Background: an optimization exercise with open tools, aiming at small area. Do not read the settings as production practice.
At most, simulation tests tie the RTL to the original design; equivalence was not proved.
Some runs may be left out. An edit can pass the tests and still lose a function that they never use.
Only the layout flow was run in runs 6 and 7; the RTL was not checked for function there.

### design/flow/design.v
module clz24(x, n);
  input [23:0] x;
  output reg [4:0] n;
  integer i;
  always @(*) begin
    n = 5'd0;
    for (i = 0; i < 24; i = i + 1)
      if (x[i]) n = 5'd23 - i;
  end
endmodule
module div(clk, div_a, div_b, div_z);
  input clk;
  input [31:0] div_a;
  input [31:0] div_b;
  output [31:0] div_z;
  wire [0:0] sign_1 = div_a[31] ^ div_b[31];
  wire a_e0 = div_a[30:23] == 8'd0, a_e1 = div_a[30:23] == 8'hff, a_f0 = div_a[22:0] == 23'd0;
  wire b_e0 = div_b[30:23] == 8'd0, b_e1 = div_b[30:23] == 8'hff, b_f0 = div_b[22:0] == 23'd0;
  wire a_nan = a_e1 & ~a_f0, a_inf = a_e1 & a_f0, a_zero = a_e0 & a_f0;
  wire b_nan = b_e1 & ~b_f0, b_inf = b_e1 & b_f0, b_zero = b_e0 & b_f0;
  wire nan_o = a_nan | b_nan | (a_inf & b_inf) | (a_zero & b_zero);
  wire inf_o = ~nan_o & ~b_inf & (a_inf | b_zero);
  wire zero_o = ~nan_o & ~inf_o & (b_inf | a_zero);
  wire [1:0] code_2 = {inf_o | zero_o, nan_o | zero_o};
  wire [4:0] clz_a, clz_b;
  clz24 u_clz_a (.x({~a_e0, div_a[22:0]}), .n(clz_a));
  clz24 u_clz_b (.x({~b_e0, div_b[22:0]}), .n(clz_b));
  wire [23:0] xa = {~a_e0, div_a[22:0]} << clz_a;
  wire [23:0] xb = {~b_e0, div_b[22:0]} << clz_b;
  wire [22:0] x_3 = xa[22:0];
  wire [22:0] d_4 = xb[22:0];
  wire [9:0] e_5 = ({2'b00, div_a[30:24], div_a[23] | a_e0} - {5'd0, clz_a}) - ({2'b00, div_b[30:24], div_b[23] | b_e0} - {5'd0, clz_b});
  reg [0:0] s1_sign;
  always @(posedge clk) s1_sign <= sign_1;
  reg [1:0] s1_code;
  always @(posedge clk) s1_code <= code_2;
  reg [22:0] s1_x;
  always @(posedge clk) s1_x <= x_3;
  reg [22:0] s1_d;
  always @(posedge clk) s1_d <= d_4;
  reg [9:0] s1_e;
  always @(posedge clk) s1_e <= e_5;
  wire [26:0] ws_6 = {4'b1111, s1_x ~^ s1_d};
  wire [26:0] wc_7 = {3'b000, s1_x & ~s1_d, 1'b1};
  wire [3:0] t_8 = ws_6[25:22] + wc_7[25:22];
  wire pos_9 = ~t_8[3];
  wire neg_10 = t_8[3] & ~(&t_8);
  wire [26:0] A_11 = ({4'b0001, s1_d} ^ {27{pos_9}}) & {27{pos_9 | neg_10}};
  wire [26:0] ps_12 = {ws_6[25:0], 1'b0};
  wire [26:0] pc_13 = {wc_7[25:0], 1'b0};
  wire [26:0] ws_14 = ps_12 ^ pc_13 ^ A_11;
  wire [26:0] mj_15 = (ps_12 & pc_13) | (ps_12 & A_11) | (pc_13 & A_11);
  wire [26:0] wc_16 = {mj_15[25:0], pos_9};
  wire [0:0] qp_17 = pos_9;
  wire [0:0] qn_18 = neg_10;
  wire [3:0] t_19 = ws_14[25:22] + wc_16[25:22];
  wire pos_20 = ~t_19[3];
  wire neg_21 = t_19[3] & ~(&t_19);
  wire [26:0] A_22 = ({4'b0001, s1_d} ^ {27{pos_20}}) & {27{pos_20 | neg_21}};
  wire [26:0] ps_23 = {ws_14[25:0], 1'b0};
  wire [26:0] pc_24 = {wc_16[25:0], 1'b0};
  wire [26:0] ws_25 = ps_23 ^ pc_24 ^ A_22;
  wire [26:0] mj_26 = (ps_23 & pc_24) | (ps_23 & A_22) | (pc_24 & A_22);
  wire [26:0] wc_27 = {mj_26[25:0], pos_20};
  wire [1:0] qp_28 = {qp_17, pos_20};
  wire [1:0] qn_29 = {qn_18, neg_21};
  reg [0:0] s2_sign;
  always @(posedge clk) s2_sign <= s1_sign;
  reg [1:0] s2_code;
  always @(posedge clk) s2_code <= s1_code;
  reg [22:0] s2_d;
  always @(posedge clk) s2_d <= s1_d;
  reg [9:0] s2_e;
  always @(posedge clk) s2_e <= s1_e;
  reg [26:0] s2_ws;
  always @(posedge clk) s2_ws <= ws_25;
  reg [26:0] s2_wc;
  always @(posedge clk) s2_wc <= wc_27;
  reg [1:0] s2_qp;
  always @(posedge clk) s2_qp <= qp_28;
  reg [1:0] s2_qn;
  always @(posedge clk) s2_qn <= qn_29;
  wire [3:0] t_30 = s2_ws[25:22] + s2_wc[25:22];
  wire pos_31 = ~t_30[3];
  wire neg_32 = t_30[3] & ~(&t_30);
  wire [26:0] A_33 = ({4'b0001, s2_d} ^ {27{pos_31}}) & {27{pos_31 | neg_32}};
  wire [26:0] ps_34 = {s2_ws[25:0], 1'b0};
  wire [26:0] pc_35 = {s2_wc[25:0], 1'b0};
  wire [26:0] ws_36 = ps_34 ^ pc_35 ^ A_33;
  wire [26:0] mj_37 = (ps_34 & pc_35) | (ps_34 & A_33) | (pc_35 & A_33);
  wire [26:0] wc_38 = {mj_37[25:0], pos_31};
  wire [2:0] qp_39 = {s2_qp, pos_31};
  wire [2:0] qn_40 = {s2_qn, neg_32};
  wire [3:0] t_41 = ws_36[25:22] + wc_38[25:22];
  wire pos_42 = ~t_41[3];
  wire neg_43 = t_41[3] & ~(&t_41);
  wire [26:0] A_44 = ({4'b0001, s2_d} ^ {27{pos_42}}) & {27{pos_42 | neg_43}};
  wire [26:0] ps_45 = {ws_36[25:0], 1'b0};
  wire [26:0] pc_46 = {wc_38[25:0], 1'b0};
  wire [26:0] ws_47 = ps_45 ^ pc_46 ^ A_44;
  wire [26:0] mj_48 = (ps_45 & pc_46) | (ps_45 & A_44) | (pc_46 & A_44);
  wire [26:0] wc_49 = {mj_48[25:0], pos_42};
  wire [3:0] qp_50 = {qp_39, pos_42};
  wire [3:0] qn_51 = {qn_40, neg_43};
  reg [0:0] s3_sign;
  always @(posedge clk) s3_sign <= s2_sign;
  reg [1:0] s3_code;
  always @(posedge clk) s3_code <= s2_code;
  reg [22:0] s3_d;
  always @(posedge clk) s3_d <= s2_d;
  reg [9:0] s3_e;
  always @(posedge clk) s3_e <= s2_e;
  reg [26:0] s3_ws;
  always @(posedge clk) s3_ws <= ws_47;
  reg [26:0] s3_wc;
  always @(posedge clk) s3_wc <= wc_49;
  reg [3:0] s3_qp;
  always @(posedge clk) s3_qp <= qp_50;
  reg [3:0] s3_qn;
  always @(posedge clk) s3_qn <= qn_51;
  wire [3:0] t_52 = s3_ws[25:22] + s3_wc[25:22];
  wire pos_53 = ~t_52[3];
  wire neg_54 = t_52[3] & ~(&t_52);
  wire [26:0] A_55 = ({4'b0001, s3_d} ^ {27{pos_53}}) & {27{pos_53 | neg_54}};
  wire [26:0] ps_56 = {s3_ws[25:0], 1'b0};
  wire [26:0] pc_57 = {s3_wc[25:0], 1'b0};
  wire [26:0] ws_58 = ps_56 ^ pc_57 ^ A_55;
  wire [26:0] mj_59 = (ps_56 & pc_57) | (ps_56 & A_55) | (pc_57 & A_55);
  wire [26:0] wc_60 = {mj_59[25:0], pos_53};
  wire [4:0] qp_61 = {s3_qp, pos_53};
  wire [4:0] qn_62 = {s3_qn, neg_54};
  wire [3:0] t_63 = ws_58[25:22] + wc_60[25:22];
  wire pos_64 = ~t_63[3];
  wire neg_65 = t_63[3] & ~(&t_63);
  wire [26:0] A_66 = ({4'b0001, s3_d} ^ {27{pos_64}}) & {27{pos_64 | neg_65}};
  wire [26:0] ps_67 = {ws_58[25:0], 1'b0};
  wire [26:0] pc_68 = {wc_60[25:0], 1'b0};
  wire [26:0] ws_69 = ps_67 ^ pc_68 ^ A_66;
  wire [26:0] mj_70 = (ps_67 & pc_68) | (ps_67 & A_66) | (pc_68 & A_66);
  wire [26:0] wc_71 = {mj_70[25:0], pos_64};
  wire [5:0] qp_72 = {qp_61, pos_64};
  wire [5:0] qn_73 = {qn_62, neg_65};
  reg [0:0] s4_sign;
  always @(posedge clk) s4_sign <= s3_sign;
  reg [1:0] s4_code;
  always @(posedge clk) s4_code <= s3_code;
  reg [22:0] s4_d;
  always @(posedge clk) s4_d <= s3_d;
  reg [9:0] s4_e;
  always @(posedge clk) s4_e <= s3_e;
  reg [26:0] s4_ws;
  always @(posedge clk) s4_ws <= ws_69;
  reg [26:0] s4_wc;
  always @(posedge clk) s4_wc <= wc_71;
  reg [5:0] s4_qp;
  always @(posedge clk) s4_qp <= qp_72;
  reg [5:0] s4_qn;
  always @(posedge clk) s4_qn <= qn_73;
  wire [3:0] t_74 = s4_ws[25:22] + s4_wc[25:22];
  wire pos_75 = ~t_74[3];
  wire neg_76 = t_74[3] & ~(&t_74);
  wire [26:0] A_77 = ({4'b0001, s4_d} ^ {27{pos_75}}) & {27{pos_75 | neg_76}};
  wire [26:0] ps_78 = {s4_ws[25:0], 1'b0};
  wire [26:0] pc_79 = {s4_wc[25:0], 1'b0};
  wire [26:0] ws_80 = ps_78 ^ pc_79 ^ A_77;
  wire [26:0] mj_81 = (ps_78 & pc_79) | (ps_78 & A_77) | (pc_79 & A_77);
  wire [26:0] wc_82 = {mj_81[25:0], pos_75};
  wire [6:0] qp_83 = {s4_qp, pos_75};
  wire [6:0] qn_84 = {s4_qn, neg_76};
  wire [3:0] t_85 = ws_80[25:22] + wc_82[25:22];
  wire pos_86 = ~t_85[3];
  wire neg_87 = t_85[3] & ~(&t_85);
  wire [26:0] A_88 = ({4'b0001, s4_d} ^ {27{pos_86}}) & {27{pos_86 | neg_87}};
  wire [26:0] ps_89 = {ws_80[25:0], 1'b0};
  wire [26:0] pc_90 = {wc_82[25:0], 1'b0};
  wire [26:0] ws_91 = ps_89 ^ pc_90 ^ A_88;
  wire [26:0] mj_92 = (ps_89 & pc_90) | (ps_89 & A_88) | (pc_90 & A_88);
  wire [26:0] wc_93 = {mj_92[25:0], pos_86};
  wire [7:0] qp_94 = {qp_83, pos_86};
  wire [7:0] qn_95 = {qn_84, neg_87};
  reg [0:0] s5_sign;
  always @(posedge clk) s5_sign <= s4_sign;
  reg [1:0] s5_code;
  always @(posedge clk) s5_code <= s4_code;
  reg [22:0] s5_d;
  always @(posedge clk) s5_d <= s4_d;
  reg [9:0] s5_e;
  always @(posedge clk) s5_e <= s4_e;
  reg [26:0] s5_ws;
  always @(posedge clk) s5_ws <= ws_91;
  reg [26:0] s5_wc;
  always @(posedge clk) s5_wc <= wc_93;
  reg [7:0] s5_qp;
  always @(posedge clk) s5_qp <= qp_94;
  reg [7:0] s5_qn;
  always @(posedge clk) s5_qn <= qn_95;
  wire [3:0] t_96 = s5_ws[25:22] + s5_wc[25:22];
  wire pos_97 = ~t_96[3];
  wire neg_98 = t_96[3] & ~(&t_96);
  wire [26:0] A_99 = ({4'b0001, s5_d} ^ {27{pos_97}}) & {27{pos_97 | neg_98}};
  wire [26:0] ps_100 = {s5_ws[25:0], 1'b0};
  wire [26:0] pc_101 = {s5_wc[25:0], 1'b0};
  wire [26:0] ws_102 = ps_100 ^ pc_101 ^ A_99;
  wire [26:0] mj_103 = (ps_100 & pc_101) | (ps_100 & A_99) | (pc_101 & A_99);
  wire [26:0] wc_104 = {mj_103[25:0], pos_97};
  wire [8:0] qp_105 = {s5_qp, pos_97};
  wire [8:0] qn_106 = {s5_qn, neg_98};
  wire [3:0] t_107 = ws_102[25:22] + wc_104[25:22];
  wire pos_108 = ~t_107[3];
  wire neg_109 = t_107[3] & ~(&t_107);
  wire [26:0] A_110 = ({4'b0001, s5_d} ^ {27{pos_108}}) & {27{pos_108 | neg_109}};
  wire [26:0] ps_111 = {ws_102[25:0], 1'b0};
  wire [26:0] pc_112 = {wc_104[25:0], 1'b0};
  wire [26:0] ws_113 = ps_111 ^ pc_112 ^ A_110;
  wire [26:0] mj_114 = (ps_111 & pc_112) | (ps_111 & A_110) | (pc_112 & A_110);
  wire [26:0] wc_115 = {mj_114[25:0], pos_108};
  wire [9:0] qp_116 = {qp_105, pos_108};
  wire [9:0] qn_117 = {qn_106, neg_109};
  reg [0:0] s6_sign;
  always @(posedge clk) s6_sign <= s5_sign;
  reg [1:0] s6_code;
  always @(posedge clk) s6_code <= s5_code;
  reg [22:0] s6_d;
  always @(posedge clk) s6_d <= s5_d;
  reg [9:0] s6_e;
  always @(posedge clk) s6_e <= s5_e;
  reg [26:0] s6_ws;
  always @(posedge clk) s6_ws <= ws_113;
  reg [26:0] s6_wc;
  always @(posedge clk) s6_wc <= wc_115;
  reg [9:0] s6_qp;
  always @(posedge clk) s6_qp <= qp_116;
  reg [9:0] s6_qn;
  always @(posedge clk) s6_qn <= qn_117;
  wire [3:0] t_118 = s6_ws[25:22] + s6_wc[25:22];
  wire pos_119 = ~t_118[3];
  wire neg_120 = t_118[3] & ~(&t_118);
  wire [26:0] A_121 = ({4'b0001, s6_d} ^ {27{pos_119}}) & {27{pos_119 | neg_120}};
  wire [26:0] ps_122 = {s6_ws[25:0], 1'b0};
  wire [26:0] pc_123 = {s6_wc[25:0], 1'b0};
  wire [26:0] ws_124 = ps_122 ^ pc_123 ^ A_121;
  wire [26:0] mj_125 = (ps_122 & pc_123) | (ps_122 & A_121) | (pc_123 & A_121);
  wire [26:0] wc_126 = {mj_125[25:0], pos_119};
  wire [10:0] qp_127 = {s6_qp, pos_119};
  wire [10:0] qn_128 = {s6_qn, neg_120};
  wire [3:0] t_129 = ws_124[25:22] + wc_126[25:22];
  wire pos_130 = ~t_129[3];
  wire neg_131 = t_129[3] & ~(&t_129);
  wire [26:0] A_132 = ({4'b0001, s6_d} ^ {27{pos_130}}) & {27{pos_130 | neg_131}};
  wire [26:0] ps_133 = {ws_124[25:0], 1'b0};
  wire [26:0] pc_134 = {wc_126[25:0], 1'b0};
  wire [26:0] ws_135 = ps_133 ^ pc_134 ^ A_132;
  wire [26:0] mj_136 = (ps_133 & pc_134) | (ps_133 & A_132) | (pc_134 & A_132);
  wire [26:0] wc_137 = {mj_136[25:0], pos_130};
  wire [11:0] qp_138 = {qp_127, pos_130};
  wire [11:0] qn_139 = {qn_128, neg_131};
  reg [0:0] s7_sign;
  always @(posedge clk) s7_sign <= s6_sign;
  reg [1:0] s7_code;
  always @(posedge clk) s7_code <= s6_code;
  reg [22:0] s7_d;
  always @(posedge clk) s7_d <= s6_d;
  reg [9:0] s7_e;
  always @(posedge clk) s7_e <= s6_e;
  reg [26:0] s7_ws;
  always @(posedge clk) s7_ws <= ws_135;
  reg [26:0] s7_wc;
  always @(posedge clk) s7_wc <= wc_137;
  reg [11:0] s7_qp;
  always @(posedge clk) s7_qp <= qp_138;
  reg [11:0] s7_qn;
  always @(posedge clk) s7_qn <= qn_139;
  wire [3:0] t_140 = s7_ws[25:22] + s7_wc[25:22];
  wire pos_141 = ~t_140[3];
  wire neg_142 = t_140[3] & ~(&t_140);
  wire [26:0] A_143 = ({4'b0001, s7_d} ^ {27{pos_141}}) & {27{pos_141 | neg_142}};
  wire [26:0] ps_144 = {s7_ws[25:0], 1'b0};
  wire [26:0] pc_145 = {s7_wc[25:0], 1'b0};
  wire [26:0] ws_146 = ps_144 ^ pc_145 ^ A_143;
  wire [26:0] mj_147 = (ps_144 & pc_145) | (ps_144 & A_143) | (pc_145 & A_143);
  wire [26:0] wc_148 = {mj_147[25:0], pos_141};
  wire [12:0] qp_149 = {s7_qp, pos_141};
  wire [12:0] qn_150 = {s7_qn, neg_142};
  wire [3:0] t_151 = ws_146[25:22] + wc_148[25:22];
  wire pos_152 = ~t_151[3];
  wire neg_153 = t_151[3] & ~(&t_151);
  wire [26:0] A_154 = ({4'b0001, s7_d} ^ {27{pos_152}}) & {27{pos_152 | neg_153}};
  wire [26:0] ps_155 = {ws_146[25:0], 1'b0};
  wire [26:0] pc_156 = {wc_148[25:0], 1'b0};
  wire [26:0] ws_157 = ps_155 ^ pc_156 ^ A_154;
  wire [26:0] mj_158 = (ps_155 & pc_156) | (ps_155 & A_154) | (pc_156 & A_154);
  wire [26:0] wc_159 = {mj_158[25:0], pos_152};
  wire [13:0] qp_160 = {qp_149, pos_152};
  wire [13:0] qn_161 = {qn_150, neg_153};
  reg [0:0] s8_sign;
  always @(posedge clk) s8_sign <= s7_sign;
  reg [1:0] s8_code;
  always @(posedge clk) s8_code <= s7_code;
  reg [22:0] s8_d;
  always @(posedge clk) s8_d <= s7_d;
  reg [9:0] s8_e;
  always @(posedge clk) s8_e <= s7_e;
  reg [26:0] s8_ws;
  always @(posedge clk) s8_ws <= ws_157;
  reg [26:0] s8_wc;
  always @(posedge clk) s8_wc <= wc_159;
  reg [13:0] s8_qp;
  always @(posedge clk) s8_qp <= qp_160;
  reg [13:0] s8_qn;
  always @(posedge clk) s8_qn <= qn_161;
  wire [3:0] t_162 = s8_ws[25:22] + s8_wc[25:22];
  wire pos_163 = ~t_162[3];
  wire neg_164 = t_162[3] & ~(&t_162);
  wire [26:0] A_165 = ({4'b0001, s8_d} ^ {27{pos_163}}) & {27{pos_163 | neg_164}};
  wire [26:0] ps_166 = {s8_ws[25:0], 1'b0};
  wire [26:0] pc_167 = {s8_wc[25:0], 1'b0};
  wire [26:0] ws_168 = ps_166 ^ pc_167 ^ A_165;
  wire [26:0] mj_169 = (ps_166 & pc_167) | (ps_166 & A_165) | (pc_167 & A_165);
  wire [26:0] wc_170 = {mj_169[25:0], pos_163};
  wire [14:0] qp_171 = {s8_qp, pos_163};
  wire [14:0] qn_172 = {s8_qn, neg_164};
  wire [3:0] t_173 = ws_168[25:22] + wc_170[25:22];
  wire pos_174 = ~t_173[3];
  wire neg_175 = t_173[3] & ~(&t_173);
  wire [26:0] A_176 = ({4'b0001, s8_d} ^ {27{pos_174}}) & {27{pos_174 | neg_175}};
  wire [26:0] ps_177 = {ws_168[25:0], 1'b0};
  wire [26:0] pc_178 = {wc_170[25:0], 1'b0};
  wire [26:0] ws_179 = ps_177 ^ pc_178 ^ A_176;
  wire [26:0] mj_180 = (ps_177 & pc_178) | (ps_177 & A_176) | (pc_178 & A_176);
  wire [26:0] wc_181 = {mj_180[25:0], pos_174};
  wire [15:0] qp_182 = {qp_171, pos_174};
  wire [15:0] qn_183 = {qn_172, neg_175};
  reg [0:0] s9_sign;
  always @(posedge clk) s9_sign <= s8_sign;
  reg [1:0] s9_code;
  always @(posedge clk) s9_code <= s8_code;
  reg [22:0] s9_d;
  always @(posedge clk) s9_d <= s8_d;
  reg [9:0] s9_e;
  always @(posedge clk) s9_e <= s8_e;
  reg [26:0] s9_ws;
  always @(posedge clk) s9_ws <= ws_179;
  reg [26:0] s9_wc;
  always @(posedge clk) s9_wc <= wc_181;
  reg [15:0] s9_qp;
  always @(posedge clk) s9_qp <= qp_182;
  reg [15:0] s9_qn;
  always @(posedge clk) s9_qn <= qn_183;
  wire [3:0] t_184 = s9_ws[25:22] + s9_wc[25:22];
  wire pos_185 = ~t_184[3];
  wire neg_186 = t_184[3] & ~(&t_184);
  wire [26:0] A_187 = ({4'b0001, s9_d} ^ {27{pos_185}}) & {27{pos_185 | neg_186}};
  wire [26:0] ps_188 = {s9_ws[25:0], 1'b0};
  wire [26:0] pc_189 = {s9_wc[25:0], 1'b0};
  wire [26:0] ws_190 = ps_188 ^ pc_189 ^ A_187;
  wire [26:0] mj_191 = (ps_188 & pc_189) | (ps_188 & A_187) | (pc_189 & A_187);
  wire [26:0] wc_192 = {mj_191[25:0], pos_185};
  wire [16:0] qp_193 = {s9_qp, pos_185};
  wire [16:0] qn_194 = {s9_qn, neg_186};
  wire [3:0] t_195 = ws_190[25:22] + wc_192[25:22];
  wire pos_196 = ~t_195[3];
  wire neg_197 = t_195[3] & ~(&t_195);
  wire [26:0] A_198 = ({4'b0001, s9_d} ^ {27{pos_196}}) & {27{pos_196 | neg_197}};
  wire [26:0] ps_199 = {ws_190[25:0], 1'b0};
  wire [26:0] pc_200 = {wc_192[25:0], 1'b0};
  wire [26:0] ws_201 = ps_199 ^ pc_200 ^ A_198;
  wire [26:0] mj_202 = (ps_199 & pc_200) | (ps_199 & A_198) | (pc_200 & A_198);
  wire [26:0] wc_203 = {mj_202[25:0], pos_196};
  wire [17:0] qp_204 = {qp_193, pos_196};
  wire [17:0] qn_205 = {qn_194, neg_197};
  reg [0:0] s10_sign;
  always @(posedge clk) s10_sign <= s9_sign;
  reg [1:0] s10_code;
  always @(posedge clk) s10_code <= s9_code;
  reg [22:0] s10_d;
  always @(posedge clk) s10_d <= s9_d;
  reg [9:0] s10_e;
  always @(posedge clk) s10_e <= s9_e;
  reg [26:0] s10_ws;
  always @(posedge clk) s10_ws <= ws_201;
  reg [26:0] s10_wc;
  always @(posedge clk) s10_wc <= wc_203;
  reg [17:0] s10_qp;
  always @(posedge clk) s10_qp <= qp_204;
  reg [17:0] s10_qn;
  always @(posedge clk) s10_qn <= qn_205;
  wire [3:0] t_206 = s10_ws[25:22] + s10_wc[25:22];
  wire pos_207 = ~t_206[3];
  wire neg_208 = t_206[3] & ~(&t_206);
  wire [26:0] A_209 = ({4'b0001, s10_d} ^ {27{pos_207}}) & {27{pos_207 | neg_208}};
  wire [26:0] ps_210 = {s10_ws[25:0], 1'b0};
  wire [26:0] pc_211 = {s10_wc[25:0], 1'b0};
  wire [26:0] ws_212 = ps_210 ^ pc_211 ^ A_209;
  wire [26:0] mj_213 = (ps_210 & pc_211) | (ps_210 & A_209) | (pc_211 & A_209);
  wire [26:0] wc_214 = {mj_213[25:0], pos_207};
  wire [18:0] qp_215 = {s10_qp, pos_207};
  wire [18:0] qn_216 = {s10_qn, neg_208};
  wire [3:0] t_217 = ws_212[25:22] + wc_214[25:22];
  wire pos_218 = ~t_217[3];
  wire neg_219 = t_217[3] & ~(&t_217);
  wire [26:0] A_220 = ({4'b0001, s10_d} ^ {27{pos_218}}) & {27{pos_218 | neg_219}};
  wire [26:0] ps_221 = {ws_212[25:0], 1'b0};
  wire [26:0] pc_222 = {wc_214[25:0], 1'b0};
  wire [26:0] ws_223 = ps_221 ^ pc_222 ^ A_220;
  wire [26:0] mj_224 = (ps_221 & pc_222) | (ps_221 & A_220) | (pc_222 & A_220);
  wire [26:0] wc_225 = {mj_224[25:0], pos_218};
  wire [19:0] qp_226 = {qp_215, pos_218};
  wire [19:0] qn_227 = {qn_216, neg_219};
  reg [0:0] s11_sign;
  always @(posedge clk) s11_sign <= s10_sign;
  reg [1:0] s11_code;
  always @(posedge clk) s11_code <= s10_code;
  reg [22:0] s11_d;
  always @(posedge clk) s11_d <= s10_d;
  reg [9:0] s11_e;
  always @(posedge clk) s11_e <= s10_e;
  reg [26:0] s11_ws;
  always @(posedge clk) s11_ws <= ws_223;
  reg [26:0] s11_wc;
  always @(posedge clk) s11_wc <= wc_225;
  reg [19:0] s11_qp;
  always @(posedge clk) s11_qp <= qp_226;
  reg [19:0] s11_qn;
  always @(posedge clk) s11_qn <= qn_227;
  wire [3:0] t_228 = s11_ws[25:22] + s11_wc[25:22];
  wire pos_229 = ~t_228[3];
  wire neg_230 = t_228[3] & ~(&t_228);
  wire [26:0] A_231 = ({4'b0001, s11_d} ^ {27{pos_229}}) & {27{pos_229 | neg_230}};
  wire [26:0] ps_232 = {s11_ws[25:0], 1'b0};
  wire [26:0] pc_233 = {s11_wc[25:0], 1'b0};
  wire [26:0] ws_234 = ps_232 ^ pc_233 ^ A_231;
  wire [26:0] mj_235 = (ps_232 & pc_233) | (ps_232 & A_231) | (pc_233 & A_231);
  wire [26:0] wc_236 = {mj_235[25:0], pos_229};
  wire [20:0] qp_237 = {s11_qp, pos_229};
  wire [20:0] qn_238 = {s11_qn, neg_230};
  wire [3:0] t_239 = ws_234[25:22] + wc_236[25:22];
  wire pos_240 = ~t_239[3];
  wire neg_241 = t_239[3] & ~(&t_239);
  wire [26:0] A_242 = ({4'b0001, s11_d} ^ {27{pos_240}}) & {27{pos_240 | neg_241}};
  wire [26:0] ps_243 = {ws_234[25:0], 1'b0};
  wire [26:0] pc_244 = {wc_236[25:0], 1'b0};
  wire [26:0] ws_245 = ps_243 ^ pc_244 ^ A_242;
  wire [26:0] mj_246 = (ps_243 & pc_244) | (ps_243 & A_242) | (pc_244 & A_242);
  wire [26:0] wc_247 = {mj_246[25:0], pos_240};
  wire [21:0] qp_248 = {qp_237, pos_240};
  wire [21:0] qn_249 = {qn_238, neg_241};
  reg [0:0] s12_sign;
  always @(posedge clk) s12_sign <= s11_sign;
  reg [1:0] s12_code;
  always @(posedge clk) s12_code <= s11_code;
  reg [22:0] s12_d;
  always @(posedge clk) s12_d <= s11_d;
  reg [9:0] s12_e;
  always @(posedge clk) s12_e <= s11_e;
  reg [26:0] s12_ws;
  always @(posedge clk) s12_ws <= ws_245;
  reg [26:0] s12_wc;
  always @(posedge clk) s12_wc <= wc_247;
  reg [21:0] s12_qp;
  always @(posedge clk) s12_qp <= qp_248;
  reg [21:0] s12_qn;
  always @(posedge clk) s12_qn <= qn_249;
  wire [3:0] t_250 = s12_ws[25:22] + s12_wc[25:22];
  wire pos_251 = ~t_250[3];
  wire neg_252 = t_250[3] & ~(&t_250);
  wire [26:0] A_253 = ({4'b0001, s12_d} ^ {27{pos_251}}) & {27{pos_251 | neg_252}};
  wire [26:0] ps_254 = {s12_ws[25:0], 1'b0};
  wire [26:0] pc_255 = {s12_wc[25:0], 1'b0};
  wire [26:0] ws_256 = ps_254 ^ pc_255 ^ A_253;
  wire [26:0] mj_257 = (ps_254 & pc_255) | (ps_254 & A_253) | (pc_255 & A_253);
  wire [26:0] wc_258 = {mj_257[25:0], pos_251};
  wire [22:0] qp_259 = {s12_qp, pos_251};
  wire [22:0] qn_260 = {s12_qn, neg_252};
  wire [3:0] t_261 = ws_256[25:22] + wc_258[25:22];
  wire pos_262 = ~t_261[3];
  wire neg_263 = t_261[3] & ~(&t_261);
  wire [26:0] A_264 = ({4'b0001, s12_d} ^ {27{pos_262}}) & {27{pos_262 | neg_263}};
  wire [26:0] ps_265 = {ws_256[25:0], 1'b0};
  wire [26:0] pc_266 = {wc_258[25:0], 1'b0};
  wire [26:0] ws_267 = ps_265 ^ pc_266 ^ A_264;
  wire [26:0] mj_268 = (ps_265 & pc_266) | (ps_265 & A_264) | (pc_266 & A_264);
  wire [26:0] wc_269 = {mj_268[25:0], pos_262};
  wire [23:0] qp_270 = {qp_259, pos_262};
  wire [23:0] qn_271 = {qn_260, neg_263};
  reg [0:0] s13_sign;
  always @(posedge clk) s13_sign <= s12_sign;
  reg [1:0] s13_code;
  always @(posedge clk) s13_code <= s12_code;
  reg [22:0] s13_d;
  always @(posedge clk) s13_d <= s12_d;
  reg [9:0] s13_e;
  always @(posedge clk) s13_e <= s12_e;
  reg [26:0] s13_ws;
  always @(posedge clk) s13_ws <= ws_267;
  reg [26:0] s13_wc;
  always @(posedge clk) s13_wc <= wc_269;
  reg [23:0] s13_qp;
  always @(posedge clk) s13_qp <= qp_270;
  reg [23:0] s13_qn;
  always @(posedge clk) s13_qn <= qn_271;
  wire [3:0] t_272 = s13_ws[25:22] + s13_wc[25:22];
  wire pos_273 = ~t_272[3];
  wire neg_274 = t_272[3] & ~(&t_272);
  wire [26:0] A_275 = ({4'b0001, s13_d} ^ {27{pos_273}}) & {27{pos_273 | neg_274}};
  wire [26:0] ps_276 = {s13_ws[25:0], 1'b0};
  wire [26:0] pc_277 = {s13_wc[25:0], 1'b0};
  wire [26:0] ws_278 = ps_276 ^ pc_277 ^ A_275;
  wire [26:0] mj_279 = (ps_276 & pc_277) | (ps_276 & A_275) | (pc_277 & A_275);
  wire [26:0] wc_280 = {mj_279[25:0], pos_273};
  wire [24:0] qp_281 = {s13_qp, pos_273};
  wire [24:0] qn_282 = {s13_qn, neg_274};
  wire [3:0] t_283 = ws_278[25:22] + wc_280[25:22];
  wire pos_284 = ~t_283[3];
  wire neg_285 = t_283[3] & ~(&t_283);
  wire [26:0] A_286 = ({4'b0001, s13_d} ^ {27{pos_284}}) & {27{pos_284 | neg_285}};
  wire [26:0] ps_287 = {ws_278[25:0], 1'b0};
  wire [26:0] pc_288 = {wc_280[25:0], 1'b0};
  wire [26:0] ws_289 = ps_287 ^ pc_288 ^ A_286;
  wire [26:0] mj_290 = (ps_287 & pc_288) | (ps_287 & A_286) | (pc_288 & A_286);
  wire [26:0] wc_291 = {mj_290[25:0], pos_284};
  wire [25:0] qp_292 = {qp_281, pos_284};
  wire [25:0] qn_293 = {qn_282, neg_285};
  reg [0:0] s14_sign;
  always @(posedge clk) s14_sign <= s13_sign;
  reg [1:0] s14_code;
  always @(posedge clk) s14_code <= s13_code;
  reg [22:0] s14_d;
  always @(posedge clk) s14_d <= s13_d;
  reg [9:0] s14_e;
  always @(posedge clk) s14_e <= s13_e;
  reg [26:0] s14_ws;
  always @(posedge clk) s14_ws <= ws_289;
  reg [26:0] s14_wc;
  always @(posedge clk) s14_wc <= wc_291;
  reg [25:0] s14_qp;
  always @(posedge clk) s14_qp <= qp_292;
  reg [25:0] s14_qn;
  always @(posedge clk) s14_qn <= qn_293;
  wire [26:0] rem_294 = s14_ws + s14_wc;
  wire [26:0] remd_295 = rem_294 + {4'b0001, s14_d};
  wire [0:0] nz_296 = rem_294[26] ? (|remd_295) : (|rem_294);
  wire [26:0] q_297 = {1'b1, s14_qp} + {1'b1, ~s14_qn} + {26'd0, ~rem_294[26]};
  reg [0:0] s15_sign;
  always @(posedge clk) s15_sign <= s14_sign;
  reg [1:0] s15_code;
  always @(posedge clk) s15_code <= s14_code;
  reg [9:0] s15_e;
  always @(posedge clk) s15_e <= s14_e;
  reg [0:0] s15_nz;
  always @(posedge clk) s15_nz <= nz_296;
  reg [26:0] s15_q;
  always @(posedge clk) s15_q <= q_297;
  wire under = $signed(s15_e) < -10'sd126;
  wire [9:0] sh = -10'sd126 - s15_e;
  wire [4:0] sha = (sh[9:5] != 5'd0) ? 5'd31 : sh[4:0];
  wire norm = ~under & ~s15_q[26] & (s15_e != -10'sd126);
  wire [26:0] q2 = under ? (s15_q >> sha) : norm ? {s15_q[25:0], 1'b0} : s15_q;
  wire [9:0] e1 = under ? -10'sd126 : norm ? s15_e - 10'd1 : s15_e;
  wire up = q2[2] & (q2[1] | q2[0] | s15_nz | q2[3]);
  wire [24:0] mr = {1'b0, q2[26:3]} + {24'd0, up};
  wire [9:0] field = mr[24] ? e1 + 10'd128 : mr[23] ? e1 + 10'd127 : 10'd0;
  wire ovf = ~field[9] & (field[8] | (&field[7:0]));
  wire [31:0] z_298 = (s15_code == 2'b01) ? {s15_sign, 31'h7fc00000} : ((s15_code == 2'b10) | ((s15_code == 2'b00) & ovf)) ? {s15_sign, 31'h7f800000} : (s15_code == 2'b11) ? {s15_sign, 31'd0} : {s15_sign, field[7:0], mr[22:0]};
  reg [31:0] s16_z;
  always @(posedge clk) s16_z <= z_298;
  reg [31:0] zd1;
  always @(posedge clk) zd1 <= s16_z;
  reg [31:0] zd2;
  always @(posedge clk) zd2 <= zd1;
  reg [31:0] zd3;
  always @(posedge clk) zd3 <= zd2;
  reg [31:0] zd4;
  always @(posedge clk) zd4 <= zd3;
  reg [31:0] zd5;
  always @(posedge clk) zd5 <= zd4;
  reg [31:0] zd6;
  always @(posedge clk) zd6 <= zd5;
  reg [31:0] zd7;
  always @(posedge clk) zd7 <= zd6;
  reg [31:0] zd8;
  always @(posedge clk) zd8 <= zd7;
  reg [31:0] zd9;
  always @(posedge clk) zd9 <= zd8;
  reg [31:0] zd10;
  always @(posedge clk) zd10 <= zd9;
  reg [31:0] zd11;
  always @(posedge clk) zd11 <= zd10;
  reg [31:0] zd12;
  always @(posedge clk) zd12 <= zd11;
  reg [31:0] zd13;
  always @(posedge clk) zd13 <= zd12;
  reg [31:0] zd14;
  always @(posedge clk) zd14 <= zd13;
  reg [31:0] zd15;
  always @(posedge clk) zd15 <= zd14;
  reg [31:0] zd16;
  always @(posedge clk) zd16 <= zd15;
  reg [31:0] zd17;
  always @(posedge clk) zd17 <= zd16;
  reg [31:0] zd18;
  always @(posedge clk) zd18 <= zd17;
  reg [31:0] zd19;
  always @(posedge clk) zd19 <= zd18;
  reg [31:0] zd20;
  always @(posedge clk) zd20 <= zd19;
  assign div_z = zd20;
endmodule
### design/flow/run.sh
#!/bin/bash
# synth_recipe.tcl (not shown) runs the flow's synth.tcl, then flattens the netlist and writes it again
# the make line also repeats each setting of config.mk as NAME=value (left out here)
make -C /OpenROAD-flow-scripts/flow DESIGN_CONFIG=/design/flow/config.mk WORK_HOME=/design/flow/orfs CLKGATE_MAP_FILE= SYNTH_SCRIPT=/design/flow/synth_recipe.tcl finish
### design/flow/config.mk
export PLATFORM = sky130hd
export DESIGN_NAME = div
export DESIGN_NICKNAME = div
export VERILOG_FILES = /design/flow/design.v
export SDC_FILE = /design/flow/constraint.sdc
export NUM_CORES = 4
export LEC_CHECK = 0
export CAP_MARGIN = 20
export CORE_MARGIN = 2
export CORE_UTILIZATION = 40
export SLEW_MARGIN = 20
### design/flow/constraint.sdc
create_clock -name core_clock -period 6.5 [get_ports {clk}]
set_input_delay 1.3000 -clock core_clock [delete_from_list [all_inputs] [get_ports {clk}]]
set_output_delay 1.3000 -clock core_clock [all_outputs]
set_load 0.01 [all_outputs]
Figure 1. Supply network (run 1).
Pins as bars on the die edge. Tap cells in gray.
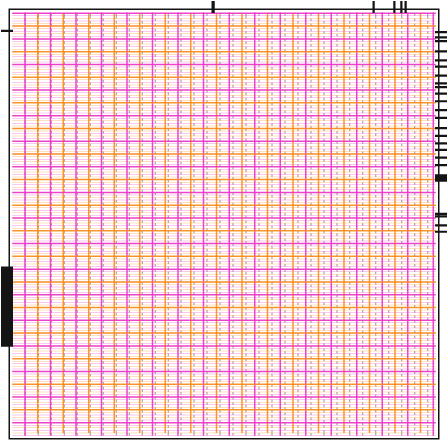
color	net
magenta	VSS
orange	VDD
met5 straps	33
rows	165
met1 rails	166
signal pins	97
met4 straps	33

Figure 2. Placed cells, one color a class (run 1).
Drawn at 1 px/um. Fill, decap, tap and diode cells in gray.
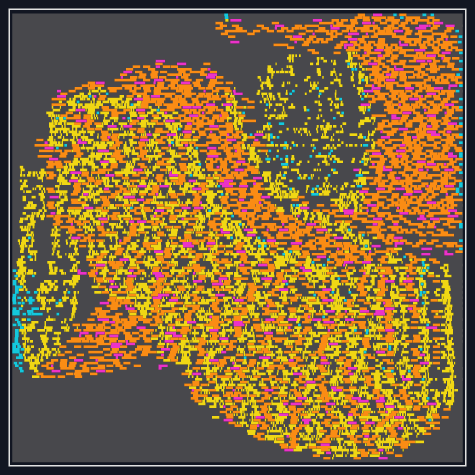
color	class	cells
orange	flops	2256
magenta	clock drivers and dummy loads	407
yellow	combinational and other logic	4852
cyan	other buffers and delay cells	234

Figure 3. Clock wires, drivers and flops (run 1).
Drawn at 1 px/um.
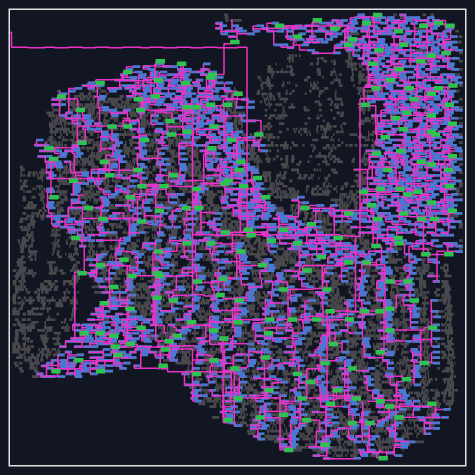
[magenta] clock wires | length: 23.2 mm
[blue] flip-flops | count: 2256
[green] clock drivers | count: 216
flops lie	spread over the die
routed clock nets	217

==> notes.md, run 1 <==
* Initial Utilization at between 40% and 50%
* Sequential cell area fraction in the yosys report at 55.50%
* CP cell instances: buf_4, a2111o_1, mux2_4, nor4_4, o21ai_0, o22ai_1, o32a_1, o21ai_1, nor2_1, ha_1, inv_1, a31oi_1, nand2_1, nor4_4, inv_1, or3_1, o21a_1, o41ai_4, buf_4, o2bb2ai_1
* CP Capture Type: register
* Vias in the first global route at ~49k
* Row Count at between 150 and 200
* Hold Slack at 0.2987 ns
* Antenna Violating Nets Remaining at 0
* Crit path to: s16_z[29]$_SDFF_PP1_
* Leading post-synthesis cells by cell area: dfxtp_1, fa_1, inv_1
* Reg2Reg Depth at 20
* Total wire length at 157.9 mm
* GR Util All Layers at 15.61%
* Cell area after layout at 0.09387 mm2
* Tcrit/Tclk final at 92.39%
* First-pass GRT wire length at 260.8 mm
* Register clock-pin slew on the reported worst setup and hold paths at 0.06 ns
* CTS sink cnt at 2256
* Critical path's slowest cell: nor4_4
* Hold Path Class: reg -> reg
* Largest net degree at the start of global routing at 43
* Mapped Avg Cell Area at 11.17 um2
* Pre-antenna DRT Iters at 5
* Root Driver: clkbuf_16
* FF-to-FF End: s16_z[29]$_SDFF_PP1_
* Synth unique cells at 85
* Crit path time final at 6.005 ns
* Largest area contributor in the netlist: dfxtp_1
* Vias per cell at 4.562
* Avg WL per Cell at 15.15 um
* Total CTS buffers at 216
* Synth Instances at 7284
* DP HPWL at 121.4 mm
* Clock Latency Late Sink at 0.85 ns
* Ys flop type: dfxtp_1
* Worst setup startpoint: s15_e[0]$_DFF_P_
* Status: complete, no violations
* Synth Warn # at 2
* Antenna diodes at 0
* Max_slew headroom at 24.00%
* Die area at 0.2071 mm2
* Area grow syn2layout at 15.35%
* Max Freq at 166.5 MHz
* Post-layout nets at between 8k and 9k
* CTS tree: done
* Skew final at 0.06575 ns
* FF+latch count, synth at 2256
* Hold-fix buffers at CTS at 0
* Max FO, Critical Path at 24
* Post-synthesis cell area at 0.08138 mm2
* Max-cap violation count at 0
* Ports at 97
* Die Wd at 455.0 um
* Core area at 0.2021 mm2
* Crit-path leading delay family: compound AO/OA/AOI/OAI gates
* H-tree depth at 4
* GRT overflow at 0
* Core Util, Final at 46.44%
* # Post-CTS Setup Buffers at 0
* RSZ-0062 raised after global routing: no
* Post-synth EDFFs at 0
* Placed cell area at around 0.086 mm2
* Final setup viols at 0
* Vias at about 48k
* Async set-reset flop share out of synthesis at 0%
* Reg2Reg Setup Slack at ~0.49 ns
* Worst path depth at 20
* Worst slew pin tran at 1.131 ns
* DRC Markers at 0
* Final hold violations at 0
* Yosys top cell area share at 55.50%
* Setup TNS at 0 ns
* Clock buffer depth at 3
* Max incr delay on CP at 1.00 ns
* Die H at 455.0 um
* RR Startpoint: s15_e[0]$_DFF_P_
* Initial antenna violation count at 3
* Final count of pins violating max slew at 0
* Crit path buf inv count at 4
* Req. time, crit path at slightly above 7 ns
* Routability cong. at 0.8463
* Critical Path AT at 6.77 ns
* Share of layout cells above drive strength 1 at 7.472%
* Crit path kind: reg -> reg
* IO Port Bufs at 96
* Worst Setup Start Kind: register
* Initial DRC count at ~1.9k
## run 1: layer usage
metal	part of all wire [%]	vias up	global-route usage, %
met4	3.6	2	6.317
li1	-	23700	-
met5	0.0082	-	0
met2	51	706	28.61
met1	42	22820	18.02
met3	3.3	311	2.494
## run 1: synth_stat cells (9+ instances only)
| master | count |
|---|---|
| dfxtp_1 | 2256 |
| inv_1 | 1175 |
| nor2_1 | 706 |
| a21oi_1 | 667 |
| fa_1 | 617 |
| ha_1 | 236 |
| nand2_1 | 220 |
| o21ai_0 | 198 |
| clkbuf_1 | 156 |
| xnor2_1 | 129 |
| mux2i_1 | 99 |
| xor2_1 | 83 |
| nor3_1 | 78 |
| nand3_1 | 73 |
| a21o_1 | 52 |
| nor4_1 | 34 |
| and3_1 | 33 |
| a211oi_1 | 32 |
| o22ai_1 | 31 |
| o21a_1 | 25 |
| nand2b_1 | 21 |
| nor2b_1 | 19 |
| or3_1 | 19 |
| mux2_2 | 18 |
| a31oi_1 | 16 |
| nand4_1 | 16 |
| a211o_1 | 15 |
| nand3b_1 | 15 |
| o21bai_1 | 15 |
| and2_1 | 12 |
| o211ai_1 | 12 |
| nor3b_1 | 11 |
| or4_1 | 10 |
| a22oi_1 | 9 |
| o2bb2ai_1 | 9 |
| o31ai_1 | 9 |
## run 1: per-stage QoR
stage               instances  setup WS, ns
floorplan                7284        0.7902
global placement        10010       -0.3813
detailed placement      10010       -0.1952
CTS                     10420       0.03365
global route            10420       0.01284
finish                  10420        0.4946
## run 1: placed cells by master, fill, tap and decap left out, types with 44 or more instances in the layout
cell and instances:
dfxtp_1 2256, inv_1 1175, nor2_1 706, a21oi_1 666, fa_1 616, ha_1 236, nand2_1 220, clkbuf_16 218
o21ai_0 197, buf_4 134, xnor2_1 104, mux2i_1 99, clkdlybuf4s50_1 96, xor2_1 83, nor3_1 78, nand3_1 73
a21o_1 52, clkbuf_1 47, clkbuf_8 44
## run 1: timing repair
action,CTS,global route
pin swaps,1,2
gates resized for setup,2,9
setup endpoints to repair,3,5
endpoints found under the hold margin,0,0
## run 1: final cells by class
cell class                      count  area [um2]
Inverter                         1181        4433
Sequential cell                  2256       45160
Clock inverter                     98        1309
Fill cell                       18390      108200
Multi-Input combinational cell   3671       31350
Tap cell                         2672        3343
Timing Repair Buffer              234        2038
Clock buffer                      309        6237
## run 1: worst min path at each step
stage | slack [ns] | from | to | cells after the start
finish | 0.30 | s13_qp[1]$_DFF_P_ | s14_qp[3]$_DFF_P_ | 0
global route | 0.30 | s12_qn[0]$_DFF_P_ | s13_qn[2]$_DFF_P_ | 0
CTS | 0.29 | s11_qn[1]$_DFF_P_ | s12_qn[3]$_DFF_P_ | 0
detailed placement | 0.31 | s9_qn[10]$_DFF_P_ | s10_qn[12]$_DFF_P_ | 0
global placement | 0.31 | zd1[30]$_DFF_P_ | zd2[30]$_DFF_P_ | 0
floorplan | 0.31 | s9_code[0]$_DFF_P_ | s10_code[0]$_DFF_P_ | 0
## run 1: cells by family (layout without fill, tap and decap cells)
| kind of cell | Yosys count | count (layout) | share of synthesized area [%] |
|---|---|---|---|
| DFF | 2256 | 2256 | 55.50 |
| and+or+nand+nor | 1296 | 1296 | 7.090 |
| other | 2 | 2 | 0.009229 |
| AOI/OAI and AO/OA | 1190 | 1190 | 8.520 |
| adders and majority gates | 853 | 853 | 18.81 |
| buffers and inverters | 1357 | 1822 | 6.309 |
| muxes | 118 | 118 | 1.485 |
| xor gates and xnor gates | 212 | 212 | 2.282 |
## Run 2: what changed since run 1
--- a/design/flow/config.mk
+++ b/design/flow/config.mk
@@ -8,4 +8,5 @@
 export CAP_MARGIN = 20
 export CORE_MARGIN = 2
 export CORE_UTILIZATION = 40
+export CTS_BUF_LIST = sky130_fd_sc_hd__clkbuf_4
 export SLEW_MARGIN = 20
Figure 4. Clock wires, drivers and flops (run 2).
Drawn at 1 px/um.
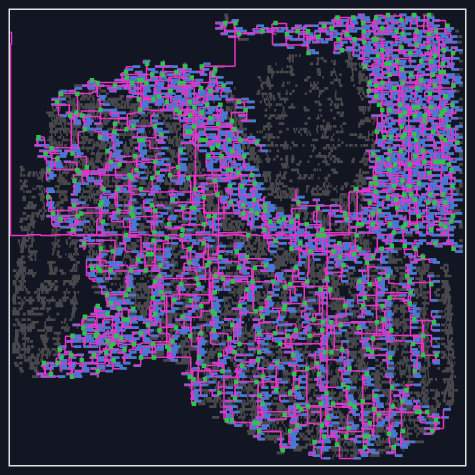
[green] clock drivers | count: 572
[magenta] clock wires | length: 26.1 mm
[blue] flip-flops | count: 2256
routed clock nets	573
flops lie	spread over the die

Figure 5. Placed cells, one color a class (run 2).
Drawn at 1 px/um. Fill, decap, tap and diode cells in gray.
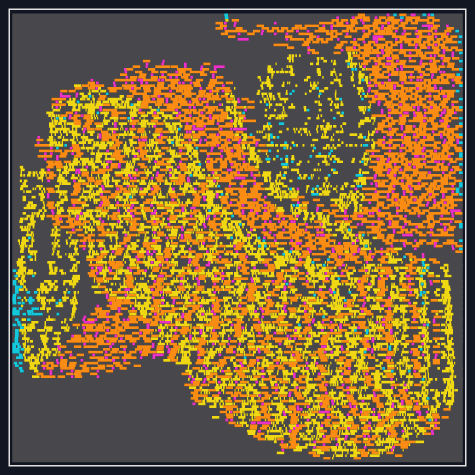
Core Util, Final: 46.25%
cell area after layout: 0.09347 mm2
core area: 0.2021 mm2
Seq area share: 48.32%

Figure 6. Final layout (run 2).
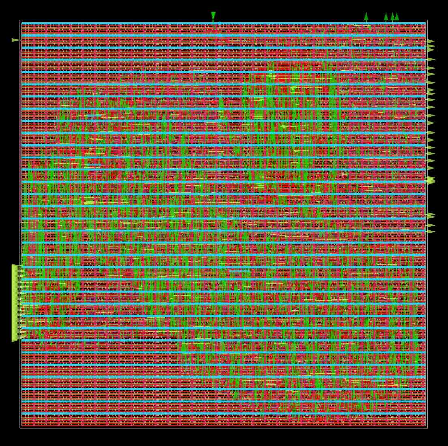
Ports: 97
Row Count: 165
Final Non-Filler Cells: 10.98k

==> run 2 against run 1 <==
Against the previous run:
- still clean
- sequential cell count is the same
- utilization fell by 0.20 points
- critical path depth did not move
- routed wire length is 1.5% higher
- sequential share of layout area rose by 0.21 points
- final cell count increased by 5.3%
- non-clock buffer count did not move
- global-route usage is 0.30 points higher
- critical path type unchanged
- highest routed layer unchanged
==> notes.md, run 2 <==
* Die H at 455.0 um
* H-tree depth at 6
* CP cell instances: buf_4, a2111o_1, mux2_4, nor4_4, o21ai_0, o22ai_1, o32a_1, o21ai_1, nor2_1, ha_1, inv_1, a31oi_1, nand2_1, nor4_4, inv_1, or3_1, o21a_1, o41ai_4, buf_4, o2bb2ai_1
* Initial DRC count at 1969
* Synth unique cells at 85
* Yosys top cell area share at a little under three fifths
* Post-synthesis cell area at 0.08138 mm2
* Vias at around 50k
* CTS tree: done
* Largest area contributor in the netlist: dfxtp_1
* Total wire length at 160.3 mm
* CTS sink cnt at 2256
* Count leader, synth: dfxtp_1
* Max FO, Critical Path at 24
* Area grow syn2layout at 14.86%
* Mapped Avg Cell Area at 11.17 um2
* Synth Instances at 7284
* GR Util All Layers at 15.91%
* Max incr delay on CP at 1.00 ns
* Vias in the first global route at 52.63k
* Clock buffer depth at 4
* Synth Warn # at 2
* Critical path's slowest cell: nor4_4
* Die area at between 0.2 and 0.25 mm2
* Max Freq at 165.1 MHz
* # Post-CTS Setup Buffers at 0
* Most frequent cells after synthesis: dfxtp_1, inv_1, nor2_1
* Met3 usage at 3.772%
* Die Wd at 455.0 um
* Final hold violations at 0
* DP HPWL at 121.4 mm
* Crit path buf inv count at 4
* Met1 Use GR at between 10% and 20%
* Antenna Violating Nets Remaining at 0
* RSZ-0062 raised after global routing: no
* Max_slew headroom at 24.34%
* Hold Path Class: reg -> reg
* Critical Path AT at 7.23 ns
* Clock Latency Late Sink at 1.31 ns
* Crit path kind: reg -> reg
* Sequential cell area fraction in the yosys report at 55.50%
* FF+latch count, synth at 2256
* Ys flop type: dfxtp_1
* Vias per cell at 4.534
* Final count of pins violating max slew at 0
* Req. time, crit path at approximately 7.7 ns
* Most frequent cells in the layout: dfxtp_1, inv_1, clkbuf_4, nor2_1, a21oi_1
* Root Driver: clkbuf_4
* Post-layout nets at 8834
* Max-cap violation count at 0
* Status: complete, no violations
* Post-synth EDFFs at 0
* Tcrit/Tclk final at 93.17%
* Final setup viols at 0
* Pre-antenna DRT Iters at 7
* Commonest non-fill, non-tap cell in the layout: dfxtp_1
* Register clock-pin slew on the reported worst setup and hold paths at 0.06 ns
* Fillers at 18.73k
* GRT overflow at 0
* Area of the multi-input gates at 0.03135 mm2
* Worst slew pin tran at 1.126 ns
* GRT Max-Usage Layer: met2
* First-pass GRT wire length at around 270 mm
* Share of layout cells above drive strength 1 at 13.13%
* Worst Setup Start Kind: register
* IO Port Bufs at between 90 and 100
* Leading post-synthesis cells by cell area: dfxtp_1, fa_1, inv_1
* Largest net degree at the start of global routing at 43
* Number of cells after detailed placement at 10.01k
* Fin worst setup slack at 0.4438 ns
* Post-Place Worst Slack at -0.1952 ns
* Placed cell area at 0.08627 mm2
* Initial antenna violation count at 9
* Crit-path leading delay family: compound AO/OA/AOI/OAI gates
* Seq. cell area at 0.04516 mm2
* Routability cong. at ~0.85
* Async set-reset flop share out of synthesis at 0%
* Total CTS buffers at 572
* DRC Markers at 0
* Crit path time final at 6.056 ns
* Initial Utilization at between 40 and 50%
* Avg WL per Cell at 14.61 um
* Met2 GRT Util at 28.90%
* Skew final at 0.09342 ns
* CP Capture Type: register
run 2: cell types whose count changed in the layout (fill, tap and decap cells not counted), moves of 4 or more:
| cell | change |
|---|---|
| clkinv_16 | -8 |
| clkinvlp_4 | -8 |
| diode_2 | +8 |
| bufinv_16 | -4 |
| clkbuf_16 | -218 |
| inv_2 | +8 |
| clkbuf_1 | -47 |
| clkinv_4 | -6 |
| clkinv_2 | -30 |
| clkbuf_4 | +826 |
| clkbuf_8 | -44 |
| clkinv_1 | +83 |
run 2: routing by layer:
metal	share of wire, %	vias up
li1	-	24790
met1	41	23640
met2	52	955
met3	4.2	362
met4	3.5	8
met5	0.038	-
run 2: area by class of cell:
class | count | area share (%)
diodes | 8 | 0.02142
inverters | 1181 | 4.743
multi-input cells | 3671 | 33.54
well taps | 2672 | 3.577
clock buffers | 826 | 6.634
flip-flops and latches | 2256 | 48.32
clock inverters | 127 | 0.9906
repair buffers | 234 | 2.181
run 2: worst paths after layout:
| path | startpoint | endpoint | slack [ns] | cells past startpoint |
|---|---|---|---|---|
| min | s11_qn[1]$_DFF_P_ | s12_qn[3]$_DFF_P_ | 0.28 | 0 |
| max reg2reg | s15_e[0]$_DFF_P_ | s16_z[26]$_SDFF_PP1_ | 0.44 | 20 |
| min reg2reg | s11_qn[1]$_DFF_P_ | s12_qn[3]$_DFF_P_ | 0.28 | 0 |
| max | s15_e[0]$_DFF_P_ | s16_z[26]$_SDFF_PP1_ | 0.44 | 20 |
run 2: logic make-up (layout without fill, tap and decap cells):
group                      after synthesis  after routing  share of synthesized area (%)
muxes                                  118            118                          1.485
DFF                                   2256           2256                          55.50
other                                    2             10                       0.009229
buffers and inverters                 1357           2368                          6.309
xor gates and xnor gates               212            212                          2.282
AOI/OAI and AO/OA                     1190           1190                          8.520
and+or+nand+nor                       1296           1296                          7.090
adders and majority gates              853            853                          18.81
run 2: metrics by stage:
stage	setup TNS, ns	hold WS, ns
2_1_floorplan	0	0.3096
3_3_place_gp	-1.049	0.3095
3_5_place_dp	-0.5320	0.3121
4_1_cts	0	0.2427
5_1_grt	0	0.2314
6_report	0	0.2777
run 2: repair_timing:
| item | CTS | global route |
|---|---|---|
| hold buffers | 0 | 0 |
| resized for setup | 2 | 9 |
| hold endpoints to repair | 0 | 0 |
| setup endpoints to repair | 3 | 5 |
| pin swaps | 1 | 2 |
| gates cloned | 0 | 0 |
## Run 3: what changed since run 2
--- a/design/flow/config.mk
+++ b/design/flow/config.mk
@@ -7,6 +7,6 @@
 export LEC_CHECK = 0
 export CAP_MARGIN = 20
 export CORE_MARGIN = 2
-export CORE_UTILIZATION = 40
-export CTS_BUF_LIST = sky130_fd_sc_hd__clkbuf_4
+export CORE_UTILIZATION = 60
+export CTS_BUF_LIST = sky130_fd_sc_hd__clkbuf_2 sky130_fd_sc_hd__clkbuf_4 sky130_fd_sc_hd__clkbuf_8
 export SLEW_MARGIN = 20
Figure 7. The clock network (run 3).
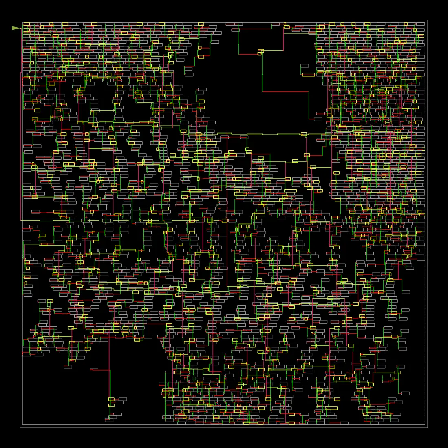
layout clock buffer count: 532
total CTS buffers: 351

Figure 8. Final layout (run 3).
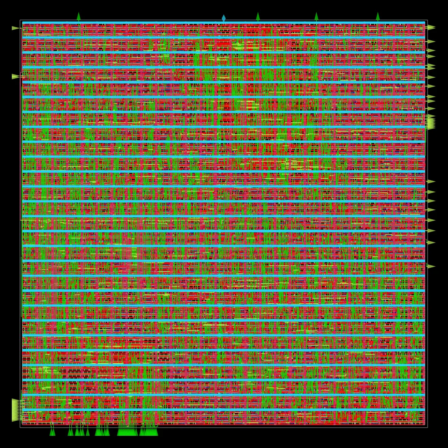
cell area after layout: 0.09251 mm2
Die Wd: 372.3 um
Core Util, Final: 68.55%

Figure 9. Placed cells, one color a class (run 3).
Drawn at 1 px/um. Fill, decap, tap and diode cells in gray.
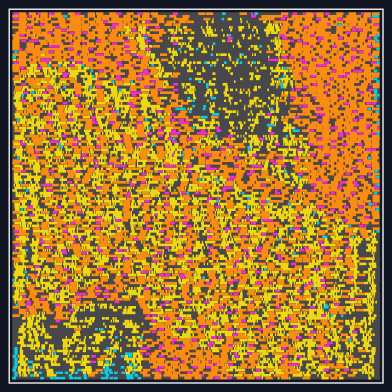
color	class	cells
yellow	combinational and other logic	4852
cyan	other buffers and delay cells	210
orange	flops	2256
magenta	clock drivers and dummy loads	595

==> run 3 against run 2 <==
Against the previous run:
- still clean
- worst hold slack got worse by 0.026 ns
- die area is 33% lower
- fmax grew 0.37%
- synthesized cell count did not move
- final area decreased by 1.0%
- clock skew is 0.017 ns higher
- setup slack improved by 0.022 ns
- final cell count fell by 12%
- first-iteration DRC count rose by 13%
- area after synthesis unchanged
- highest routed layer is now met4
==> notes.md, run 3 <==
* Critical path's slowest cell: fa_1
* Largest net degree at the start of global routing at 44
* GR Util All Layers at 23.83%
* Skew final at 0.1104 ns
* Largest area contributor in the netlist: dfxtp_1
* Clock buffer depth at 4
* Worst Setup Start Kind: register
* Max incr delay on CP at 0.39 ns
* Initial antenna violation count at 2
* Synth Area in Adders at about a fifth
* Vias at 48.59k
* Post-layout nets at 8589
* DP HPWL at 121.1 mm
* Root Driver: clkbuf_8
* IO Port Bufs at 96
* Pre-antenna DRT Iters at 7
* Core area at 0.1350 mm2
* Ys flop type: dfxtp_1
* Post-Synth XOR/XNOR Area at 2.282%
* Synth Warn # at 2
* Area grow syn2layout at 13.68%
* First-pass GRT wire length at 260.7 mm
* Row Count at 135
* Crit path kind: reg -> reg
* DRC Markers at 0
* Hold_sp: zd2[30]$_DFF_P_
* Tcrit/Tclk final at 92.83%
* Max FO, Critical Path at 3
* Register clock-pin slew on the reported worst setup and hold paths at 0.06 ns
* Clock Latency Late Sink at 1.02 ns
* Simple-Gate Fraction of Synth Area at 7.090%
* Final setup viols at 0
* Sequential cell area fraction in the yosys report at 55.50%
* Hold-fix buffers at CTS at 0
* Commonest non-fill, non-tap cell in the layout: dfxtp_1
* Post-synthesis cell area at 0.08138 mm2
* Max-cap violation count at 0
* Final count of pins violating max slew at 0
* Final hold violations at 0
* Hold Path Class: reg -> reg
* Most frequent cells after synthesis: dfxtp_1, inv_1, nor2_1
* Crit path time final at around 6.0 ns
* FF+latch count, synth at 2256
* Req. time, crit path at 7.36 ns
* CP Capture Type: register
* Max Freq at 165.7 MHz
* Avg WL per Cell at 16.69 um
* H-tree depth at 5
* Post-synth EDFFs at 0
* Count leader, synth: dfxtp_1
* Total wire length at 161.9 mm
* GRT overflow at 0
* Synth unique cells at 85
* Initial Utilization at 60.30%
* Vias in the first global route at 50.51k
* Mux contribution to synthesized area at 1.485%
* Antenna Violating Nets Remaining at 0
* Main combinational cell family by area after synthesis: adder cells
* Placed cell area at 0.08499 mm2
* Synth Instances at ~7.3k
* RSZ-0062 raised after global routing: no
* Status: complete, no violations
* Vias per cell at 5.011
* Most frequent cells in the layout: dfxtp_1, inv_1, nor2_1, a21oi_1, fa_1
* Ports at 97
* Yosys top cell area share at between 50% and 60%
* Setup TNS at 0 ns
* Worst setup startpoint: s14_qp[0]$_DFF_P_
run 3: cell counts after synthesis:
Identical to the previous run, type by type.
run 3: cells by family after synthesis:
logic type	count (synthesis)
flip-flops	2256
buffers and inverters	1357
AND/OR/NAND/NOR	1296
AO/OA/AOI/OAI	1190
adder cells (fa/ha/maj)	853
XOR/XNOR	212
multiplexers	118
other	2
run 3: routing by layer:
| metal | vias to the layer above | share of wire, % | GRT usage [%] |
|---|---|---|---|
| li1 | 23930 | - | - |
| met5 | - | 0 | 0 |
| met3 | 407 | 3.3 | 3.521 |
| met4 | 0 | 4.4 | 11.60 |
| met2 | 949 | 51 | 43.04 |
| met1 | 23310 | 41 | 27.59 |
run 3: layout make-up:
type	count	area (um2)
Inverter	1181	4433
Sequential cell	2256	45160
Clock buffer	532	6746
Timing Repair Buffer	210	1887
Clock inverter	63	710.7
Antenna cell	3	7.507
Multi-Input combinational cell	3671	31340
Fill cell	9936	42450
Tap cell	1781	2228
run 3: worst max-delay path: cells and delay by family, from the launching register on:
| family | cells | cell delay, ns |
|---|---|---|
| AO/OA/AOI/OAI | 15 | 2.92 |
| adder cells (fa/ha/maj) | 4 | 1.08 |
| AND/OR/NAND/NOR | 5 | 0.65 |
| buffers and inverters | 4 | 0.60 |
| XOR/XNOR | 2 | 0.34 |
| flip-flops | 1 | 0.31 |
run 3: per-stage QoR:
stage / instances / hold WS [ns]
after floorplan: 7284 / 0.3096
after CTS: 9692 / 0.2359
after global routing: 9697 / 0.2273
after detailed placement: 9097 / 0.3121
after global placement: 9097 / 0.3095
final: 9697 / 0.2519
run 3: final timing paths:
check / end / slack (ns) / cells after the start
min reg2reg: zd3[30]$_DFF_P_ / 0.25 / 0
max: s15_q[24]$_DFF_P_ / 0.47 / 30
min: zd3[30]$_DFF_P_ / 0.25 / 0
max reg2reg: s15_q[24]$_DFF_P_ / 0.47 / 30
run 3: what timing repair did:
action,CTS,global route
gates cloned,0,0
resized for setup,1,9
buffers inserted,0,1
endpoints found under the setup margin,2,4
pin swaps,0,3
--- run 4 (changed files replaced; the others as in run 3) ---
==> design/flow/design.v <==
module clz24(x, n);
  input [23:0] x;
  output reg [4:0] n;
  integer i;
  always @(*) begin
    n = 5'd0;
    for (i = 0; i < 24; i = i + 1)
      if (x[i]) n = 5'd23 - i;
  end
endmodule
module add7(a, b, s);
  input [6:0] a, b;
  output [6:0] s;
  wire [6:0] g0 = a & b, p0 = a | b, x = a ^ b;
  wire [6:0] g1 = g0 | (p0 & {g0[5:0], 1'b0}), p1 = p0 & {p0[5:0], 1'b0};
  wire [6:0] g2 = g1 | (p1 & {g1[4:0], 2'b00}), p2 = p1 & {p1[4:0], 2'b00};
  wire [6:0] g3 = g2 | (p2 & {g2[2:0], 4'b0000});
  assign s = x ^ {g3[5:0], 1'b0};
endmodule
module qsel4(y, d, q);
  input [6:0] y;
  input [2:0] d;
  output [3:0] q;
  wire signed [6:0] ys = y;
  reg ge2, gem1;
  always @(*) begin
    case (d)
      3'd0: begin ge2 = ys >= 7'sd12; gem1 = ys >= -7'sd13; end
      3'd1: begin ge2 = ys >= 7'sd14; gem1 = ys >= -7'sd15; end
      3'd2: begin ge2 = ys >= 7'sd15; gem1 = ys >= -7'sd16; end
      3'd3: begin ge2 = ys >= 7'sd16; gem1 = ys >= -7'sd17; end
      3'd4, 3'd5: begin ge2 = ys >= 7'sd19; gem1 = ys >= -7'sd20; end
      default: begin ge2 = ys >= 7'sd22; gem1 = ys >= -7'sd23; end
    endcase
  end
  wire ge1 = d[2] ? (ys >= 7'sd6) : (ys >= 7'sd4);
  wire ge0 = d[2] ? (ys >= -7'sd7) : (ys >= -7'sd5);
  assign q[3] = ge2;
  assign q[2] = ge1 & ~ge2;
  assign q[1] = gem1 & ~ge0;
  assign q[0] = ~gem1;
endmodule
module div(clk, div_a, div_b, div_z);
  input clk;
  input [31:0] div_a;
  input [31:0] div_b;
  output [31:0] div_z;
  wire [0:0] sign_1 = div_a[31] ^ div_b[31];
  wire a_e0 = div_a[30:23] == 8'd0, a_e1 = div_a[30:23] == 8'hff, a_f0 = div_a[22:0] == 23'd0;
  wire b_e0 = div_b[30:23] == 8'd0, b_e1 = div_b[30:23] == 8'hff, b_f0 = div_b[22:0] == 23'd0;
  wire a_nan = a_e1 & ~a_f0, a_inf = a_e1 & a_f0, a_zero = a_e0 & a_f0;
  wire b_nan = b_e1 & ~b_f0, b_inf = b_e1 & b_f0, b_zero = b_e0 & b_f0;
  wire nan_o = a_nan | b_nan | (a_inf & b_inf) | (a_zero & b_zero);
  wire inf_o = ~nan_o & ~b_inf & (a_inf | b_zero);
  wire zero_o = ~nan_o & ~inf_o & (b_inf | a_zero);
  wire [1:0] code_2 = {inf_o | zero_o, nan_o | zero_o};
  wire [4:0] clz_a, clz_b;
  clz24 u_clz_a (.x({~a_e0, div_a[22:0]}), .n(clz_a));
  clz24 u_clz_b (.x({~b_e0, div_b[22:0]}), .n(clz_b));
  wire [23:0] xa = {~a_e0, div_a[22:0]} << clz_a;
  wire [23:0] xb = {~b_e0, div_b[22:0]} << clz_b;
  wire [22:0] x_3 = xa[22:0];
  wire [22:0] d_4 = xb[22:0];
  wire [9:0] e_5 = ({2'b00, div_a[30:24], div_a[23] | a_e0} - {5'd0, clz_a}) - ({2'b00, div_b[30:24], div_b[23] | b_e0} - {5'd0, clz_b});
  reg [0:0] s1_sign;
  always @(posedge clk) s1_sign <= sign_1;
  reg [1:0] s1_code;
  always @(posedge clk) s1_code <= code_2;
  reg [22:0] s1_x;
  always @(posedge clk) s1_x <= x_3;
  reg [22:0] s1_d;
  always @(posedge clk) s1_d <= d_4;
  reg [9:0] s1_e;
  always @(posedge clk) s1_e <= e_5;
  wire [6:0] y_6 = {4'b0001, s1_x[22:20]};
  wire [3:0] qsel_7;   
  qsel4 u_qsel_7 (.y(y_6), .d(s1_d[22:20]), .q(qsel_7));
  wire pos_8 = qsel_7[3] | qsel_7[2];
  wire [26:0] dn_9 = {4'b0001, s1_d};
  wire [26:0] mag_10 = ({27{qsel_7[3] | qsel_7[0]}} & {dn_9[25:0], 1'b0}) | ({27{qsel_7[2] | qsel_7[1]}} & dn_9);
  wire [26:0] A_11 = mag_10 ^ {27{pos_8}};
  wire [26:0] ps_12 = {4'b0001, s1_x};
  wire [26:0] ws_13 = ~(ps_12 ^ A_11);
  wire [26:0] wc_14 = ~{ps_12[25:0] & A_11[25:0], pos_8};
  wire [2:0] qd_15 = {qsel_7[1] | qsel_7[0], qsel_7[3] | qsel_7[0], qsel_7[2] | qsel_7[1]};
  wire [6:0] y_16;
  add7 u_y_16 (.a(~ws_13[24:18]), .b(~wc_14[24:18]), .s(y_16));
  wire [3:0] qsel_17;   
  qsel4 u_qsel_17 (.y(y_16), .d(s1_d[22:20]), .q(qsel_17));
  reg [0:0] s2_sign;
  always @(posedge clk) s2_sign <= s1_sign;
  reg [1:0] s2_code;
  always @(posedge clk) s2_code <= s1_code;
  reg [22:0] s2_d;
  always @(posedge clk) s2_d <= s1_d;
  reg [9:0] s2_e;
  always @(posedge clk) s2_e <= s1_e;
  reg [26:0] s2_ws;
  always @(posedge clk) s2_ws <= ws_13;
  reg [26:0] s2_wc;
  always @(posedge clk) s2_wc <= wc_14;
  reg [2:0] s2_qd;
  always @(posedge clk) s2_qd <= qd_15;
  reg [3:0] s2_qs;
  always @(posedge clk) s2_qs <= qsel_17;
  wire pos_18 = s2_qs[3] | s2_qs[2];
  wire [26:0] dn_19 = {4'b0001, s2_d};
  wire [26:0] mag_20 = ({27{s2_qs[3] | s2_qs[0]}} & {dn_19[25:0], 1'b0}) | ({27{s2_qs[2] | s2_qs[1]}} & dn_19);
  wire [26:0] A_21 = mag_20 ^ {27{pos_18}};
  wire [26:0] ps_22 = ~{s2_ws[24:0], 2'b11};
  wire [26:0] pc_23 = ~{s2_wc[24:0], 2'b11};
  wire [26:0] ws_24 = ~(ps_22 ^ pc_23 ^ A_21);
  wire [26:0] mj_25 = (ps_22 & pc_23) | (ps_22 & A_21) | (pc_23 & A_21);
  wire [26:0] wc_26 = ~{mj_25[25:0], pos_18};
  wire [5:0] qd_27 = {s2_qd, {s2_qs[1] | s2_qs[0], s2_qs[3] | s2_qs[0], s2_qs[2] | s2_qs[1]}};
  wire [6:0] y_28;
  add7 u_y_28 (.a(~ws_24[24:18]), .b(~wc_26[24:18]), .s(y_28));
  wire [3:0] qsel_29;   
  qsel4 u_qsel_29 (.y(y_28), .d(s2_d[22:20]), .q(qsel_29));
  wire pos_30 = qsel_29[3] | qsel_29[2];
  wire [26:0] dn_31 = {4'b0001, s2_d};
  wire [26:0] mag_32 = ({27{qsel_29[3] | qsel_29[0]}} & {dn_31[25:0], 1'b0}) | ({27{qsel_29[2] | qsel_29[1]}} & dn_31);
  wire [26:0] A_33 = mag_32 ^ {27{pos_30}};
  wire [26:0] ps_34 = ~{ws_24[24:0], 2'b11};
  wire [26:0] pc_35 = ~{wc_26[24:0], 2'b11};
  wire [26:0] ws_36 = ~(ps_34 ^ pc_35 ^ A_33);
  wire [26:0] mj_37 = (ps_34 & pc_35) | (ps_34 & A_33) | (pc_35 & A_33);
  wire [26:0] wc_38 = ~{mj_37[25:0], pos_30};
  wire [8:0] qd_39 = {qd_27, {qsel_29[1] | qsel_29[0], qsel_29[3] | qsel_29[0], qsel_29[2] | qsel_29[1]}};
  reg [0:0] s3_sign;
  always @(posedge clk) s3_sign <= s2_sign;
  reg [1:0] s3_code;
  always @(posedge clk) s3_code <= s2_code;
  reg [22:0] s3_d;
  always @(posedge clk) s3_d <= s2_d;
  reg [9:0] s3_e;
  always @(posedge clk) s3_e <= s2_e;
  reg [26:0] s3_ws;
  always @(posedge clk) s3_ws <= ws_36;
  reg [26:0] s3_wc;
  always @(posedge clk) s3_wc <= wc_38;
  reg [8:0] s3_qd;
  always @(posedge clk) s3_qd <= qd_39;
  wire [6:0] y_40;
  add7 u_y_40 (.a(~s3_ws[24:18]), .b(~s3_wc[24:18]), .s(y_40));
  wire [3:0] qsel_41;   
  qsel4 u_qsel_41 (.y(y_40), .d(s3_d[22:20]), .q(qsel_41));
  wire pos_42 = qsel_41[3] | qsel_41[2];
  wire [26:0] dn_43 = {4'b0001, s3_d};
  wire [26:0] mag_44 = ({27{qsel_41[3] | qsel_41[0]}} & {dn_43[25:0], 1'b0}) | ({27{qsel_41[2] | qsel_41[1]}} & dn_43);
  wire [26:0] A_45 = mag_44 ^ {27{pos_42}};
  wire [26:0] ps_46 = ~{s3_ws[24:0], 2'b11};
  wire [26:0] pc_47 = ~{s3_wc[24:0], 2'b11};
  wire [26:0] ws_48 = ~(ps_46 ^ pc_47 ^ A_45);
  wire [26:0] mj_49 = (ps_46 & pc_47) | (ps_46 & A_45) | (pc_47 & A_45);
  wire [26:0] wc_50 = ~{mj_49[25:0], pos_42};
  wire [11:0] qd_51 = {s3_qd, {qsel_41[1] | qsel_41[0], qsel_41[3] | qsel_41[0], qsel_41[2] | qsel_41[1]}};
  wire [6:0] y_52;
  add7 u_y_52 (.a(~ws_48[24:18]), .b(~wc_50[24:18]), .s(y_52));
  reg [0:0] s4_sign;
  always @(posedge clk) s4_sign <= s3_sign;
  reg [1:0] s4_code;
  always @(posedge clk) s4_code <= s3_code;
  reg [22:0] s4_d;
  always @(posedge clk) s4_d <= s3_d;
  reg [9:0] s4_e;
  always @(posedge clk) s4_e <= s3_e;
  reg [26:0] s4_ws;
  always @(posedge clk) s4_ws <= ws_48;
  reg [26:0] s4_wc;
  always @(posedge clk) s4_wc <= wc_50;
  reg [11:0] s4_qd;
  always @(posedge clk) s4_qd <= qd_51;
  reg [6:0] s4_y;
  always @(posedge clk) s4_y <= y_52;
  wire [3:0] qsel_53;   
  qsel4 u_qsel_53 (.y(s4_y), .d(s4_d[22:20]), .q(qsel_53));
  wire pos_54 = qsel_53[3] | qsel_53[2];
  wire [26:0] dn_55 = {4'b0001, s4_d};
  wire [26:0] mag_56 = ({27{qsel_53[3] | qsel_53[0]}} & {dn_55[25:0], 1'b0}) | ({27{qsel_53[2] | qsel_53[1]}} & dn_55);
  wire [26:0] A_57 = mag_56 ^ {27{pos_54}};
  wire [26:0] ps_58 = ~{s4_ws[24:0], 2'b11};
  wire [26:0] pc_59 = ~{s4_wc[24:0], 2'b11};
  wire [26:0] ws_60 = ~(ps_58 ^ pc_59 ^ A_57);
  wire [26:0] mj_61 = (ps_58 & pc_59) | (ps_58 & A_57) | (pc_59 & A_57);
  wire [26:0] wc_62 = ~{mj_61[25:0], pos_54};
  wire [14:0] qd_63 = {s4_qd, {qsel_53[1] | qsel_53[0], qsel_53[3] | qsel_53[0], qsel_53[2] | qsel_53[1]}};
  wire [6:0] y_64;
  add7 u_y_64 (.a(~ws_60[24:18]), .b(~wc_62[24:18]), .s(y_64));
  wire [3:0] qsel_65;   
  qsel4 u_qsel_65 (.y(y_64), .d(s4_d[22:20]), .q(qsel_65));
  reg [0:0] s5_sign;
  always @(posedge clk) s5_sign <= s4_sign;
  reg [1:0] s5_code;
  always @(posedge clk) s5_code <= s4_code;
  reg [22:0] s5_d;
  always @(posedge clk) s5_d <= s4_d;
  reg [9:0] s5_e;
  always @(posedge clk) s5_e <= s4_e;
  reg [26:0] s5_ws;
  always @(posedge clk) s5_ws <= ws_60;
  reg [26:0] s5_wc;
  always @(posedge clk) s5_wc <= wc_62;
  reg [14:0] s5_qd;
  always @(posedge clk) s5_qd <= qd_63;
  reg [3:0] s5_qs;
  always @(posedge clk) s5_qs <= qsel_65;
  wire pos_66 = s5_qs[3] | s5_qs[2];
  wire [26:0] dn_67 = {4'b0001, s5_d};
  wire [26:0] mag_68 = ({27{s5_qs[3] | s5_qs[0]}} & {dn_67[25:0], 1'b0}) | ({27{s5_qs[2] | s5_qs[1]}} & dn_67);
  wire [26:0] A_69 = mag_68 ^ {27{pos_66}};
  wire [26:0] ps_70 = ~{s5_ws[24:0], 2'b11};
  wire [26:0] pc_71 = ~{s5_wc[24:0], 2'b11};
  wire [26:0] ws_72 = ~(ps_70 ^ pc_71 ^ A_69);
  wire [26:0] mj_73 = (ps_70 & pc_71) | (ps_70 & A_69) | (pc_71 & A_69);
  wire [26:0] wc_74 = ~{mj_73[25:0], pos_66};
  wire [17:0] qd_75 = {s5_qd, {s5_qs[1] | s5_qs[0], s5_qs[3] | s5_qs[0], s5_qs[2] | s5_qs[1]}};
  wire [6:0] y_76;
  add7 u_y_76 (.a(~ws_72[24:18]), .b(~wc_74[24:18]), .s(y_76));
  wire [3:0] qsel_77;   
  qsel4 u_qsel_77 (.y(y_76), .d(s5_d[22:20]), .q(qsel_77));
  wire pos_78 = qsel_77[3] | qsel_77[2];
  wire [26:0] dn_79 = {4'b0001, s5_d};
  wire [26:0] mag_80 = ({27{qsel_77[3] | qsel_77[0]}} & {dn_79[25:0], 1'b0}) | ({27{qsel_77[2] | qsel_77[1]}} & dn_79);
  wire [26:0] A_81 = mag_80 ^ {27{pos_78}};
  wire [26:0] ps_82 = ~{ws_72[24:0], 2'b11};
  wire [26:0] pc_83 = ~{wc_74[24:0], 2'b11};
  wire [26:0] ws_84 = ~(ps_82 ^ pc_83 ^ A_81);
  wire [26:0] mj_85 = (ps_82 & pc_83) | (ps_82 & A_81) | (pc_83 & A_81);
  wire [26:0] wc_86 = ~{mj_85[25:0], pos_78};
  wire [20:0] qd_87 = {qd_75, {qsel_77[1] | qsel_77[0], qsel_77[3] | qsel_77[0], qsel_77[2] | qsel_77[1]}};
  reg [0:0] s6_sign;
  always @(posedge clk) s6_sign <= s5_sign;
  reg [1:0] s6_code;
  always @(posedge clk) s6_code <= s5_code;
  reg [22:0] s6_d;
  always @(posedge clk) s6_d <= s5_d;
  reg [9:0] s6_e;
  always @(posedge clk) s6_e <= s5_e;
  reg [26:0] s6_ws;
  always @(posedge clk) s6_ws <= ws_84;
  reg [26:0] s6_wc;
  always @(posedge clk) s6_wc <= wc_86;
  reg [20:0] s6_qd;
  always @(posedge clk) s6_qd <= qd_87;
  wire [6:0] y_88;
  add7 u_y_88 (.a(~s6_ws[24:18]), .b(~s6_wc[24:18]), .s(y_88));
  wire [3:0] qsel_89;   
  qsel4 u_qsel_89 (.y(y_88), .d(s6_d[22:20]), .q(qsel_89));
  wire pos_90 = qsel_89[3] | qsel_89[2];
  wire [26:0] dn_91 = {4'b0001, s6_d};
  wire [26:0] mag_92 = ({27{qsel_89[3] | qsel_89[0]}} & {dn_91[25:0], 1'b0}) | ({27{qsel_89[2] | qsel_89[1]}} & dn_91);
  wire [26:0] A_93 = mag_92 ^ {27{pos_90}};
  wire [26:0] ps_94 = ~{s6_ws[24:0], 2'b11};
  wire [26:0] pc_95 = ~{s6_wc[24:0], 2'b11};
  wire [26:0] ws_96 = ~(ps_94 ^ pc_95 ^ A_93);
  wire [26:0] mj_97 = (ps_94 & pc_95) | (ps_94 & A_93) | (pc_95 & A_93);
  wire [26:0] wc_98 = ~{mj_97[25:0], pos_90};
  wire [23:0] qd_99 = {s6_qd, {qsel_89[1] | qsel_89[0], qsel_89[3] | qsel_89[0], qsel_89[2] | qsel_89[1]}};
  wire [6:0] y_100;
  add7 u_y_100 (.a(~ws_96[24:18]), .b(~wc_98[24:18]), .s(y_100));
  reg [0:0] s7_sign;
  always @(posedge clk) s7_sign <= s6_sign;
  reg [1:0] s7_code;
  always @(posedge clk) s7_code <= s6_code;
  reg [22:0] s7_d;
  always @(posedge clk) s7_d <= s6_d;
  reg [9:0] s7_e;
  always @(posedge clk) s7_e <= s6_e;
  reg [26:0] s7_ws;
  always @(posedge clk) s7_ws <= ws_96;
  reg [26:0] s7_wc;
  always @(posedge clk) s7_wc <= wc_98;
  reg [23:0] s7_qd;
  always @(posedge clk) s7_qd <= qd_99;
  reg [6:0] s7_y;
  always @(posedge clk) s7_y <= y_100;
  wire [3:0] qsel_101;   
  qsel4 u_qsel_101 (.y(s7_y), .d(s7_d[22:20]), .q(qsel_101));
  wire pos_102 = qsel_101[3] | qsel_101[2];
  wire [26:0] dn_103 = {4'b0001, s7_d};
  wire [26:0] mag_104 = ({27{qsel_101[3] | qsel_101[0]}} & {dn_103[25:0], 1'b0}) | ({27{qsel_101[2] | qsel_101[1]}} & dn_103);
  wire [26:0] A_105 = mag_104 ^ {27{pos_102}};
  wire [26:0] ps_106 = ~{s7_ws[24:0], 2'b11};
  wire [26:0] pc_107 = ~{s7_wc[24:0], 2'b11};
  wire [26:0] ws_108 = ~(ps_106 ^ pc_107 ^ A_105);
  wire [26:0] mj_109 = (ps_106 & pc_107) | (ps_106 & A_105) | (pc_107 & A_105);
  wire [26:0] wc_110 = ~{mj_109[25:0], pos_102};
  wire [26:0] qd_111 = {s7_qd, {qsel_101[1] | qsel_101[0], qsel_101[3] | qsel_101[0], qsel_101[2] | qsel_101[1]}};
  wire [6:0] y_112;
  add7 u_y_112 (.a(~ws_108[24:18]), .b(~wc_110[24:18]), .s(y_112));
  wire [3:0] qsel_113;   
  qsel4 u_qsel_113 (.y(y_112), .d(s7_d[22:20]), .q(qsel_113));
  reg [0:0] s8_sign;
  always @(posedge clk) s8_sign <= s7_sign;
  reg [1:0] s8_code;
  always @(posedge clk) s8_code <= s7_code;
  reg [22:0] s8_d;
  always @(posedge clk) s8_d <= s7_d;
  reg [9:0] s8_e;
  always @(posedge clk) s8_e <= s7_e;
  reg [26:0] s8_ws;
  always @(posedge clk) s8_ws <= ws_108;
  reg [26:0] s8_wc;
  always @(posedge clk) s8_wc <= wc_110;
  reg [26:0] s8_qd;
  always @(posedge clk) s8_qd <= qd_111;
  reg [3:0] s8_qs;
  always @(posedge clk) s8_qs <= qsel_113;
  wire pos_114 = s8_qs[3] | s8_qs[2];
  wire [26:0] dn_115 = {4'b0001, s8_d};
  wire [26:0] mag_116 = ({27{s8_qs[3] | s8_qs[0]}} & {dn_115[25:0], 1'b0}) | ({27{s8_qs[2] | s8_qs[1]}} & dn_115);
  wire [26:0] A_117 = mag_116 ^ {27{pos_114}};
  wire [26:0] ps_118 = ~{s8_ws[24:0], 2'b11};
  wire [26:0] pc_119 = ~{s8_wc[24:0], 2'b11};
  wire [26:0] ws_120 = ~(ps_118 ^ pc_119 ^ A_117);
  wire [26:0] mj_121 = (ps_118 & pc_119) | (ps_118 & A_117) | (pc_119 & A_117);
  wire [26:0] wc_122 = ~{mj_121[25:0], pos_114};
  wire [29:0] qd_123 = {s8_qd, {s8_qs[1] | s8_qs[0], s8_qs[3] | s8_qs[0], s8_qs[2] | s8_qs[1]}};
  wire [6:0] y_124;
  add7 u_y_124 (.a(~ws_120[24:18]), .b(~wc_122[24:18]), .s(y_124));
  wire [3:0] qsel_125;   
  qsel4 u_qsel_125 (.y(y_124), .d(s8_d[22:20]), .q(qsel_125));
  wire pos_126 = qsel_125[3] | qsel_125[2];
  wire [26:0] dn_127 = {4'b0001, s8_d};
  wire [26:0] mag_128 = ({27{qsel_125[3] | qsel_125[0]}} & {dn_127[25:0], 1'b0}) | ({27{qsel_125[2] | qsel_125[1]}} & dn_127);
  wire [26:0] A_129 = mag_128 ^ {27{pos_126}};
  wire [26:0] ps_130 = ~{ws_120[24:0], 2'b11};
  wire [26:0] pc_131 = ~{wc_122[24:0], 2'b11};
  wire [26:0] ws_132 = ~(ps_130 ^ pc_131 ^ A_129);
  wire [26:0] mj_133 = (ps_130 & pc_131) | (ps_130 & A_129) | (pc_131 & A_129);
  wire [26:0] wc_134 = ~{mj_133[25:0], pos_126};
  wire [32:0] qd_135 = {qd_123, {qsel_125[1] | qsel_125[0], qsel_125[3] | qsel_125[0], qsel_125[2] | qsel_125[1]}};
  reg [0:0] s9_sign;
  always @(posedge clk) s9_sign <= s8_sign;
  reg [1:0] s9_code;
  always @(posedge clk) s9_code <= s8_code;
  reg [22:0] s9_d;
  always @(posedge clk) s9_d <= s8_d;
  reg [9:0] s9_e;
  always @(posedge clk) s9_e <= s8_e;
  reg [26:0] s9_ws;
  always @(posedge clk) s9_ws <= ws_132;
  reg [26:0] s9_wc;
  always @(posedge clk) s9_wc <= wc_134;
  reg [32:0] s9_qd;
  always @(posedge clk) s9_qd <= qd_135;
  wire [6:0] y_136;
  add7 u_y_136 (.a(~s9_ws[24:18]), .b(~s9_wc[24:18]), .s(y_136));
  wire [3:0] qsel_137;   
  qsel4 u_qsel_137 (.y(y_136), .d(s9_d[22:20]), .q(qsel_137));
  wire pos_138 = qsel_137[3] | qsel_137[2];
  wire [26:0] dn_139 = {4'b0001, s9_d};
  wire [26:0] mag_140 = ({27{qsel_137[3] | qsel_137[0]}} & {dn_139[25:0], 1'b0}) | ({27{qsel_137[2] | qsel_137[1]}} & dn_139);
  wire [26:0] A_141 = mag_140 ^ {27{pos_138}};
  wire [26:0] ps_142 = ~{s9_ws[24:0], 2'b11};
  wire [26:0] pc_143 = ~{s9_wc[24:0], 2'b11};
  wire [26:0] ws_144 = ~(ps_142 ^ pc_143 ^ A_141);
  wire [26:0] mj_145 = (ps_142 & pc_143) | (ps_142 & A_141) | (pc_143 & A_141);
  wire [26:0] wc_146 = ~{mj_145[25:0], pos_138};
  wire [35:0] qd_147 = {s9_qd, {qsel_137[1] | qsel_137[0], qsel_137[3] | qsel_137[0], qsel_137[2] | qsel_137[1]}};
  wire [6:0] y_148;
  add7 u_y_148 (.a(~ws_144[24:18]), .b(~wc_146[24:18]), .s(y_148));
  reg [0:0] s10_sign;
  always @(posedge clk) s10_sign <= s9_sign;
  reg [1:0] s10_code;
  always @(posedge clk) s10_code <= s9_code;
  reg [22:0] s10_d;
  always @(posedge clk) s10_d <= s9_d;
  reg [9:0] s10_e;
  always @(posedge clk) s10_e <= s9_e;
  reg [26:0] s10_ws;
  always @(posedge clk) s10_ws <= ws_144;
  reg [26:0] s10_wc;
  always @(posedge clk) s10_wc <= wc_146;
  reg [35:0] s10_qd;
  always @(posedge clk) s10_qd <= qd_147;
  reg [6:0] s10_y;
  always @(posedge clk) s10_y <= y_148;
  wire [3:0] qsel_149;   
  qsel4 u_qsel_149 (.y(s10_y), .d(s10_d[22:20]), .q(qsel_149));
  wire pos_150 = qsel_149[3] | qsel_149[2];
  wire [26:0] dn_151 = {4'b0001, s10_d};
  wire [26:0] mag_152 = ({27{qsel_149[3] | qsel_149[0]}} & {dn_151[25:0], 1'b0}) | ({27{qsel_149[2] | qsel_149[1]}} & dn_151);
  wire [26:0] A_153 = mag_152 ^ {27{pos_150}};
  wire [26:0] ps_154 = ~{s10_ws[24:0], 2'b11};
  wire [26:0] pc_155 = ~{s10_wc[24:0], 2'b11};
  wire [26:0] ws_156 = ~(ps_154 ^ pc_155 ^ A_153);
  wire [26:0] mj_157 = (ps_154 & pc_155) | (ps_154 & A_153) | (pc_155 & A_153);
  wire [26:0] wc_158 = ~{mj_157[25:0], pos_150};
  wire [38:0] qd_159 = {s10_qd, {qsel_149[1] | qsel_149[0], qsel_149[3] | qsel_149[0], qsel_149[2] | qsel_149[1]}};
  wire [6:0] y_160;
  add7 u_y_160 (.a(~ws_156[24:18]), .b(~wc_158[24:18]), .s(y_160));
  wire [3:0] qsel_161;   
  qsel4 u_qsel_161 (.y(y_160), .d(s10_d[22:20]), .q(qsel_161));
  reg [0:0] s11_sign;
  always @(posedge clk) s11_sign <= s10_sign;
  reg [1:0] s11_code;
  always @(posedge clk) s11_code <= s10_code;
  reg [22:0] s11_d;
  always @(posedge clk) s11_d <= s10_d;
  reg [9:0] s11_e;
  always @(posedge clk) s11_e <= s10_e;
  reg [26:0] s11_ws;
  always @(posedge clk) s11_ws <= ws_156;
  reg [26:0] s11_wc;
  always @(posedge clk) s11_wc <= wc_158;
  reg [38:0] s11_qd;
  always @(posedge clk) s11_qd <= qd_159;
  reg [3:0] s11_qs;
  always @(posedge clk) s11_qs <= qsel_161;
  wire pos_162 = s11_qs[3] | s11_qs[2];
  wire [26:0] dn_163 = {4'b0001, s11_d};
  wire [26:0] mag_164 = ({27{s11_qs[3] | s11_qs[0]}} & {dn_163[25:0], 1'b0}) | ({27{s11_qs[2] | s11_qs[1]}} & dn_163);
  wire [26:0] A_165 = mag_164 ^ {27{pos_162}};
  wire [26:0] ps_166 = ~{s11_ws[24:0], 2'b11};
  wire [26:0] pc_167 = ~{s11_wc[24:0], 2'b11};
  wire [26:0] ws_168 = ~(ps_166 ^ pc_167 ^ A_165);
  wire [26:0] mj_169 = (ps_166 & pc_167) | (ps_166 & A_165) | (pc_167 & A_165);
  wire [26:0] wc_170 = ~{mj_169[25:0], pos_162};
  wire [41:0] qd_171 = {s11_qd, {s11_qs[1] | s11_qs[0], s11_qs[3] | s11_qs[0], s11_qs[2] | s11_qs[1]}};
  wire [26:0] ra_172 = ~ws_168;
  wire [26:0] rb_173 = ~wc_170;
  wire [26:0] rem_174 = ra_172 + rb_173;
  wire [0:0] nz_175 = (ra_172 ^ rb_173) != {ra_172[25:0] | rb_173[25:0], 1'b0};
  wire [27:0] qp_176 = {qd_171[40:39] & {2{~qd_171[41]}}, qd_171[37:36] & {2{~qd_171[38]}}, qd_171[34:33] & {2{~qd_171[35]}}, qd_171[31:30] & {2{~qd_171[32]}}, qd_171[28:27] & {2{~qd_171[29]}}, qd_171[25:24] & {2{~qd_171[26]}}, qd_171[22:21] & {2{~qd_171[23]}}, qd_171[19:18] & {2{~qd_171[20]}}, qd_171[16:15] & {2{~qd_171[17]}}, qd_171[13:12] & {2{~qd_171[14]}}, qd_171[10:9] & {2{~qd_171[11]}}, qd_171[7:6] & {2{~qd_171[8]}}, qd_171[4:3] & {2{~qd_171[5]}}, qd_171[1:0] & {2{~qd_171[2]}}};
  wire [27:0] qn_177 = {qd_171[40:39] & {2{qd_171[41]}}, qd_171[37:36] & {2{qd_171[38]}}, qd_171[34:33] & {2{qd_171[35]}}, qd_171[31:30] & {2{qd_171[32]}}, qd_171[28:27] & {2{qd_171[29]}}, qd_171[25:24] & {2{qd_171[26]}}, qd_171[22:21] & {2{qd_171[23]}}, qd_171[19:18] & {2{qd_171[20]}}, qd_171[16:15] & {2{qd_171[17]}}, qd_171[13:12] & {2{qd_171[14]}}, qd_171[10:9] & {2{qd_171[11]}}, qd_171[7:6] & {2{qd_171[8]}}, qd_171[4:3] & {2{qd_171[5]}}, qd_171[1:0] & {2{qd_171[2]}}};
  wire [26:0] q_178 = qp_176[26:0] - qn_177[26:0];
  wire [0:0] qneg_179 = rem_174[26];
  reg [0:0] s12_sign;
  always @(posedge clk) s12_sign <= s11_sign;
  reg [1:0] s12_code;
  always @(posedge clk) s12_code <= s11_code;
  reg [9:0] s12_e;
  always @(posedge clk) s12_e <= s11_e;
  reg [0:0] s12_nz;
  always @(posedge clk) s12_nz <= nz_175;
  reg [26:0] s12_q;
  always @(posedge clk) s12_q <= q_178;
  reg [0:0] s12_qneg;
  always @(posedge clk) s12_qneg <= qneg_179;
  wire [26:0] qc_180 = s12_q - {26'd0, s12_qneg};
  wire under = $signed(s12_e) < -10'sd126;
  wire [9:0] sh = -10'sd126 - s12_e;
  wire [4:0] sha = (sh[9:5] != 5'd0) ? 5'd31 : sh[4:0];
  wire norm = ~under & ~qc_180[26] & (s12_e != -10'sd126);
  wire [26:0] q2 = under ? (qc_180 >> sha) : norm ? {qc_180[25:0], 1'b0} : qc_180;
  wire [9:0] e1 = under ? -10'sd126 : norm ? s12_e - 10'd1 : s12_e;
  wire up = q2[2] & (q2[1] | q2[0] | s12_nz | q2[3]);
  wire [24:0] mr = {1'b0, q2[26:3]} + {24'd0, up};
  wire [9:0] field = mr[24] ? e1 + 10'd128 : mr[23] ? e1 + 10'd127 : 10'd0;
  wire ovf = ~field[9] & (field[8] | (&field[7:0]));
  wire [31:0] z_181 = (s12_code == 2'b01) ? {s12_sign, 31'h7fc00000} : ((s12_code == 2'b10) | ((s12_code == 2'b00) & ovf)) ? {s12_sign, 31'h7f800000} : (s12_code == 2'b11) ? {s12_sign, 31'd0} : {s12_sign, field[7:0], mr[22:0]};
  reg [31:0] s13_z;
  always @(posedge clk) s13_z <= z_181;
  reg [31:0] zd1;
  always @(posedge clk) zd1 <= s13_z;
  reg [31:0] zd2;
  always @(posedge clk) zd2 <= zd1;
  reg [31:0] zd3;
  always @(posedge clk) zd3 <= zd2;
  reg [31:0] zd4;
  always @(posedge clk) zd4 <= zd3;
  reg [31:0] zd5;
  always @(posedge clk) zd5 <= zd4;
  reg [31:0] zd6;
  always @(posedge clk) zd6 <= zd5;
  reg [31:0] zd7;
  always @(posedge clk) zd7 <= zd6;
  reg [31:0] zd8;
  always @(posedge clk) zd8 <= zd7;
  reg [31:0] zd9;
  always @(posedge clk) zd9 <= zd8;
  reg [31:0] zd10;
  always @(posedge clk) zd10 <= zd9;
  reg [31:0] zd11;
  always @(posedge clk) zd11 <= zd10;
  reg [31:0] zd12;
  always @(posedge clk) zd12 <= zd11;
  reg [31:0] zd13;
  always @(posedge clk) zd13 <= zd12;
  reg [31:0] zd14;
  always @(posedge clk) zd14 <= zd13;
  reg [31:0] zd15;
  always @(posedge clk) zd15 <= zd14;
  reg [31:0] zd16;
  always @(posedge clk) zd16 <= zd15;
  reg [31:0] zd17;
  always @(posedge clk) zd17 <= zd16;
  reg [31:0] zd18;
  always @(posedge clk) zd18 <= zd17;
  reg [31:0] zd19;
  always @(posedge clk) zd19 <= zd18;
  reg [31:0] zd20;
  always @(posedge clk) zd20 <= zd19;
  reg [31:0] zd21;
  always @(posedge clk) zd21 <= zd20;
  reg [31:0] zd22;
  always @(posedge clk) zd22 <= zd21;
  reg [31:0] zd23;
  always @(posedge clk) zd23 <= zd22;
  assign div_z = zd23;
endmodule
==> design/flow/config.mk <==
export PLATFORM = sky130hd
export DESIGN_NAME = div
export DESIGN_NICKNAME = div
export VERILOG_FILES = /design/flow/design.v
export SDC_FILE = /design/flow/constraint.sdc
export NUM_CORES = 4
export LEC_CHECK = 0
export ABC_AREA = 1
export CAP_MARGIN = 20
export CORE_MARGIN = 2
export CORE_UTILIZATION = 40
export CTS_BUF_LIST = sky130_fd_sc_hd__clkbuf_8
export CTS_CLUSTER_DIAMETER = 80
export CTS_CLUSTER_SIZE = 18
export SLEW_MARGIN = 20
Figure 10. Signal wires by layer (run 4).
Drawn at 1 px/um. Only two layers are drawn.
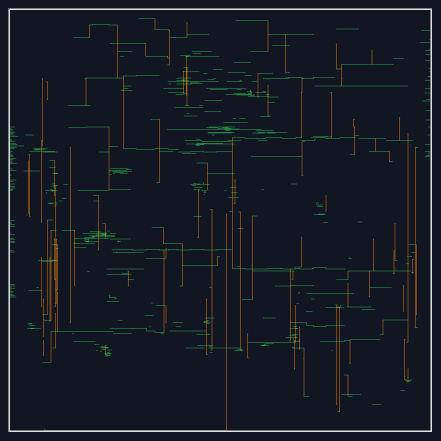
color	layer	wire length
green	metal 3	5360 um
orange	metal 4	4530 um

Figure 11. Clock wires, drivers and flops (run 4).
Drawn at 1 px/um.
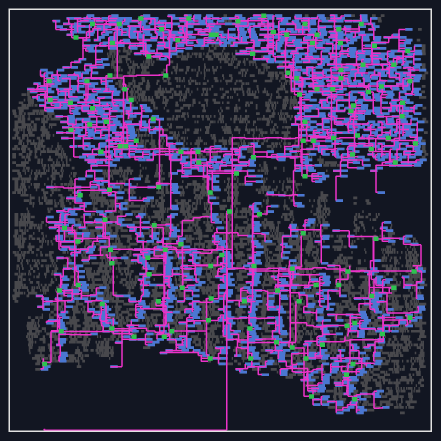
[blue] flip-flops | count: 1922
[magenta] clock wires | length: 18800 um
[green] clock drivers | count: 132
routed clock nets	133
flops lie	spread over the die

Figure 12. Final layout (run 4).
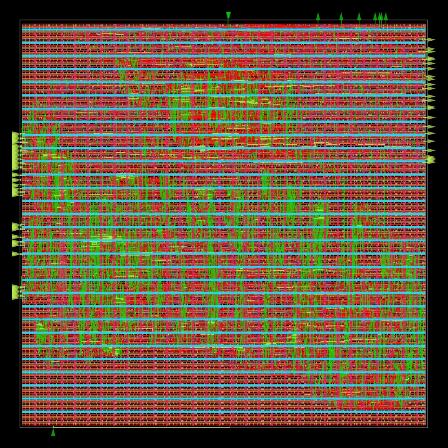
Row Count: 152
Core Util, Final: 43.95%
Die H: 420.5 um

==> run 4 against run 3 <==
Against the previous run:
- final area down 18%
- non-clock buffer count decreased by 30
- die area increased by 28%
- critical endpoint is now s9_ws[14]$_DFF_P_
==> notes.md, run 4 <==
* DP HPWL at 111.8 mm
* Final Non-Filler Cells at roughly 9.3k
* Vias in the first global route at between 40k and 50k
* Synth unique cells at 69
* Pre-antenna DRT Iters at 6
* Hold path depth at 0
* Fillers at approximately 17k
* Mapped Avg Cell Area at 10.17 um2
* Final setup viols at 0
* Reg2Reg Depth at 25
* Tcrit/Tclk final at 90.11%
* Largest net degree at the start of global routing at 44
* Status: complete, no violations
* CP Capture Type: register
* Register clock-pin slew on the reported worst setup and hold paths at 0.11 ns
* Most frequent cells after synthesis: dfxtp_1, inv_1, nand2_1
* Post-synthesis cell area at 0.06940 mm2
* Die Wd at roughly 420 um
* Commonest non-fill, non-tap cell in the layout: dfxtp_1
* Skew final at 0.04047 ns
* Total wire length at 142.1 mm
* Max Freq at about 170 MHz
* DRC Markers at 0
* Routability cong. at 0.8871
* Leading post-synthesis cells by cell area: dfxtp_1, fa_1, inv_1
* First-pass GRT wire length at 227.4 mm
* # Post-CTS Setup Buffers at 0
* Clock buffer depth at 3
* FF+latch count, synth at 1922
* Die area at 0.1768 mm2
* Final hold violations at 0
* Initial Utilization at 40.37%
* IO Port Bufs at 96
* Root Driver: clkbuf_8
* Worst slew pin tran at 0.9765 ns
* GR Util All Layers at between 10% and 20%
* Async set-reset flop share out of synthesis at 0%
* CTS sink cnt at 1922
* Initial DRC count at 2623
* Sequential cell area fraction in the yosys report at between 50% and 60%
* CTS tree: done
* Worst Setup Start Kind: register
* Max_slew headroom at between 30% and 40%
* Final count of pins violating max slew at 0
* RSZ-0062 raised after global routing: no
* Hold Path Class: reg -> reg
* Total CTS buffers at 132
* Post-layout nets at 7594
* Clock Latency Late Sink at 0.92 ns
* Synth Warn # at 3
* Setup TNS at 0 ns
* Number of cells after detailed placement at 9166
* Vias per cell at approximately 4.6
* Antenna Violating Nets Remaining at 0
* Hold-fix buffers at CTS at 0
* Vias at roughly 43k
* Fin worst setup slack at 0.6427 ns
* Req. time, crit path at between 7 and 8 ns
* Seq. cell area at 0.03848 mm2
* Post-Place Worst Slack at 0.6606 ns
* Initial antenna violation count at 3
* Most frequent cells in the layout: dfxtp_1, inv_1, nand2_1, xor2_1, nor2_1
* Synth Instances at ~6.8k
* Max FO, Critical Path at 18
* Crit path time final at 5.857 ns
* Core area at 0.1719 mm2
* Largest area contributor in the netlist: dfxtp_1
* Critical Path AT at 6.66 ns
* Area grow syn2layout at 8.885%
* Post-synth EDFFs at 0
* Area of the multi-input gates at 0.02632 mm2
* Hold Slack at 0.3140 ns
==> run 4: kinds of logic (layout without fill, tap and decap cells) <==
logic type               Yosys count  in the layout  share of synthesized area [%]
AO/OA/AOI/OAI                    895            895                          7.751
flip-flops                      1922           1922                          55.44
adder cells (fa/ha/maj)          539            539                          12.70
AND/OR/NAND/NOR                 1756           1756                          11.02
other                              1              5                       0.005404
buffers and inverters           1206           1405                          6.656
multiplexers                      28             28                         0.4039
XOR/XNOR                         477            477                          6.020
==> run 4: layout make-up <==
class | instances | area share (%)
Sequential cell | 1922 | 50.92
Clock inverter | 34 | 0.6011
Tap cell | 2310 | 3.825
Clock buffer | 134 | 2.441
Timing Repair Buffer | 180 | 2.123
Antenna cell | 3 | 0.009935
Inverter | 1057 | 5.251
Multi-Input combinational cell | 3697 | 34.83
==> run 4: final timing paths <==
check	slack, ns	start	to
worst min register to register	0.31	zd21[18]$_DFF_P_	zd22[18]$_DFF_P_
worst max register to register	0.64	s8_qs[1]$_DFF_P_	s9_ws[14]$_DFF_P_
worst max-delay path	0.64	s8_qs[1]$_DFF_P_	s9_ws[14]$_DFF_P_
worst min-delay path	0.31	zd21[18]$_DFF_P_	zd22[18]$_DFF_P_
==> run 4: layer usage <==
metal / GRT usage, % / wire length, um / up-vias
met5: 0 / 0 / -
met4: 5.674 / 4529 / 0
met3: 2.466 / 5364 / 222
met2: 26.73 / 65540 / 878
met1: 21.18 / 66630 / 20170
li1: - / - / 21900
==> run 4: per-stage QoR <==
stage / utilization (%) / area [um2]
4_1_cts: 43.95 / 75550
6_report: 43.95 / 75560
2_1_floorplan: - / 69400
3_3_place_gp: 42.61 / 73260
3_5_place_dp: 42.61 / 73260
5_1_grt: 43.95 / 75560
==> run 4: critical path, stage by stage, from the launching register on <==
cell and delay (ns):
dfxtp_1 0.33, nor2_1 0.42, o22ai_1 0.16, xor2_1 0.19
fa_1 0.50, ha_1 0.26, fa_1 0.42, nand3_1 0.10
nand2_1 0.09, a21oi_1 0.14, o21bai_1 0.08, xor2_1 0.41
inv_1 0.20, nor3_1 0.22, nand2_1 0.07, a21oi_1 0.13
nor2_1 0.05, nand2_1 0.05, nor3b_1 0.04, a31oi_1 0.26
nand2_1 0.46, buf_4 0.33, nand2_1 0.06, o21ai_0 0.09
xor2_1 0.21, fa_1 0.46
## Run 5: what changed since run 4
--- a/design/flow/config.mk
+++ b/design/flow/config.mk
@@ -9,7 +9,7 @@
 export CAP_MARGIN = 20
 export CORE_MARGIN = 2
 export CORE_UTILIZATION = 40
-export CTS_BUF_LIST = sky130_fd_sc_hd__clkbuf_8
-export CTS_CLUSTER_DIAMETER = 80
-export CTS_CLUSTER_SIZE = 18
+export CTS_BUF_LIST = sky130_fd_sc_hd__clkbuf_16
+export CTS_CLUSTER_DIAMETER = 120
+export CTS_CLUSTER_SIZE = 28
 export SLEW_MARGIN = 20
Figure 13. Placed cells, one color a class (run 5).
Drawn at 1 px/um. Fill, decap, tap and diode cells in gray.
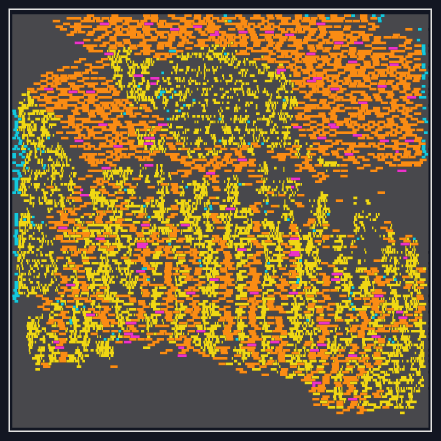
color	class	cells
cyan	other buffers and delay cells	180
magenta	clock drivers and dummy loads	101
orange	flops	1922
yellow	combinational and other logic	4754

Figure 14. Supply network (run 5).
Drawn at 1 px/um. Pins as bars on the die edge. Tap cells in gray.
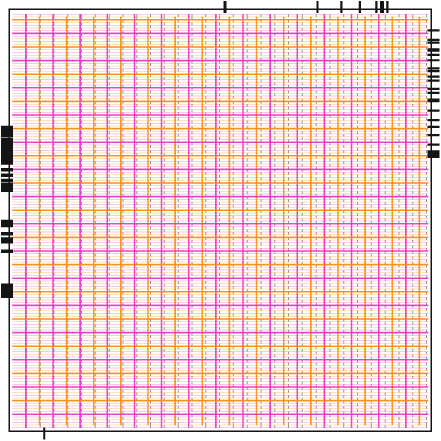
color	net
magenta	VSS
orange	VDD
met1 rails	153
met5 straps	30
met4 straps	30
rows	152
tap cells	2310

Figure 15. The clock network (run 5).
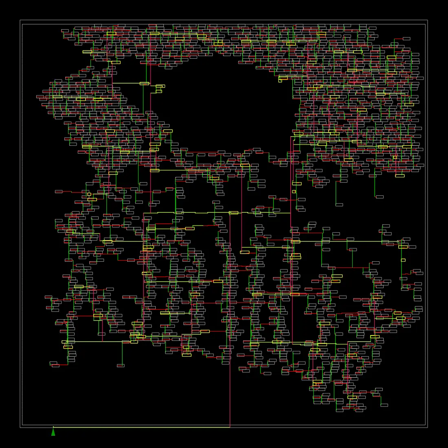
skew final: 0.03823 ns
total CTS buffers: 82
CTS sink cnt: 1922

==> run 5 against run 4 <==
Against the previous run:
- setup slack worse by 0.027 ns
- sequential cell count stayed put
- routed wire length shrank 0.59%
- worst hold slack worse by 0.0029 ns
- critical path depth did not move
- first-iteration DRC count up 5.7%
- highest routed layer unchanged
- die area unchanged
- register-to-register slack lost 0.03 ns
==> notes.md, run 5 <==
* Most frequent cells in the layout: dfxtp_1, inv_1, nand2_1, xor2_1, nor2_1
* Met2 WL at 65.34 mm
* Commonest non-fill, non-tap cell in the layout: dfxtp_1
* # Post-CTS Setup Buffers at 0
* Synth Instances at 6824
* Die H at 420.5 um
* Core area at about 0.17 mm2
* Biggest regs: s11_qd x37, s10_qd x34
* Post-Place Worst Slack at around 0.66 ns
* DP HPWL at approximately 110 mm
* Die area at 0.1768 mm2
* Root Driver: clkbuf_16
* Post-synthesis cell area at 0.06940 mm2
* Status: complete, no violations
* CTS resizes at 0
* Initial Utilization at between 40% and 50%
* DRC Markers at 0
* Setup TNS at 0 ns
* Final hold violations at 0
* Ports at between 90 and 100
* Yosys top cell area share at 55.44%
* Max FO, Critical Path at 18
* Mapped Avg Cell Area at 10.17 um2
* Async set-reset flop share out of synthesis at 0%
* Avg WL per Cell at 15.24 um
* Synth Warn # at 3
* CP dominant cell by count: nand2_1
* Clock Latency Late Sink at 0.73 ns
* Die Wd at 420.5 um
* Vias per cell at 4.624
* Met3 routed WL at 5.004 mm
* Hold-fix buffers at CTS at 0
* Initial antenna violation count at 2
* Critical Path AT at around 6.5 ns
* Share of layout cells above drive strength 1 at 4.355%
* CP Capture Type: register
* First-pass GRT wire length at 225.8 mm
* Max-cap violation count at 0
* Largest register by flop count: s11_qd
* Max FFs per register at 37
* Largest area contributor in the netlist: dfxtp_1
* Leading post-synthesis cells by cell area: dfxtp_1, fa_1, inv_1
* Max_slew headroom at 32.65%
* Register clock-pin slew on the reported worst setup and hold paths at 0.11 ns
* Sequential cell area fraction in the yosys report at 55.44%
* IO Port Bufs at 96
* Crit path kind: reg -> reg
* Post-layout nets at 7544
* Fin worst setup slack at 0.6162 ns
* Routability cong. at 0.8871
* Req. time, crit path at 7.12 ns
* Max Freq at ~170 MHz
* Max incr delay on CP at 0.50 ns
* Row Count at 152
* RSZ-0062 raised after global routing: no
* Initial DRC count at about 2.8k
* Post-synth EDFFs at 0
* FF+latch count, synth at about 1.9k
* Hold Slack at 0.3111 ns
* Antenna Violating Nets Remaining at 0
* Count leader, synth: dfxtp_1
* CTS tree: done
* Ys flop type: dfxtp_1
* Fillers at 16.45k
* Most frequent cells after synthesis: dfxtp_1, inv_1, nand2_1
* Final setup viols at 0
* Met1 WL at 66.46 mm
* Final count of pins violating max slew at 0
* Largest net degree at the start of global routing at 44
* Pre-antenna DRT Iters at 6
* H-tree depth at 3
* Crit path time final at slightly below 6 ns
* Worst slew pin tran at between 1 and 1.5 ns
* Hold Path Class: reg -> reg
* Max layer used: met4
* Clock buffer depth at 3
* Total wire length at 141.2 mm
* Worst Setup Start Kind: register
* Area grow syn2layout at 9.035%
* Critical path's slowest cell: fa_1
* GR Util All Layers at between 15 and 20%
* Vias at 42.86k
* Core Util, Final at between 40% and 50%
* Tcrit/Tclk final at 90.52%
* Vias in the first global route at 42.19k
* GRT overflow at 0
* Synth unique cells at 69
==> run 5: cell count changes in the layout (fill, tap and decap cells not counted), moves of 2 or more <==
cell | previous run | this run
clkinvlp_4 | 4 | 0
clkbuf_16 | 0 | 82
inv_8 | 4 | 2
bufinv_16 | 3 | 1
clkinv_2 | 2 | 0
inv_1 | 1032 | 1030
clkbuf_8 | 134 | 0
diode_2 | 3 | 1
inv_16 | 0 | 3
clkinv_16 | 0 | 5
inv_12 | 11 | 1
==> run 5: cell families after synthesis <==
group | after synthesis | share of synthesized area [%]
other | 1 | 0.005404
AND/OR/NAND/NOR | 1756 | 11.02
adder cells (fa/ha/maj) | 539 | 12.70
AO/OA/AOI/OAI | 895 | 7.751
flip-flops | 1922 | 55.44
XOR/XNOR | 477 | 6.020
buffers and inverters | 1206 | 6.656
multiplexers | 28 | 0.4039
==> run 5: worst paths after layout <==
| path | start | slack (ns) | cells past startpoint | end |
|---|---|---|---|---|
| worst min register to register | s10_e[4]$_DFF_P_ | 0.31 | 0 | s11_e[4]$_DFF_P_ |
| worst max register to register | s8_qs[1]$_DFF_P_ | 0.62 | 25 | s9_ws[14]$_DFF_P_ |
| worst min-delay path | s10_e[4]$_DFF_P_ | 0.31 | 0 | s11_e[4]$_DFF_P_ |
| worst max-delay path | s8_qs[1]$_DFF_P_ | 0.62 | 25 | s9_ws[14]$_DFF_P_ |
==> run 5: routing by layer <==
metal / track usage [%] / vias up
met5: 0 / -
met2: 26.78 / 860
li1: - / 21790
met4: 5.504 / 0
met1: 21.07 / 20020
met3: 1.776 / 191
==> run 5: worst max-delay path, delay by kind of cell, from the launching register on <==
kind                     cells  cell delay (ns)
AND/OR/NAND/NOR             10             1.60
adder cells (fa/ha/maj)      4             1.64
AO/OA/AOI/OAI                6             0.86
buffers and inverters        2             0.54
flip-flops                   1             0.33
XOR/XNOR                     3             0.81
==> run 5: layout make-up <==
cell class / count / area, um2 / area share, %
Clock inverter: 19 / 355.3 / 0.4696
Tap cell: 2310 / 2890 / 3.820
Timing Repair Buffer: 180 / 1604 / 2.120
Clock buffer: 82 / 2052 / 2.712
Sequential cell: 1922 / 38480 / 50.85
Antenna cell: 1 / 2.502 / 0.003307
Multi-Input combinational cell: 3697 / 26320 / 34.78
Inverter: 1057 / 3968 / 5.243
==> run 5: stage by stage <==
step	area (um2)	std cells
floorplan	69400	6825
global placement	73260	9166
detailed placement	73260	9166
CTS	75660	9267
global route	75670	9268
finish	75670	9268
--- run 6 (changed files replaced; the others as in run 5) ---
==> design/flow/design.v <==
module clz24(x, n);
  input [23:0] x;
  output reg [4:0] n;
  integer i;
  always @(*) begin
    n = 5'd0;
    for (i = 0; i < 24; i = i + 1)
      if (x[i]) n = 5'd23 - i;
  end
endmodule
module add7(a, b, s);
  input [6:0] a, b;
  output [6:0] s;
  wire [6:0] g0 = a & b, p0 = a | b, x = a ^ b;
  wire [6:0] g1 = g0 | (p0 & {g0[5:0], 1'b0}), p1 = p0 & {p0[5:0], 1'b0};
  wire [6:0] g2 = g1 | (p1 & {g1[4:0], 2'b00}), p2 = p1 & {p1[4:0], 2'b00};
  wire [6:0] g3 = g2 | (p2 & {g2[2:0], 4'b0000});
  assign s = x ^ {g3[5:0], 1'b0};
endmodule
module qsel4(y, d, q);
  input [6:0] y;
  input [2:0] d;
  output [2:0] q;
  wire signed [6:0] ys = y;
  reg ge2, gem1;
  always @(*) begin
    case (d)
      3'd0: begin ge2 = ys >= 7'sd12; gem1 = ys >= -7'sd13; end
      3'd1: begin ge2 = ys >= 7'sd14; gem1 = ys >= -7'sd15; end
      3'd2: begin ge2 = ys >= 7'sd15; gem1 = ys >= -7'sd16; end
      3'd3: begin ge2 = ys >= 7'sd16; gem1 = ys >= -7'sd17; end
      3'd4, 3'd5: begin ge2 = ys >= 7'sd19; gem1 = ys >= -7'sd20; end
      default: begin ge2 = ys >= 7'sd22; gem1 = ys >= -7'sd23; end
    endcase
  end
  wire ge1 = d[2] ? (ys >= 7'sd6) : (ys >= 7'sd4);
  wire ge0 = d[2] ? (ys >= -7'sd7) : (ys >= -7'sd5);
  assign q[2] = ge1;
  assign q[1] = ge2 | ~gem1;
  assign q[0] = (ge1 & ~ge2) | (gem1 & ~ge0);
endmodule
module div(clk, div_a, div_b, div_z);
  input clk;
  input [31:0] div_a;
  input [31:0] div_b;
  output [31:0] div_z;
  wire [0:0] sign_1 = div_a[31] ^ div_b[31];
  wire a_e0 = div_a[30:23] == 8'd0, a_e1 = div_a[30:23] == 8'hff, a_f0 = div_a[22:0] == 23'd0;
  wire b_e0 = div_b[30:23] == 8'd0, b_e1 = div_b[30:23] == 8'hff, b_f0 = div_b[22:0] == 23'd0;
  wire a_nan = a_e1 & ~a_f0, a_inf = a_e1 & a_f0, a_zero = a_e0 & a_f0;
  wire b_nan = b_e1 & ~b_f0, b_inf = b_e1 & b_f0, b_zero = b_e0 & b_f0;
  wire nan_o = a_nan | b_nan | (a_inf & b_inf) | (a_zero & b_zero);
  wire inf_o = ~nan_o & ~b_inf & (a_inf | b_zero);
  wire zero_o = ~nan_o & ~inf_o & (b_inf | a_zero);
  wire [1:0] code = {inf_o | zero_o, nan_o | zero_o};
  wire [4:0] clz_a, clz_b;
  clz24 u_clz_a (.x({~a_e0, div_a[22:0]}), .n(clz_a));
  clz24 u_clz_b (.x({~b_e0, div_b[22:0]}), .n(clz_b));
  wire [23:0] xa = {~a_e0, div_a[22:0]} << clz_a;
  wire [23:0] xb = {~b_e0, div_b[22:0]} << clz_b;
  wire [22:0] x_2 = xa[22:0];
  wire [22:0] d_3 = xb[22:0];
  wire [9:0] ediff = ({2'b00, div_a[30:24], div_a[23] | a_e0} - {5'd0, clz_a}) - ({2'b00, div_b[30:24], div_b[23] | b_e0} - {5'd0, clz_b});
  wire [9:0] e_4 = (code == 2'b00) ? ediff : {8'b01111100, code};
  reg [0:0] s1_sign;
  always @(posedge clk) s1_sign <= sign_1;
  reg [22:0] s1_x;
  always @(posedge clk) s1_x <= x_2;
  reg [22:0] s1_d;
  always @(posedge clk) s1_d <= d_3;
  reg [9:0] s1_e;
  always @(posedge clk) s1_e <= e_4;
  wire [6:0] y_5 = {4'b0001, s1_x[22:20]};
  wire [2:0] qsel_6;   
  qsel4 u_qsel_6 (.y(y_5), .d(s1_d[22:20]), .q(qsel_6));
  wire pos_7 = qsel_6[2];
  wire [26:0] dn_8 = {4'b0001, s1_d};
  wire [26:0] mag_9 = ({27{qsel_6[1]}} & {dn_8[25:0], 1'b0}) | ({27{qsel_6[0]}} & dn_8);
  wire [26:0] A_10 = mag_9 ^ {27{pos_7}};
  wire [26:0] ps_11 = {4'b0001, s1_x};
  wire [26:0] ws_12 = ~(ps_11 ^ A_10);
  wire [26:0] wc_13 = ~{ps_11[25:0] & A_10[25:0], pos_7};
  wire [0:0] qd_14 = qsel_6[1];
  wire [6:0] y_15;
  add7 u_y_15 (.a(~ws_12[24:18]), .b(~wc_13[24:18]), .s(y_15));
  wire [2:0] qsel_16;   
  qsel4 u_qsel_16 (.y(y_15), .d(s1_d[22:20]), .q(qsel_16));
  reg [0:0] s2_sign;
  always @(posedge clk) s2_sign <= s1_sign;
  reg [22:0] s2_d;
  always @(posedge clk) s2_d <= s1_d;
  reg [9:0] s2_e;
  always @(posedge clk) s2_e <= s1_e;
  reg [26:0] s2_ws;
  always @(posedge clk) s2_ws <= ws_12;
  reg [26:0] s2_wc;
  always @(posedge clk) s2_wc <= wc_13;
  reg [0:0] s2_qd;
  always @(posedge clk) s2_qd <= qd_14;
  reg [2:0] s2_qs;
  always @(posedge clk) s2_qs <= qsel_16;
  wire pos_17 = s2_qs[2];
  wire [26:0] dn_18 = {4'b0001, s2_d};
  wire [26:0] mag_19 = ({27{s2_qs[1]}} & {dn_18[25:0], 1'b0}) | ({27{s2_qs[0]}} & dn_18);
  wire [26:0] A_20 = mag_19 ^ {27{pos_17}};
  wire [26:0] ps_21 = ~{s2_ws[24:0], 2'b11};
  wire [26:0] pc_22 = ~{s2_wc[24:0], 2'b11};
  wire [26:0] ws_23 = ~(ps_21 ^ pc_22 ^ A_20);
  wire [26:0] mj_24 = (ps_21 & pc_22) | (ps_21 & A_20) | (pc_22 & A_20);
  wire [26:0] wc_25 = ~{mj_24[25:0], pos_17};
  wire [3:0] qd_26 = {s2_qd, {~s2_qs[2], s2_qs[1], s2_qs[0]}};
  wire [6:0] y_27;
  add7 u_y_27 (.a(~ws_23[24:18]), .b(~wc_25[24:18]), .s(y_27));
  wire [2:0] qsel_28;   
  qsel4 u_qsel_28 (.y(y_27), .d(s2_d[22:20]), .q(qsel_28));
  wire pos_29 = qsel_28[2];
  wire [26:0] dn_30 = {4'b0001, s2_d};
  wire [26:0] mag_31 = ({27{qsel_28[1]}} & {dn_30[25:0], 1'b0}) | ({27{qsel_28[0]}} & dn_30);
  wire [26:0] A_32 = mag_31 ^ {27{pos_29}};
  wire [26:0] ps_33 = ~{ws_23[24:0], 2'b11};
  wire [26:0] pc_34 = ~{wc_25[24:0], 2'b11};
  wire [26:0] ws_35 = ~(ps_33 ^ pc_34 ^ A_32);
  wire [26:0] mj_36 = (ps_33 & pc_34) | (ps_33 & A_32) | (pc_34 & A_32);
  wire [26:0] wc_37 = ~{mj_36[25:0], pos_29};
  wire [6:0] qd_38 = {qd_26, {~qsel_28[2], qsel_28[1], qsel_28[0]}};
  reg [0:0] s3_sign;
  always @(posedge clk) s3_sign <= s2_sign;
  reg [22:0] s3_d;
  always @(posedge clk) s3_d <= s2_d;
  reg [9:0] s3_e;
  always @(posedge clk) s3_e <= s2_e;
  reg [26:0] s3_ws;
  always @(posedge clk) s3_ws <= ws_35;
  reg [26:0] s3_wc;
  always @(posedge clk) s3_wc <= wc_37;
  reg [6:0] s3_qd;
  always @(posedge clk) s3_qd <= qd_38;
  wire [6:0] y_39;
  add7 u_y_39 (.a(~s3_ws[24:18]), .b(~s3_wc[24:18]), .s(y_39));
  wire [2:0] qsel_40;   
  qsel4 u_qsel_40 (.y(y_39), .d(s3_d[22:20]), .q(qsel_40));
  wire pos_41 = qsel_40[2];
  wire [26:0] dn_42 = {4'b0001, s3_d};
  wire [26:0] mag_43 = ({27{qsel_40[1]}} & {dn_42[25:0], 1'b0}) | ({27{qsel_40[0]}} & dn_42);
  wire [26:0] A_44 = mag_43 ^ {27{pos_41}};
  wire [26:0] ps_45 = ~{s3_ws[24:0], 2'b11};
  wire [26:0] pc_46 = ~{s3_wc[24:0], 2'b11};
  wire [26:0] ws_47 = ~(ps_45 ^ pc_46 ^ A_44);
  wire [26:0] mj_48 = (ps_45 & pc_46) | (ps_45 & A_44) | (pc_46 & A_44);
  wire [26:0] wc_49 = ~{mj_48[25:0], pos_41};
  wire [9:0] qd_50 = {s3_qd, {~qsel_40[2], qsel_40[1], qsel_40[0]}};
  wire [6:0] y_51;
  add7 u_y_51 (.a(~ws_47[24:18]), .b(~wc_49[24:18]), .s(y_51));
  reg [0:0] s4_sign;
  always @(posedge clk) s4_sign <= s3_sign;
  reg [22:0] s4_d;
  always @(posedge clk) s4_d <= s3_d;
  reg [9:0] s4_e;
  always @(posedge clk) s4_e <= s3_e;
  reg [26:0] s4_ws;
  always @(posedge clk) s4_ws <= ws_47;
  reg [26:0] s4_wc;
  always @(posedge clk) s4_wc <= wc_49;
  reg [9:0] s4_qd;
  always @(posedge clk) s4_qd <= qd_50;
  reg [6:0] s4_y;
  always @(posedge clk) s4_y <= y_51;
  wire [2:0] qsel_52;   
  qsel4 u_qsel_52 (.y(s4_y), .d(s4_d[22:20]), .q(qsel_52));
  wire pos_53 = qsel_52[2];
  wire [26:0] dn_54 = {4'b0001, s4_d};
  wire [26:0] mag_55 = ({27{qsel_52[1]}} & {dn_54[25:0], 1'b0}) | ({27{qsel_52[0]}} & dn_54);
  wire [26:0] A_56 = mag_55 ^ {27{pos_53}};
  wire [26:0] ps_57 = ~{s4_ws[24:0], 2'b11};
  wire [26:0] pc_58 = ~{s4_wc[24:0], 2'b11};
  wire [26:0] ws_59 = ~(ps_57 ^ pc_58 ^ A_56);
  wire [26:0] mj_60 = (ps_57 & pc_58) | (ps_57 & A_56) | (pc_58 & A_56);
  wire [26:0] wc_61 = ~{mj_60[25:0], pos_53};
  wire [12:0] qd_62 = {s4_qd, {~qsel_52[2], qsel_52[1], qsel_52[0]}};
  wire [6:0] y_63;
  add7 u_y_63 (.a(~ws_59[24:18]), .b(~wc_61[24:18]), .s(y_63));
  wire [2:0] qsel_64;   
  qsel4 u_qsel_64 (.y(y_63), .d(s4_d[22:20]), .q(qsel_64));
  reg [0:0] s5_sign;
  always @(posedge clk) s5_sign <= s4_sign;
  reg [22:0] s5_d;
  always @(posedge clk) s5_d <= s4_d;
  reg [9:0] s5_e;
  always @(posedge clk) s5_e <= s4_e;
  reg [26:0] s5_ws;
  always @(posedge clk) s5_ws <= ws_59;
  reg [26:0] s5_wc;
  always @(posedge clk) s5_wc <= wc_61;
  reg [12:0] s5_qd;
  always @(posedge clk) s5_qd <= qd_62;
  reg [2:0] s5_qs;
  always @(posedge clk) s5_qs <= qsel_64;
  wire pos_65 = s5_qs[2];
  wire [26:0] dn_66 = {4'b0001, s5_d};
  wire [26:0] mag_67 = ({27{s5_qs[1]}} & {dn_66[25:0], 1'b0}) | ({27{s5_qs[0]}} & dn_66);
  wire [26:0] A_68 = mag_67 ^ {27{pos_65}};
  wire [26:0] ps_69 = ~{s5_ws[24:0], 2'b11};
  wire [26:0] pc_70 = ~{s5_wc[24:0], 2'b11};
  wire [26:0] ws_71 = ~(ps_69 ^ pc_70 ^ A_68);
  wire [26:0] mj_72 = (ps_69 & pc_70) | (ps_69 & A_68) | (pc_70 & A_68);
  wire [26:0] wc_73 = ~{mj_72[25:0], pos_65};
  wire [15:0] qd_74 = {s5_qd, {~s5_qs[2], s5_qs[1], s5_qs[0]}};
  wire [6:0] y_75;
  add7 u_y_75 (.a(~ws_71[24:18]), .b(~wc_73[24:18]), .s(y_75));
  wire [2:0] qsel_76;   
  qsel4 u_qsel_76 (.y(y_75), .d(s5_d[22:20]), .q(qsel_76));
  wire pos_77 = qsel_76[2];
  wire [26:0] dn_78 = {4'b0001, s5_d};
  wire [26:0] mag_79 = ({27{qsel_76[1]}} & {dn_78[25:0], 1'b0}) | ({27{qsel_76[0]}} & dn_78);
  wire [26:0] A_80 = mag_79 ^ {27{pos_77}};
  wire [26:0] ps_81 = ~{ws_71[24:0], 2'b11};
  wire [26:0] pc_82 = ~{wc_73[24:0], 2'b11};
  wire [26:0] ws_83 = ~(ps_81 ^ pc_82 ^ A_80);
  wire [26:0] mj_84 = (ps_81 & pc_82) | (ps_81 & A_80) | (pc_82 & A_80);
  wire [26:0] wc_85 = ~{mj_84[25:0], pos_77};
  wire [18:0] qd_86 = {qd_74, {~qsel_76[2], qsel_76[1], qsel_76[0]}};
  reg [0:0] s6_sign;
  always @(posedge clk) s6_sign <= s5_sign;
  reg [22:0] s6_d;
  always @(posedge clk) s6_d <= s5_d;
  reg [9:0] s6_e;
  always @(posedge clk) s6_e <= s5_e;
  reg [26:0] s6_ws;
  always @(posedge clk) s6_ws <= ws_83;
  reg [26:0] s6_wc;
  always @(posedge clk) s6_wc <= wc_85;
  reg [18:0] s6_qd;
  always @(posedge clk) s6_qd <= qd_86;
  wire [6:0] y_87;
  add7 u_y_87 (.a(~s6_ws[24:18]), .b(~s6_wc[24:18]), .s(y_87));
  wire [2:0] qsel_88;   
  qsel4 u_qsel_88 (.y(y_87), .d(s6_d[22:20]), .q(qsel_88));
  wire pos_89 = qsel_88[2];
  wire [26:0] dn_90 = {4'b0001, s6_d};
  wire [26:0] mag_91 = ({27{qsel_88[1]}} & {dn_90[25:0], 1'b0}) | ({27{qsel_88[0]}} & dn_90);
  wire [26:0] A_92 = mag_91 ^ {27{pos_89}};
  wire [26:0] ps_93 = ~{s6_ws[24:0], 2'b11};
  wire [26:0] pc_94 = ~{s6_wc[24:0], 2'b11};
  wire [26:0] ws_95 = ~(ps_93 ^ pc_94 ^ A_92);
  wire [26:0] mj_96 = (ps_93 & pc_94) | (ps_93 & A_92) | (pc_94 & A_92);
  wire [26:0] wc_97 = ~{mj_96[25:0], pos_89};
  wire [21:0] qd_98 = {s6_qd, {~qsel_88[2], qsel_88[1], qsel_88[0]}};
  wire [6:0] y_99;
  add7 u_y_99 (.a(~ws_95[24:18]), .b(~wc_97[24:18]), .s(y_99));
  reg [0:0] s7_sign;
  always @(posedge clk) s7_sign <= s6_sign;
  reg [22:0] s7_d;
  always @(posedge clk) s7_d <= s6_d;
  reg [9:0] s7_e;
  always @(posedge clk) s7_e <= s6_e;
  reg [26:0] s7_ws;
  always @(posedge clk) s7_ws <= ws_95;
  reg [26:0] s7_wc;
  always @(posedge clk) s7_wc <= wc_97;
  reg [21:0] s7_qd;
  always @(posedge clk) s7_qd <= qd_98;
  reg [6:0] s7_y;
  always @(posedge clk) s7_y <= y_99;
  wire [2:0] qsel_100;   
  qsel4 u_qsel_100 (.y(s7_y), .d(s7_d[22:20]), .q(qsel_100));
  wire pos_101 = qsel_100[2];
  wire [26:0] dn_102 = {4'b0001, s7_d};
  wire [26:0] mag_103 = ({27{qsel_100[1]}} & {dn_102[25:0], 1'b0}) | ({27{qsel_100[0]}} & dn_102);
  wire [26:0] A_104 = mag_103 ^ {27{pos_101}};
  wire [26:0] ps_105 = ~{s7_ws[24:0], 2'b11};
  wire [26:0] pc_106 = ~{s7_wc[24:0], 2'b11};
  wire [26:0] ws_107 = ~(ps_105 ^ pc_106 ^ A_104);
  wire [26:0] mj_108 = (ps_105 & pc_106) | (ps_105 & A_104) | (pc_106 & A_104);
  wire [26:0] wc_109 = ~{mj_108[25:0], pos_101};
  wire [24:0] qd_110 = {s7_qd, {~qsel_100[2], qsel_100[1], qsel_100[0]}};
  wire [6:0] y_111;
  add7 u_y_111 (.a(~ws_107[24:18]), .b(~wc_109[24:18]), .s(y_111));
  wire [2:0] qsel_112;   
  qsel4 u_qsel_112 (.y(y_111), .d(s7_d[22:20]), .q(qsel_112));
  reg [0:0] s8_sign;
  always @(posedge clk) s8_sign <= s7_sign;
  reg [22:0] s8_d;
  always @(posedge clk) s8_d <= s7_d;
  reg [9:0] s8_e;
  always @(posedge clk) s8_e <= s7_e;
  reg [26:0] s8_ws;
  always @(posedge clk) s8_ws <= ws_107;
  reg [26:0] s8_wc;
  always @(posedge clk) s8_wc <= wc_109;
  reg [24:0] s8_qd;
  always @(posedge clk) s8_qd <= qd_110;
  reg [2:0] s8_qs;
  always @(posedge clk) s8_qs <= qsel_112;
  wire pos_113 = s8_qs[2];
  wire [26:0] dn_114 = {4'b0001, s8_d};
  wire [26:0] mag_115 = ({27{s8_qs[1]}} & {dn_114[25:0], 1'b0}) | ({27{s8_qs[0]}} & dn_114);
  wire [26:0] A_116 = mag_115 ^ {27{pos_113}};
  wire [26:0] ps_117 = ~{s8_ws[24:0], 2'b11};
  wire [26:0] pc_118 = ~{s8_wc[24:0], 2'b11};
  wire [26:0] ws_119 = ~(ps_117 ^ pc_118 ^ A_116);
  wire [26:0] mj_120 = (ps_117 & pc_118) | (ps_117 & A_116) | (pc_118 & A_116);
  wire [26:0] wc_121 = ~{mj_120[25:0], pos_113};
  wire [27:0] qd_122 = {s8_qd, {~s8_qs[2], s8_qs[1], s8_qs[0]}};
  wire [6:0] y_123;
  add7 u_y_123 (.a(~ws_119[24:18]), .b(~wc_121[24:18]), .s(y_123));
  wire [2:0] qsel_124;   
  qsel4 u_qsel_124 (.y(y_123), .d(s8_d[22:20]), .q(qsel_124));
  wire pos_125 = qsel_124[2];
  wire [26:0] dn_126 = {4'b0001, s8_d};
  wire [26:0] mag_127 = ({27{qsel_124[1]}} & {dn_126[25:0], 1'b0}) | ({27{qsel_124[0]}} & dn_126);
  wire [26:0] A_128 = mag_127 ^ {27{pos_125}};
  wire [26:0] ps_129 = ~{ws_119[24:0], 2'b11};
  wire [26:0] pc_130 = ~{wc_121[24:0], 2'b11};
  wire [26:0] ws_131 = ~(ps_129 ^ pc_130 ^ A_128);
  wire [26:0] mj_132 = (ps_129 & pc_130) | (ps_129 & A_128) | (pc_130 & A_128);
  wire [26:0] wc_133 = ~{mj_132[25:0], pos_125};
  wire [30:0] qd_134 = {qd_122, {~qsel_124[2], qsel_124[1], qsel_124[0]}};
  reg [0:0] s9_sign;
  always @(posedge clk) s9_sign <= s8_sign;
  reg [22:0] s9_d;
  always @(posedge clk) s9_d <= s8_d;
  reg [9:0] s9_e;
  always @(posedge clk) s9_e <= s8_e;
  reg [26:0] s9_ws;
  always @(posedge clk) s9_ws <= ws_131;
  reg [26:0] s9_wc;
  always @(posedge clk) s9_wc <= wc_133;
  reg [30:0] s9_qd;
  always @(posedge clk) s9_qd <= qd_134;
  wire [6:0] y_135;
  add7 u_y_135 (.a(~s9_ws[24:18]), .b(~s9_wc[24:18]), .s(y_135));
  wire [2:0] qsel_136;   
  qsel4 u_qsel_136 (.y(y_135), .d(s9_d[22:20]), .q(qsel_136));
  wire pos_137 = qsel_136[2];
  wire [26:0] dn_138 = {4'b0001, s9_d};
  wire [26:0] mag_139 = ({27{qsel_136[1]}} & {dn_138[25:0], 1'b0}) | ({27{qsel_136[0]}} & dn_138);
  wire [26:0] A_140 = mag_139 ^ {27{pos_137}};
  wire [26:0] ps_141 = ~{s9_ws[24:0], 2'b11};
  wire [26:0] pc_142 = ~{s9_wc[24:0], 2'b11};
  wire [26:0] ws_143 = ~(ps_141 ^ pc_142 ^ A_140);
  wire [26:0] mj_144 = (ps_141 & pc_142) | (ps_141 & A_140) | (pc_142 & A_140);
  wire [26:0] wc_145 = ~{mj_144[25:0], pos_137};
  wire [33:0] qd_146 = {s9_qd, {~qsel_136[2], qsel_136[1], qsel_136[0]}};
  wire [6:0] y_147;
  add7 u_y_147 (.a(~ws_143[24:18]), .b(~wc_145[24:18]), .s(y_147));
  reg [0:0] s10_sign;
  always @(posedge clk) s10_sign <= s9_sign;
  reg [22:0] s10_d;
  always @(posedge clk) s10_d <= s9_d;
  reg [9:0] s10_e;
  always @(posedge clk) s10_e <= s9_e;
  reg [26:0] s10_ws;
  always @(posedge clk) s10_ws <= ws_143;
  reg [26:0] s10_wc;
  always @(posedge clk) s10_wc <= wc_145;
  reg [33:0] s10_qd;
  always @(posedge clk) s10_qd <= qd_146;
  reg [6:0] s10_y;
  always @(posedge clk) s10_y <= y_147;
  wire [2:0] qsel_148;   
  qsel4 u_qsel_148 (.y(s10_y), .d(s10_d[22:20]), .q(qsel_148));
  wire pos_149 = qsel_148[2];
  wire [26:0] dn_150 = {4'b0001, s10_d};
  wire [26:0] mag_151 = ({27{qsel_148[1]}} & {dn_150[25:0], 1'b0}) | ({27{qsel_148[0]}} & dn_150);
  wire [26:0] A_152 = mag_151 ^ {27{pos_149}};
  wire [26:0] ps_153 = ~{s10_ws[24:0], 2'b11};
  wire [26:0] pc_154 = ~{s10_wc[24:0], 2'b11};
  wire [26:0] ws_155 = ~(ps_153 ^ pc_154 ^ A_152);
  wire [26:0] mj_156 = (ps_153 & pc_154) | (ps_153 & A_152) | (pc_154 & A_152);
  wire [26:0] wc_157 = ~{mj_156[25:0], pos_149};
  wire [36:0] qd_158 = {s10_qd, {~qsel_148[2], qsel_148[1], qsel_148[0]}};
  wire [6:0] y_159;
  add7 u_y_159 (.a(~ws_155[24:18]), .b(~wc_157[24:18]), .s(y_159));
  wire [2:0] qsel_160;   
  qsel4 u_qsel_160 (.y(y_159), .d(s10_d[22:20]), .q(qsel_160));
  reg [0:0] s11_sign;
  always @(posedge clk) s11_sign <= s10_sign;
  reg [22:0] s11_d;
  always @(posedge clk) s11_d <= s10_d;
  reg [9:0] s11_e;
  always @(posedge clk) s11_e <= s10_e;
  reg [26:0] s11_ws;
  always @(posedge clk) s11_ws <= ws_155;
  reg [26:0] s11_wc;
  always @(posedge clk) s11_wc <= wc_157;
  reg [36:0] s11_qd;
  always @(posedge clk) s11_qd <= qd_158;
  reg [2:0] s11_qs;
  always @(posedge clk) s11_qs <= qsel_160;
  wire pos_161 = s11_qs[2];
  wire [26:0] dn_162 = {4'b0001, s11_d};
  wire [26:0] mag_163 = ({27{s11_qs[1]}} & {dn_162[25:0], 1'b0}) | ({27{s11_qs[0]}} & dn_162);
  wire [26:0] A_164 = mag_163 ^ {27{pos_161}};
  wire [26:0] ps_165 = ~{s11_ws[24:0], 2'b11};
  wire [26:0] pc_166 = ~{s11_wc[24:0], 2'b11};
  wire [26:0] ws_167 = ~(ps_165 ^ pc_166 ^ A_164);
  wire [26:0] mj_168 = (ps_165 & pc_166) | (ps_165 & A_164) | (pc_166 & A_164);
  wire [26:0] wc_169 = ~{mj_168[25:0], pos_161};
  wire [39:0] qd_170 = {s11_qd, {~s11_qs[2], s11_qs[1], s11_qs[0]}};
  wire [26:0] ra_171 = ~ws_167;
  wire [26:0] rb_172 = ~wc_169;
  wire [26:0] rem_173 = ra_171 + rb_172;
  wire [0:0] nz_174 = (ra_171 ^ rb_172) != {ra_171[25:0] | rb_172[25:0], 1'b0};
  wire [27:0] qp_175 = {qd_170[39], ~qd_170[39], qd_170[37:36] & {2{~qd_170[38]}}, qd_170[34:33] & {2{~qd_170[35]}}, qd_170[31:30] & {2{~qd_170[32]}}, qd_170[28:27] & {2{~qd_170[29]}}, qd_170[25:24] & {2{~qd_170[26]}}, qd_170[22:21] & {2{~qd_170[23]}}, qd_170[19:18] & {2{~qd_170[20]}}, qd_170[16:15] & {2{~qd_170[17]}}, qd_170[13:12] & {2{~qd_170[14]}}, qd_170[10:9] & {2{~qd_170[11]}}, qd_170[7:6] & {2{~qd_170[8]}}, qd_170[4:3] & {2{~qd_170[5]}}, qd_170[1:0] & {2{~qd_170[2]}}};
  wire [27:0] qn_176 = {2'b00, qd_170[37:36] & {2{qd_170[38]}}, qd_170[34:33] & {2{qd_170[35]}}, qd_170[31:30] & {2{qd_170[32]}}, qd_170[28:27] & {2{qd_170[29]}}, qd_170[25:24] & {2{qd_170[26]}}, qd_170[22:21] & {2{qd_170[23]}}, qd_170[19:18] & {2{qd_170[20]}}, qd_170[16:15] & {2{qd_170[17]}}, qd_170[13:12] & {2{qd_170[14]}}, qd_170[10:9] & {2{qd_170[11]}}, qd_170[7:6] & {2{qd_170[8]}}, qd_170[4:3] & {2{qd_170[5]}}, qd_170[1:0] & {2{qd_170[2]}}};
  wire [26:0] q_177 = qp_175[26:0] - qn_176[26:0];
  wire [0:0] qneg_178 = rem_173[26];
  reg [0:0] s12_sign;
  always @(posedge clk) s12_sign <= s11_sign;
  reg [9:0] s12_e;
  always @(posedge clk) s12_e <= s11_e;
  reg [0:0] s12_nz;
  always @(posedge clk) s12_nz <= nz_174;
  reg [26:0] s12_q;
  always @(posedge clk) s12_q <= q_177;
  reg [0:0] s12_qneg;
  always @(posedge clk) s12_qneg <= qneg_178;
  wire [26:0] qc_179 = s12_q - {26'd0, s12_qneg};
  wire under = $signed(s12_e) < -10'sd126;
  wire [9:0] sh = -10'sd126 - s12_e;
  wire [4:0] sha = (sh[9:5] != 5'd0) ? 5'd31 : sh[4:0];
  wire norm = ~under & ~qc_179[26] & (s12_e != -10'sd126);
  wire [26:0] q2 = under ? (qc_179 >> sha) : norm ? {qc_179[25:0], 1'b0} : qc_179;
  wire [9:0] e1 = under ? -10'sd126 : norm ? s12_e - 10'd1 : s12_e;
  wire up = q2[2] & (q2[1] | q2[0] | s12_nz | q2[3]);
  wire [24:0] mr = {1'b0, q2[26:3]} + {24'd0, up};
  wire [9:0] field = mr[24] ? e1 + 10'd128 : mr[23] ? e1 + 10'd127 : 10'd0;
  wire ovf = ~field[9] & (field[8] | (&field[7:0]));
  wire [1:0] code_180 = (s12_e[9:4] == 6'b011111) ? s12_e[1:0] : 2'b00;
  wire [31:0] z_181 = (code_180 == 2'b01) ? {s12_sign, 31'h7fc00000} : ((code_180 == 2'b10) | ((code_180 == 2'b00) & ovf)) ? {s12_sign, 31'h7f800000} : (code_180 == 2'b11) ? {s12_sign, 31'd0} : {s12_sign, field[7:0], mr[22:0]};
  reg [31:0] s13_z;
  always @(posedge clk) s13_z <= z_181;
  reg [31:0] zd1;
  always @(posedge clk) zd1 <= s13_z;
  reg [31:0] zd2;
  always @(posedge clk) zd2 <= zd1;
  reg [31:0] zd3;
  always @(posedge clk) zd3 <= zd2;
  reg [31:0] zd4;
  always @(posedge clk) zd4 <= zd3;
  reg [31:0] zd5;
  always @(posedge clk) zd5 <= zd4;
  reg [31:0] zd6;
  always @(posedge clk) zd6 <= zd5;
  reg [31:0] zd7;
  always @(posedge clk) zd7 <= zd6;
  reg [31:0] zd8;
  always @(posedge clk) zd8 <= zd7;
  reg [31:0] zd9;
  always @(posedge clk) zd9 <= zd8;
  reg [31:0] zd10;
  always @(posedge clk) zd10 <= zd9;
  reg [31:0] zd11;
  always @(posedge clk) zd11 <= zd10;
  reg [31:0] zd12;
  always @(posedge clk) zd12 <= zd11;
  reg [31:0] zd13;
  always @(posedge clk) zd13 <= zd12;
  reg [31:0] zd14;
  always @(posedge clk) zd14 <= zd13;
  reg [31:0] zd15;
  always @(posedge clk) zd15 <= zd14;
  reg [31:0] zd16;
  always @(posedge clk) zd16 <= zd15;
  reg [31:0] zd17;
  always @(posedge clk) zd17 <= zd16;
  reg [31:0] zd18;
  always @(posedge clk) zd18 <= zd17;
  reg [31:0] zd19;
  always @(posedge clk) zd19 <= zd18;
  reg [31:0] zd20;
  always @(posedge clk) zd20 <= zd19;
  reg [31:0] zd21;
  always @(posedge clk) zd21 <= zd20;
  reg [31:0] zd22;
  always @(posedge clk) zd22 <= zd21;
  reg [31:0] zd23;
  always @(posedge clk) zd23 <= zd22;
  assign div_z = zd23;
endmodule
==> design/flow/config.mk <==
export PLATFORM = sky130hd
export DESIGN_NAME = div
export DESIGN_NICKNAME = div
export VERILOG_FILES = /design/flow/design.v
export SDC_FILE = /design/flow/constraint.sdc
export NUM_CORES = 4
export LEC_CHECK = 0
export ABC_AREA = 1
export CAP_MARGIN = 20
export CORE_MARGIN = 2
export CORE_UTILIZATION = 40
export CTS_BUF_LIST = sky130_fd_sc_hd__clkbuf_8
export CTS_CLUSTER_DIAMETER = 80
export CTS_CLUSTER_SIZE = 18
export SLEW_MARGIN = 20
Figure 16. Final layout (run 6).
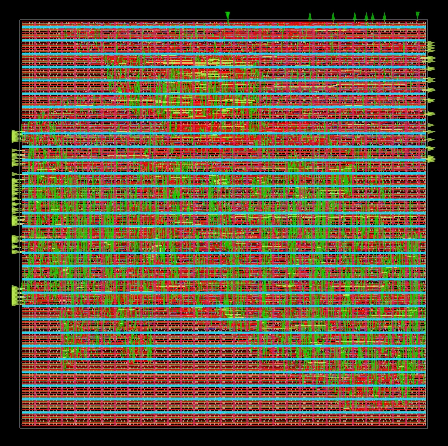
cell area after layout: 0.07451 mm2
Die Wd: 418.2 um
die area: 0.1749 mm2
total wire length: 139.3 mm
Die H: 418.2 um

Figure 17. Placed cells, one color a class (run 6).
Drawn at 1 px/um. Fill, decap, tap and diode cells in gray.
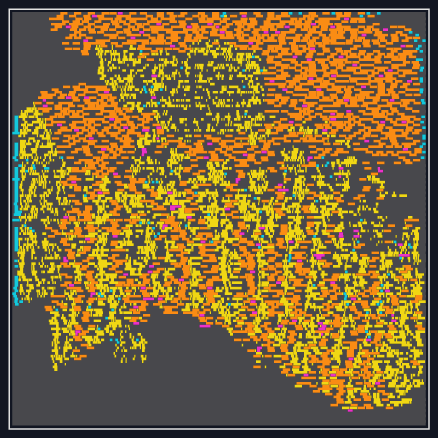
color	class	cells
yellow	combinational and other logic	4697
cyan	other buffers and delay cells	188
magenta	clock drivers and dummy loads	151
orange	flops	1885

Figure 18. The clock network (run 6).
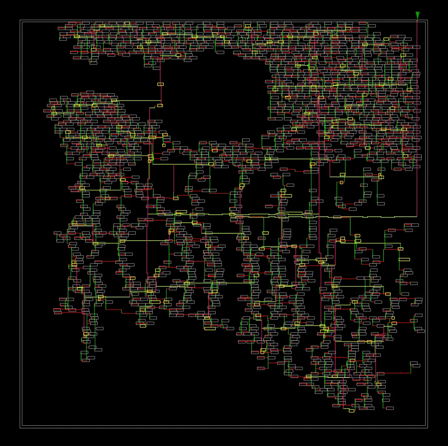
total CTS buffers: 121
CTS sink cnt: 1885
num sequential: 1885
skew final: 0.06595 ns

==> run 6 against run 5 <==
Against the previous run:
- still clean on timing, DRC and antenna
- area after synthesis shrank 1.1%
- final area decreased by 1.5%
- first-iteration DRC count shrank 2.3%
- register-to-register slack about the same
- clock-buffer cell count increased by 40
- routed wire length shrank 1.4%
==> notes.md, run 6 <==
* Critical Path AT at between 6 and 7 ns
* H-tree depth at 3
* Row Count at 152
* Reg2Reg Setup Slack at a little over 0.6 ns
* Final Non-Filler Cells at 9159
* GRT overflow at 0
* Max Freq at approximately 170 MHz
* Register clock-pin slew on the reported worst setup and hold paths at 0.11 ns
* Largest net degree at the start of global routing at 37
* CP dominant cell by count: nor2_1
* Final setup viols at 0
* Post-layout nets at 7509
* Root Driver: clkbuf_8
* Initial antenna violation count at 3
* Crit-path leading delay family: adder cells
* Most frequent cells in the layout: dfxtp_1, inv_1, nand2_1, xor2_1, nor2_1
* Tcrit/Tclk final at 90.55%
* Crit path time final at about 6 ns
* Hold Slack at 0.2749 ns
* IO Port Bufs at 96
* Seq. cell area at 0.03774 mm2
* Worst Setup Start Kind: register
* Fin worst setup slack at 0.6143 ns
* Leading post-synthesis cells by cell area: dfxtp_1, fa_1, xor2_1
* # Post-CTS Setup Buffers at 0
* Vias at around 42k
* Pre-antenna DRT Iters at 6
* DRC Markers at 0
* GR Util All Layers at approximately 16%
* Crit path buf inv count at 4
* Clock buffer depth at 3
* Ys flop type: dfxtp_1
* Placed cell area at 0.07239 mm2
* Max-cap violation count at 0
* Routability cong. at roughly 0.89
* Core area at approximately 0.17 mm2
* Initial Utilization at 40.13%
* FF+latch count, synth at 1885
* Sequential cell area fraction in the yosys report at 55.00%
* Count leader, synth: dfxtp_1
* Post-Place Worst Slack at 0.5407 ns
* Area of the multi-input gates at 0.02649 mm2
* Critical path's slowest cell: fa_1
* Vias per cell at 4.639
* CTS tree: done
* Number of cells after detailed placement at 9003
* Hold Path Class: reg -> reg
* Yosys top cell area share at 55.00%
* Synth Warn # at 3
* Final hold violations at 0
* Post-synthesis cell area at 0.06862 mm2
* Commonest non-fill, non-tap cell in the layout: dfxtp_1
* Status: complete, no violations
* Max incr delay on CP at 0.52 ns
* Largest area contributor in the netlist: dfxtp_1
* Async set-reset flop share out of synthesis at 0%
* Antenna Violating Nets Remaining at 0
* Synth unique cells at 71
* First-pass GRT wire length at 223.5 mm
* Biggest regs: s11_qd x37, s10_qd x34
* Crit path kind: reg -> reg
* Req. time, crit path at about 7.3 ns
* Mapped Avg Cell Area at 10.19 um2
* Share of layout cells above drive strength 1 at just under 5%
* Ports at between 90 and 100
* Final count of pins violating max slew at 0
* Largest register by flop count: s11_qd
* Max FO, Critical Path at 17
* RSZ-0062 raised after global routing: no
* Clock Latency Late Sink at 0.88 ns
* Fillers at around 16k
* Worst slew pin tran at a little over 0.8 ns
* Max_slew headroom at 44.83%
* CP Capture Type: register
* Max FFs per register at 37
* Synth Instances at 6733
* Initial DRC count at 2708
* Post-synth EDFFs at 0
* Avg WL per Cell at 15.21 um
* Most frequent cells after synthesis: dfxtp_1, inv_1, nand2_1
* Area grow syn2layout at 8.590%
* Vias in the first global route at 41.89k
* Setup TNS at 0 ns
* Core Util, Final at 43.58%
* DP HPWL at between 100 and 150 mm
==> run 6: cell families after synthesis <==
logic type / Yosys count / synth area share, %
DFF: 1885 / 55.00
and+or+nand+nor: 1744 / 11.00
buffers and inverters: 1145 / 6.441
AOI/OAI and AO/OA: 887 / 7.801
adders and majority gates: 551 / 13.07
xor gates and xnor gates: 494 / 6.306
muxes: 26 / 0.3793
other: 1 / 0.005465
==> run 6: what timing repair did <==
action	4_1_cts	5_1_grt
hold buffers	0	0
setup endpoints to repair	0	2
gates resized for setup	0	3
==> run 6: final cells by class <==
type / count / share of cell area (%)
tap: 2233 / 3.750
multi-input combinational: 3704 / 35.55
clock buffer: 122 / 2.254
clock inverter: 29 / 0.5541
inverter: 993 / 5.009
timing repair buffer: 188 / 2.217
sequential: 1885 / 50.65
antenna: 5 / 0.01679
==> run 6: per-layer routing <==
| layer | share of wire (%) | track usage [%] |
|---|---|---|
| met5 | 0 | 0 |
| met4 | 2.8 | 5.207 |
| met3 | 4.1 | 2.099 |
| met2 | 46 | 26.74 |
| met1 | 47 | 20.82 |
==> run 6: worst paths after layout <==
kind | startpoint | cells after the start | to
worst min-delay path | s10_qd[19]$_DFF_P_ | 0 | s11_qd[22]$_DFF_P_
worst min register to register | s10_qd[19]$_DFF_P_ | 0 | s11_qd[22]$_DFF_P_
worst max register to register | s6_ws[19]$_DFF_P_ | 33 | s7_y[6]$_DFF_P_
worst max-delay path | s6_ws[19]$_DFF_P_ | 33 | s7_y[6]$_DFF_P_
--- run 7 (changed files replaced; the others as in run 6) ---
==> design/flow/design.v <==
module clz24(x, n);
  input [23:0] x;
  output reg [4:0] n;
  integer i;
  always @(*) begin
    n = 5'd0;
    for (i = 0; i < 24; i = i + 1)
      if (x[i]) n = 5'd23 - i;
  end
endmodule
module add7n(a, b, s);
  input [6:0] a, b;
  output [6:0] s;
  assign s = ~(a + b + 7'd1);
endmodule
module qsel4(y, d, q);
  input [6:0] y;
  input [2:0] d;
  output [2:0] q;
  wire signed [6:0] ys = y;
  reg ge2, gem1;
  always @(*) begin
    case (d)
      3'd0: begin ge2 = ys >= 7'sd12; gem1 = ys >= -7'sd13; end
      3'd1: begin ge2 = ys >= 7'sd14; gem1 = ys >= -7'sd15; end
      3'd2: begin ge2 = ys >= 7'sd15; gem1 = ys >= -7'sd16; end
      3'd3: begin ge2 = ys >= 7'sd16; gem1 = ys >= -7'sd17; end
      3'd4, 3'd5: begin ge2 = ys >= 7'sd19; gem1 = ys >= -7'sd20; end
      default: begin ge2 = ys >= 7'sd22; gem1 = ys >= -7'sd23; end
    endcase
  end
  wire ge1 = d[2] ? (ys >= 7'sd6) : (ys >= 7'sd4);
  wire ge0 = d[2] ? (ys >= -7'sd7) : (ys >= -7'sd5);
  assign q[2] = ge1;
  assign q[1] = ge2 | ~gem1;
  assign q[0] = (ge1 & ~ge2) | (gem1 & ~ge0);
endmodule
module div(clk, div_a, div_b, div_z);
  input clk;
  input [31:0] div_a;
  input [31:0] div_b;
  output [31:0] div_z;
  wire [0:0] sign_1 = div_a[31] ^ div_b[31];
  wire a_e0 = div_a[30:23] == 8'd0, a_e1 = div_a[30:23] == 8'hff, a_f0 = div_a[22:0] == 23'd0;
  wire b_e0 = div_b[30:23] == 8'd0, b_e1 = div_b[30:23] == 8'hff, b_f0 = div_b[22:0] == 23'd0;
  wire a_nan = a_e1 & ~a_f0, a_inf = a_e1 & a_f0, a_zero = a_e0 & a_f0;
  wire b_nan = b_e1 & ~b_f0, b_inf = b_e1 & b_f0, b_zero = b_e0 & b_f0;
  wire nan_o = a_nan | b_nan | (a_inf & b_inf) | (a_zero & b_zero);
  wire inf_o = ~nan_o & ~b_inf & (a_inf | b_zero);
  wire zero_o = ~nan_o & ~inf_o & (b_inf | a_zero);
  wire [1:0] code = {inf_o | zero_o, nan_o | zero_o};
  wire [4:0] clz_a, clz_b;
  clz24 u_clz_a (.x({~a_e0, div_a[22:0]}), .n(clz_a));
  clz24 u_clz_b (.x({~b_e0, div_b[22:0]}), .n(clz_b));
  wire [23:0] xa = {~a_e0, div_a[22:0]} << clz_a;
  wire [23:0] xb = {~b_e0, div_b[22:0]} << clz_b;
  wire [22:0] x_2 = xa[22:0];
  wire [22:0] d_3 = ~xb[22:0];
  wire [9:0] ediff = ({2'b00, div_a[30:24], div_a[23] | a_e0} - {5'd0, clz_a}) - ({2'b00, div_b[30:24], div_b[23] | b_e0} - {5'd0, clz_b});
  wire [9:0] e_4 = (code == 2'b00) ? ediff : {8'b01111100, code};
  reg [0:0] s1_sign;
  always @(posedge clk) s1_sign <= sign_1;
  reg [22:0] s1_x;
  always @(posedge clk) s1_x <= x_2;
  reg [22:0] s1_d;
  always @(posedge clk) s1_d <= d_3;
  reg [9:0] s1_e;
  always @(posedge clk) s1_e <= e_4;
  wire [6:0] y_5 = {4'b0001, s1_x[22:20]};
  wire [2:0] qsel_6;   
  qsel4 u_qsel_6 (.y(y_5), .d(~s1_d[22:20]), .q(qsel_6));
  wire pos_7 = qsel_6[2];
  wire [26:0] dn_8 = {4'b0001, ~s1_d};
  wire [26:0] mag_9 = ({27{qsel_6[1]}} & {dn_8[25:0], 1'b0}) | ({27{qsel_6[0]}} & dn_8);
  wire [26:0] A_10 = mag_9 ^ {27{pos_7}};
  wire [26:0] ps_11 = {4'b0001, s1_x};
  wire [26:0] ws_12 = ~(ps_11 ^ A_10);
  wire [26:0] wc_13 = ~{ps_11[25:0] & A_10[25:0], pos_7};
  wire [0:0] qd_14 = qsel_6[1];
  wire [6:0] y_15;
  add7n u_y_15 (.a(ws_12[24:18]), .b(wc_13[24:18]), .s(y_15));
  wire [2:0] qsel_16;   
  qsel4 u_qsel_16 (.y(y_15), .d(~s1_d[22:20]), .q(qsel_16));
  reg [0:0] s2_sign;
  always @(posedge clk) s2_sign <= s1_sign;
  reg [22:0] s2_d;
  always @(posedge clk) s2_d <= s1_d;
  reg [9:0] s2_e;
  always @(posedge clk) s2_e <= s1_e;
  reg [26:0] s2_ws;
  always @(posedge clk) s2_ws <= ws_12;
  reg [26:0] s2_wc;
  always @(posedge clk) s2_wc <= wc_13;
  reg [0:0] s2_qd;
  always @(posedge clk) s2_qd <= qd_14;
  reg [2:0] s2_qs;
  always @(posedge clk) s2_qs <= qsel_16;
  wire pos_17 = s2_qs[2];
  wire [26:0] dn_18 = {4'b0001, ~s2_d};
  wire [26:0] mag_19 = ({27{s2_qs[1]}} & {dn_18[25:0], 1'b0}) | ({27{s2_qs[0]}} & dn_18);
  wire [26:0] A_20 = mag_19 ^ {27{pos_17}};
  wire [26:0] ps_21 = ~{s2_ws[24:0], 2'b11};
  wire [26:0] pc_22 = ~{s2_wc[24:0], 2'b11};
  wire [26:0] ws_23 = ~(ps_21 ^ pc_22 ^ A_20);
  wire [26:0] mj_24 = (ps_21 & pc_22) | (ps_21 & A_20) | (pc_22 & A_20);
  wire [26:0] wc_25 = ~{mj_24[25:0], pos_17};
  wire [3:0] qd_26 = {s2_qd, {~s2_qs[2], s2_qs[1], s2_qs[0]}};
  wire [6:0] y_27;
  add7n u_y_27 (.a(ws_23[24:18]), .b(wc_25[24:18]), .s(y_27));
  wire [2:0] qsel_28;   
  qsel4 u_qsel_28 (.y(y_27), .d(~s2_d[22:20]), .q(qsel_28));
  wire pos_29 = qsel_28[2];
  wire [26:0] dn_30 = {4'b0001, ~s2_d};
  wire [26:0] mag_31 = ({27{qsel_28[1]}} & {dn_30[25:0], 1'b0}) | ({27{qsel_28[0]}} & dn_30);
  wire [26:0] A_32 = mag_31 ^ {27{pos_29}};
  wire [26:0] ps_33 = ~{ws_23[24:0], 2'b11};
  wire [26:0] pc_34 = ~{wc_25[24:0], 2'b11};
  wire [26:0] ws_35 = ~(ps_33 ^ pc_34 ^ A_32);
  wire [26:0] mj_36 = (ps_33 & pc_34) | (ps_33 & A_32) | (pc_34 & A_32);
  wire [26:0] wc_37 = ~{mj_36[25:0], pos_29};
  wire [6:0] qd_38 = {qd_26, {~qsel_28[2], qsel_28[1], qsel_28[0]}};
  reg [0:0] s3_sign;
  always @(posedge clk) s3_sign <= s2_sign;
  reg [22:0] s3_d;
  always @(posedge clk) s3_d <= s2_d;
  reg [9:0] s3_e;
  always @(posedge clk) s3_e <= s2_e;
  reg [26:0] s3_ws;
  always @(posedge clk) s3_ws <= ws_35;
  reg [26:0] s3_wc;
  always @(posedge clk) s3_wc <= wc_37;
  reg [6:0] s3_qd;
  always @(posedge clk) s3_qd <= qd_38;
  wire [6:0] y_39;
  add7n u_y_39 (.a(s3_ws[24:18]), .b(s3_wc[24:18]), .s(y_39));
  wire [2:0] qsel_40;   
  qsel4 u_qsel_40 (.y(y_39), .d(~s3_d[22:20]), .q(qsel_40));
  wire pos_41 = qsel_40[2];
  wire [26:0] dn_42 = {4'b0001, ~s3_d};
  wire [26:0] mag_43 = ({27{qsel_40[1]}} & {dn_42[25:0], 1'b0}) | ({27{qsel_40[0]}} & dn_42);
  wire [26:0] A_44 = mag_43 ^ {27{pos_41}};
  wire [26:0] ps_45 = ~{s3_ws[24:0], 2'b11};
  wire [26:0] pc_46 = ~{s3_wc[24:0], 2'b11};
  wire [26:0] ws_47 = ~(ps_45 ^ pc_46 ^ A_44);
  wire [26:0] mj_48 = (ps_45 & pc_46) | (ps_45 & A_44) | (pc_46 & A_44);
  wire [26:0] wc_49 = ~{mj_48[25:0], pos_41};
  wire [9:0] qd_50 = {s3_qd, {~qsel_40[2], qsel_40[1], qsel_40[0]}};
  wire [6:0] y_51;
  add7n u_y_51 (.a(ws_47[24:18]), .b(wc_49[24:18]), .s(y_51));
  reg [0:0] s4_sign;
  always @(posedge clk) s4_sign <= s3_sign;
  reg [22:0] s4_d;
  always @(posedge clk) s4_d <= s3_d;
  reg [9:0] s4_e;
  always @(posedge clk) s4_e <= s3_e;
  reg [26:0] s4_ws;
  always @(posedge clk) s4_ws <= ws_47;
  reg [26:0] s4_wc;
  always @(posedge clk) s4_wc <= wc_49;
  reg [9:0] s4_qd;
  always @(posedge clk) s4_qd <= qd_50;
  reg [6:0] s4_y;
  always @(posedge clk) s4_y <= y_51;
  wire [2:0] qsel_52;   
  qsel4 u_qsel_52 (.y(s4_y), .d(~s4_d[22:20]), .q(qsel_52));
  wire pos_53 = qsel_52[2];
  wire [26:0] dn_54 = {4'b0001, ~s4_d};
  wire [26:0] mag_55 = ({27{qsel_52[1]}} & {dn_54[25:0], 1'b0}) | ({27{qsel_52[0]}} & dn_54);
  wire [26:0] A_56 = mag_55 ^ {27{pos_53}};
  wire [26:0] ps_57 = ~{s4_ws[24:0], 2'b11};
  wire [26:0] pc_58 = ~{s4_wc[24:0], 2'b11};
  wire [26:0] ws_59 = ~(ps_57 ^ pc_58 ^ A_56);
  wire [26:0] mj_60 = (ps_57 & pc_58) | (ps_57 & A_56) | (pc_58 & A_56);
  wire [26:0] wc_61 = ~{mj_60[25:0], pos_53};
  wire [12:0] qd_62 = {s4_qd, {~qsel_52[2], qsel_52[1], qsel_52[0]}};
  wire [6:0] y_63;
  add7n u_y_63 (.a(ws_59[24:18]), .b(wc_61[24:18]), .s(y_63));
  wire [2:0] qsel_64;   
  qsel4 u_qsel_64 (.y(y_63), .d(~s4_d[22:20]), .q(qsel_64));
  reg [0:0] s5_sign;
  always @(posedge clk) s5_sign <= s4_sign;
  reg [22:0] s5_d;
  always @(posedge clk) s5_d <= s4_d;
  reg [9:0] s5_e;
  always @(posedge clk) s5_e <= s4_e;
  reg [26:0] s5_ws;
  always @(posedge clk) s5_ws <= ws_59;
  reg [26:0] s5_wc;
  always @(posedge clk) s5_wc <= wc_61;
  reg [12:0] s5_qd;
  always @(posedge clk) s5_qd <= qd_62;
  reg [2:0] s5_qs;
  always @(posedge clk) s5_qs <= qsel_64;
  wire pos_65 = s5_qs[2];
  wire [26:0] dn_66 = {4'b0001, ~s5_d};
  wire [26:0] mag_67 = ({27{s5_qs[1]}} & {dn_66[25:0], 1'b0}) | ({27{s5_qs[0]}} & dn_66);
  wire [26:0] A_68 = mag_67 ^ {27{pos_65}};
  wire [26:0] ps_69 = ~{s5_ws[24:0], 2'b11};
  wire [26:0] pc_70 = ~{s5_wc[24:0], 2'b11};
  wire [26:0] ws_71 = ~(ps_69 ^ pc_70 ^ A_68);
  wire [26:0] mj_72 = (ps_69 & pc_70) | (ps_69 & A_68) | (pc_70 & A_68);
  wire [26:0] wc_73 = ~{mj_72[25:0], pos_65};
  wire [15:0] qd_74 = {s5_qd, {~s5_qs[2], s5_qs[1], s5_qs[0]}};
  wire [6:0] y_75;
  add7n u_y_75 (.a(ws_71[24:18]), .b(wc_73[24:18]), .s(y_75));
  wire [2:0] qsel_76;   
  qsel4 u_qsel_76 (.y(y_75), .d(~s5_d[22:20]), .q(qsel_76));
  wire pos_77 = qsel_76[2];
  wire [26:0] dn_78 = {4'b0001, ~s5_d};
  wire [26:0] mag_79 = ({27{qsel_76[1]}} & {dn_78[25:0], 1'b0}) | ({27{qsel_76[0]}} & dn_78);
  wire [26:0] A_80 = mag_79 ^ {27{pos_77}};
  wire [26:0] ps_81 = ~{ws_71[24:0], 2'b11};
  wire [26:0] pc_82 = ~{wc_73[24:0], 2'b11};
  wire [26:0] ws_83 = ~(ps_81 ^ pc_82 ^ A_80);
  wire [26:0] mj_84 = (ps_81 & pc_82) | (ps_81 & A_80) | (pc_82 & A_80);
  wire [26:0] wc_85 = ~{mj_84[25:0], pos_77};
  wire [18:0] qd_86 = {qd_74, {~qsel_76[2], qsel_76[1], qsel_76[0]}};
  reg [0:0] s6_sign;
  always @(posedge clk) s6_sign <= s5_sign;
  reg [22:0] s6_d;
  always @(posedge clk) s6_d <= s5_d;
  reg [9:0] s6_e;
  always @(posedge clk) s6_e <= s5_e;
  reg [26:0] s6_ws;
  always @(posedge clk) s6_ws <= ws_83;
  reg [26:0] s6_wc;
  always @(posedge clk) s6_wc <= wc_85;
  reg [18:0] s6_qd;
  always @(posedge clk) s6_qd <= qd_86;
  wire [6:0] y_87;
  add7n u_y_87 (.a(s6_ws[24:18]), .b(s6_wc[24:18]), .s(y_87));
  wire [2:0] qsel_88;   
  qsel4 u_qsel_88 (.y(y_87), .d(~s6_d[22:20]), .q(qsel_88));
  wire pos_89 = qsel_88[2];
  wire [26:0] dn_90 = {4'b0001, ~s6_d};
  wire [26:0] mag_91 = ({27{qsel_88[1]}} & {dn_90[25:0], 1'b0}) | ({27{qsel_88[0]}} & dn_90);
  wire [26:0] A_92 = mag_91 ^ {27{pos_89}};
  wire [26:0] ps_93 = ~{s6_ws[24:0], 2'b11};
  wire [26:0] pc_94 = ~{s6_wc[24:0], 2'b11};
  wire [26:0] ws_95 = ~(ps_93 ^ pc_94 ^ A_92);
  wire [26:0] mj_96 = (ps_93 & pc_94) | (ps_93 & A_92) | (pc_94 & A_92);
  wire [26:0] wc_97 = ~{mj_96[25:0], pos_89};
  wire [21:0] qd_98 = {s6_qd, {~qsel_88[2], qsel_88[1], qsel_88[0]}};
  wire [6:0] y_99;
  add7n u_y_99 (.a(ws_95[24:18]), .b(wc_97[24:18]), .s(y_99));
  reg [0:0] s7_sign;
  always @(posedge clk) s7_sign <= s6_sign;
  reg [22:0] s7_d;
  always @(posedge clk) s7_d <= s6_d;
  reg [9:0] s7_e;
  always @(posedge clk) s7_e <= s6_e;
  reg [26:0] s7_ws;
  always @(posedge clk) s7_ws <= ws_95;
  reg [26:0] s7_wc;
  always @(posedge clk) s7_wc <= wc_97;
  reg [21:0] s7_qd;
  always @(posedge clk) s7_qd <= qd_98;
  reg [6:0] s7_y;
  always @(posedge clk) s7_y <= y_99;
  wire [2:0] qsel_100;   
  qsel4 u_qsel_100 (.y(s7_y), .d(~s7_d[22:20]), .q(qsel_100));
  wire pos_101 = qsel_100[2];
  wire [26:0] dn_102 = {4'b0001, ~s7_d};
  wire [26:0] mag_103 = ({27{qsel_100[1]}} & {dn_102[25:0], 1'b0}) | ({27{qsel_100[0]}} & dn_102);
  wire [26:0] A_104 = mag_103 ^ {27{pos_101}};
  wire [26:0] ps_105 = ~{s7_ws[24:0], 2'b11};
  wire [26:0] pc_106 = ~{s7_wc[24:0], 2'b11};
  wire [26:0] ws_107 = ~(ps_105 ^ pc_106 ^ A_104);
  wire [26:0] mj_108 = (ps_105 & pc_106) | (ps_105 & A_104) | (pc_106 & A_104);
  wire [26:0] wc_109 = ~{mj_108[25:0], pos_101};
  wire [24:0] qd_110 = {s7_qd, {~qsel_100[2], qsel_100[1], qsel_100[0]}};
  wire [6:0] y_111;
  add7n u_y_111 (.a(ws_107[24:18]), .b(wc_109[24:18]), .s(y_111));
  wire [2:0] qsel_112;   
  qsel4 u_qsel_112 (.y(y_111), .d(~s7_d[22:20]), .q(qsel_112));
  reg [0:0] s8_sign;
  always @(posedge clk) s8_sign <= s7_sign;
  reg [22:0] s8_d;
  always @(posedge clk) s8_d <= s7_d;
  reg [9:0] s8_e;
  always @(posedge clk) s8_e <= s7_e;
  reg [26:0] s8_ws;
  always @(posedge clk) s8_ws <= ws_107;
  reg [26:0] s8_wc;
  always @(posedge clk) s8_wc <= wc_109;
  reg [24:0] s8_qd;
  always @(posedge clk) s8_qd <= qd_110;
  reg [2:0] s8_qs;
  always @(posedge clk) s8_qs <= qsel_112;
  wire pos_113 = s8_qs[2];
  wire [26:0] dn_114 = {4'b0001, ~s8_d};
  wire [26:0] mag_115 = ({27{s8_qs[1]}} & {dn_114[25:0], 1'b0}) | ({27{s8_qs[0]}} & dn_114);
  wire [26:0] A_116 = mag_115 ^ {27{pos_113}};
  wire [26:0] ps_117 = ~{s8_ws[24:0], 2'b11};
  wire [26:0] pc_118 = ~{s8_wc[24:0], 2'b11};
  wire [26:0] ws_119 = ~(ps_117 ^ pc_118 ^ A_116);
  wire [26:0] mj_120 = (ps_117 & pc_118) | (ps_117 & A_116) | (pc_118 & A_116);
  wire [26:0] wc_121 = ~{mj_120[25:0], pos_113};
  wire [27:0] qd_122 = {s8_qd, {~s8_qs[2], s8_qs[1], s8_qs[0]}};
  wire [6:0] y_123;
  add7n u_y_123 (.a(ws_119[24:18]), .b(wc_121[24:18]), .s(y_123));
  wire [2:0] qsel_124;   
  qsel4 u_qsel_124 (.y(y_123), .d(~s8_d[22:20]), .q(qsel_124));
  wire pos_125 = qsel_124[2];
  wire [26:0] dn_126 = {4'b0001, ~s8_d};
  wire [26:0] mag_127 = ({27{qsel_124[1]}} & {dn_126[25:0], 1'b0}) | ({27{qsel_124[0]}} & dn_126);
  wire [26:0] A_128 = mag_127 ^ {27{pos_125}};
  wire [26:0] ps_129 = ~{ws_119[24:0], 2'b11};
  wire [26:0] pc_130 = ~{wc_121[24:0], 2'b11};
  wire [26:0] ws_131 = ~(ps_129 ^ pc_130 ^ A_128);
  wire [26:0] mj_132 = (ps_129 & pc_130) | (ps_129 & A_128) | (pc_130 & A_128);
  wire [26:0] wc_133 = ~{mj_132[25:0], pos_125};
  wire [30:0] qd_134 = {qd_122, {~qsel_124[2], qsel_124[1], qsel_124[0]}};
  reg [0:0] s9_sign;
  always @(posedge clk) s9_sign <= s8_sign;
  reg [22:0] s9_d;
  always @(posedge clk) s9_d <= s8_d;
  reg [9:0] s9_e;
  always @(posedge clk) s9_e <= s8_e;
  reg [26:0] s9_ws;
  always @(posedge clk) s9_ws <= ws_131;
  reg [26:0] s9_wc;
  always @(posedge clk) s9_wc <= wc_133;
  reg [30:0] s9_qd;
  always @(posedge clk) s9_qd <= qd_134;
  wire [6:0] y_135;
  add7n u_y_135 (.a(s9_ws[24:18]), .b(s9_wc[24:18]), .s(y_135));
  wire [2:0] qsel_136;   
  qsel4 u_qsel_136 (.y(y_135), .d(~s9_d[22:20]), .q(qsel_136));
  wire pos_137 = qsel_136[2];
  wire [26:0] dn_138 = {4'b0001, ~s9_d};
  wire [26:0] mag_139 = ({27{qsel_136[1]}} & {dn_138[25:0], 1'b0}) | ({27{qsel_136[0]}} & dn_138);
  wire [26:0] A_140 = mag_139 ^ {27{pos_137}};
  wire [26:0] ps_141 = ~{s9_ws[24:0], 2'b11};
  wire [26:0] pc_142 = ~{s9_wc[24:0], 2'b11};
  wire [26:0] ws_143 = ~(ps_141 ^ pc_142 ^ A_140);
  wire [26:0] mj_144 = (ps_141 & pc_142) | (ps_141 & A_140) | (pc_142 & A_140);
  wire [26:0] wc_145 = ~{mj_144[25:0], pos_137};
  wire [33:0] qd_146 = {s9_qd, {~qsel_136[2], qsel_136[1], qsel_136[0]}};
  wire [6:0] y_147;
  add7n u_y_147 (.a(ws_143[24:18]), .b(wc_145[24:18]), .s(y_147));
  reg [0:0] s10_sign;
  always @(posedge clk) s10_sign <= s9_sign;
  reg [22:0] s10_d;
  always @(posedge clk) s10_d <= s9_d;
  reg [9:0] s10_e;
  always @(posedge clk) s10_e <= s9_e;
  reg [26:0] s10_ws;
  always @(posedge clk) s10_ws <= ws_143;
  reg [26:0] s10_wc;
  always @(posedge clk) s10_wc <= wc_145;
  reg [33:0] s10_qd;
  always @(posedge clk) s10_qd <= qd_146;
  reg [6:0] s10_y;
  always @(posedge clk) s10_y <= y_147;
  wire [2:0] qsel_148;   
  qsel4 u_qsel_148 (.y(s10_y), .d(~s10_d[22:20]), .q(qsel_148));
  wire pos_149 = qsel_148[2];
  wire [26:0] dn_150 = {4'b0001, ~s10_d};
  wire [26:0] mag_151 = ({27{qsel_148[1]}} & {dn_150[25:0], 1'b0}) | ({27{qsel_148[0]}} & dn_150);
  wire [26:0] A_152 = mag_151 ^ {27{pos_149}};
  wire [26:0] ps_153 = ~{s10_ws[24:0], 2'b11};
  wire [26:0] pc_154 = ~{s10_wc[24:0], 2'b11};
  wire [26:0] ws_155 = ~(ps_153 ^ pc_154 ^ A_152);
  wire [26:0] mj_156 = (ps_153 & pc_154) | (ps_153 & A_152) | (pc_154 & A_152);
  wire [26:0] wc_157 = ~{mj_156[25:0], pos_149};
  wire [36:0] qd_158 = {s10_qd, {~qsel_148[2], qsel_148[1], qsel_148[0]}};
  wire [6:0] y_159;
  add7n u_y_159 (.a(ws_155[24:18]), .b(wc_157[24:18]), .s(y_159));
  wire [2:0] qsel_160;   
  qsel4 u_qsel_160 (.y(y_159), .d(~s10_d[22:20]), .q(qsel_160));
  reg [0:0] s11_sign;
  always @(posedge clk) s11_sign <= s10_sign;
  reg [22:0] s11_d;
  always @(posedge clk) s11_d <= s10_d;
  reg [9:0] s11_e;
  always @(posedge clk) s11_e <= s10_e;
  reg [26:0] s11_ws;
  always @(posedge clk) s11_ws <= ws_155;
  reg [26:0] s11_wc;
  always @(posedge clk) s11_wc <= wc_157;
  reg [36:0] s11_qd;
  always @(posedge clk) s11_qd <= qd_158;
  reg [2:0] s11_qs;
  always @(posedge clk) s11_qs <= qsel_160;
  wire pos_161 = s11_qs[2];
  wire [26:0] dn_162 = {4'b0001, ~s11_d};
  wire [26:0] mag_163 = ({27{s11_qs[1]}} & {dn_162[25:0], 1'b0}) | ({27{s11_qs[0]}} & dn_162);
  wire [26:0] A_164 = mag_163 ^ {27{pos_161}};
  wire [26:0] ps_165 = ~{s11_ws[24:0], 2'b11};
  wire [26:0] pc_166 = ~{s11_wc[24:0], 2'b11};
  wire [26:0] ws_167 = ~(ps_165 ^ pc_166 ^ A_164);
  wire [26:0] mj_168 = (ps_165 & pc_166) | (ps_165 & A_164) | (pc_166 & A_164);
  wire [26:0] wc_169 = ~{mj_168[25:0], pos_161};
  wire [39:0] qd_170 = {s11_qd, {~s11_qs[2], s11_qs[1], s11_qs[0]}};
  wire [26:0] ra_171 = ~ws_167;
  wire [26:0] rb_172 = ~wc_169;
  wire [26:0] rem_173 = ra_171 + rb_172;
  wire [0:0] nz_174 = (ra_171 ^ rb_172) != {ra_171[25:0] | rb_172[25:0], 1'b0};
  wire [27:0] qp_175 = {qd_170[39], ~qd_170[39], qd_170[37:36] & {2{~qd_170[38]}}, qd_170[34:33] & {2{~qd_170[35]}}, qd_170[31:30] & {2{~qd_170[32]}}, qd_170[28:27] & {2{~qd_170[29]}}, qd_170[25:24] & {2{~qd_170[26]}}, qd_170[22:21] & {2{~qd_170[23]}}, qd_170[19:18] & {2{~qd_170[20]}}, qd_170[16:15] & {2{~qd_170[17]}}, qd_170[13:12] & {2{~qd_170[14]}}, qd_170[10:9] & {2{~qd_170[11]}}, qd_170[7:6] & {2{~qd_170[8]}}, qd_170[4:3] & {2{~qd_170[5]}}, qd_170[1:0] & {2{~qd_170[2]}}};
  wire [27:0] qn_176 = {2'b00, qd_170[37:36] & {2{qd_170[38]}}, qd_170[34:33] & {2{qd_170[35]}}, qd_170[31:30] & {2{qd_170[32]}}, qd_170[28:27] & {2{qd_170[29]}}, qd_170[25:24] & {2{qd_170[26]}}, qd_170[22:21] & {2{qd_170[23]}}, qd_170[19:18] & {2{qd_170[20]}}, qd_170[16:15] & {2{qd_170[17]}}, qd_170[13:12] & {2{qd_170[14]}}, qd_170[10:9] & {2{qd_170[11]}}, qd_170[7:6] & {2{qd_170[8]}}, qd_170[4:3] & {2{qd_170[5]}}, qd_170[1:0] & {2{qd_170[2]}}};
  wire [26:0] q_177 = qp_175[26:0] - qn_176[26:0];
  wire [0:0] qneg_178 = rem_173[26];
  reg [0:0] s12_sign;
  always @(posedge clk) s12_sign <= s11_sign;
  reg [9:0] s12_e;
  always @(posedge clk) s12_e <= s11_e;
  reg [0:0] s12_nz;
  always @(posedge clk) s12_nz <= nz_174;
  reg [26:0] s12_q;
  always @(posedge clk) s12_q <= q_177;
  reg [0:0] s12_qneg;
  always @(posedge clk) s12_qneg <= qneg_178;
  wire [26:0] qc_179 = s12_q - {26'd0, s12_qneg};
  wire under = $signed(s12_e) < -10'sd126;
  wire [9:0] sh = -10'sd126 - s12_e;
  wire [4:0] sha = (sh[9:5] != 5'd0) ? 5'd31 : sh[4:0];
  wire norm = ~under & ~qc_179[26] & (s12_e != -10'sd126);
  wire [26:0] q2 = under ? (qc_179 >> sha) : norm ? {qc_179[25:0], 1'b0} : qc_179;
  wire [9:0] e1 = under ? -10'sd126 : norm ? s12_e - 10'd1 : s12_e;
  wire up = q2[2] & (q2[1] | q2[0] | s12_nz | q2[3]);
  wire [24:0] mr = {1'b0, q2[26:3]} + {24'd0, up};
  wire [9:0] field = mr[24] ? e1 + 10'd128 : mr[23] ? e1 + 10'd127 : 10'd0;
  wire ovf = ~field[9] & (field[8] | (&field[7:0]));
  wire [1:0] code_180 = (s12_e[9:4] == 6'b011111) ? s12_e[1:0] : 2'b00;
  wire [31:0] z_181 = (code_180 == 2'b01) ? {s12_sign, 31'h7fc00000} : ((code_180 == 2'b10) | ((code_180 == 2'b00) & ovf)) ? {s12_sign, 31'h7f800000} : (code_180 == 2'b11) ? {s12_sign, 31'd0} : {s12_sign, field[7:0], mr[22:0]};
  reg [31:0] s13_z;
  always @(posedge clk) s13_z <= z_181;
  reg [31:0] zd1;
  always @(posedge clk) zd1 <= s13_z;
  reg [31:0] zd2;
  always @(posedge clk) zd2 <= zd1;
  reg [31:0] zd3;
  always @(posedge clk) zd3 <= zd2;
  reg [31:0] zd4;
  always @(posedge clk) zd4 <= zd3;
  reg [31:0] zd5;
  always @(posedge clk) zd5 <= zd4;
  reg [31:0] zd6;
  always @(posedge clk) zd6 <= zd5;
  reg [31:0] zd7;
  always @(posedge clk) zd7 <= zd6;
  reg [31:0] zd8;
  always @(posedge clk) zd8 <= zd7;
  reg [31:0] zd9;
  always @(posedge clk) zd9 <= zd8;
  reg [31:0] zd10;
  always @(posedge clk) zd10 <= zd9;
  reg [31:0] zd11;
  always @(posedge clk) zd11 <= zd10;
  reg [31:0] zd12;
  always @(posedge clk) zd12 <= zd11;
  reg [31:0] zd13;
  always @(posedge clk) zd13 <= zd12;
  reg [31:0] zd14;
  always @(posedge clk) zd14 <= zd13;
  reg [31:0] zd15;
  always @(posedge clk) zd15 <= zd14;
  reg [31:0] zd16;
  always @(posedge clk) zd16 <= zd15;
  reg [31:0] zd17;
  always @(posedge clk) zd17 <= zd16;
  reg [31:0] zd18;
  always @(posedge clk) zd18 <= zd17;
  reg [31:0] zd19;
  always @(posedge clk) zd19 <= zd18;
  reg [31:0] zd20;
  always @(posedge clk) zd20 <= zd19;
  reg [31:0] zd21;
  always @(posedge clk) zd21 <= zd20;
  reg [31:0] zd22;
  always @(posedge clk) zd22 <= zd21;
  reg [31:0] zd23;
  always @(posedge clk) zd23 <= zd22;
  assign div_z = zd23;
endmodule
==> design/flow/config.mk <==
export PLATFORM = sky130hd
export DESIGN_NAME = div
export DESIGN_NICKNAME = div
export VERILOG_FILES = /design/flow/design.v
export SDC_FILE = /design/flow/constraint.sdc
export NUM_CORES = 4
export LEC_CHECK = 0
export ABC_AREA = 1
export CAP_MARGIN = 20
export CORE_MARGIN = 2
export CORE_UTILIZATION = 55
export CTS_BUF_LIST = sky130_fd_sc_hd__clkbuf_8
export CTS_CLUSTER_DIAMETER = 80
export CTS_CLUSTER_SIZE = 18
export PLACE_DENSITY = 0.7
export SLEW_MARGIN = 20
Figure 19. Signal wires by layer (run 7).
Drawn at 1.5 px/um. Only two layers are drawn.
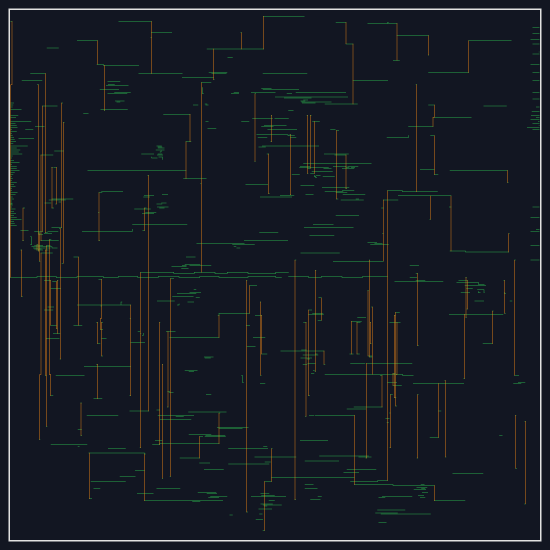
vias: 42.15k
GR Util All Layers: 21.04%
total wire length: 132.1 mm
Avg WL per Cell: 15.98 um

Figure 20. Clock wires, drivers and flops (run 7).
Drawn at 1 px/um.
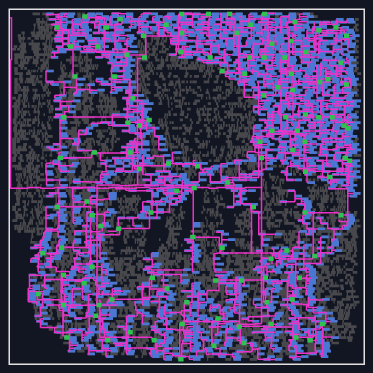
[green] clock drivers | count: 118
[magenta] clock wires | length: 16600 um
[blue] flip-flops | count: 1885
flops lie	spread over the die

Figure 21. Placed cells, one color a class (run 7).
Drawn at 1.5 px/um. Fill, decap, tap and diode cells in gray.
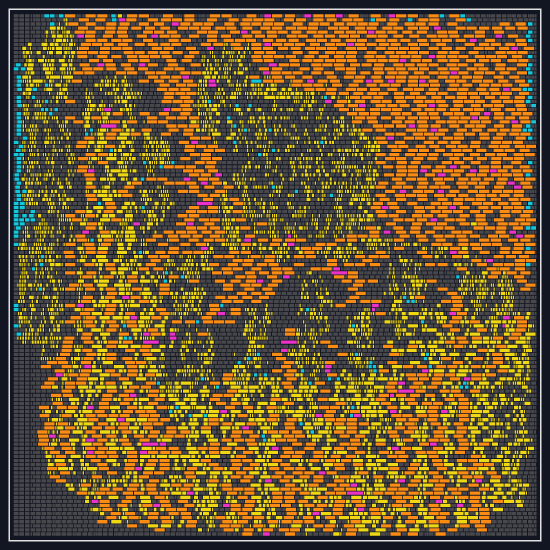
core area: 0.1214 mm2
Row Count: 128
Core Util, Final: 59.42%
Seq area share: 52.31%
cell area after layout: 0.07214 mm2

==> run 7 against run 6 <==
Against the previous run:
- still clean on timing, DRC and antenna
- critical endpoint is now s4_y[6]$_DFF_P_
- largest cell class unchanged
- critical path type unchanged
- die area is 29% lower
- utilization is 16 points higher
- first-iteration DRC count shrank 5.7%
- synthesized cell count decreased by 3.7%
==> notes.md, run 7 <==
* Max_slew headroom at a little over two fifths
* Worst Setup Start Kind: register
* Post-layout nets at 7203
* Leading post-synthesis cells by cell area: dfxtp_1, fa_1, xor2_1
* Skew final at 0.06013 ns
* Pre-antenna DRT Iters at 5
* Initial DRC count at around 2.6k
* DP HPWL at just over 100 mm
* Yosys top cell area share at 56.20%
* Die area at about 0.12 mm2
* Max FFs per register at 37
* Post-synthesis cell area at 0.06715 mm2
* Max-cap violation count at 0
* Async set-reset flop share out of synthesis at 0%
* Most frequent cells in the layout: dfxtp_1, nand2_1, inv_1, xor2_1, nor2_1
* Final count of pins violating max slew at 0
* IO Port Bufs at 96
* Max FO, Critical Path at 17
* Commonest non-fill, non-tap cell in the layout: dfxtp_1
* Share of layout cells above drive strength 1 at under 10%
* Final setup viols at 0
* Biggest regs: s11_qd x37, s10_qd x34
* Post-synth EDFFs at 0
* Area grow syn2layout at 7.431%
* Worst slew pin tran at 0.8446 ns
* Largest net degree at the start of global routing at between 40 and 50
* Ports at 97
* Placed cell area at ~0.070 mm2
* Vias per cell at 5.097
* Hold-fix buffers at CTS at 0
* Critical Path AT at 6.72 ns
* Die H at between 300 and 400 um
* CP dominant cell by count: nand2_1
* Status: complete, no violations
* Sequential cell area fraction in the yosys report at 56.20%
* Total CTS buffers at approximately 120
* Initial antenna violation count at 1
* H-tree depth at 3
* # Post-CTS Setup Buffers at 0
* Synth Instances at between 6k and 7k
* CTS resizes at 0
* RSZ-0062 raised after global routing: no
* Tcrit/Tclk final at between 90% and 100%
* Critical path's slowest cell: a221oi_1
* Mapped Avg Cell Area at 10.35 um2
* CTS sink cnt at 1885
* Max incr delay on CP at 0.42 ns
* GRT overflow at 0
* Largest area contributor in the netlist: dfxtp_1
* Clock buffer depth at 3
* CTS tree: done
* Largest register by flop count: s11_qd
* Routability cong. at 0.9248
* Setup TNS at 0 ns
* Req. time, crit path at 7.31 ns
* FF+latch count, synth at about 1.9k
* Final hold violations at 0
* Crit-path leading delay family: compound AO/OA/AOI/OAI gates
* DRC Markers at 0
* Synth unique cells at 69
* Crit path time final at 5.915 ns
* First-pass GRT wire length at roughly 210 mm
* Die Wd at 353.4 um
* Antenna Violating Nets Remaining at 0
* Hold Path Class: reg -> reg
* Fillers at between 10k and 15k
* Ys flop type: dfxtp_1
* Most frequent cells after synthesis: dfxtp_1, nand2_1, inv_1
run 7: changes by cell type after synthesis, sizes merged, moves of 18 or more:
cell   previous run  this run
nand2           843       863
nand3           291       263
inv             983       724
ha              275       235
o21ai           255       313
mux2i            26         8
run 7: area by class of cell:
| class | count | area, um2 | area share (%) |
|---|---|---|---|
| tap | 1625 | 2033 | 2.819 |
| clock buffer | 118 | 1624 | 2.251 |
| inverter | 733 | 2751 | 3.814 |
| sequential | 1885 | 37740 | 52.31 |
| multi-input combinational | 3707 | 26010 | 36.06 |
| clock inverter | 18 | 355.3 | 0.4926 |
| timing repair buffer | 182 | 1619 | 2.244 |
| antenna | 2 | 5.005 | 0.006938 |
run 7: worst reg2reg max path: cells and delay by family, from the launching register on:
kind                       cells  cell delay (ns)
AOI/OAI and AO/OA              8             1.64
DFF                            1             0.40
and+or+nand+nor                7             0.74
adders and majority gates      5             1.46
buffers and inverters          4             0.65
xor gates and xnor gates       5             0.98
run 7: cells by family (layout without fill, tap and decap cells):
family          Yosys count  count (layout)  synth area share (%)
other cells               1               3              0.005585
simple gates           1728            1728                 10.96
buf+inv                 895            1051                 5.095
compound gates          973             973                 8.674
fa+ha+maj               511             511                 12.61
xor+xnor                486             486                 6.339
mux                       8               8                0.1193
flops                  1885            1885                 56.20
run 7: path summary, 6_finish.rpt:
check,to,slack [ns],cells after the start,start
max,s4_y[6]$_DFF_P_,0.59,29,s3_ws[19]$_DFF_P_
max reg2reg,s4_y[6]$_DFF_P_,0.59,29,s3_ws[19]$_DFF_P_
min,s9_qd[10]$_DFF_P_,0.29,0,s8_qd[4]$_DFF_P_
min reg2reg,s9_qd[10]$_DFF_P_,0.29,0,s8_qd[4]$_DFF_P_
run 7: metal layers:
metal  vias up  routed length (um)  share of wire, %  GRT usage [%]
met5         -                   0                 0              0
met4         0                5281               4.0          9.209
met3       252                4915               3.7          2.501
met2       919               65190                49          37.39
met1     19820               56740                43          25.68
li1      21170                   -                 -              -
run 7: through the flow:
stage | worst slack [ns] | hold slack, ns | cells
2_1_floorplan | 0.6503 | 0.3096 | 6487
3_3_place_gp | 0.4985 | 0.3095 | 8132
3_5_place_dp | 0.4715 | 0.3121 | 8132
4_1_cts | 0.4379 | 0.2985 | 8268
5_1_grt | 0.006962 | 0.2841 | 8270
6_report | 0.5852 | 0.2914 | 8270
==> run 8: a larger rewrite; changed files in full <==
==> design/flow/design.v <==
module clz24(x, n);
  input [23:0] x;
  output reg [4:0] n;
  integer i;
  always @(*) begin
    n = 5'd0;
    for (i = 0; i < 24; i = i + 1)
      if (x[i]) n = 5'd23 - i;
  end
endmodule
module add7n(a, b, s);
  input [6:0] a, b;
  output [6:0] s;
  assign s = ~(a + b + 7'd1);
endmodule
module qsel4(y, d, q);
  input [6:0] y;
  input [2:0] d;
  output [2:0] q;
  wire signed [6:0] ys = y;
  reg ge2, gem1;
  always @(*) begin
    case (d)
      3'd0: begin ge2 = ys >= 7'sd12; gem1 = ys >= -7'sd13; end
      3'd1: begin ge2 = ys >= 7'sd14; gem1 = ys >= -7'sd15; end
      3'd2: begin ge2 = ys >= 7'sd15; gem1 = ys >= -7'sd16; end
      3'd3: begin ge2 = ys >= 7'sd16; gem1 = ys >= -7'sd17; end
      3'd4, 3'd5: begin ge2 = ys >= 7'sd19; gem1 = ys >= -7'sd20; end
      default: begin ge2 = ys >= 7'sd22; gem1 = ys >= -7'sd23; end
    endcase
  end
  wire ge1 = d[2] ? (ys >= 7'sd6) : (ys >= 7'sd4);
  wire ge0 = d[2] ? (ys >= -7'sd7) : (ys >= -7'sd5);
  assign q[2] = ge1;
  assign q[1] = ge2 | ~gem1;
  assign q[0] = (ge1 & ~ge2) | (gem1 & ~ge0);
endmodule
module qself(na, nb, d, q);
  input [6:0] na, nb;
  input [2:0] d;
  output [2:0] q;
  reg [6:0] c2, cm1;
  always @(*) begin
    case (d)
      3'd0: begin c2 = -7'sd12; cm1 = 7'sd13; end
      3'd1: begin c2 = -7'sd14; cm1 = 7'sd15; end
      3'd2: begin c2 = -7'sd15; cm1 = 7'sd16; end
      3'd3: begin c2 = -7'sd16; cm1 = 7'sd17; end
      3'd4, 3'd5: begin c2 = -7'sd19; cm1 = 7'sd20; end
      default: begin c2 = -7'sd22; cm1 = 7'sd23; end
    endcase
  end
  wire [6:0] c1 = d[2] ? -7'sd6 : -7'sd4;
  wire [6:0] c0 = d[2] ? 7'sd7 : 7'sd5;
  wire ge2, ge1, ge0, gem1;
  sgn3 u2 (.a(~na), .b(~nb), .c(c2), .ge(ge2));
  sgn3 u1 (.a(~na), .b(~nb), .c(c1), .ge(ge1));
  sgn3 u0 (.a(~na), .b(~nb), .c(c0), .ge(ge0));
  sgn3 um (.a(~na), .b(~nb), .c(cm1), .ge(gem1));
  assign q[2] = ge1;
  assign q[1] = ge2 | ~gem1;
  assign q[0] = (ge1 & ~ge2) | (gem1 & ~ge0);
endmodule
module sgn3(a, b, c, ge);
  input [6:0] a, b, c;
  output ge;
  wire [6:0] s = a ^ b ^ c;
  wire [6:0] k = (a & b) | (a & c) | (b & c);
  wire [6:0] t = {k[5:0], 1'b0};
  wire [5:0] g = s[5:0] & t[5:0], p = s[5:0] | t[5:0];
  wire c6 = g[5] | (p[5] & g[4]) | (p[5] & p[4] & g[3]) | (p[5] & p[4] & p[3] & g[2]) | (p[5] & p[4] & p[3] & p[2] & g[1]);
  assign ge = ~(s[6] ^ t[6] ^ c6);
endmodule
module div(clk, div_a, div_b, div_z);
  input clk;
  input [31:0] div_a;
  input [31:0] div_b;
  output [31:0] div_z;
  wire [0:0] sign_1 = div_a[31] ^ div_b[31];
  wire a_e0 = div_a[30:23] == 8'd0, a_e1 = div_a[30:23] == 8'hff, a_f0 = div_a[22:0] == 23'd0;
  wire b_e0 = div_b[30:23] == 8'd0, b_e1 = div_b[30:23] == 8'hff, b_f0 = div_b[22:0] == 23'd0;
  wire a_nan = a_e1 & ~a_f0, a_inf = a_e1 & a_f0, a_zero = a_e0 & a_f0;
  wire b_nan = b_e1 & ~b_f0, b_inf = b_e1 & b_f0, b_zero = b_e0 & b_f0;
  wire nan_o = a_nan | b_nan | (a_inf & b_inf) | (a_zero & b_zero);
  wire inf_o = ~nan_o & ~b_inf & (a_inf | b_zero);
  wire zero_o = ~nan_o & ~inf_o & (b_inf | a_zero);
  wire [1:0] code = {inf_o | zero_o, nan_o | zero_o};
  wire [4:0] clz_a, clz_b;
  clz24 u_clz_a (.x({~a_e0, div_a[22:0]}), .n(clz_a));
  clz24 u_clz_b (.x({~b_e0, div_b[22:0]}), .n(clz_b));
  wire [23:0] xa = {~a_e0, div_a[22:0]} << clz_a;
  wire [23:0] xb = {~b_e0, div_b[22:0]} << clz_b;
  wire [22:0] x_2 = xa[22:0];
  wire [22:0] d_3 = ~xb[22:0];
  wire [9:0] ediff = ({2'b00, div_a[30:24], div_a[23] | a_e0} - {5'd0, clz_a}) - ({2'b00, div_b[30:24], div_b[23] | b_e0} - {5'd0, clz_b});
  wire [9:0] e_4 = (code == 2'b00) ? ediff : {8'b01111100, code};
  reg [0:0] s1_sign;
  always @(posedge clk) s1_sign <= sign_1;
  reg [22:0] s1_x;
  always @(posedge clk) s1_x <= x_2;
  reg [22:0] s1_d;
  always @(posedge clk) s1_d <= d_3;
  reg [9:0] s1_e;
  always @(posedge clk) s1_e <= e_4;
  wire [6:0] y_5 = {4'b0001, s1_x[22:20]};
  wire [2:0] qsel_6;   
  qsel4 u_qsel_6 (.y(y_5), .d(~s1_d[22:20]), .q(qsel_6));
  wire pos_7 = qsel_6[2];
  wire [26:0] dn_8 = {4'b0001, ~s1_d};
  wire [26:0] mag_9 = ({27{qsel_6[1]}} & {dn_8[25:0], 1'b0}) | ({27{qsel_6[0]}} & dn_8);
  wire [26:0] A_10 = mag_9 ^ {27{pos_7}};
  wire [26:0] ps_11 = {4'b0001, s1_x};
  wire [26:0] ws_12 = ~(ps_11 ^ A_10);
  wire [26:0] wc_13 = ~{ps_11[25:0] & A_10[25:0], pos_7};
  wire [0:0] qd_14 = qsel_6[1];
  wire [2:0] qsel_15;   
  qself u_qsel_15 (.na(ws_12[24:18]), .nb(wc_13[24:18]), .d(~s1_d[22:20]), .q(qsel_15));
  reg [0:0] s2_sign;
  always @(posedge clk) s2_sign <= s1_sign;
  reg [22:0] s2_d;
  always @(posedge clk) s2_d <= s1_d;
  reg [9:0] s2_e;
  always @(posedge clk) s2_e <= s1_e;
  reg [26:0] s2_ws;
  always @(posedge clk) s2_ws <= ws_12;
  reg [26:0] s2_wc;
  always @(posedge clk) s2_wc <= wc_13;
  reg [0:0] s2_qd;
  always @(posedge clk) s2_qd <= qd_14;
  reg [2:0] s2_qs;
  always @(posedge clk) s2_qs <= qsel_15;
  wire pos_16 = s2_qs[2];
  wire [26:0] dn_17 = {4'b0001, ~s2_d};
  wire [26:0] mag_18 = ({27{s2_qs[1]}} & {dn_17[25:0], 1'b0}) | ({27{s2_qs[0]}} & dn_17);
  wire [26:0] A_19 = mag_18 ^ {27{pos_16}};
  wire [26:0] ps_20 = ~{s2_ws[24:0], 2'b11};
  wire [26:0] pc_21 = ~{s2_wc[24:0], 2'b11};
  wire [26:0] ws_22 = ~(ps_20 ^ pc_21 ^ A_19);
  wire [26:0] mj_23 = (ps_20 & pc_21) | (ps_20 & A_19) | (pc_21 & A_19);
  wire [26:0] wc_24 = ~{mj_23[25:0], pos_16};
  wire [3:0] qd_25 = {s2_qd, {~s2_qs[2], s2_qs[1], s2_qs[0]}};
  wire [2:0] qsel_26;   
  qself u_qsel_26 (.na(ws_22[24:18]), .nb(wc_24[24:18]), .d(~s2_d[22:20]), .q(qsel_26));
  wire pos_27 = qsel_26[2];
  wire [26:0] dn_28 = {4'b0001, ~s2_d};
  wire [26:0] mag_29 = ({27{qsel_26[1]}} & {dn_28[25:0], 1'b0}) | ({27{qsel_26[0]}} & dn_28);
  wire [26:0] A_30 = mag_29 ^ {27{pos_27}};
  wire [26:0] ps_31 = ~{ws_22[24:0], 2'b11};
  wire [26:0] pc_32 = ~{wc_24[24:0], 2'b11};
  wire [26:0] ws_33 = ~(ps_31 ^ pc_32 ^ A_30);
  wire [26:0] mj_34 = (ps_31 & pc_32) | (ps_31 & A_30) | (pc_32 & A_30);
  wire [26:0] wc_35 = ~{mj_34[25:0], pos_27};
  wire [6:0] qd_36 = {qd_25, {~qsel_26[2], qsel_26[1], qsel_26[0]}};
  wire [2:0] qsel_37;   
  qself u_qsel_37 (.na(ws_33[24:18]), .nb(wc_35[24:18]), .d(~s2_d[22:20]), .q(qsel_37));
  reg [0:0] s3_sign;
  always @(posedge clk) s3_sign <= s2_sign;
  reg [22:0] s3_d;
  always @(posedge clk) s3_d <= s2_d;
  reg [9:0] s3_e;
  always @(posedge clk) s3_e <= s2_e;
  reg [26:0] s3_ws;
  always @(posedge clk) s3_ws <= ws_33;
  reg [26:0] s3_wc;
  always @(posedge clk) s3_wc <= wc_35;
  reg [6:0] s3_qd;
  always @(posedge clk) s3_qd <= qd_36;
  reg [2:0] s3_qs;
  always @(posedge clk) s3_qs <= qsel_37;
  wire pos_38 = s3_qs[2];
  wire [26:0] dn_39 = {4'b0001, ~s3_d};
  wire [26:0] mag_40 = ({27{s3_qs[1]}} & {dn_39[25:0], 1'b0}) | ({27{s3_qs[0]}} & dn_39);
  wire [26:0] A_41 = mag_40 ^ {27{pos_38}};
  wire [26:0] ps_42 = ~{s3_ws[24:0], 2'b11};
  wire [26:0] pc_43 = ~{s3_wc[24:0], 2'b11};
  wire [26:0] ws_44 = ~(ps_42 ^ pc_43 ^ A_41);
  wire [26:0] mj_45 = (ps_42 & pc_43) | (ps_42 & A_41) | (pc_43 & A_41);
  wire [26:0] wc_46 = ~{mj_45[25:0], pos_38};
  wire [9:0] qd_47 = {s3_qd, {~s3_qs[2], s3_qs[1], s3_qs[0]}};
  wire [2:0] qsel_48;   
  qself u_qsel_48 (.na(ws_44[24:18]), .nb(wc_46[24:18]), .d(~s3_d[22:20]), .q(qsel_48));
  wire pos_49 = qsel_48[2];
  wire [26:0] dn_50 = {4'b0001, ~s3_d};
  wire [26:0] mag_51 = ({27{qsel_48[1]}} & {dn_50[25:0], 1'b0}) | ({27{qsel_48[0]}} & dn_50);
  wire [26:0] A_52 = mag_51 ^ {27{pos_49}};
  wire [26:0] ps_53 = ~{ws_44[24:0], 2'b11};
  wire [26:0] pc_54 = ~{wc_46[24:0], 2'b11};
  wire [26:0] ws_55 = ~(ps_53 ^ pc_54 ^ A_52);
  wire [26:0] mj_56 = (ps_53 & pc_54) | (ps_53 & A_52) | (pc_54 & A_52);
  wire [26:0] wc_57 = ~{mj_56[25:0], pos_49};
  wire [12:0] qd_58 = {qd_47, {~qsel_48[2], qsel_48[1], qsel_48[0]}};
  wire [2:0] qsel_59;   
  qself u_qsel_59 (.na(ws_55[24:18]), .nb(wc_57[24:18]), .d(~s3_d[22:20]), .q(qsel_59));
  reg [0:0] s4_sign;
  always @(posedge clk) s4_sign <= s3_sign;
  reg [22:0] s4_d;
  always @(posedge clk) s4_d <= s3_d;
  reg [9:0] s4_e;
  always @(posedge clk) s4_e <= s3_e;
  reg [26:0] s4_ws;
  always @(posedge clk) s4_ws <= ws_55;
  reg [26:0] s4_wc;
  always @(posedge clk) s4_wc <= wc_57;
  reg [12:0] s4_qd;
  always @(posedge clk) s4_qd <= qd_58;
  reg [2:0] s4_qs;
  always @(posedge clk) s4_qs <= qsel_59;
  wire pos_60 = s4_qs[2];
  wire [26:0] dn_61 = {4'b0001, ~s4_d};
  wire [26:0] mag_62 = ({27{s4_qs[1]}} & {dn_61[25:0], 1'b0}) | ({27{s4_qs[0]}} & dn_61);
  wire [26:0] A_63 = mag_62 ^ {27{pos_60}};
  wire [26:0] ps_64 = ~{s4_ws[24:0], 2'b11};
  wire [26:0] pc_65 = ~{s4_wc[24:0], 2'b11};
  wire [26:0] ws_66 = ~(ps_64 ^ pc_65 ^ A_63);
  wire [26:0] mj_67 = (ps_64 & pc_65) | (ps_64 & A_63) | (pc_65 & A_63);
  wire [26:0] wc_68 = ~{mj_67[25:0], pos_60};
  wire [15:0] qd_69 = {s4_qd, {~s4_qs[2], s4_qs[1], s4_qs[0]}};
  wire [2:0] qsel_70;   
  qself u_qsel_70 (.na(ws_66[24:18]), .nb(wc_68[24:18]), .d(~s4_d[22:20]), .q(qsel_70));
  wire pos_71 = qsel_70[2];
  wire [26:0] dn_72 = {4'b0001, ~s4_d};
  wire [26:0] mag_73 = ({27{qsel_70[1]}} & {dn_72[25:0], 1'b0}) | ({27{qsel_70[0]}} & dn_72);
  wire [26:0] A_74 = mag_73 ^ {27{pos_71}};
  wire [26:0] ps_75 = ~{ws_66[24:0], 2'b11};
  wire [26:0] pc_76 = ~{wc_68[24:0], 2'b11};
  wire [26:0] ws_77 = ~(ps_75 ^ pc_76 ^ A_74);
  wire [26:0] mj_78 = (ps_75 & pc_76) | (ps_75 & A_74) | (pc_76 & A_74);
  wire [26:0] wc_79 = ~{mj_78[25:0], pos_71};
  wire [18:0] qd_80 = {qd_69, {~qsel_70[2], qsel_70[1], qsel_70[0]}};
  wire [2:0] qsel_81;   
  qself u_qsel_81 (.na(ws_77[24:18]), .nb(wc_79[24:18]), .d(~s4_d[22:20]), .q(qsel_81));
  reg [0:0] s5_sign;
  always @(posedge clk) s5_sign <= s4_sign;
  reg [22:0] s5_d;
  always @(posedge clk) s5_d <= s4_d;
  reg [9:0] s5_e;
  always @(posedge clk) s5_e <= s4_e;
  reg [26:0] s5_ws;
  always @(posedge clk) s5_ws <= ws_77;
  reg [26:0] s5_wc;
  always @(posedge clk) s5_wc <= wc_79;
  reg [18:0] s5_qd;
  always @(posedge clk) s5_qd <= qd_80;
  reg [2:0] s5_qs;
  always @(posedge clk) s5_qs <= qsel_81;
  wire pos_82 = s5_qs[2];
  wire [26:0] dn_83 = {4'b0001, ~s5_d};
  wire [26:0] mag_84 = ({27{s5_qs[1]}} & {dn_83[25:0], 1'b0}) | ({27{s5_qs[0]}} & dn_83);
  wire [26:0] A_85 = mag_84 ^ {27{pos_82}};
  wire [26:0] ps_86 = ~{s5_ws[24:0], 2'b11};
  wire [26:0] pc_87 = ~{s5_wc[24:0], 2'b11};
  wire [26:0] ws_88 = ~(ps_86 ^ pc_87 ^ A_85);
  wire [26:0] mj_89 = (ps_86 & pc_87) | (ps_86 & A_85) | (pc_87 & A_85);
  wire [26:0] wc_90 = ~{mj_89[25:0], pos_82};
  wire [21:0] qd_91 = {s5_qd, {~s5_qs[2], s5_qs[1], s5_qs[0]}};
  wire [2:0] qsel_92;   
  qself u_qsel_92 (.na(ws_88[24:18]), .nb(wc_90[24:18]), .d(~s5_d[22:20]), .q(qsel_92));
  wire pos_93 = qsel_92[2];
  wire [26:0] dn_94 = {4'b0001, ~s5_d};
  wire [26:0] mag_95 = ({27{qsel_92[1]}} & {dn_94[25:0], 1'b0}) | ({27{qsel_92[0]}} & dn_94);
  wire [26:0] A_96 = mag_95 ^ {27{pos_93}};
  wire [26:0] ps_97 = ~{ws_88[24:0], 2'b11};
  wire [26:0] pc_98 = ~{wc_90[24:0], 2'b11};
  wire [26:0] ws_99 = ~(ps_97 ^ pc_98 ^ A_96);
  wire [26:0] mj_100 = (ps_97 & pc_98) | (ps_97 & A_96) | (pc_98 & A_96);
  wire [26:0] wc_101 = ~{mj_100[25:0], pos_93};
  wire [24:0] qd_102 = {qd_91, {~qsel_92[2], qsel_92[1], qsel_92[0]}};
  wire [2:0] qsel_103;   
  qself u_qsel_103 (.na(ws_99[24:18]), .nb(wc_101[24:18]), .d(~s5_d[22:20]), .q(qsel_103));
  reg [0:0] s6_sign;
  always @(posedge clk) s6_sign <= s5_sign;
  reg [22:0] s6_d;
  always @(posedge clk) s6_d <= s5_d;
  reg [9:0] s6_e;
  always @(posedge clk) s6_e <= s5_e;
  reg [26:0] s6_ws;
  always @(posedge clk) s6_ws <= ws_99;
  reg [26:0] s6_wc;
  always @(posedge clk) s6_wc <= wc_101;
  reg [24:0] s6_qd;
  always @(posedge clk) s6_qd <= qd_102;
  reg [2:0] s6_qs;
  always @(posedge clk) s6_qs <= qsel_103;
  wire pos_104 = s6_qs[2];
  wire [26:0] dn_105 = {4'b0001, ~s6_d};
  wire [26:0] mag_106 = ({27{s6_qs[1]}} & {dn_105[25:0], 1'b0}) | ({27{s6_qs[0]}} & dn_105);
  wire [26:0] A_107 = mag_106 ^ {27{pos_104}};
  wire [26:0] ps_108 = ~{s6_ws[24:0], 2'b11};
  wire [26:0] pc_109 = ~{s6_wc[24:0], 2'b11};
  wire [26:0] ws_110 = ~(ps_108 ^ pc_109 ^ A_107);
  wire [26:0] mj_111 = (ps_108 & pc_109) | (ps_108 & A_107) | (pc_109 & A_107);
  wire [26:0] wc_112 = ~{mj_111[25:0], pos_104};
  wire [27:0] qd_113 = {s6_qd, {~s6_qs[2], s6_qs[1], s6_qs[0]}};
  wire [2:0] qsel_114;   
  qself u_qsel_114 (.na(ws_110[24:18]), .nb(wc_112[24:18]), .d(~s6_d[22:20]), .q(qsel_114));
  wire pos_115 = qsel_114[2];
  wire [26:0] dn_116 = {4'b0001, ~s6_d};
  wire [26:0] mag_117 = ({27{qsel_114[1]}} & {dn_116[25:0], 1'b0}) | ({27{qsel_114[0]}} & dn_116);
  wire [26:0] A_118 = mag_117 ^ {27{pos_115}};
  wire [26:0] ps_119 = ~{ws_110[24:0], 2'b11};
  wire [26:0] pc_120 = ~{wc_112[24:0], 2'b11};
  wire [26:0] ws_121 = ~(ps_119 ^ pc_120 ^ A_118);
  wire [26:0] mj_122 = (ps_119 & pc_120) | (ps_119 & A_118) | (pc_120 & A_118);
  wire [26:0] wc_123 = ~{mj_122[25:0], pos_115};
  wire [30:0] qd_124 = {qd_113, {~qsel_114[2], qsel_114[1], qsel_114[0]}};
  wire [2:0] qsel_125;   
  qself u_qsel_125 (.na(ws_121[24:18]), .nb(wc_123[24:18]), .d(~s6_d[22:20]), .q(qsel_125));
  reg [0:0] s7_sign;
  always @(posedge clk) s7_sign <= s6_sign;
  reg [22:0] s7_d;
  always @(posedge clk) s7_d <= s6_d;
  reg [9:0] s7_e;
  always @(posedge clk) s7_e <= s6_e;
  reg [26:0] s7_ws;
  always @(posedge clk) s7_ws <= ws_121;
  reg [26:0] s7_wc;
  always @(posedge clk) s7_wc <= wc_123;
  reg [30:0] s7_qd;
  always @(posedge clk) s7_qd <= qd_124;
  reg [2:0] s7_qs;
  always @(posedge clk) s7_qs <= qsel_125;
  wire pos_126 = s7_qs[2];
  wire [26:0] dn_127 = {4'b0001, ~s7_d};
  wire [26:0] mag_128 = ({27{s7_qs[1]}} & {dn_127[25:0], 1'b0}) | ({27{s7_qs[0]}} & dn_127);
  wire [26:0] A_129 = mag_128 ^ {27{pos_126}};
  wire [26:0] ps_130 = ~{s7_ws[24:0], 2'b11};
  wire [26:0] pc_131 = ~{s7_wc[24:0], 2'b11};
  wire [26:0] ws_132 = ~(ps_130 ^ pc_131 ^ A_129);
  wire [26:0] mj_133 = (ps_130 & pc_131) | (ps_130 & A_129) | (pc_131 & A_129);
  wire [26:0] wc_134 = ~{mj_133[25:0], pos_126};
  wire [33:0] qd_135 = {s7_qd, {~s7_qs[2], s7_qs[1], s7_qs[0]}};
  wire [2:0] qsel_136;   
  qself u_qsel_136 (.na(ws_132[24:18]), .nb(wc_134[24:18]), .d(~s7_d[22:20]), .q(qsel_136));
  wire pos_137 = qsel_136[2];
  wire [26:0] dn_138 = {4'b0001, ~s7_d};
  wire [26:0] mag_139 = ({27{qsel_136[1]}} & {dn_138[25:0], 1'b0}) | ({27{qsel_136[0]}} & dn_138);
  wire [26:0] A_140 = mag_139 ^ {27{pos_137}};
  wire [26:0] ps_141 = ~{ws_132[24:0], 2'b11};
  wire [26:0] pc_142 = ~{wc_134[24:0], 2'b11};
  wire [26:0] ws_143 = ~(ps_141 ^ pc_142 ^ A_140);
  wire [26:0] mj_144 = (ps_141 & pc_142) | (ps_141 & A_140) | (pc_142 & A_140);
  wire [26:0] wc_145 = ~{mj_144[25:0], pos_137};
  wire [36:0] qd_146 = {qd_135, {~qsel_136[2], qsel_136[1], qsel_136[0]}};
  wire [2:0] qsel_147;   
  qself u_qsel_147 (.na(ws_143[24:18]), .nb(wc_145[24:18]), .d(~s7_d[22:20]), .q(qsel_147));
  reg [0:0] s8_sign;
  always @(posedge clk) s8_sign <= s7_sign;
  reg [22:0] s8_d;
  always @(posedge clk) s8_d <= s7_d;
  reg [9:0] s8_e;
  always @(posedge clk) s8_e <= s7_e;
  reg [26:0] s8_ws;
  always @(posedge clk) s8_ws <= ws_143;
  reg [26:0] s8_wc;
  always @(posedge clk) s8_wc <= wc_145;
  reg [36:0] s8_qd;
  always @(posedge clk) s8_qd <= qd_146;
  reg [2:0] s8_qs;
  always @(posedge clk) s8_qs <= qsel_147;
  wire pos_148 = s8_qs[2];
  wire [26:0] dn_149 = {4'b0001, ~s8_d};
  wire [26:0] mag_150 = ({27{s8_qs[1]}} & {dn_149[25:0], 1'b0}) | ({27{s8_qs[0]}} & dn_149);
  wire [26:0] A_151 = mag_150 ^ {27{pos_148}};
  wire [26:0] ps_152 = ~{s8_ws[24:0], 2'b11};
  wire [26:0] pc_153 = ~{s8_wc[24:0], 2'b11};
  wire [26:0] ws_154 = ~(ps_152 ^ pc_153 ^ A_151);
  wire [26:0] mj_155 = (ps_152 & pc_153) | (ps_152 & A_151) | (pc_153 & A_151);
  wire [26:0] wc_156 = ~{mj_155[25:0], pos_148};
  wire [39:0] qd_157 = {s8_qd, {~s8_qs[2], s8_qs[1], s8_qs[0]}};
  wire [26:0] ra_158 = ~ws_154;
  wire [26:0] rb_159 = ~wc_156;
  wire [26:0] rem_160 = ra_158 + rb_159;
  wire [0:0] nz_161 = (ra_158 ^ rb_159) != {ra_158[25:0] | rb_159[25:0], 1'b0};
  wire [27:0] qp_162 = {qd_157[39], ~qd_157[39], qd_157[37:36] & {2{~qd_157[38]}}, qd_157[34:33] & {2{~qd_157[35]}}, qd_157[31:30] & {2{~qd_157[32]}}, qd_157[28:27] & {2{~qd_157[29]}}, qd_157[25:24] & {2{~qd_157[26]}}, qd_157[22:21] & {2{~qd_157[23]}}, qd_157[19:18] & {2{~qd_157[20]}}, qd_157[16:15] & {2{~qd_157[17]}}, qd_157[13:12] & {2{~qd_157[14]}}, qd_157[10:9] & {2{~qd_157[11]}}, qd_157[7:6] & {2{~qd_157[8]}}, qd_157[4:3] & {2{~qd_157[5]}}, qd_157[1:0] & {2{~qd_157[2]}}};
  wire [27:0] qn_163 = {2'b00, qd_157[37:36] & {2{qd_157[38]}}, qd_157[34:33] & {2{qd_157[35]}}, qd_157[31:30] & {2{qd_157[32]}}, qd_157[28:27] & {2{qd_157[29]}}, qd_157[25:24] & {2{qd_157[26]}}, qd_157[22:21] & {2{qd_157[23]}}, qd_157[19:18] & {2{qd_157[20]}}, qd_157[16:15] & {2{qd_157[17]}}, qd_157[13:12] & {2{qd_157[14]}}, qd_157[10:9] & {2{qd_157[11]}}, qd_157[7:6] & {2{qd_157[8]}}, qd_157[4:3] & {2{qd_157[5]}}, qd_157[1:0] & {2{qd_157[2]}}};
  wire [26:0] q_164 = qp_162[26:0] - qn_163[26:0];
  wire [0:0] qneg_165 = rem_160[26];
  reg [0:0] s9_sign;
  always @(posedge clk) s9_sign <= s8_sign;
  reg [9:0] s9_e;
  always @(posedge clk) s9_e <= s8_e;
  reg [0:0] s9_nz;
  always @(posedge clk) s9_nz <= nz_161;
  reg [26:0] s9_q;
  always @(posedge clk) s9_q <= q_164;
  reg [0:0] s9_qneg;
  always @(posedge clk) s9_qneg <= qneg_165;
  wire [26:0] qc_166 = s9_q - {26'd0, s9_qneg};
  wire under = $signed(s9_e) < -10'sd126;
  wire [9:0] sh = -10'sd126 - s9_e;
  wire [4:0] sha = (sh[9:5] != 5'd0) ? 5'd31 : sh[4:0];
  wire norm = ~under & ~qc_166[26] & (s9_e != -10'sd126);
  wire [26:0] q2 = under ? (qc_166 >> sha) : norm ? {qc_166[25:0], 1'b0} : qc_166;
  wire [9:0] e1 = under ? -10'sd126 : norm ? s9_e - 10'd1 : s9_e;
  wire up = q2[2] & (q2[1] | q2[0] | s9_nz | q2[3]);
  wire [24:0] mr = {1'b0, q2[26:3]} + {24'd0, up};
  wire [9:0] field = mr[24] ? e1 + 10'd128 : mr[23] ? e1 + 10'd127 : 10'd0;
  wire ovf = ~field[9] & (field[8] | (&field[7:0]));
  wire [1:0] code_167 = (s9_e[9:4] == 6'b011111) ? s9_e[1:0] : 2'b00;
  wire [31:0] z_168 = (code_167 == 2'b01) ? {s9_sign, 31'h7fc00000} : ((code_167 == 2'b10) | ((code_167 == 2'b00) & ovf)) ? {s9_sign, 31'h7f800000} : (code_167 == 2'b11) ? {s9_sign, 31'd0} : {s9_sign, field[7:0], mr[22:0]};
  reg [31:0] s10_z;
  always @(posedge clk) s10_z <= z_168;
  reg [31:0] zd1;
  always @(posedge clk) zd1 <= s10_z;
  reg [31:0] zd2;
  always @(posedge clk) zd2 <= zd1;
  reg [31:0] zd3;
  always @(posedge clk) zd3 <= zd2;
  reg [31:0] zd4;
  always @(posedge clk) zd4 <= zd3;
  reg [31:0] zd5;
  always @(posedge clk) zd5 <= zd4;
  reg [31:0] zd6;
  always @(posedge clk) zd6 <= zd5;
  reg [31:0] zd7;
  always @(posedge clk) zd7 <= zd6;
  reg [31:0] zd8;
  always @(posedge clk) zd8 <= zd7;
  reg [31:0] zd9;
  always @(posedge clk) zd9 <= zd8;
  reg [31:0] zd10;
  always @(posedge clk) zd10 <= zd9;
  reg [31:0] zd11;
  always @(posedge clk) zd11 <= zd10;
  reg [31:0] zd12;
  always @(posedge clk) zd12 <= zd11;
  reg [31:0] zd13;
  always @(posedge clk) zd13 <= zd12;
  reg [31:0] zd14;
  always @(posedge clk) zd14 <= zd13;
  reg [31:0] zd15;
  always @(posedge clk) zd15 <= zd14;
  reg [31:0] zd16;
  always @(posedge clk) zd16 <= zd15;
  reg [31:0] zd17;
  always @(posedge clk) zd17 <= zd16;
  reg [31:0] zd18;
  always @(posedge clk) zd18 <= zd17;
  reg [31:0] zd19;
  always @(posedge clk) zd19 <= zd18;
  reg [31:0] zd20;
  always @(posedge clk) zd20 <= zd19;
  reg [31:0] zd21;
  always @(posedge clk) zd21 <= zd20;
  reg [31:0] zd22;
  always @(posedge clk) zd22 <= zd21;
  reg [31:0] zd23;
  always @(posedge clk) zd23 <= zd22;
  reg [31:0] zd24;
  always @(posedge clk) zd24 <= zd23;
  reg [31:0] zd25;
  always @(posedge clk) zd25 <= zd24;
  reg [31:0] zd26;
  always @(posedge clk) zd26 <= zd25;
  assign div_z = zd26;
endmodule
==> design/flow/config.mk <==
export PLATFORM = sky130hd
export DESIGN_NAME = div
export DESIGN_NICKNAME = div
export VERILOG_FILES = /design/flow/design.v
export SDC_FILE = /design/flow/constraint.sdc
export NUM_CORES = 4
export LEC_CHECK = 0
export ABC_AREA = 1
export CAP_MARGIN = 20
export CORE_MARGIN = 2
export CORE_UTILIZATION = 40
export CTS_BUF_LIST = sky130_fd_sc_hd__clkbuf_8
export CTS_CLUSTER_DIAMETER = 80
export CTS_CLUSTER_SIZE = 18
export SLEW_MARGIN = 20
Figure 22. Placed cells, one color a class (run 8).
Drawn at 1 px/um. Fill, decap, tap and diode cells in gray.
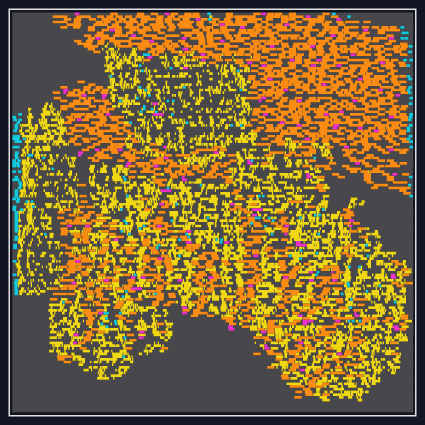
Row Count: 147
Seq area share: 47.38%
cell area after layout: 0.07014 mm2
Core Util, Final: 43.78%

Figure 23. Supply network (run 8).
Drawn at 1 px/um. Pins as bars on the die edge. Tap cells in gray.
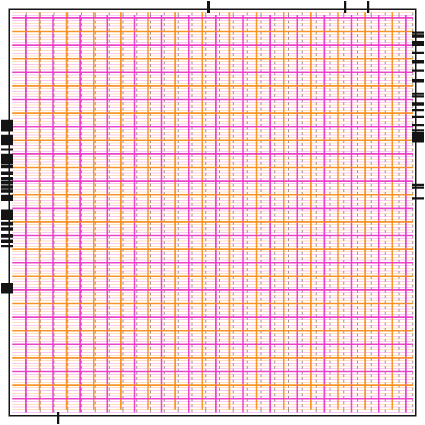
color	net
magenta	VSS
orange	VDD
signal pins	97
met4 straps	29
met5 straps	29
rows	147
met1 rails	148

Figure 24. The clock network (run 8).
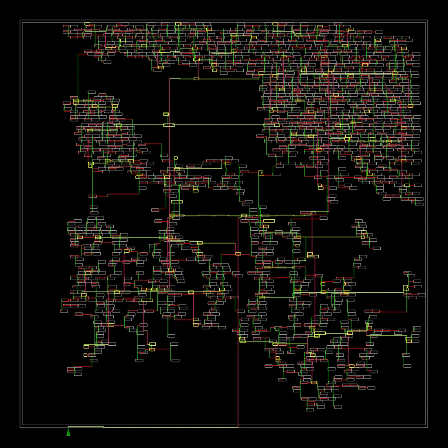
layout clock buffer count: 112
Clock Latency Late Sink: 0.87 ns
total CTS buffers: 111
num sequential: 1660

==> run 8 against run 7 <==
Against the previous run:
- routed wire length is 1.0% higher
- final area is 2.8% lower
- worst hold slack better by 0.0048 ns
- final cell count is 4.0% higher
- clock-buffer cell count is 6 lower
- sequential share of layout area is 4.9 points lower
- synthesized cell count is 3.6% lower
- non-clock buffer count is 23 higher
- die area is 31% higher
- critical path depth is 2 lower
- critical endpoint is now s6_qs[0]$_DFF_P_
- largest cell class unchanged
==> notes.md, run 8 <==
* Worst setup startpoint: s5_qs[1]$_DFF_P_
* Antenna Violating Nets Remaining at 0
* Initial Utilization at 40.16%
* CTS sink cnt at 1660
* Critical Path AT at 6.77 ns
* FF+latch count, synth at 1660
* First-pass GRT wire length at 215.4 mm
* Initial antenna violation count at 1
* Largest area contributor in the netlist: dfxtp_1
* Ports at 97
* Final setup viols at 0
* Most frequent cells after synthesis: dfxtp_1, inv_1, nand2_1
* IO Port Bufs at 96
* Placed cell area at 0.06810 mm2
* Ys flop type: dfxtp_1
* Crit path kind: reg -> reg
* Crit path time final at 6.023 ns
* Max FFs per register at 37
* Tcrit/Tclk final at 92.66%
* Vias per cell at 4.680
* Largest register by flop count: s8_qd
* Root Driver: clkbuf_8
* Yosys top cell area share at 51.66%
* Count leader, synth: dfxtp_1
* GR Util All Layers at 16.33%
* Leading post-synthesis cells by cell area: dfxtp_1, fa_1, xor2_1
* Max FO, Critical Path at 18
* Synth Warn # at 4
* Post-Place Worst Slack at 0.4375 ns
* CP Capture Type: register
* Routability cong. at 0.8799
* Async set-reset flop share out of synthesis at 0%
* DRC Markers at 0
* Most frequent cells in the layout: dfxtp_1, inv_1, nand2_1, xor2_1, fa_1
* Area grow syn2layout at 9.020%
* Total wire length at 133.5 mm
* Largest net degree at the start of global routing at 44
* Clock buffer depth at 3
* Die Wd at 405.0 um
* Synth Instances at approximately 6.3k
* DP HPWL at about 110 mm
* Max-cap violation count at 0
* Post-layout nets at 7091
* Core area at 0.1602 mm2
* Hold Path Class: reg -> reg
* Final count of pins violating max slew at 0
* Post-synth EDFFs at 0
* CTS tree: done
* Hold-fix buffers at CTS at 0
* H-tree depth at 3
* Share of layout cells above drive strength 1 at 5.485%
* Die H at 405.0 um
* Commonest non-fill, non-tap cell in the layout: dfxtp_1
* Vias in the first global route at 39.85k
* Final hold violations at 0
* Post-synthesis cell area at 0.06433 mm2
* Vias at roughly 40k
* Fin worst setup slack at 0.4772 ns
* Max Freq at 166.0 MHz
* Crit path to: s6_qs[0]$_DFF_P_
* RR Startpoint: s5_qs[1]$_DFF_P_
* Worst slew pin tran at 0.8986 ns
* Req. time, crit path at 7.25 ns
* Mapped Avg Cell Area at 10.29 um2
* Skew final at 0.06106 ns
* Avg WL per Cell at 15.53 um
* Pre-antenna DRT Iters at 8
* Setup TNS at 0 ns
* Fillers at 15.16k
* Initial DRC count at 2591
* Sequential cell area fraction in the yosys report at 51.66%
* FF-to-FF End: s6_qs[0]$_DFF_P_
* Reg2Reg Depth at 27
* Reg2Reg Setup Slack at around 0.48 ns
* Die area at 0.1641 mm2
* Max_slew headroom at 39.87%
* GRT overflow at 0
* RSZ-0062 raised after global routing: yes
* Register clock-pin slew on the reported worst setup and hold paths at about 0.10 ns
* Synth unique cells at 68
* Worst Setup Start Kind: register
* Status: complete, no violations
==> run 8: cell types whose count changed after synthesis, moves of 26 or more <==
cell,previous run,this run
dfxtp_1,1885,1660
fa_1,276,377
o22ai_1,275,333
inv_1,712,786
nor2_1,387,324
a21oi_1,164,138
nand2_1,858,762
nor3_1,72,39
==> run 8: logic make-up (layout without fill, tap and decap cells) <==
kind of cell,after synthesis,after routing,share of synthesized area [%]
AO/OA/AOI/OAI,964,964,8.958
buffers and inverters,969,1152,5.782
XOR/XNOR,502,502,6.869
adder cells (fa/ha/maj),620,620,16.45
multiplexers,9,9,0.1459
flip-flops,1660,1660,51.66
AND/OR/NAND/NOR,1528,1528,10.13
other,1,2,0.005829
==> run 8: cell type report <==
cell class / count / area, um2 / share of cell area (%)
diodes: 1 / 2.502 / 0.003568
clock buffers: 112 / 1541 / 2.198
clock inverters: 30 / 432.9 / 0.6172
inverters: 805 / 3025 / 4.314
multi-input cells: 3624 / 27400 / 39.07
flip-flops and latches: 1660 / 33230 / 47.38
well taps: 2160 / 2703 / 3.853
repair buffers: 205 / 1799 / 2.565
==> run 8: routing by layer <==
layer / part of all wire, % / routed length (um) / vias up / track usage, %
li1: - / - / 20340 / -
met1: 47 / 63380 / 18990 / 22.28
met2: 46 / 61850 / 768 / 27.22
met3: 4.2 / 5628 / 138 / 2.199
met4: 2.0 / 2628 / 0 / 4.229
met5: 0 / 0 / - / 0
==> run 8: how the worst min path moves through the flow <==
| stage | from | end | slack [ns] | depth (start not counted) |
|---|---|---|---|---|
| final | zd15[5]$_DFF_P_ | zd16[5]$_DFF_P_ | 0.30 | 0 |
| after global routing | zd25[6]$_DFF_P_ | zd26[6]$_DFF_P_ | 0.30 | 0 |
| after CTS | zd22[6]$_DFF_P_ | zd23[6]$_DFF_P_ | 0.28 | 0 |
| after detailed placement | s1_e[8]$_SDFF_PP1_ | s2_e[8]$_DFF_P_ | 0.31 | 0 |
| after global placement | zd17[4]$_DFF_P_ | zd18[4]$_DFF_P_ | 0.31 | 0 |
| after floorplan | s9_sign$_DFF_P_ | s10_z[31]$_DFF_P_ | 0.31 | 0 |
==> run 8: per-stage QoR <==
step | instances | hold slack [ns]
floorplan | 6253 | 0.3096
global placement | 8450 | 0.3096
detailed placement | 8450 | 0.3121
CTS | 8592 | 0.2841
global route | 8597 | 0.3027
finish | 8597 | 0.2961
==> run 8: repair_timing <==
item / CTS / global route
gates resized for setup: 0 / 9
buffers inserted: 0 / 3
setup endpoints to repair: 0 / 7
==> run 8: critical path, stage by stage, from the launching register on <==
cell	delay, ns
dfxtp_1	0.34
inv_1	0.16
buf_4	0.25
o22ai_1	0.12
xor2_1	0.16
fa_1	0.47
fa_1	0.57
a21oi_1	0.05
a221oi_1	0.28
nor2_1	0.07
a2bb2oi_1	0.14
or2_2	0.28
mux2_2	0.26
nand2_1	0.10
inv_1	0.13
o22ai_1	0.16
xor2_1	0.22
fa_1	0.46
fa_1	0.51
and2_1	0.15
o21ai_0	0.08
o21ai_0	0.08
a21oi_1	0.08
o22ai_1	0.11
a21o_1	0.10
inv_1	0.06
or2_2	0.30
a32o_1	0.22
## Run 9: large edit since run 8, in outline
design/flow/design.v: 456 -> 446 lines; modules unchanged: 5
  div: edited, 383 -> 373 lines
--- a/design/flow/config.mk
+++ b/design/flow/config.mk
@@ -9,7 +9,8 @@
 export CAP_MARGIN = 20
 export CORE_MARGIN = 2
-export CORE_UTILIZATION = 40
+export CORE_UTILIZATION = 55
 export CTS_BUF_LIST = sky130_fd_sc_hd__clkbuf_8
 export CTS_CLUSTER_DIAMETER = 80
 export CTS_CLUSTER_SIZE = 18
+export PLACE_DENSITY = 0.7
 export SLEW_MARGIN = 20
Figure 25. Supply network (run 9).
Drawn at 1 px/um. Pins as bars on the die edge. Tap cells in gray.
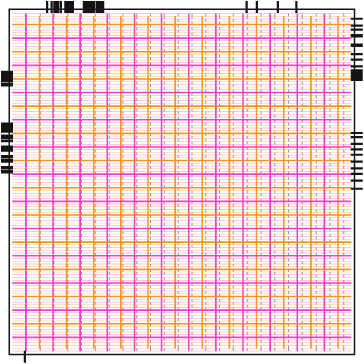
core area: 0.1143 mm2
Die H: 343.7 um

Figure 26. Signal wires by layer (run 9).
Drawn at 1.5 px/um. Only two layers are drawn.
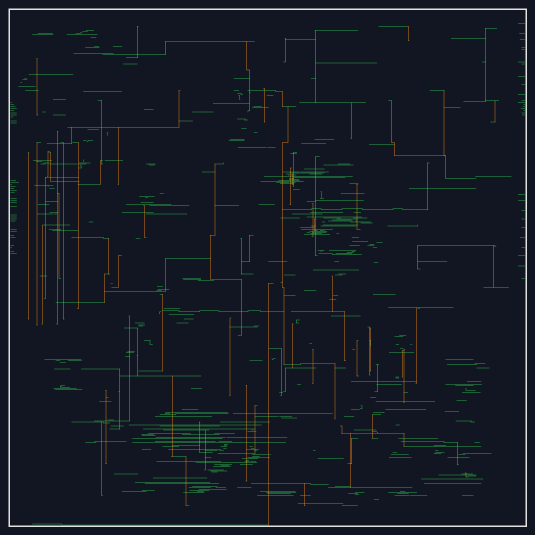
color	layer	wire length
orange	metal 4	3300 um
green	metal 3	6430 um

Figure 27. The clock network (run 9).
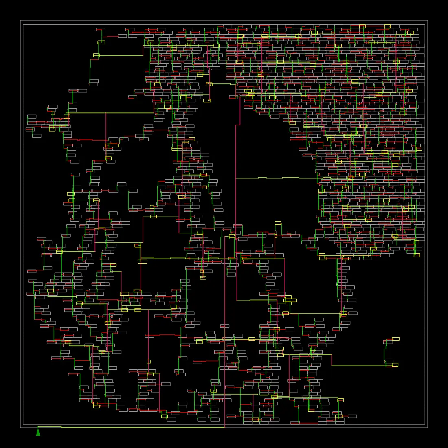
num sequential: 1589
CTS sink cnt: 1589
skew final: 0.08767 ns

==> run 9 against run 8 <==
Against the previous run:
- final cell count shrank 7.3%
- non-clock buffer count grew 3
- via count grew 2.8%
- clock skew grew 0.027 ns
- critical path depth grew 2
- fmax shrank 2.4%
==> notes.md, run 9 <==
* Crit path kind: reg -> reg
* Hold path depth at 0
* Placed cell area at about 0.066 mm2
* CTS tree: done
* Max-cap violation count at 0
* Initial DRC count at 2647
* Avg WL per Cell at 16.33 um
* Crit-path leading delay family: adder cells
* Share of layout cells above drive strength 1 at 6.180%
* FF-to-FF End: s5_qs[0]$_DFF_P_
* GR Util All Layers at 21.97%
* FF+latch count, synth at 1589
* Ports at 97
* H-tree depth at 3
* Setup TNS at 0 ns
* Ys flop type: dfxtp_1
* Final count of pins violating max slew at 0
* Die area at 0.1181 mm2
* Critical path's slowest cell: fa_1
* Final hold violations at 0
* Max FFs per register at 34
* Reg2Reg Setup Slack at 0.33 ns
* First-pass GRT wire length at 209.6 mm
* Final setup viols at 0
* Largest area contributor in the netlist: dfxtp_1
* Routability cong. at 0.9408
* Final Non-Filler Cells at 7969
* Mapped Avg Cell Area at 10.11 um2
* Vias in the first global route at 40.20k
* Crit path time final at 6.173 ns
* RSZ-0062 raised after global routing: no
* Status: complete, no violations
* Vias per cell at 5.188
* Largest net degree at the start of global routing at 35
* Largest register by flop count: s7_qd
* Synth Instances at around 6.3k
* Most frequent cells in the layout: dfxtp_1, inv_1, nand2_1, xor2_1, fa_1
* Clock Latency Late Sink at 0.84 ns
* Async set-reset flop share out of synthesis at 0%
* Initial Utilization at 55.49%
* Reg2Reg Depth at 29
* Area of the multi-input gates at roughly 0.028 mm2
* Count leader, synth: dfxtp_1
* Total wire length at 130.1 mm
* Req. time, crit path at a little over 7 ns
* Worst slew pin tran at 0.9864 ns
* Antenna Violating Nets Remaining at 0
* Post-synthesis cell area at 0.06345 mm2
* DRC Markers at 0
* Post-synth EDFFs at 0
* Crit path to: s5_qs[0]$_DFF_P_
* Max incr delay on CP at 0.59 ns
* Crit path buf inv count at 6
* Synth unique cells at 70
* Synth Warn # at 4
* Worst path depth at 29
* Worst setup startpoint: s4_qs[0]$_DFF_P_
* Commonest non-fill, non-tap cell in the layout: dfxtp_1
* Tcrit/Tclk final at 94.97%
* IO Port Bufs at 96
* Pre-antenna DRT Iters at 5
* Critical Path AT at 6.93 ns
* Seq. cell area at around 0.032 mm2
* Row Count at roughly 120
* Max Freq at 162.0 MHz
* Max_slew headroom at about a third
* Cell area after layout at 0.06841 mm2
* Yosys top cell area share at 50.13%
* CP Capture Type: register
* GRT overflow at 0
* Worst Setup Start Kind: register
* Total CTS buffers at 106
* DP HPWL at 102.8 mm
* Leading post-synthesis cells by cell area: dfxtp_1, fa_1, xor2_1
* Register clock-pin slew on the reported worst setup and hold paths at 0.12 ns
* Max FO, Critical Path at 19
* Sequential cell area fraction in the yosys report at 50.13%
==> run 9: cell type report <==
class,count,area share (%)
Antenna cell,1,0.003658
Clock buffer,107,2.153
Clock inverter,23,0.5048
Inverter,874,4.807
Multi-Input combinational cell,3655,40.52
Sequential cell,1589,46.51
Tap cell,1512,2.765
Timing Repair Buffer,208,2.731
==> run 9: worst min-delay path by stage <==
stage / startpoint / endpoint
floorplan: s1_e[0]$_DFF_P_ / s2_e[0]$_DFF_P_
global placement: zd26[24]$_DFF_P_ / zd27[24]$_DFF_P_
detailed placement: zd18[4]$_DFF_P_ / zd19[4]$_DFF_P_
CTS: zd9[23]$_DFF_P_ / zd10[23]$_DFF_P_
global route: zd1[11]$_DFF_P_ / zd2[11]$_DFF_P_
finish: zd12[25]$_DFF_P_ / zd13[25]$_DFF_P_
==> run 9: per-layer routing <==
| metal | share of wire [%] | up-vias | GRT usage [%] |
|---|---|---|---|
| met2 | 48 | 1022 | 38.05 |
| met4 | 2.5 | 0 | 6.386 |
| li1 | - | 20440 | - |
| met3 | 4.9 | 202 | 2.918 |
| met1 | 44 | 19680 | 28.74 |
| met5 | 0 | - | 0 |
==> run 9: timing repair <==
action / CTS / global route
gates resized for setup: 0 / 51
buffers inserted: 0 / 4
setup endpoints to repair: 0 / 13
hold buffers: 0 / 0
==> run 9: through the flow <==
stage	hold WS (ns)	util (%)	worst slack [ns]
detailed placement	0.3121	58.11	0.2365
global placement	0.3095	58.11	0.3080
CTS	0.2515	59.70	0.2054
global route	0.2787	59.83	0.01206
floorplan	0.3096	-	-0.002834
finish	0.2757	59.83	0.3272
==> run 9: kinds of logic after synthesis <==
family                   Yosys count  synth area share, %
AO/OA/AOI/OAI                    909                8.755
XOR/XNOR                         498                6.957
adder cells (fa/ha/maj)          621                16.71
buffers and inverters           1031                6.282
flip-flops                      1589                50.13
multiplexers                       5              0.08479
other                              1             0.005910
AND/OR/NAND/NOR                 1621                11.08
## Run 10: what changed since run 9
--- a/design/flow/config.mk
+++ b/design/flow/config.mk
@@ -8,9 +8,8 @@
 export ABC_AREA = 1
 export CAP_MARGIN = 20
 export CORE_MARGIN = 2
-export CORE_UTILIZATION = 55
+export CORE_UTILIZATION = 40
 export CTS_BUF_LIST = sky130_fd_sc_hd__clkbuf_8
 export CTS_CLUSTER_DIAMETER = 80
 export CTS_CLUSTER_SIZE = 18
-export PLACE_DENSITY = 0.7
 export SLEW_MARGIN = 20
Figure 28. Placed cells, one color a class (run 10).
Drawn at 1 px/um. Fill, decap, tap and diode cells in gray.
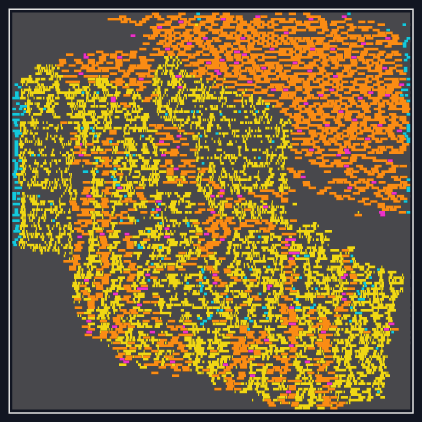
color	class	cells
yellow	combinational and other logic	4529
cyan	other buffers and delay cells	208
orange	flops	1589
magenta	clock drivers and dummy loads	131

Figure 29. Final layout (run 10).
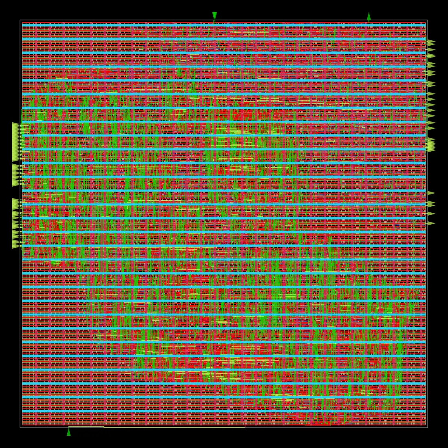
Die Wd: 402.3 um
Core Util, Final: 43.76%
cell area after layout: 0.06914 mm2
Die H: 402.3 um
total wire length: 133.6 mm

Figure 30. The clock network (run 10).
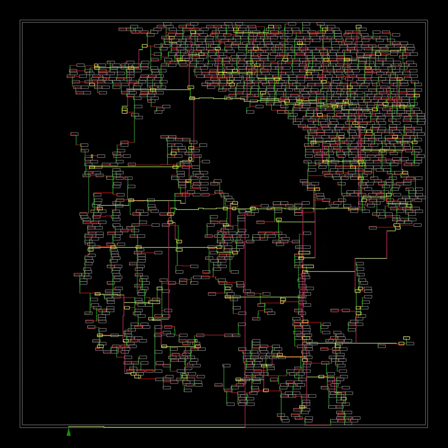
skew final: 0.06796 ns
total CTS buffers: 105

==> run 10 against run 9 <==
Against the previous run:
- via count shrank 1.2%
- die area grew 37%
- routed wire length rose by 2.7%
- final area grew 1.1%
- largest cell class unchanged
- highest routed layer unchanged
- critical path depth down 1
- fmax grew 0.61%
- synthesized cell count stayed put
- global-route usage is 5.4 points lower
==> notes.md, run 10 <==
* Max FO, Critical Path at 20
* Tcrit/Tclk final at a little over nine tenths
* Fillers at 15.08k
* Largest net degree at the start of global routing at 35
* CP dominant cell by count: o22ai_1
* Root Driver: clkbuf_8
* Hold_sp: zd12[20]$_DFF_P_
* Final setup viols at 0
* Hold-fix buffers at CTS at 0
* Routability cong. at 0.8790
* Ys flop type: dfxtp_1
* GR Util All Layers at 16.53%
* Most frequent cells in the layout: dfxtp_1, inv_1, nand2_1, xor2_1, fa_1
* Initial antenna violation count at 3
* Status: complete, no violations
* Reg2Reg Depth at 28
* Pre-antenna DRT Iters at 5
* Crit path time final at 6.135 ns
* Post-synth EDFFs at 0
* Worst slew pin tran at 0.9765 ns
* Placed cell area at 0.06717 mm2
* Number of cells after detailed placement at 8396
* Clock Latency Late Sink at roughly 0.89 ns
* Max-cap violation count at 0
* Max Freq at 163.0 MHz
* Commonest non-fill, non-tap cell in the layout: dfxtp_1
* IO Port Bufs at 96
* Seq. cell area at around 0.032 mm2
* GRT overflow at 0
* Max incr delay on CP at 0.54 ns
* Vias at 40.85k
* Final Non-Filler Cells at between 8k and 9k
* Sequential cell area fraction in the yosys report at 50.13%
* Crit path kind: reg -> reg
* Hold path endpoint: zd13[20]$_DFF_P_
* Async set-reset flop share out of synthesis at 0%
* Max FFs per register at 34
* Yosys top cell area share at 50.13%
* Synth unique cells at 70
* Largest area contributor in the netlist: dfxtp_1
* Reg2Reg Setup Slack at 0.36 ns
* Largest register by flop count: s7_qd
* Count leader, synth: dfxtp_1
* Max_slew headroom at 34.40%
* Register clock-pin slew on the reported worst setup and hold paths at 0.11 ns
* Synth Instances at between 6k and 7k
* Most frequent cells after synthesis: dfxtp_1, inv_1, nand2_1
* FF+latch count, synth at 1589
* Req. time, crit path at 7.26 ns
* Post-synthesis cell area at 0.06345 mm2
* Vias in the first global route at 40.84k
* Initial DRC count at 2293
* Ports at 97
* Worst Setup Start Kind: register
* Vias per cell at 4.786
* Critical path's slowest cell: fa_2
* Share of layout cells above drive strength 1 at under 10%
* First-pass GRT wire length at 217.8 mm
* Die area at 0.1618 mm2
* RR Startpoint: s4_qs[1]$_DFF_P_
* Area of the multi-input gates at 0.02775 mm2
* CTS tree: done
* DRC Markers at 0
* DP HPWL at 105.8 mm
* Leading post-synthesis cells by cell area: dfxtp_1, fa_1, xor2_1
* FF-to-FF End: s5_qs[0]$_DFF_P_
* Mapped Avg Cell Area at 10.11 um2
* Hold path depth at 0
* CP Capture Type: register
* Fin worst setup slack at 0.3647 ns
* CTS sink cnt at 1589
* Critical Path AT at 6.90 ns
* Avg WL per Cell at 15.65 um
* Core area at 0.1580 mm2
* Row Count at ~150
* Post-layout nets at 7119
* Hold Slack at between 0.2 and 0.3 ns
* Setup TNS at 0 ns
* Final count of pins violating max slew at 0
* Initial Utilization at 40.16%
* Final hold violations at 0
* Antenna Violating Nets Remaining at 0
* Hold Path Class: reg -> reg
* Clock buffer depth at 3
* H-tree depth at 3
* Post-Place Worst Slack at 0.1085 ns
* Area grow syn2layout at 8.968%
* Synth Warn # at 4
[run 10: cell counts after synthesis]
Identical to the previous run, type by type.
[run 10: area by class of cell]
cell class                 count  share of cell area (%)
antenna                        5                 0.01810
clock buffer                 109                   2.170
clock inverter                22                  0.4795
inverter                     874                   4.745
multi-input combinational   3655                   40.13
sequential                  1589                   46.02
tap                         2072                   3.749
timing repair buffer         208                   2.696
[run 10: how the worst max path moves through the flow]
stage / startpoint / endpoint / cells after the start
after floorplan: s4_qs[0]$_DFF_P_ / s5_qs[0]$_DFF_P_ / 28
after global placement: s4_qs[1]$_DFF_P_ / s5_qs[0]$_DFF_P_ / 29
after detailed placement: s6_d[21]$_DFF_P_ / s7_qs[0]$_DFF_P_ / 25
after CTS: s6_d[21]$_DFF_P_ / s7_qs[0]$_DFF_P_ / 25
after global routing: s6_qs[1]$_DFF_P_ / s7_qs[0]$_DFF_P_ / 27
final: s4_qs[1]$_DFF_P_ / s5_qs[0]$_DFF_P_ / 28
[run 10: metrics by stage]
step	utilization (%)
2_1_floorplan	-
3_3_place_gp	42.51
3_5_place_dp	42.51
4_1_cts	43.67
5_1_grt	43.75
6_report	43.76
[run 10: worst max-delay path: cells and delay by family (launching register included)]
family,cells,cell delay (ns)
adder cells (fa/ha/maj),4,2.00
AO/OA/AOI/OAI,10,1.43
AND/OR/NAND/NOR,5,0.93
XOR/XNOR,3,0.69
buffers and inverters,6,0.60
flip-flops,1,0.37
[run 10: repair_timing]
item,4_1_cts,5_1_grt
setup endpoints to repair,0,11
resized for setup,0,49
endpoints found under the hold margin,0,0
buffers inserted,0,2
[run 10: metal layers]
metal	track usage, %	vias to the layer above	share of wire (%)
li1	-	20410	-
met4	4.966	0	2.6
met2	28.38	874	48
met1	21.75	19360	46
met3	2.007	202	3.9
met5	0	-	0
[run 10: kinds of logic (layout without fill, tap and decap cells)]
logic type	Yosys count	after routing	synth area share, %
AO/OA/AOI/OAI	909	909	8.755
XOR/XNOR	498	498	6.957
adder cells (fa/ha/maj)	621	621	16.71
buffers and inverters	1031	1213	6.282
flip-flops	1589	1589	50.13
multiplexers	5	5	0.08479
other	1	6	0.005910
AND/OR/NAND/NOR	1621	1621	11.08
## Run 11: what changed since run 10
==> design/flow/flow/run.sh (new file) <==
#!/bin/bash
set -e
export BUFFER_PORTS_ARGS="-buffer_cell sky130_fd_sc_hd__buf_1"
ls -la > ls_before.log 2>&1
bash standard.sh > standard.log 2>&1
==> design/flow/standard.sh (new file) <==
#!/bin/bash
# synth_recipe.tcl (not shown) runs the flow's synth.tcl, then flattens the netlist and writes it again
# the make line also repeats each setting of config.mk as NAME=value (left out here)
make -C /OpenROAD-flow-scripts/flow DESIGN_CONFIG=/design/flow/config.mk WORK_HOME=/design/flow/orfs CLKGATE_MAP_FILE= SYNTH_SCRIPT=/design/flow/synth_recipe.tcl "${@:-finish}"
removed: design/flow/run.sh
Figure 31. Placed cells, one color a class (run 11).
Drawn at 1 px/um. Fill, decap, tap and diode cells in gray.
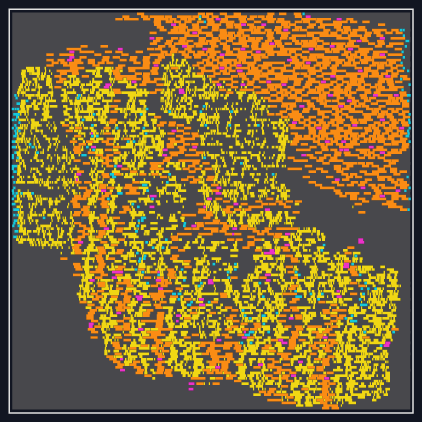
color	class	cells
yellow	combinational and other logic	4529
cyan	other buffers and delay cells	219
magenta	clock drivers and dummy loads	138
orange	flops	1589

Figure 32. Signal wires by layer (run 11).
Drawn at 1 px/um. Only two layers are drawn.
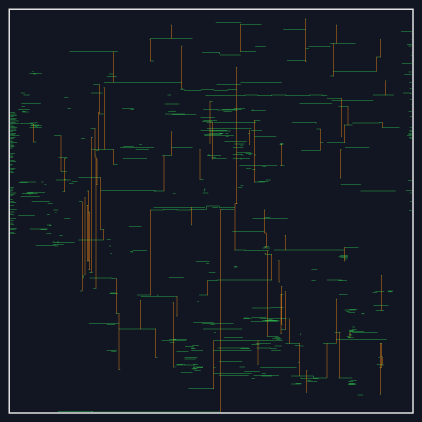
color	layer	wire length
green	metal 3	5020 um
orange	metal 4	3090 um

Figure 33. The clock network (run 11).
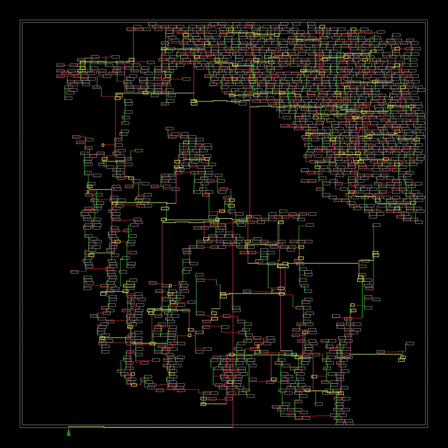
total CTS buffers: 107

==> run 11 against run 10 <==
Against the previous run:
- still clean on timing, DRC and antenna
- synthesized cell count did not move
- area after synthesis is the same
- global-route usage is 0.30 points lower
- routed wire length down 0.68%
- sequential share of layout area increased by 0.30 points
- die area stayed put
- setup slack improved by 0.040 ns
- utilization fell by 0.28 points
- critical path depth stayed put
- critical endpoint unchanged
- highest routed layer unchanged
==> notes.md, run 11 <==
* Avg WL per Cell at 15.52 um
* Routability cong. at 0.8895
* Yosys top cell area share at between 50 and 60%
* Post-synth EDFFs at 0
* DRC Markers at 0
* Mapped Avg Cell Area at approximately 10 um2
* GRT Max-Usage Layer: met2
* Met2 GRT Util at 28.28%
* Core area at 0.1580 mm2
* Req. time, crit path at 7.28 ns
* Async set-reset flop share out of synthesis at 0%
* Die Wd at 402.3 um
* Die H at a little over 400 um
* Row Count at 146
* Final hold violations at 0
* First-pass GRT wire length at 214.0 mm
* Root Driver: clkbuf_8
* Final setup viols at 0
* Crit path kind: reg -> reg
* Share of layout cells above drive strength 1 at 6.456%
* Final count of pins violating max slew at 0
* Max_slew headroom at 38.64%
* Hold Path Class: reg -> reg
* Pre-antenna DRT Iters at 6
* Max FFs per register at 34
* DP HPWL at 105.7 mm
* H-tree depth at 3
* Initial antenna violation count at 3
* Setup TNS at 0 ns
* Largest net degree at the start of global routing at 35
* Critical path's slowest cell: fa_2
* Total wire length at ~130 mm
* Crit-path leading delay family: adder cells
* Synth unique cells at 70
* GR Util All Layers at 16.23%
* Register clock-pin slew on the reported worst setup and hold paths at 0.11 ns
* Tcrit/Tclk final at 93.78%
* Count leader, synth: dfxtp_1
* Core Util, Final at 43.48%
* Worst Setup Start Kind: register
* Vias in the first global route at 40.15k
* Antenna Violating Nets Remaining at 0
* Largest area contributor in the netlist: dfxtp_1
* Ys flop type: dfxtp_1
* Worst slew pin tran at 0.9134 ns
* IO Port Bufs at 96
* Leading post-synthesis cells by cell area: dfxtp_1, fa_1, xor2_1
* Max Freq at 164.1 MHz
* Max-cap violation count at 0
* Synth Warn # at 4
* Ports at 97
* Clock Latency Late Sink at 0.88 ns
* Synth Instances at 6275
* Max FO, Critical Path at 19
* Vias at 40.80k
* Initial DRC count at 2366
* Most frequent cells after synthesis: dfxtp_1, inv_1, nand2_1
* Post-synthesis cell area at approximately 0.063 mm2
* Largest register by flop count: s7_qd
* Die area at 0.1618 mm2
* Max incr delay on CP at 0.52 ns
* Clock buffer depth at 3
* CTS sink cnt at 1589
* Most frequent cells in the layout: dfxtp_1, inv_1, nand2_1, xor2_1, fa_1
* Crit path buf inv count at 6
* Hold-fix buffers at CTS at 0
* CP Capture Type: register
* Initial Utilization at 40.16%
* Status: complete, no violations
* Vias per cell at 4.772
[run 11: logic make-up (layout without fill, tap and decap cells)]
family	count (synthesis)	count (layout)	share of synthesized area, %
AOI/OAI and AO/OA	909	909	8.755
xor gates and xnor gates	498	498	6.957
adders and majority gates	621	621	16.71
buffers and inverters	1031	1231	6.282
DFF	1589	1589	50.13
muxes	5	5	0.08479
other	1	4	0.005910
and+or+nand+nor	1621	1621	11.08
[run 11: worst register-to-register path: cells and delay by family, from the launching register on]
family / cells / cell delay (ns)
AOI/OAI and AO/OA: 10 / 1.54
and+or+nand+nor: 5 / 0.94
adders and majority gates: 4 / 1.92
DFF: 1 / 0.37
buffers and inverters: 6 / 0.67
xor gates and xnor gates: 3 / 0.62
[run 11: path summary, 6_finish.rpt]
check	from	to	slack, ns	depth (start not counted)
min	zd17[27]$_DFF_P_	zd18[27]$_DFF_P_	0.28	0
max	s4_qs[1]$_DFF_P_	s5_qs[0]$_DFF_P_	0.40	28
max reg2reg	s4_qs[1]$_DFF_P_	s5_qs[0]$_DFF_P_	0.40	28
min reg2reg	zd17[27]$_DFF_P_	zd18[27]$_DFF_P_	0.28	0
[run 11: stage by stage]
stage               setup WS (ns)  hold WS [ns]  instance area [um2]  instances
finish                     0.4044        0.2803                68700       8550
global route           -0.0009011        0.2788                68700       8549
CTS                        0.1218        0.2708                68530       8543
detailed placement         0.1768        0.3121                66630       8405
global placement           0.1495        0.3097                66630       8405
floorplan               -0.002834        0.3096                63460       6275
[run 11: repair_timing]
item                                    CTS  global route
setup buffers                             0             4
endpoints found under the setup margin    0            10
resized for setup                         0            53
[run 11: cell type report]
class	count	area, um2	share of cell area [%]
sequential	1589	31820	46.31
multi-input combinational	3655	27750	40.39
inverter	874	3281	4.775
tap	2072	2592	3.773
clock buffer	111	1528	2.224
timing repair buffer	219	1350	1.965
clock inverter	27	372.9	0.5427
antenna	3	7.507	0.01093
[run 11: routing by layer]
metal	wire [um]	share of wire [%]
met2	63690	48
met4	3087	2.3
met5	0	0
met3	5019	3.8
met1	60890	46
## Run 12: what changed since run 11
==> design/flow/run.sh (new file) <==
#!/bin/bash
# synth_recipe.tcl (not shown) runs the flow's synth.tcl, then flattens the netlist and writes it again
# the make line also repeats each setting of config.mk as NAME=value (left out here)
make -C /OpenROAD-flow-scripts/flow DESIGN_CONFIG=/design/flow/config.mk WORK_HOME=/design/flow/orfs CLKGATE_MAP_FILE= SYNTH_SCRIPT=/design/flow/synth_recipe.tcl finish
--- a/design/flow/config.mk
+++ b/design/flow/config.mk
@@ -10,6 +10,6 @@
 export CORE_MARGIN = 2
 export CORE_UTILIZATION = 40
 export CTS_BUF_LIST = sky130_fd_sc_hd__clkbuf_8
-export CTS_CLUSTER_DIAMETER = 80
-export CTS_CLUSTER_SIZE = 18
+export CTS_CLUSTER_DIAMETER = 60
+export CTS_CLUSTER_SIZE = 22
 export SLEW_MARGIN = 20
removed: design/flow/flow/run.sh
removed: design/flow/standard.sh
Figure 34. Supply network (run 12).
Drawn at 1 px/um. Pins as bars on the die edge. Tap cells in gray.
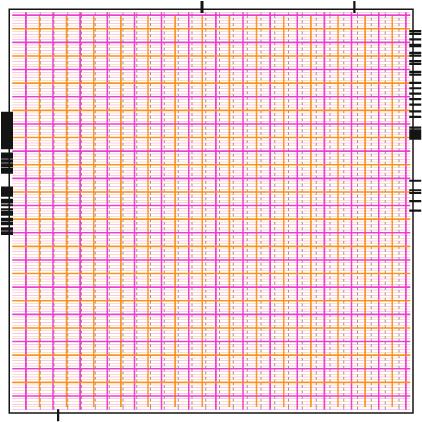
color	net
magenta	VSS
orange	VDD
met5 straps	29
met4 straps	29
tap cells	2072
signal pins	97

Figure 35. Signal wires by layer (run 12).
Drawn at 1 px/um. Only two layers are drawn.
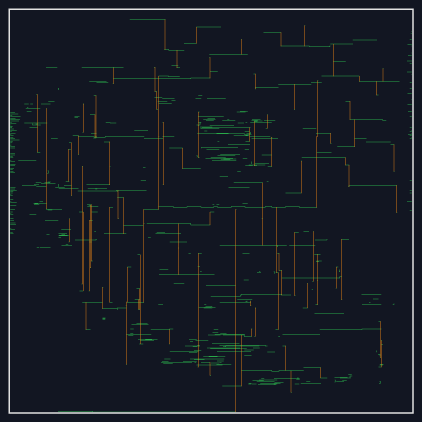
color	layer	wire length
orange	metal 4	3390 um
green	metal 3	5130 um

Figure 36. Clock wires, drivers and flops (run 12).
Drawn at 1 px/um.
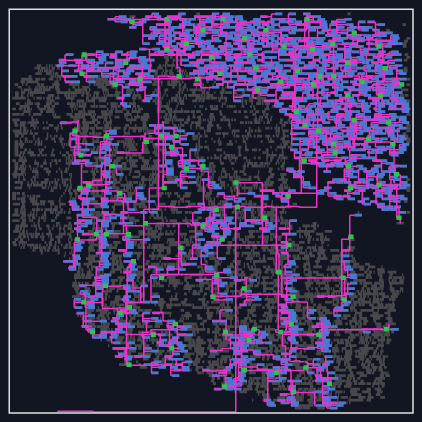
[blue] flip-flops | count: 1589
[green] clock drivers | count: 112
[magenta] clock wires | length: 15700 um
flops lie	spread over the die

==> run 12 against run 11 <==
Against the previous run:
- register-to-register slack lost 0.04 ns
- die area stayed put
- utilization rose by 0.63 points
- fmax shrank 0.60%
- critical path type unchanged
- synthesized cell count did not move
- still clean
- setup slack lost 0.037 ns
- sequential cell count unchanged
- final area increased by 1.5%
- sequential share of layout area is 0.67 points lower
- worst hold slack gained 0.045 ns
==> notes.md, run 12 <==
* Largest register by flop count: s7_qd
* Commonest non-fill, non-tap cell in the layout: dfxtp_1
* Synth Warn # at 4
* Tcrit/Tclk final at 94.35%
* Main combinational cell family by area after synthesis: adder cells
* Setup TNS at 0 ns
* IO Port Bufs at 96
* Complex-gate fraction of the synthesized area at 8.755%
* Row Count at 146
* Hold Path Class: reg -> reg
* Async set-reset flop share out of synthesis at 0%
* Initial DRC count at 2314
* Max FFs per register at 34
* Yosys top cell area share at 50.13%
* Crit path time final at 6.132 ns
* Share of layout cells above drive strength 1 at about 6.7%
* Total CTS buffers at 112
* Hold-fix buffers at CTS at 0
* RSZ-0062 raised after global routing: no
* Final count of pins violating max slew at 0
* Routability cong. at 0.8790
* Mux contribution to synthesized area at 0.08479%
* Pre-antenna DRT Iters at 6
* Max incr delay on CP at 0.64 ns
* Placed cell area at between 0.06 and 0.07 mm2
* Post-synth EDFFs at 0
* GRT overflow at 0
* Post-synthesis cell area at 0.06345 mm2
* CP Capture Type: register
* Final setup viols at 0
* Register clock-pin slew on the reported worst setup and hold paths at roughly 0.11 ns
* Max Freq at 163.1 MHz
* H-tree depth at 3
* Die H at 402.3 um
* Antenna Violating Nets Remaining at 0
* Simple-Gate Fraction of Synth Area at approximately 11%
* Most frequent cells in the layout: dfxtp_1, inv_1, nand2_1, xor2_1, fa_1
* Largest net degree at the start of global routing at 35
* Synth Area in Adders at 16.71%
* Core Util, Final at 44.11%
* Initial antenna violation count at 1
* Critical path's slowest cell: fa_1
* Critical Path AT at 6.89 ns
* Max-cap violation count at 0
* First-pass GRT wire length at 217.8 mm
* GR Util All Layers at between 10% and 20%
* Max FO, Critical Path at 6
* Ports at between 90 and 100
* Worst Setup Start Kind: register
* Final hold violations at 0
* Die area at 0.1618 mm2
* Sequential cell area fraction in the yosys report at between 50 and 60%
* Most frequent cells after synthesis: dfxtp_1, inv_1, nand2_1
* DRC Markers at 0
* DP HPWL at 105.8 mm
* Post-Place Worst Slack at 0.1085 ns
* Skew final at around 0.052 ns
* Vias at 40.91k
* Root Driver: clkbuf_8
* Req. time, crit path at 7.25 ns
* CTS sink cnt at between 1.5k and 2k
* Status: complete, no violations
* Clock Latency Late Sink at 0.86 ns
* Ys flop type: dfxtp_1
* Mapped Avg Cell Area at 10.11 um2
* Largest area contributor in the netlist: dfxtp_1
* Total wire length at 133.7 mm
* Synth unique cells at 70
* Initial Utilization at 40.16%
* Post-layout nets at 7126
* Area grow syn2layout at 9.851%
* FF+latch count, synth at 1589
* Vias in the first global route at between 40k and 50k
* Count leader, synth: dfxtp_1
* Post-Synth XOR/XNOR Area at 6.957%
* Cell area after layout at 0.06970 mm2
* Crit path kind: reg -> reg
* Leading post-synthesis cells by cell area: dfxtp_1, fa_1, xor2_1
* Clock buffer depth at 3
* Vias per cell at between 4 and 5
* Synth Instances at 6275
* Avg WL per Cell at roughly 16 um
* Die Wd at 402.3 um
* CTS tree: done
* Worst slew pin tran at 0.9533 ns
* Core area at ~0.16 mm2
* Max_slew headroom at a little over a third
* Fin worst setup slack at ~0.37 ns
## run 12: cell types whose count changed in the layout (fill, tap and decap cells not counted), moves of 6 or more
cell / delta
buf_4: -11
inv_1: +6
inv_6: +12
buf_1: -96
clkdlybuf4s50_1: +96
clkinv_8: +8
## run 12: metal layers
layer	up-vias	global-route usage [%]	part of all wire (%)
met2	839	28.42	48
met4	0	5.032	2.5
met5	-	0	0
li1	20480	-	-
met3	194	1.920	3.8
met1	19400	21.69	46
## run 12: critical path: cells and delay by family (launching register included)
kind / cells / cell delay (ns)
AO/OA/AOI/OAI: 9 / 1.34
adder cells (fa/ha/maj): 4 / 2.27
AND/OR/NAND/NOR: 8 / 0.86
flip-flops: 1 / 0.33
buffers and inverters: 5 / 0.72
XOR/XNOR: 3 / 0.51
## run 12: per-stage QoR
step	instances	hold WS, ns
4_1_cts	8574	0.3226
6_report	8577	0.3255
5_1_grt	8577	0.3170
3_5_place_dp	8396	0.3121
2_1_floorplan	6275	0.3096
3_3_place_gp	8396	0.3097
## run 12: cell families (layout without fill, tap and decap cells)
logic type / Yosys count / count (layout)
AOI/OAI and AO/OA: 909 / 909
xor gates and xnor gates: 498 / 498
adders and majority gates: 621 / 621
buffers and inverters: 1031 / 1260
DFF: 1589 / 1589
muxes: 5 / 5
other: 1 / 2
and+or+nand+nor: 1621 / 1621
## run 12: layout make-up
class                           count  area, um2
Fill cell                       15050      88310
Antenna cell                        1      2.502
Sequential cell                  1589      31820
Tap cell                         2072       2592
Timing Repair Buffer              208       1861
Clock buffer                      116       1597
Clock inverter                     62      814.5
Inverter                          874       3281
Multi-Input combinational cell   3655      27740
## run 12: path summary, 6_finish.rpt
kind	startpoint	endpoint	slack, ns	cells past startpoint
hold / removal	s3_e[5]$_DFF_P_	s4_e[5]$_DFF_P_	0.33	0
setup reg to reg	s5_qs[0]$_DFF_P_	s6_qs[0]$_DFF_P_	0.37	29
setup / recovery	s5_qs[0]$_DFF_P_	s6_qs[0]$_DFF_P_	0.37	29
hold reg to reg	s3_e[5]$_DFF_P_	s4_e[5]$_DFF_P_	0.33	0
## run 12: timing repair
item,CTS,global route
hold endpoints to repair,0,0
setup buffers,0,2
endpoints found under the setup margin,0,10
resized for setup,0,42

==> layout pictures side by side <==
Signal wires by layer.
Drawn at 1 px/um. Only two layers are drawn.
Plate I
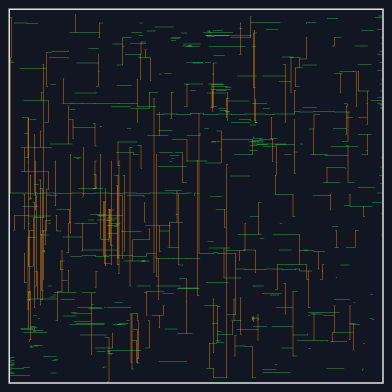
Plate II
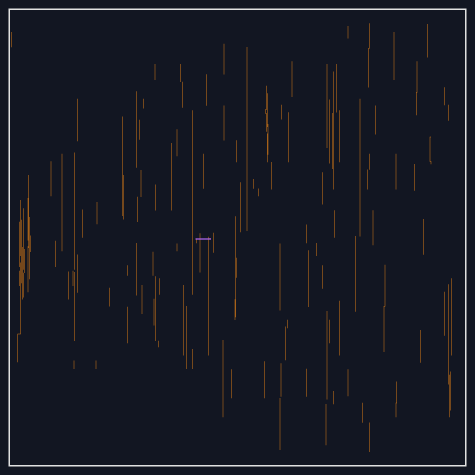
Plate III
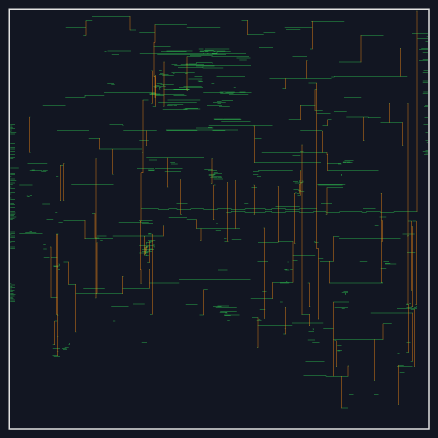
Plate IV
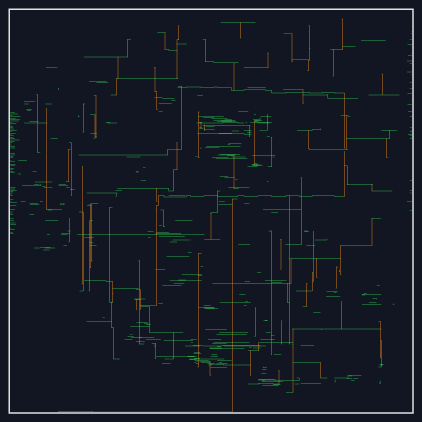
Plate V
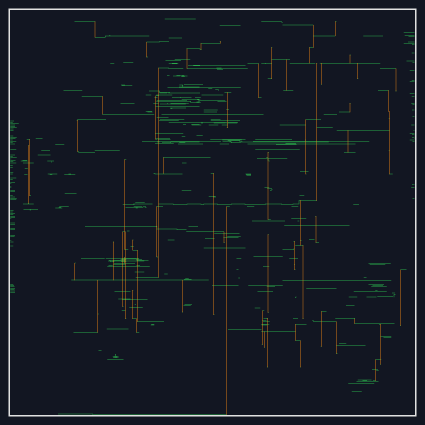
Plate VI
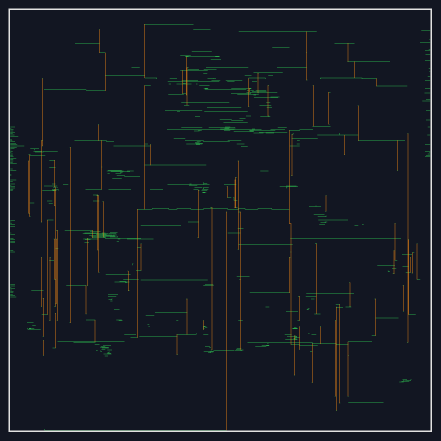
For run 3, see Plate I.
For run 10, see Plate IV.
For run 8, see Plate V.
For run 5, see Plate VI.
For run 6, see Plate III.
For run 1, see Plate II.

Key to Plate I:
color	layer	wire length
green	metal 3	5320 um
orange	metal 4	7120 um


==> layout pictures side by side <==
Final layout.
(a)
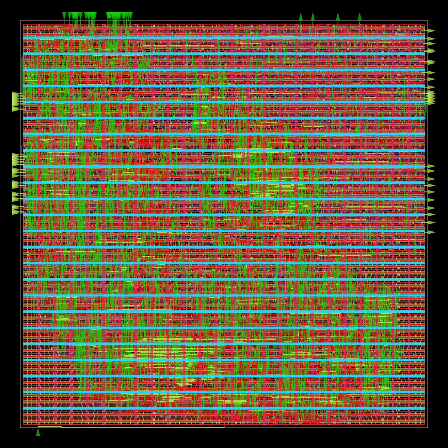
(b)
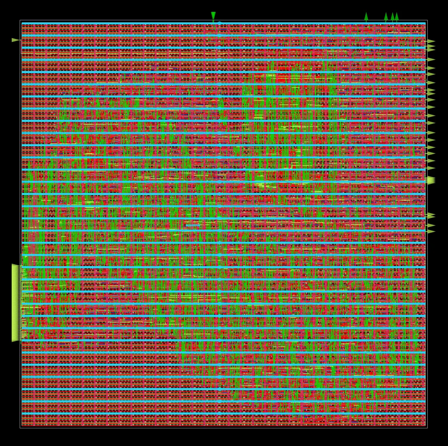
(c)
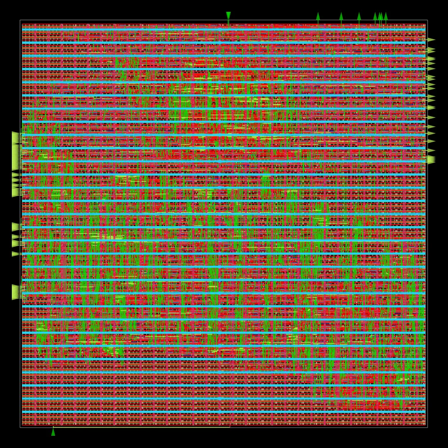
- run 1 = (b)
- run 9 = (a)
- run 5 = (c)
Of these, smallest die: (a)

-- separate check: timing with driven ports --
Ports are ideal in the flow. The routed layouts listed here were re-timed in OpenROAD. Step 1 (the two cells are an assumption about what drives the block):
set clk [get_ports {clk}]
set_driving_cell -lib_cell sky130_fd_sc_hd__clkbuf_16 $clk
set_driving_cell -lib_cell sky130_fd_sc_hd__buf_2 [delete_from_list [all_inputs] $clk]
Step 2 also shifts input and output timing later by t, the mid clock arrival at the registers, as if the neighbouring blocks saw the same clock. Three values: ideal ports, drivers, drivers and shift; two values: the first two.
run | shift t [ns] | slack for setup (ns) | worst register clock-pin slew, ns
run 1 | 0.895 | 0.495 / 0.495 / 0.495 | 0.07 / 0.07
run 2 | 1.342 | 0.444 / 0.444 / 0.444 | 0.07 / 0.07
run 3 | 1.041 | 0.466 / 0.466 / 0.466 | 0.09 / 0.09
run 4 | 0.968 | 0.643 / 0.643 / 0.643 | 0.11 / 0.11
run 5 | 0.788 | 0.616 / 0.616 / 0.616 | 0.11 / 0.11
run 6 | 0.929 | 0.614 / 0.614 / 0.614 | 0.11 / 0.11
run 7 | 0.933 | 0.585 / 0.585 / 0.585 | 0.11 / 0.11
run 8 | 0.915 | 0.477 / 0.477 / 0.477 | 0.12 / 0.12
run 9 | 0.868 | 0.327 / 0.327 / 0.327 | 0.12 / 0.12
run 10 | 0.918 | 0.365 / 0.365 / 0.365 | 0.12 / 0.12
run 11 | 0.908 | 0.404 / 0.404 / 0.404 | 0.12 / 0.12
run 12 | 0.910 | 0.368 / 0.368 / 0.368 | 0.12 / 0.12
After both steps setup and hold are still met in every run listed.
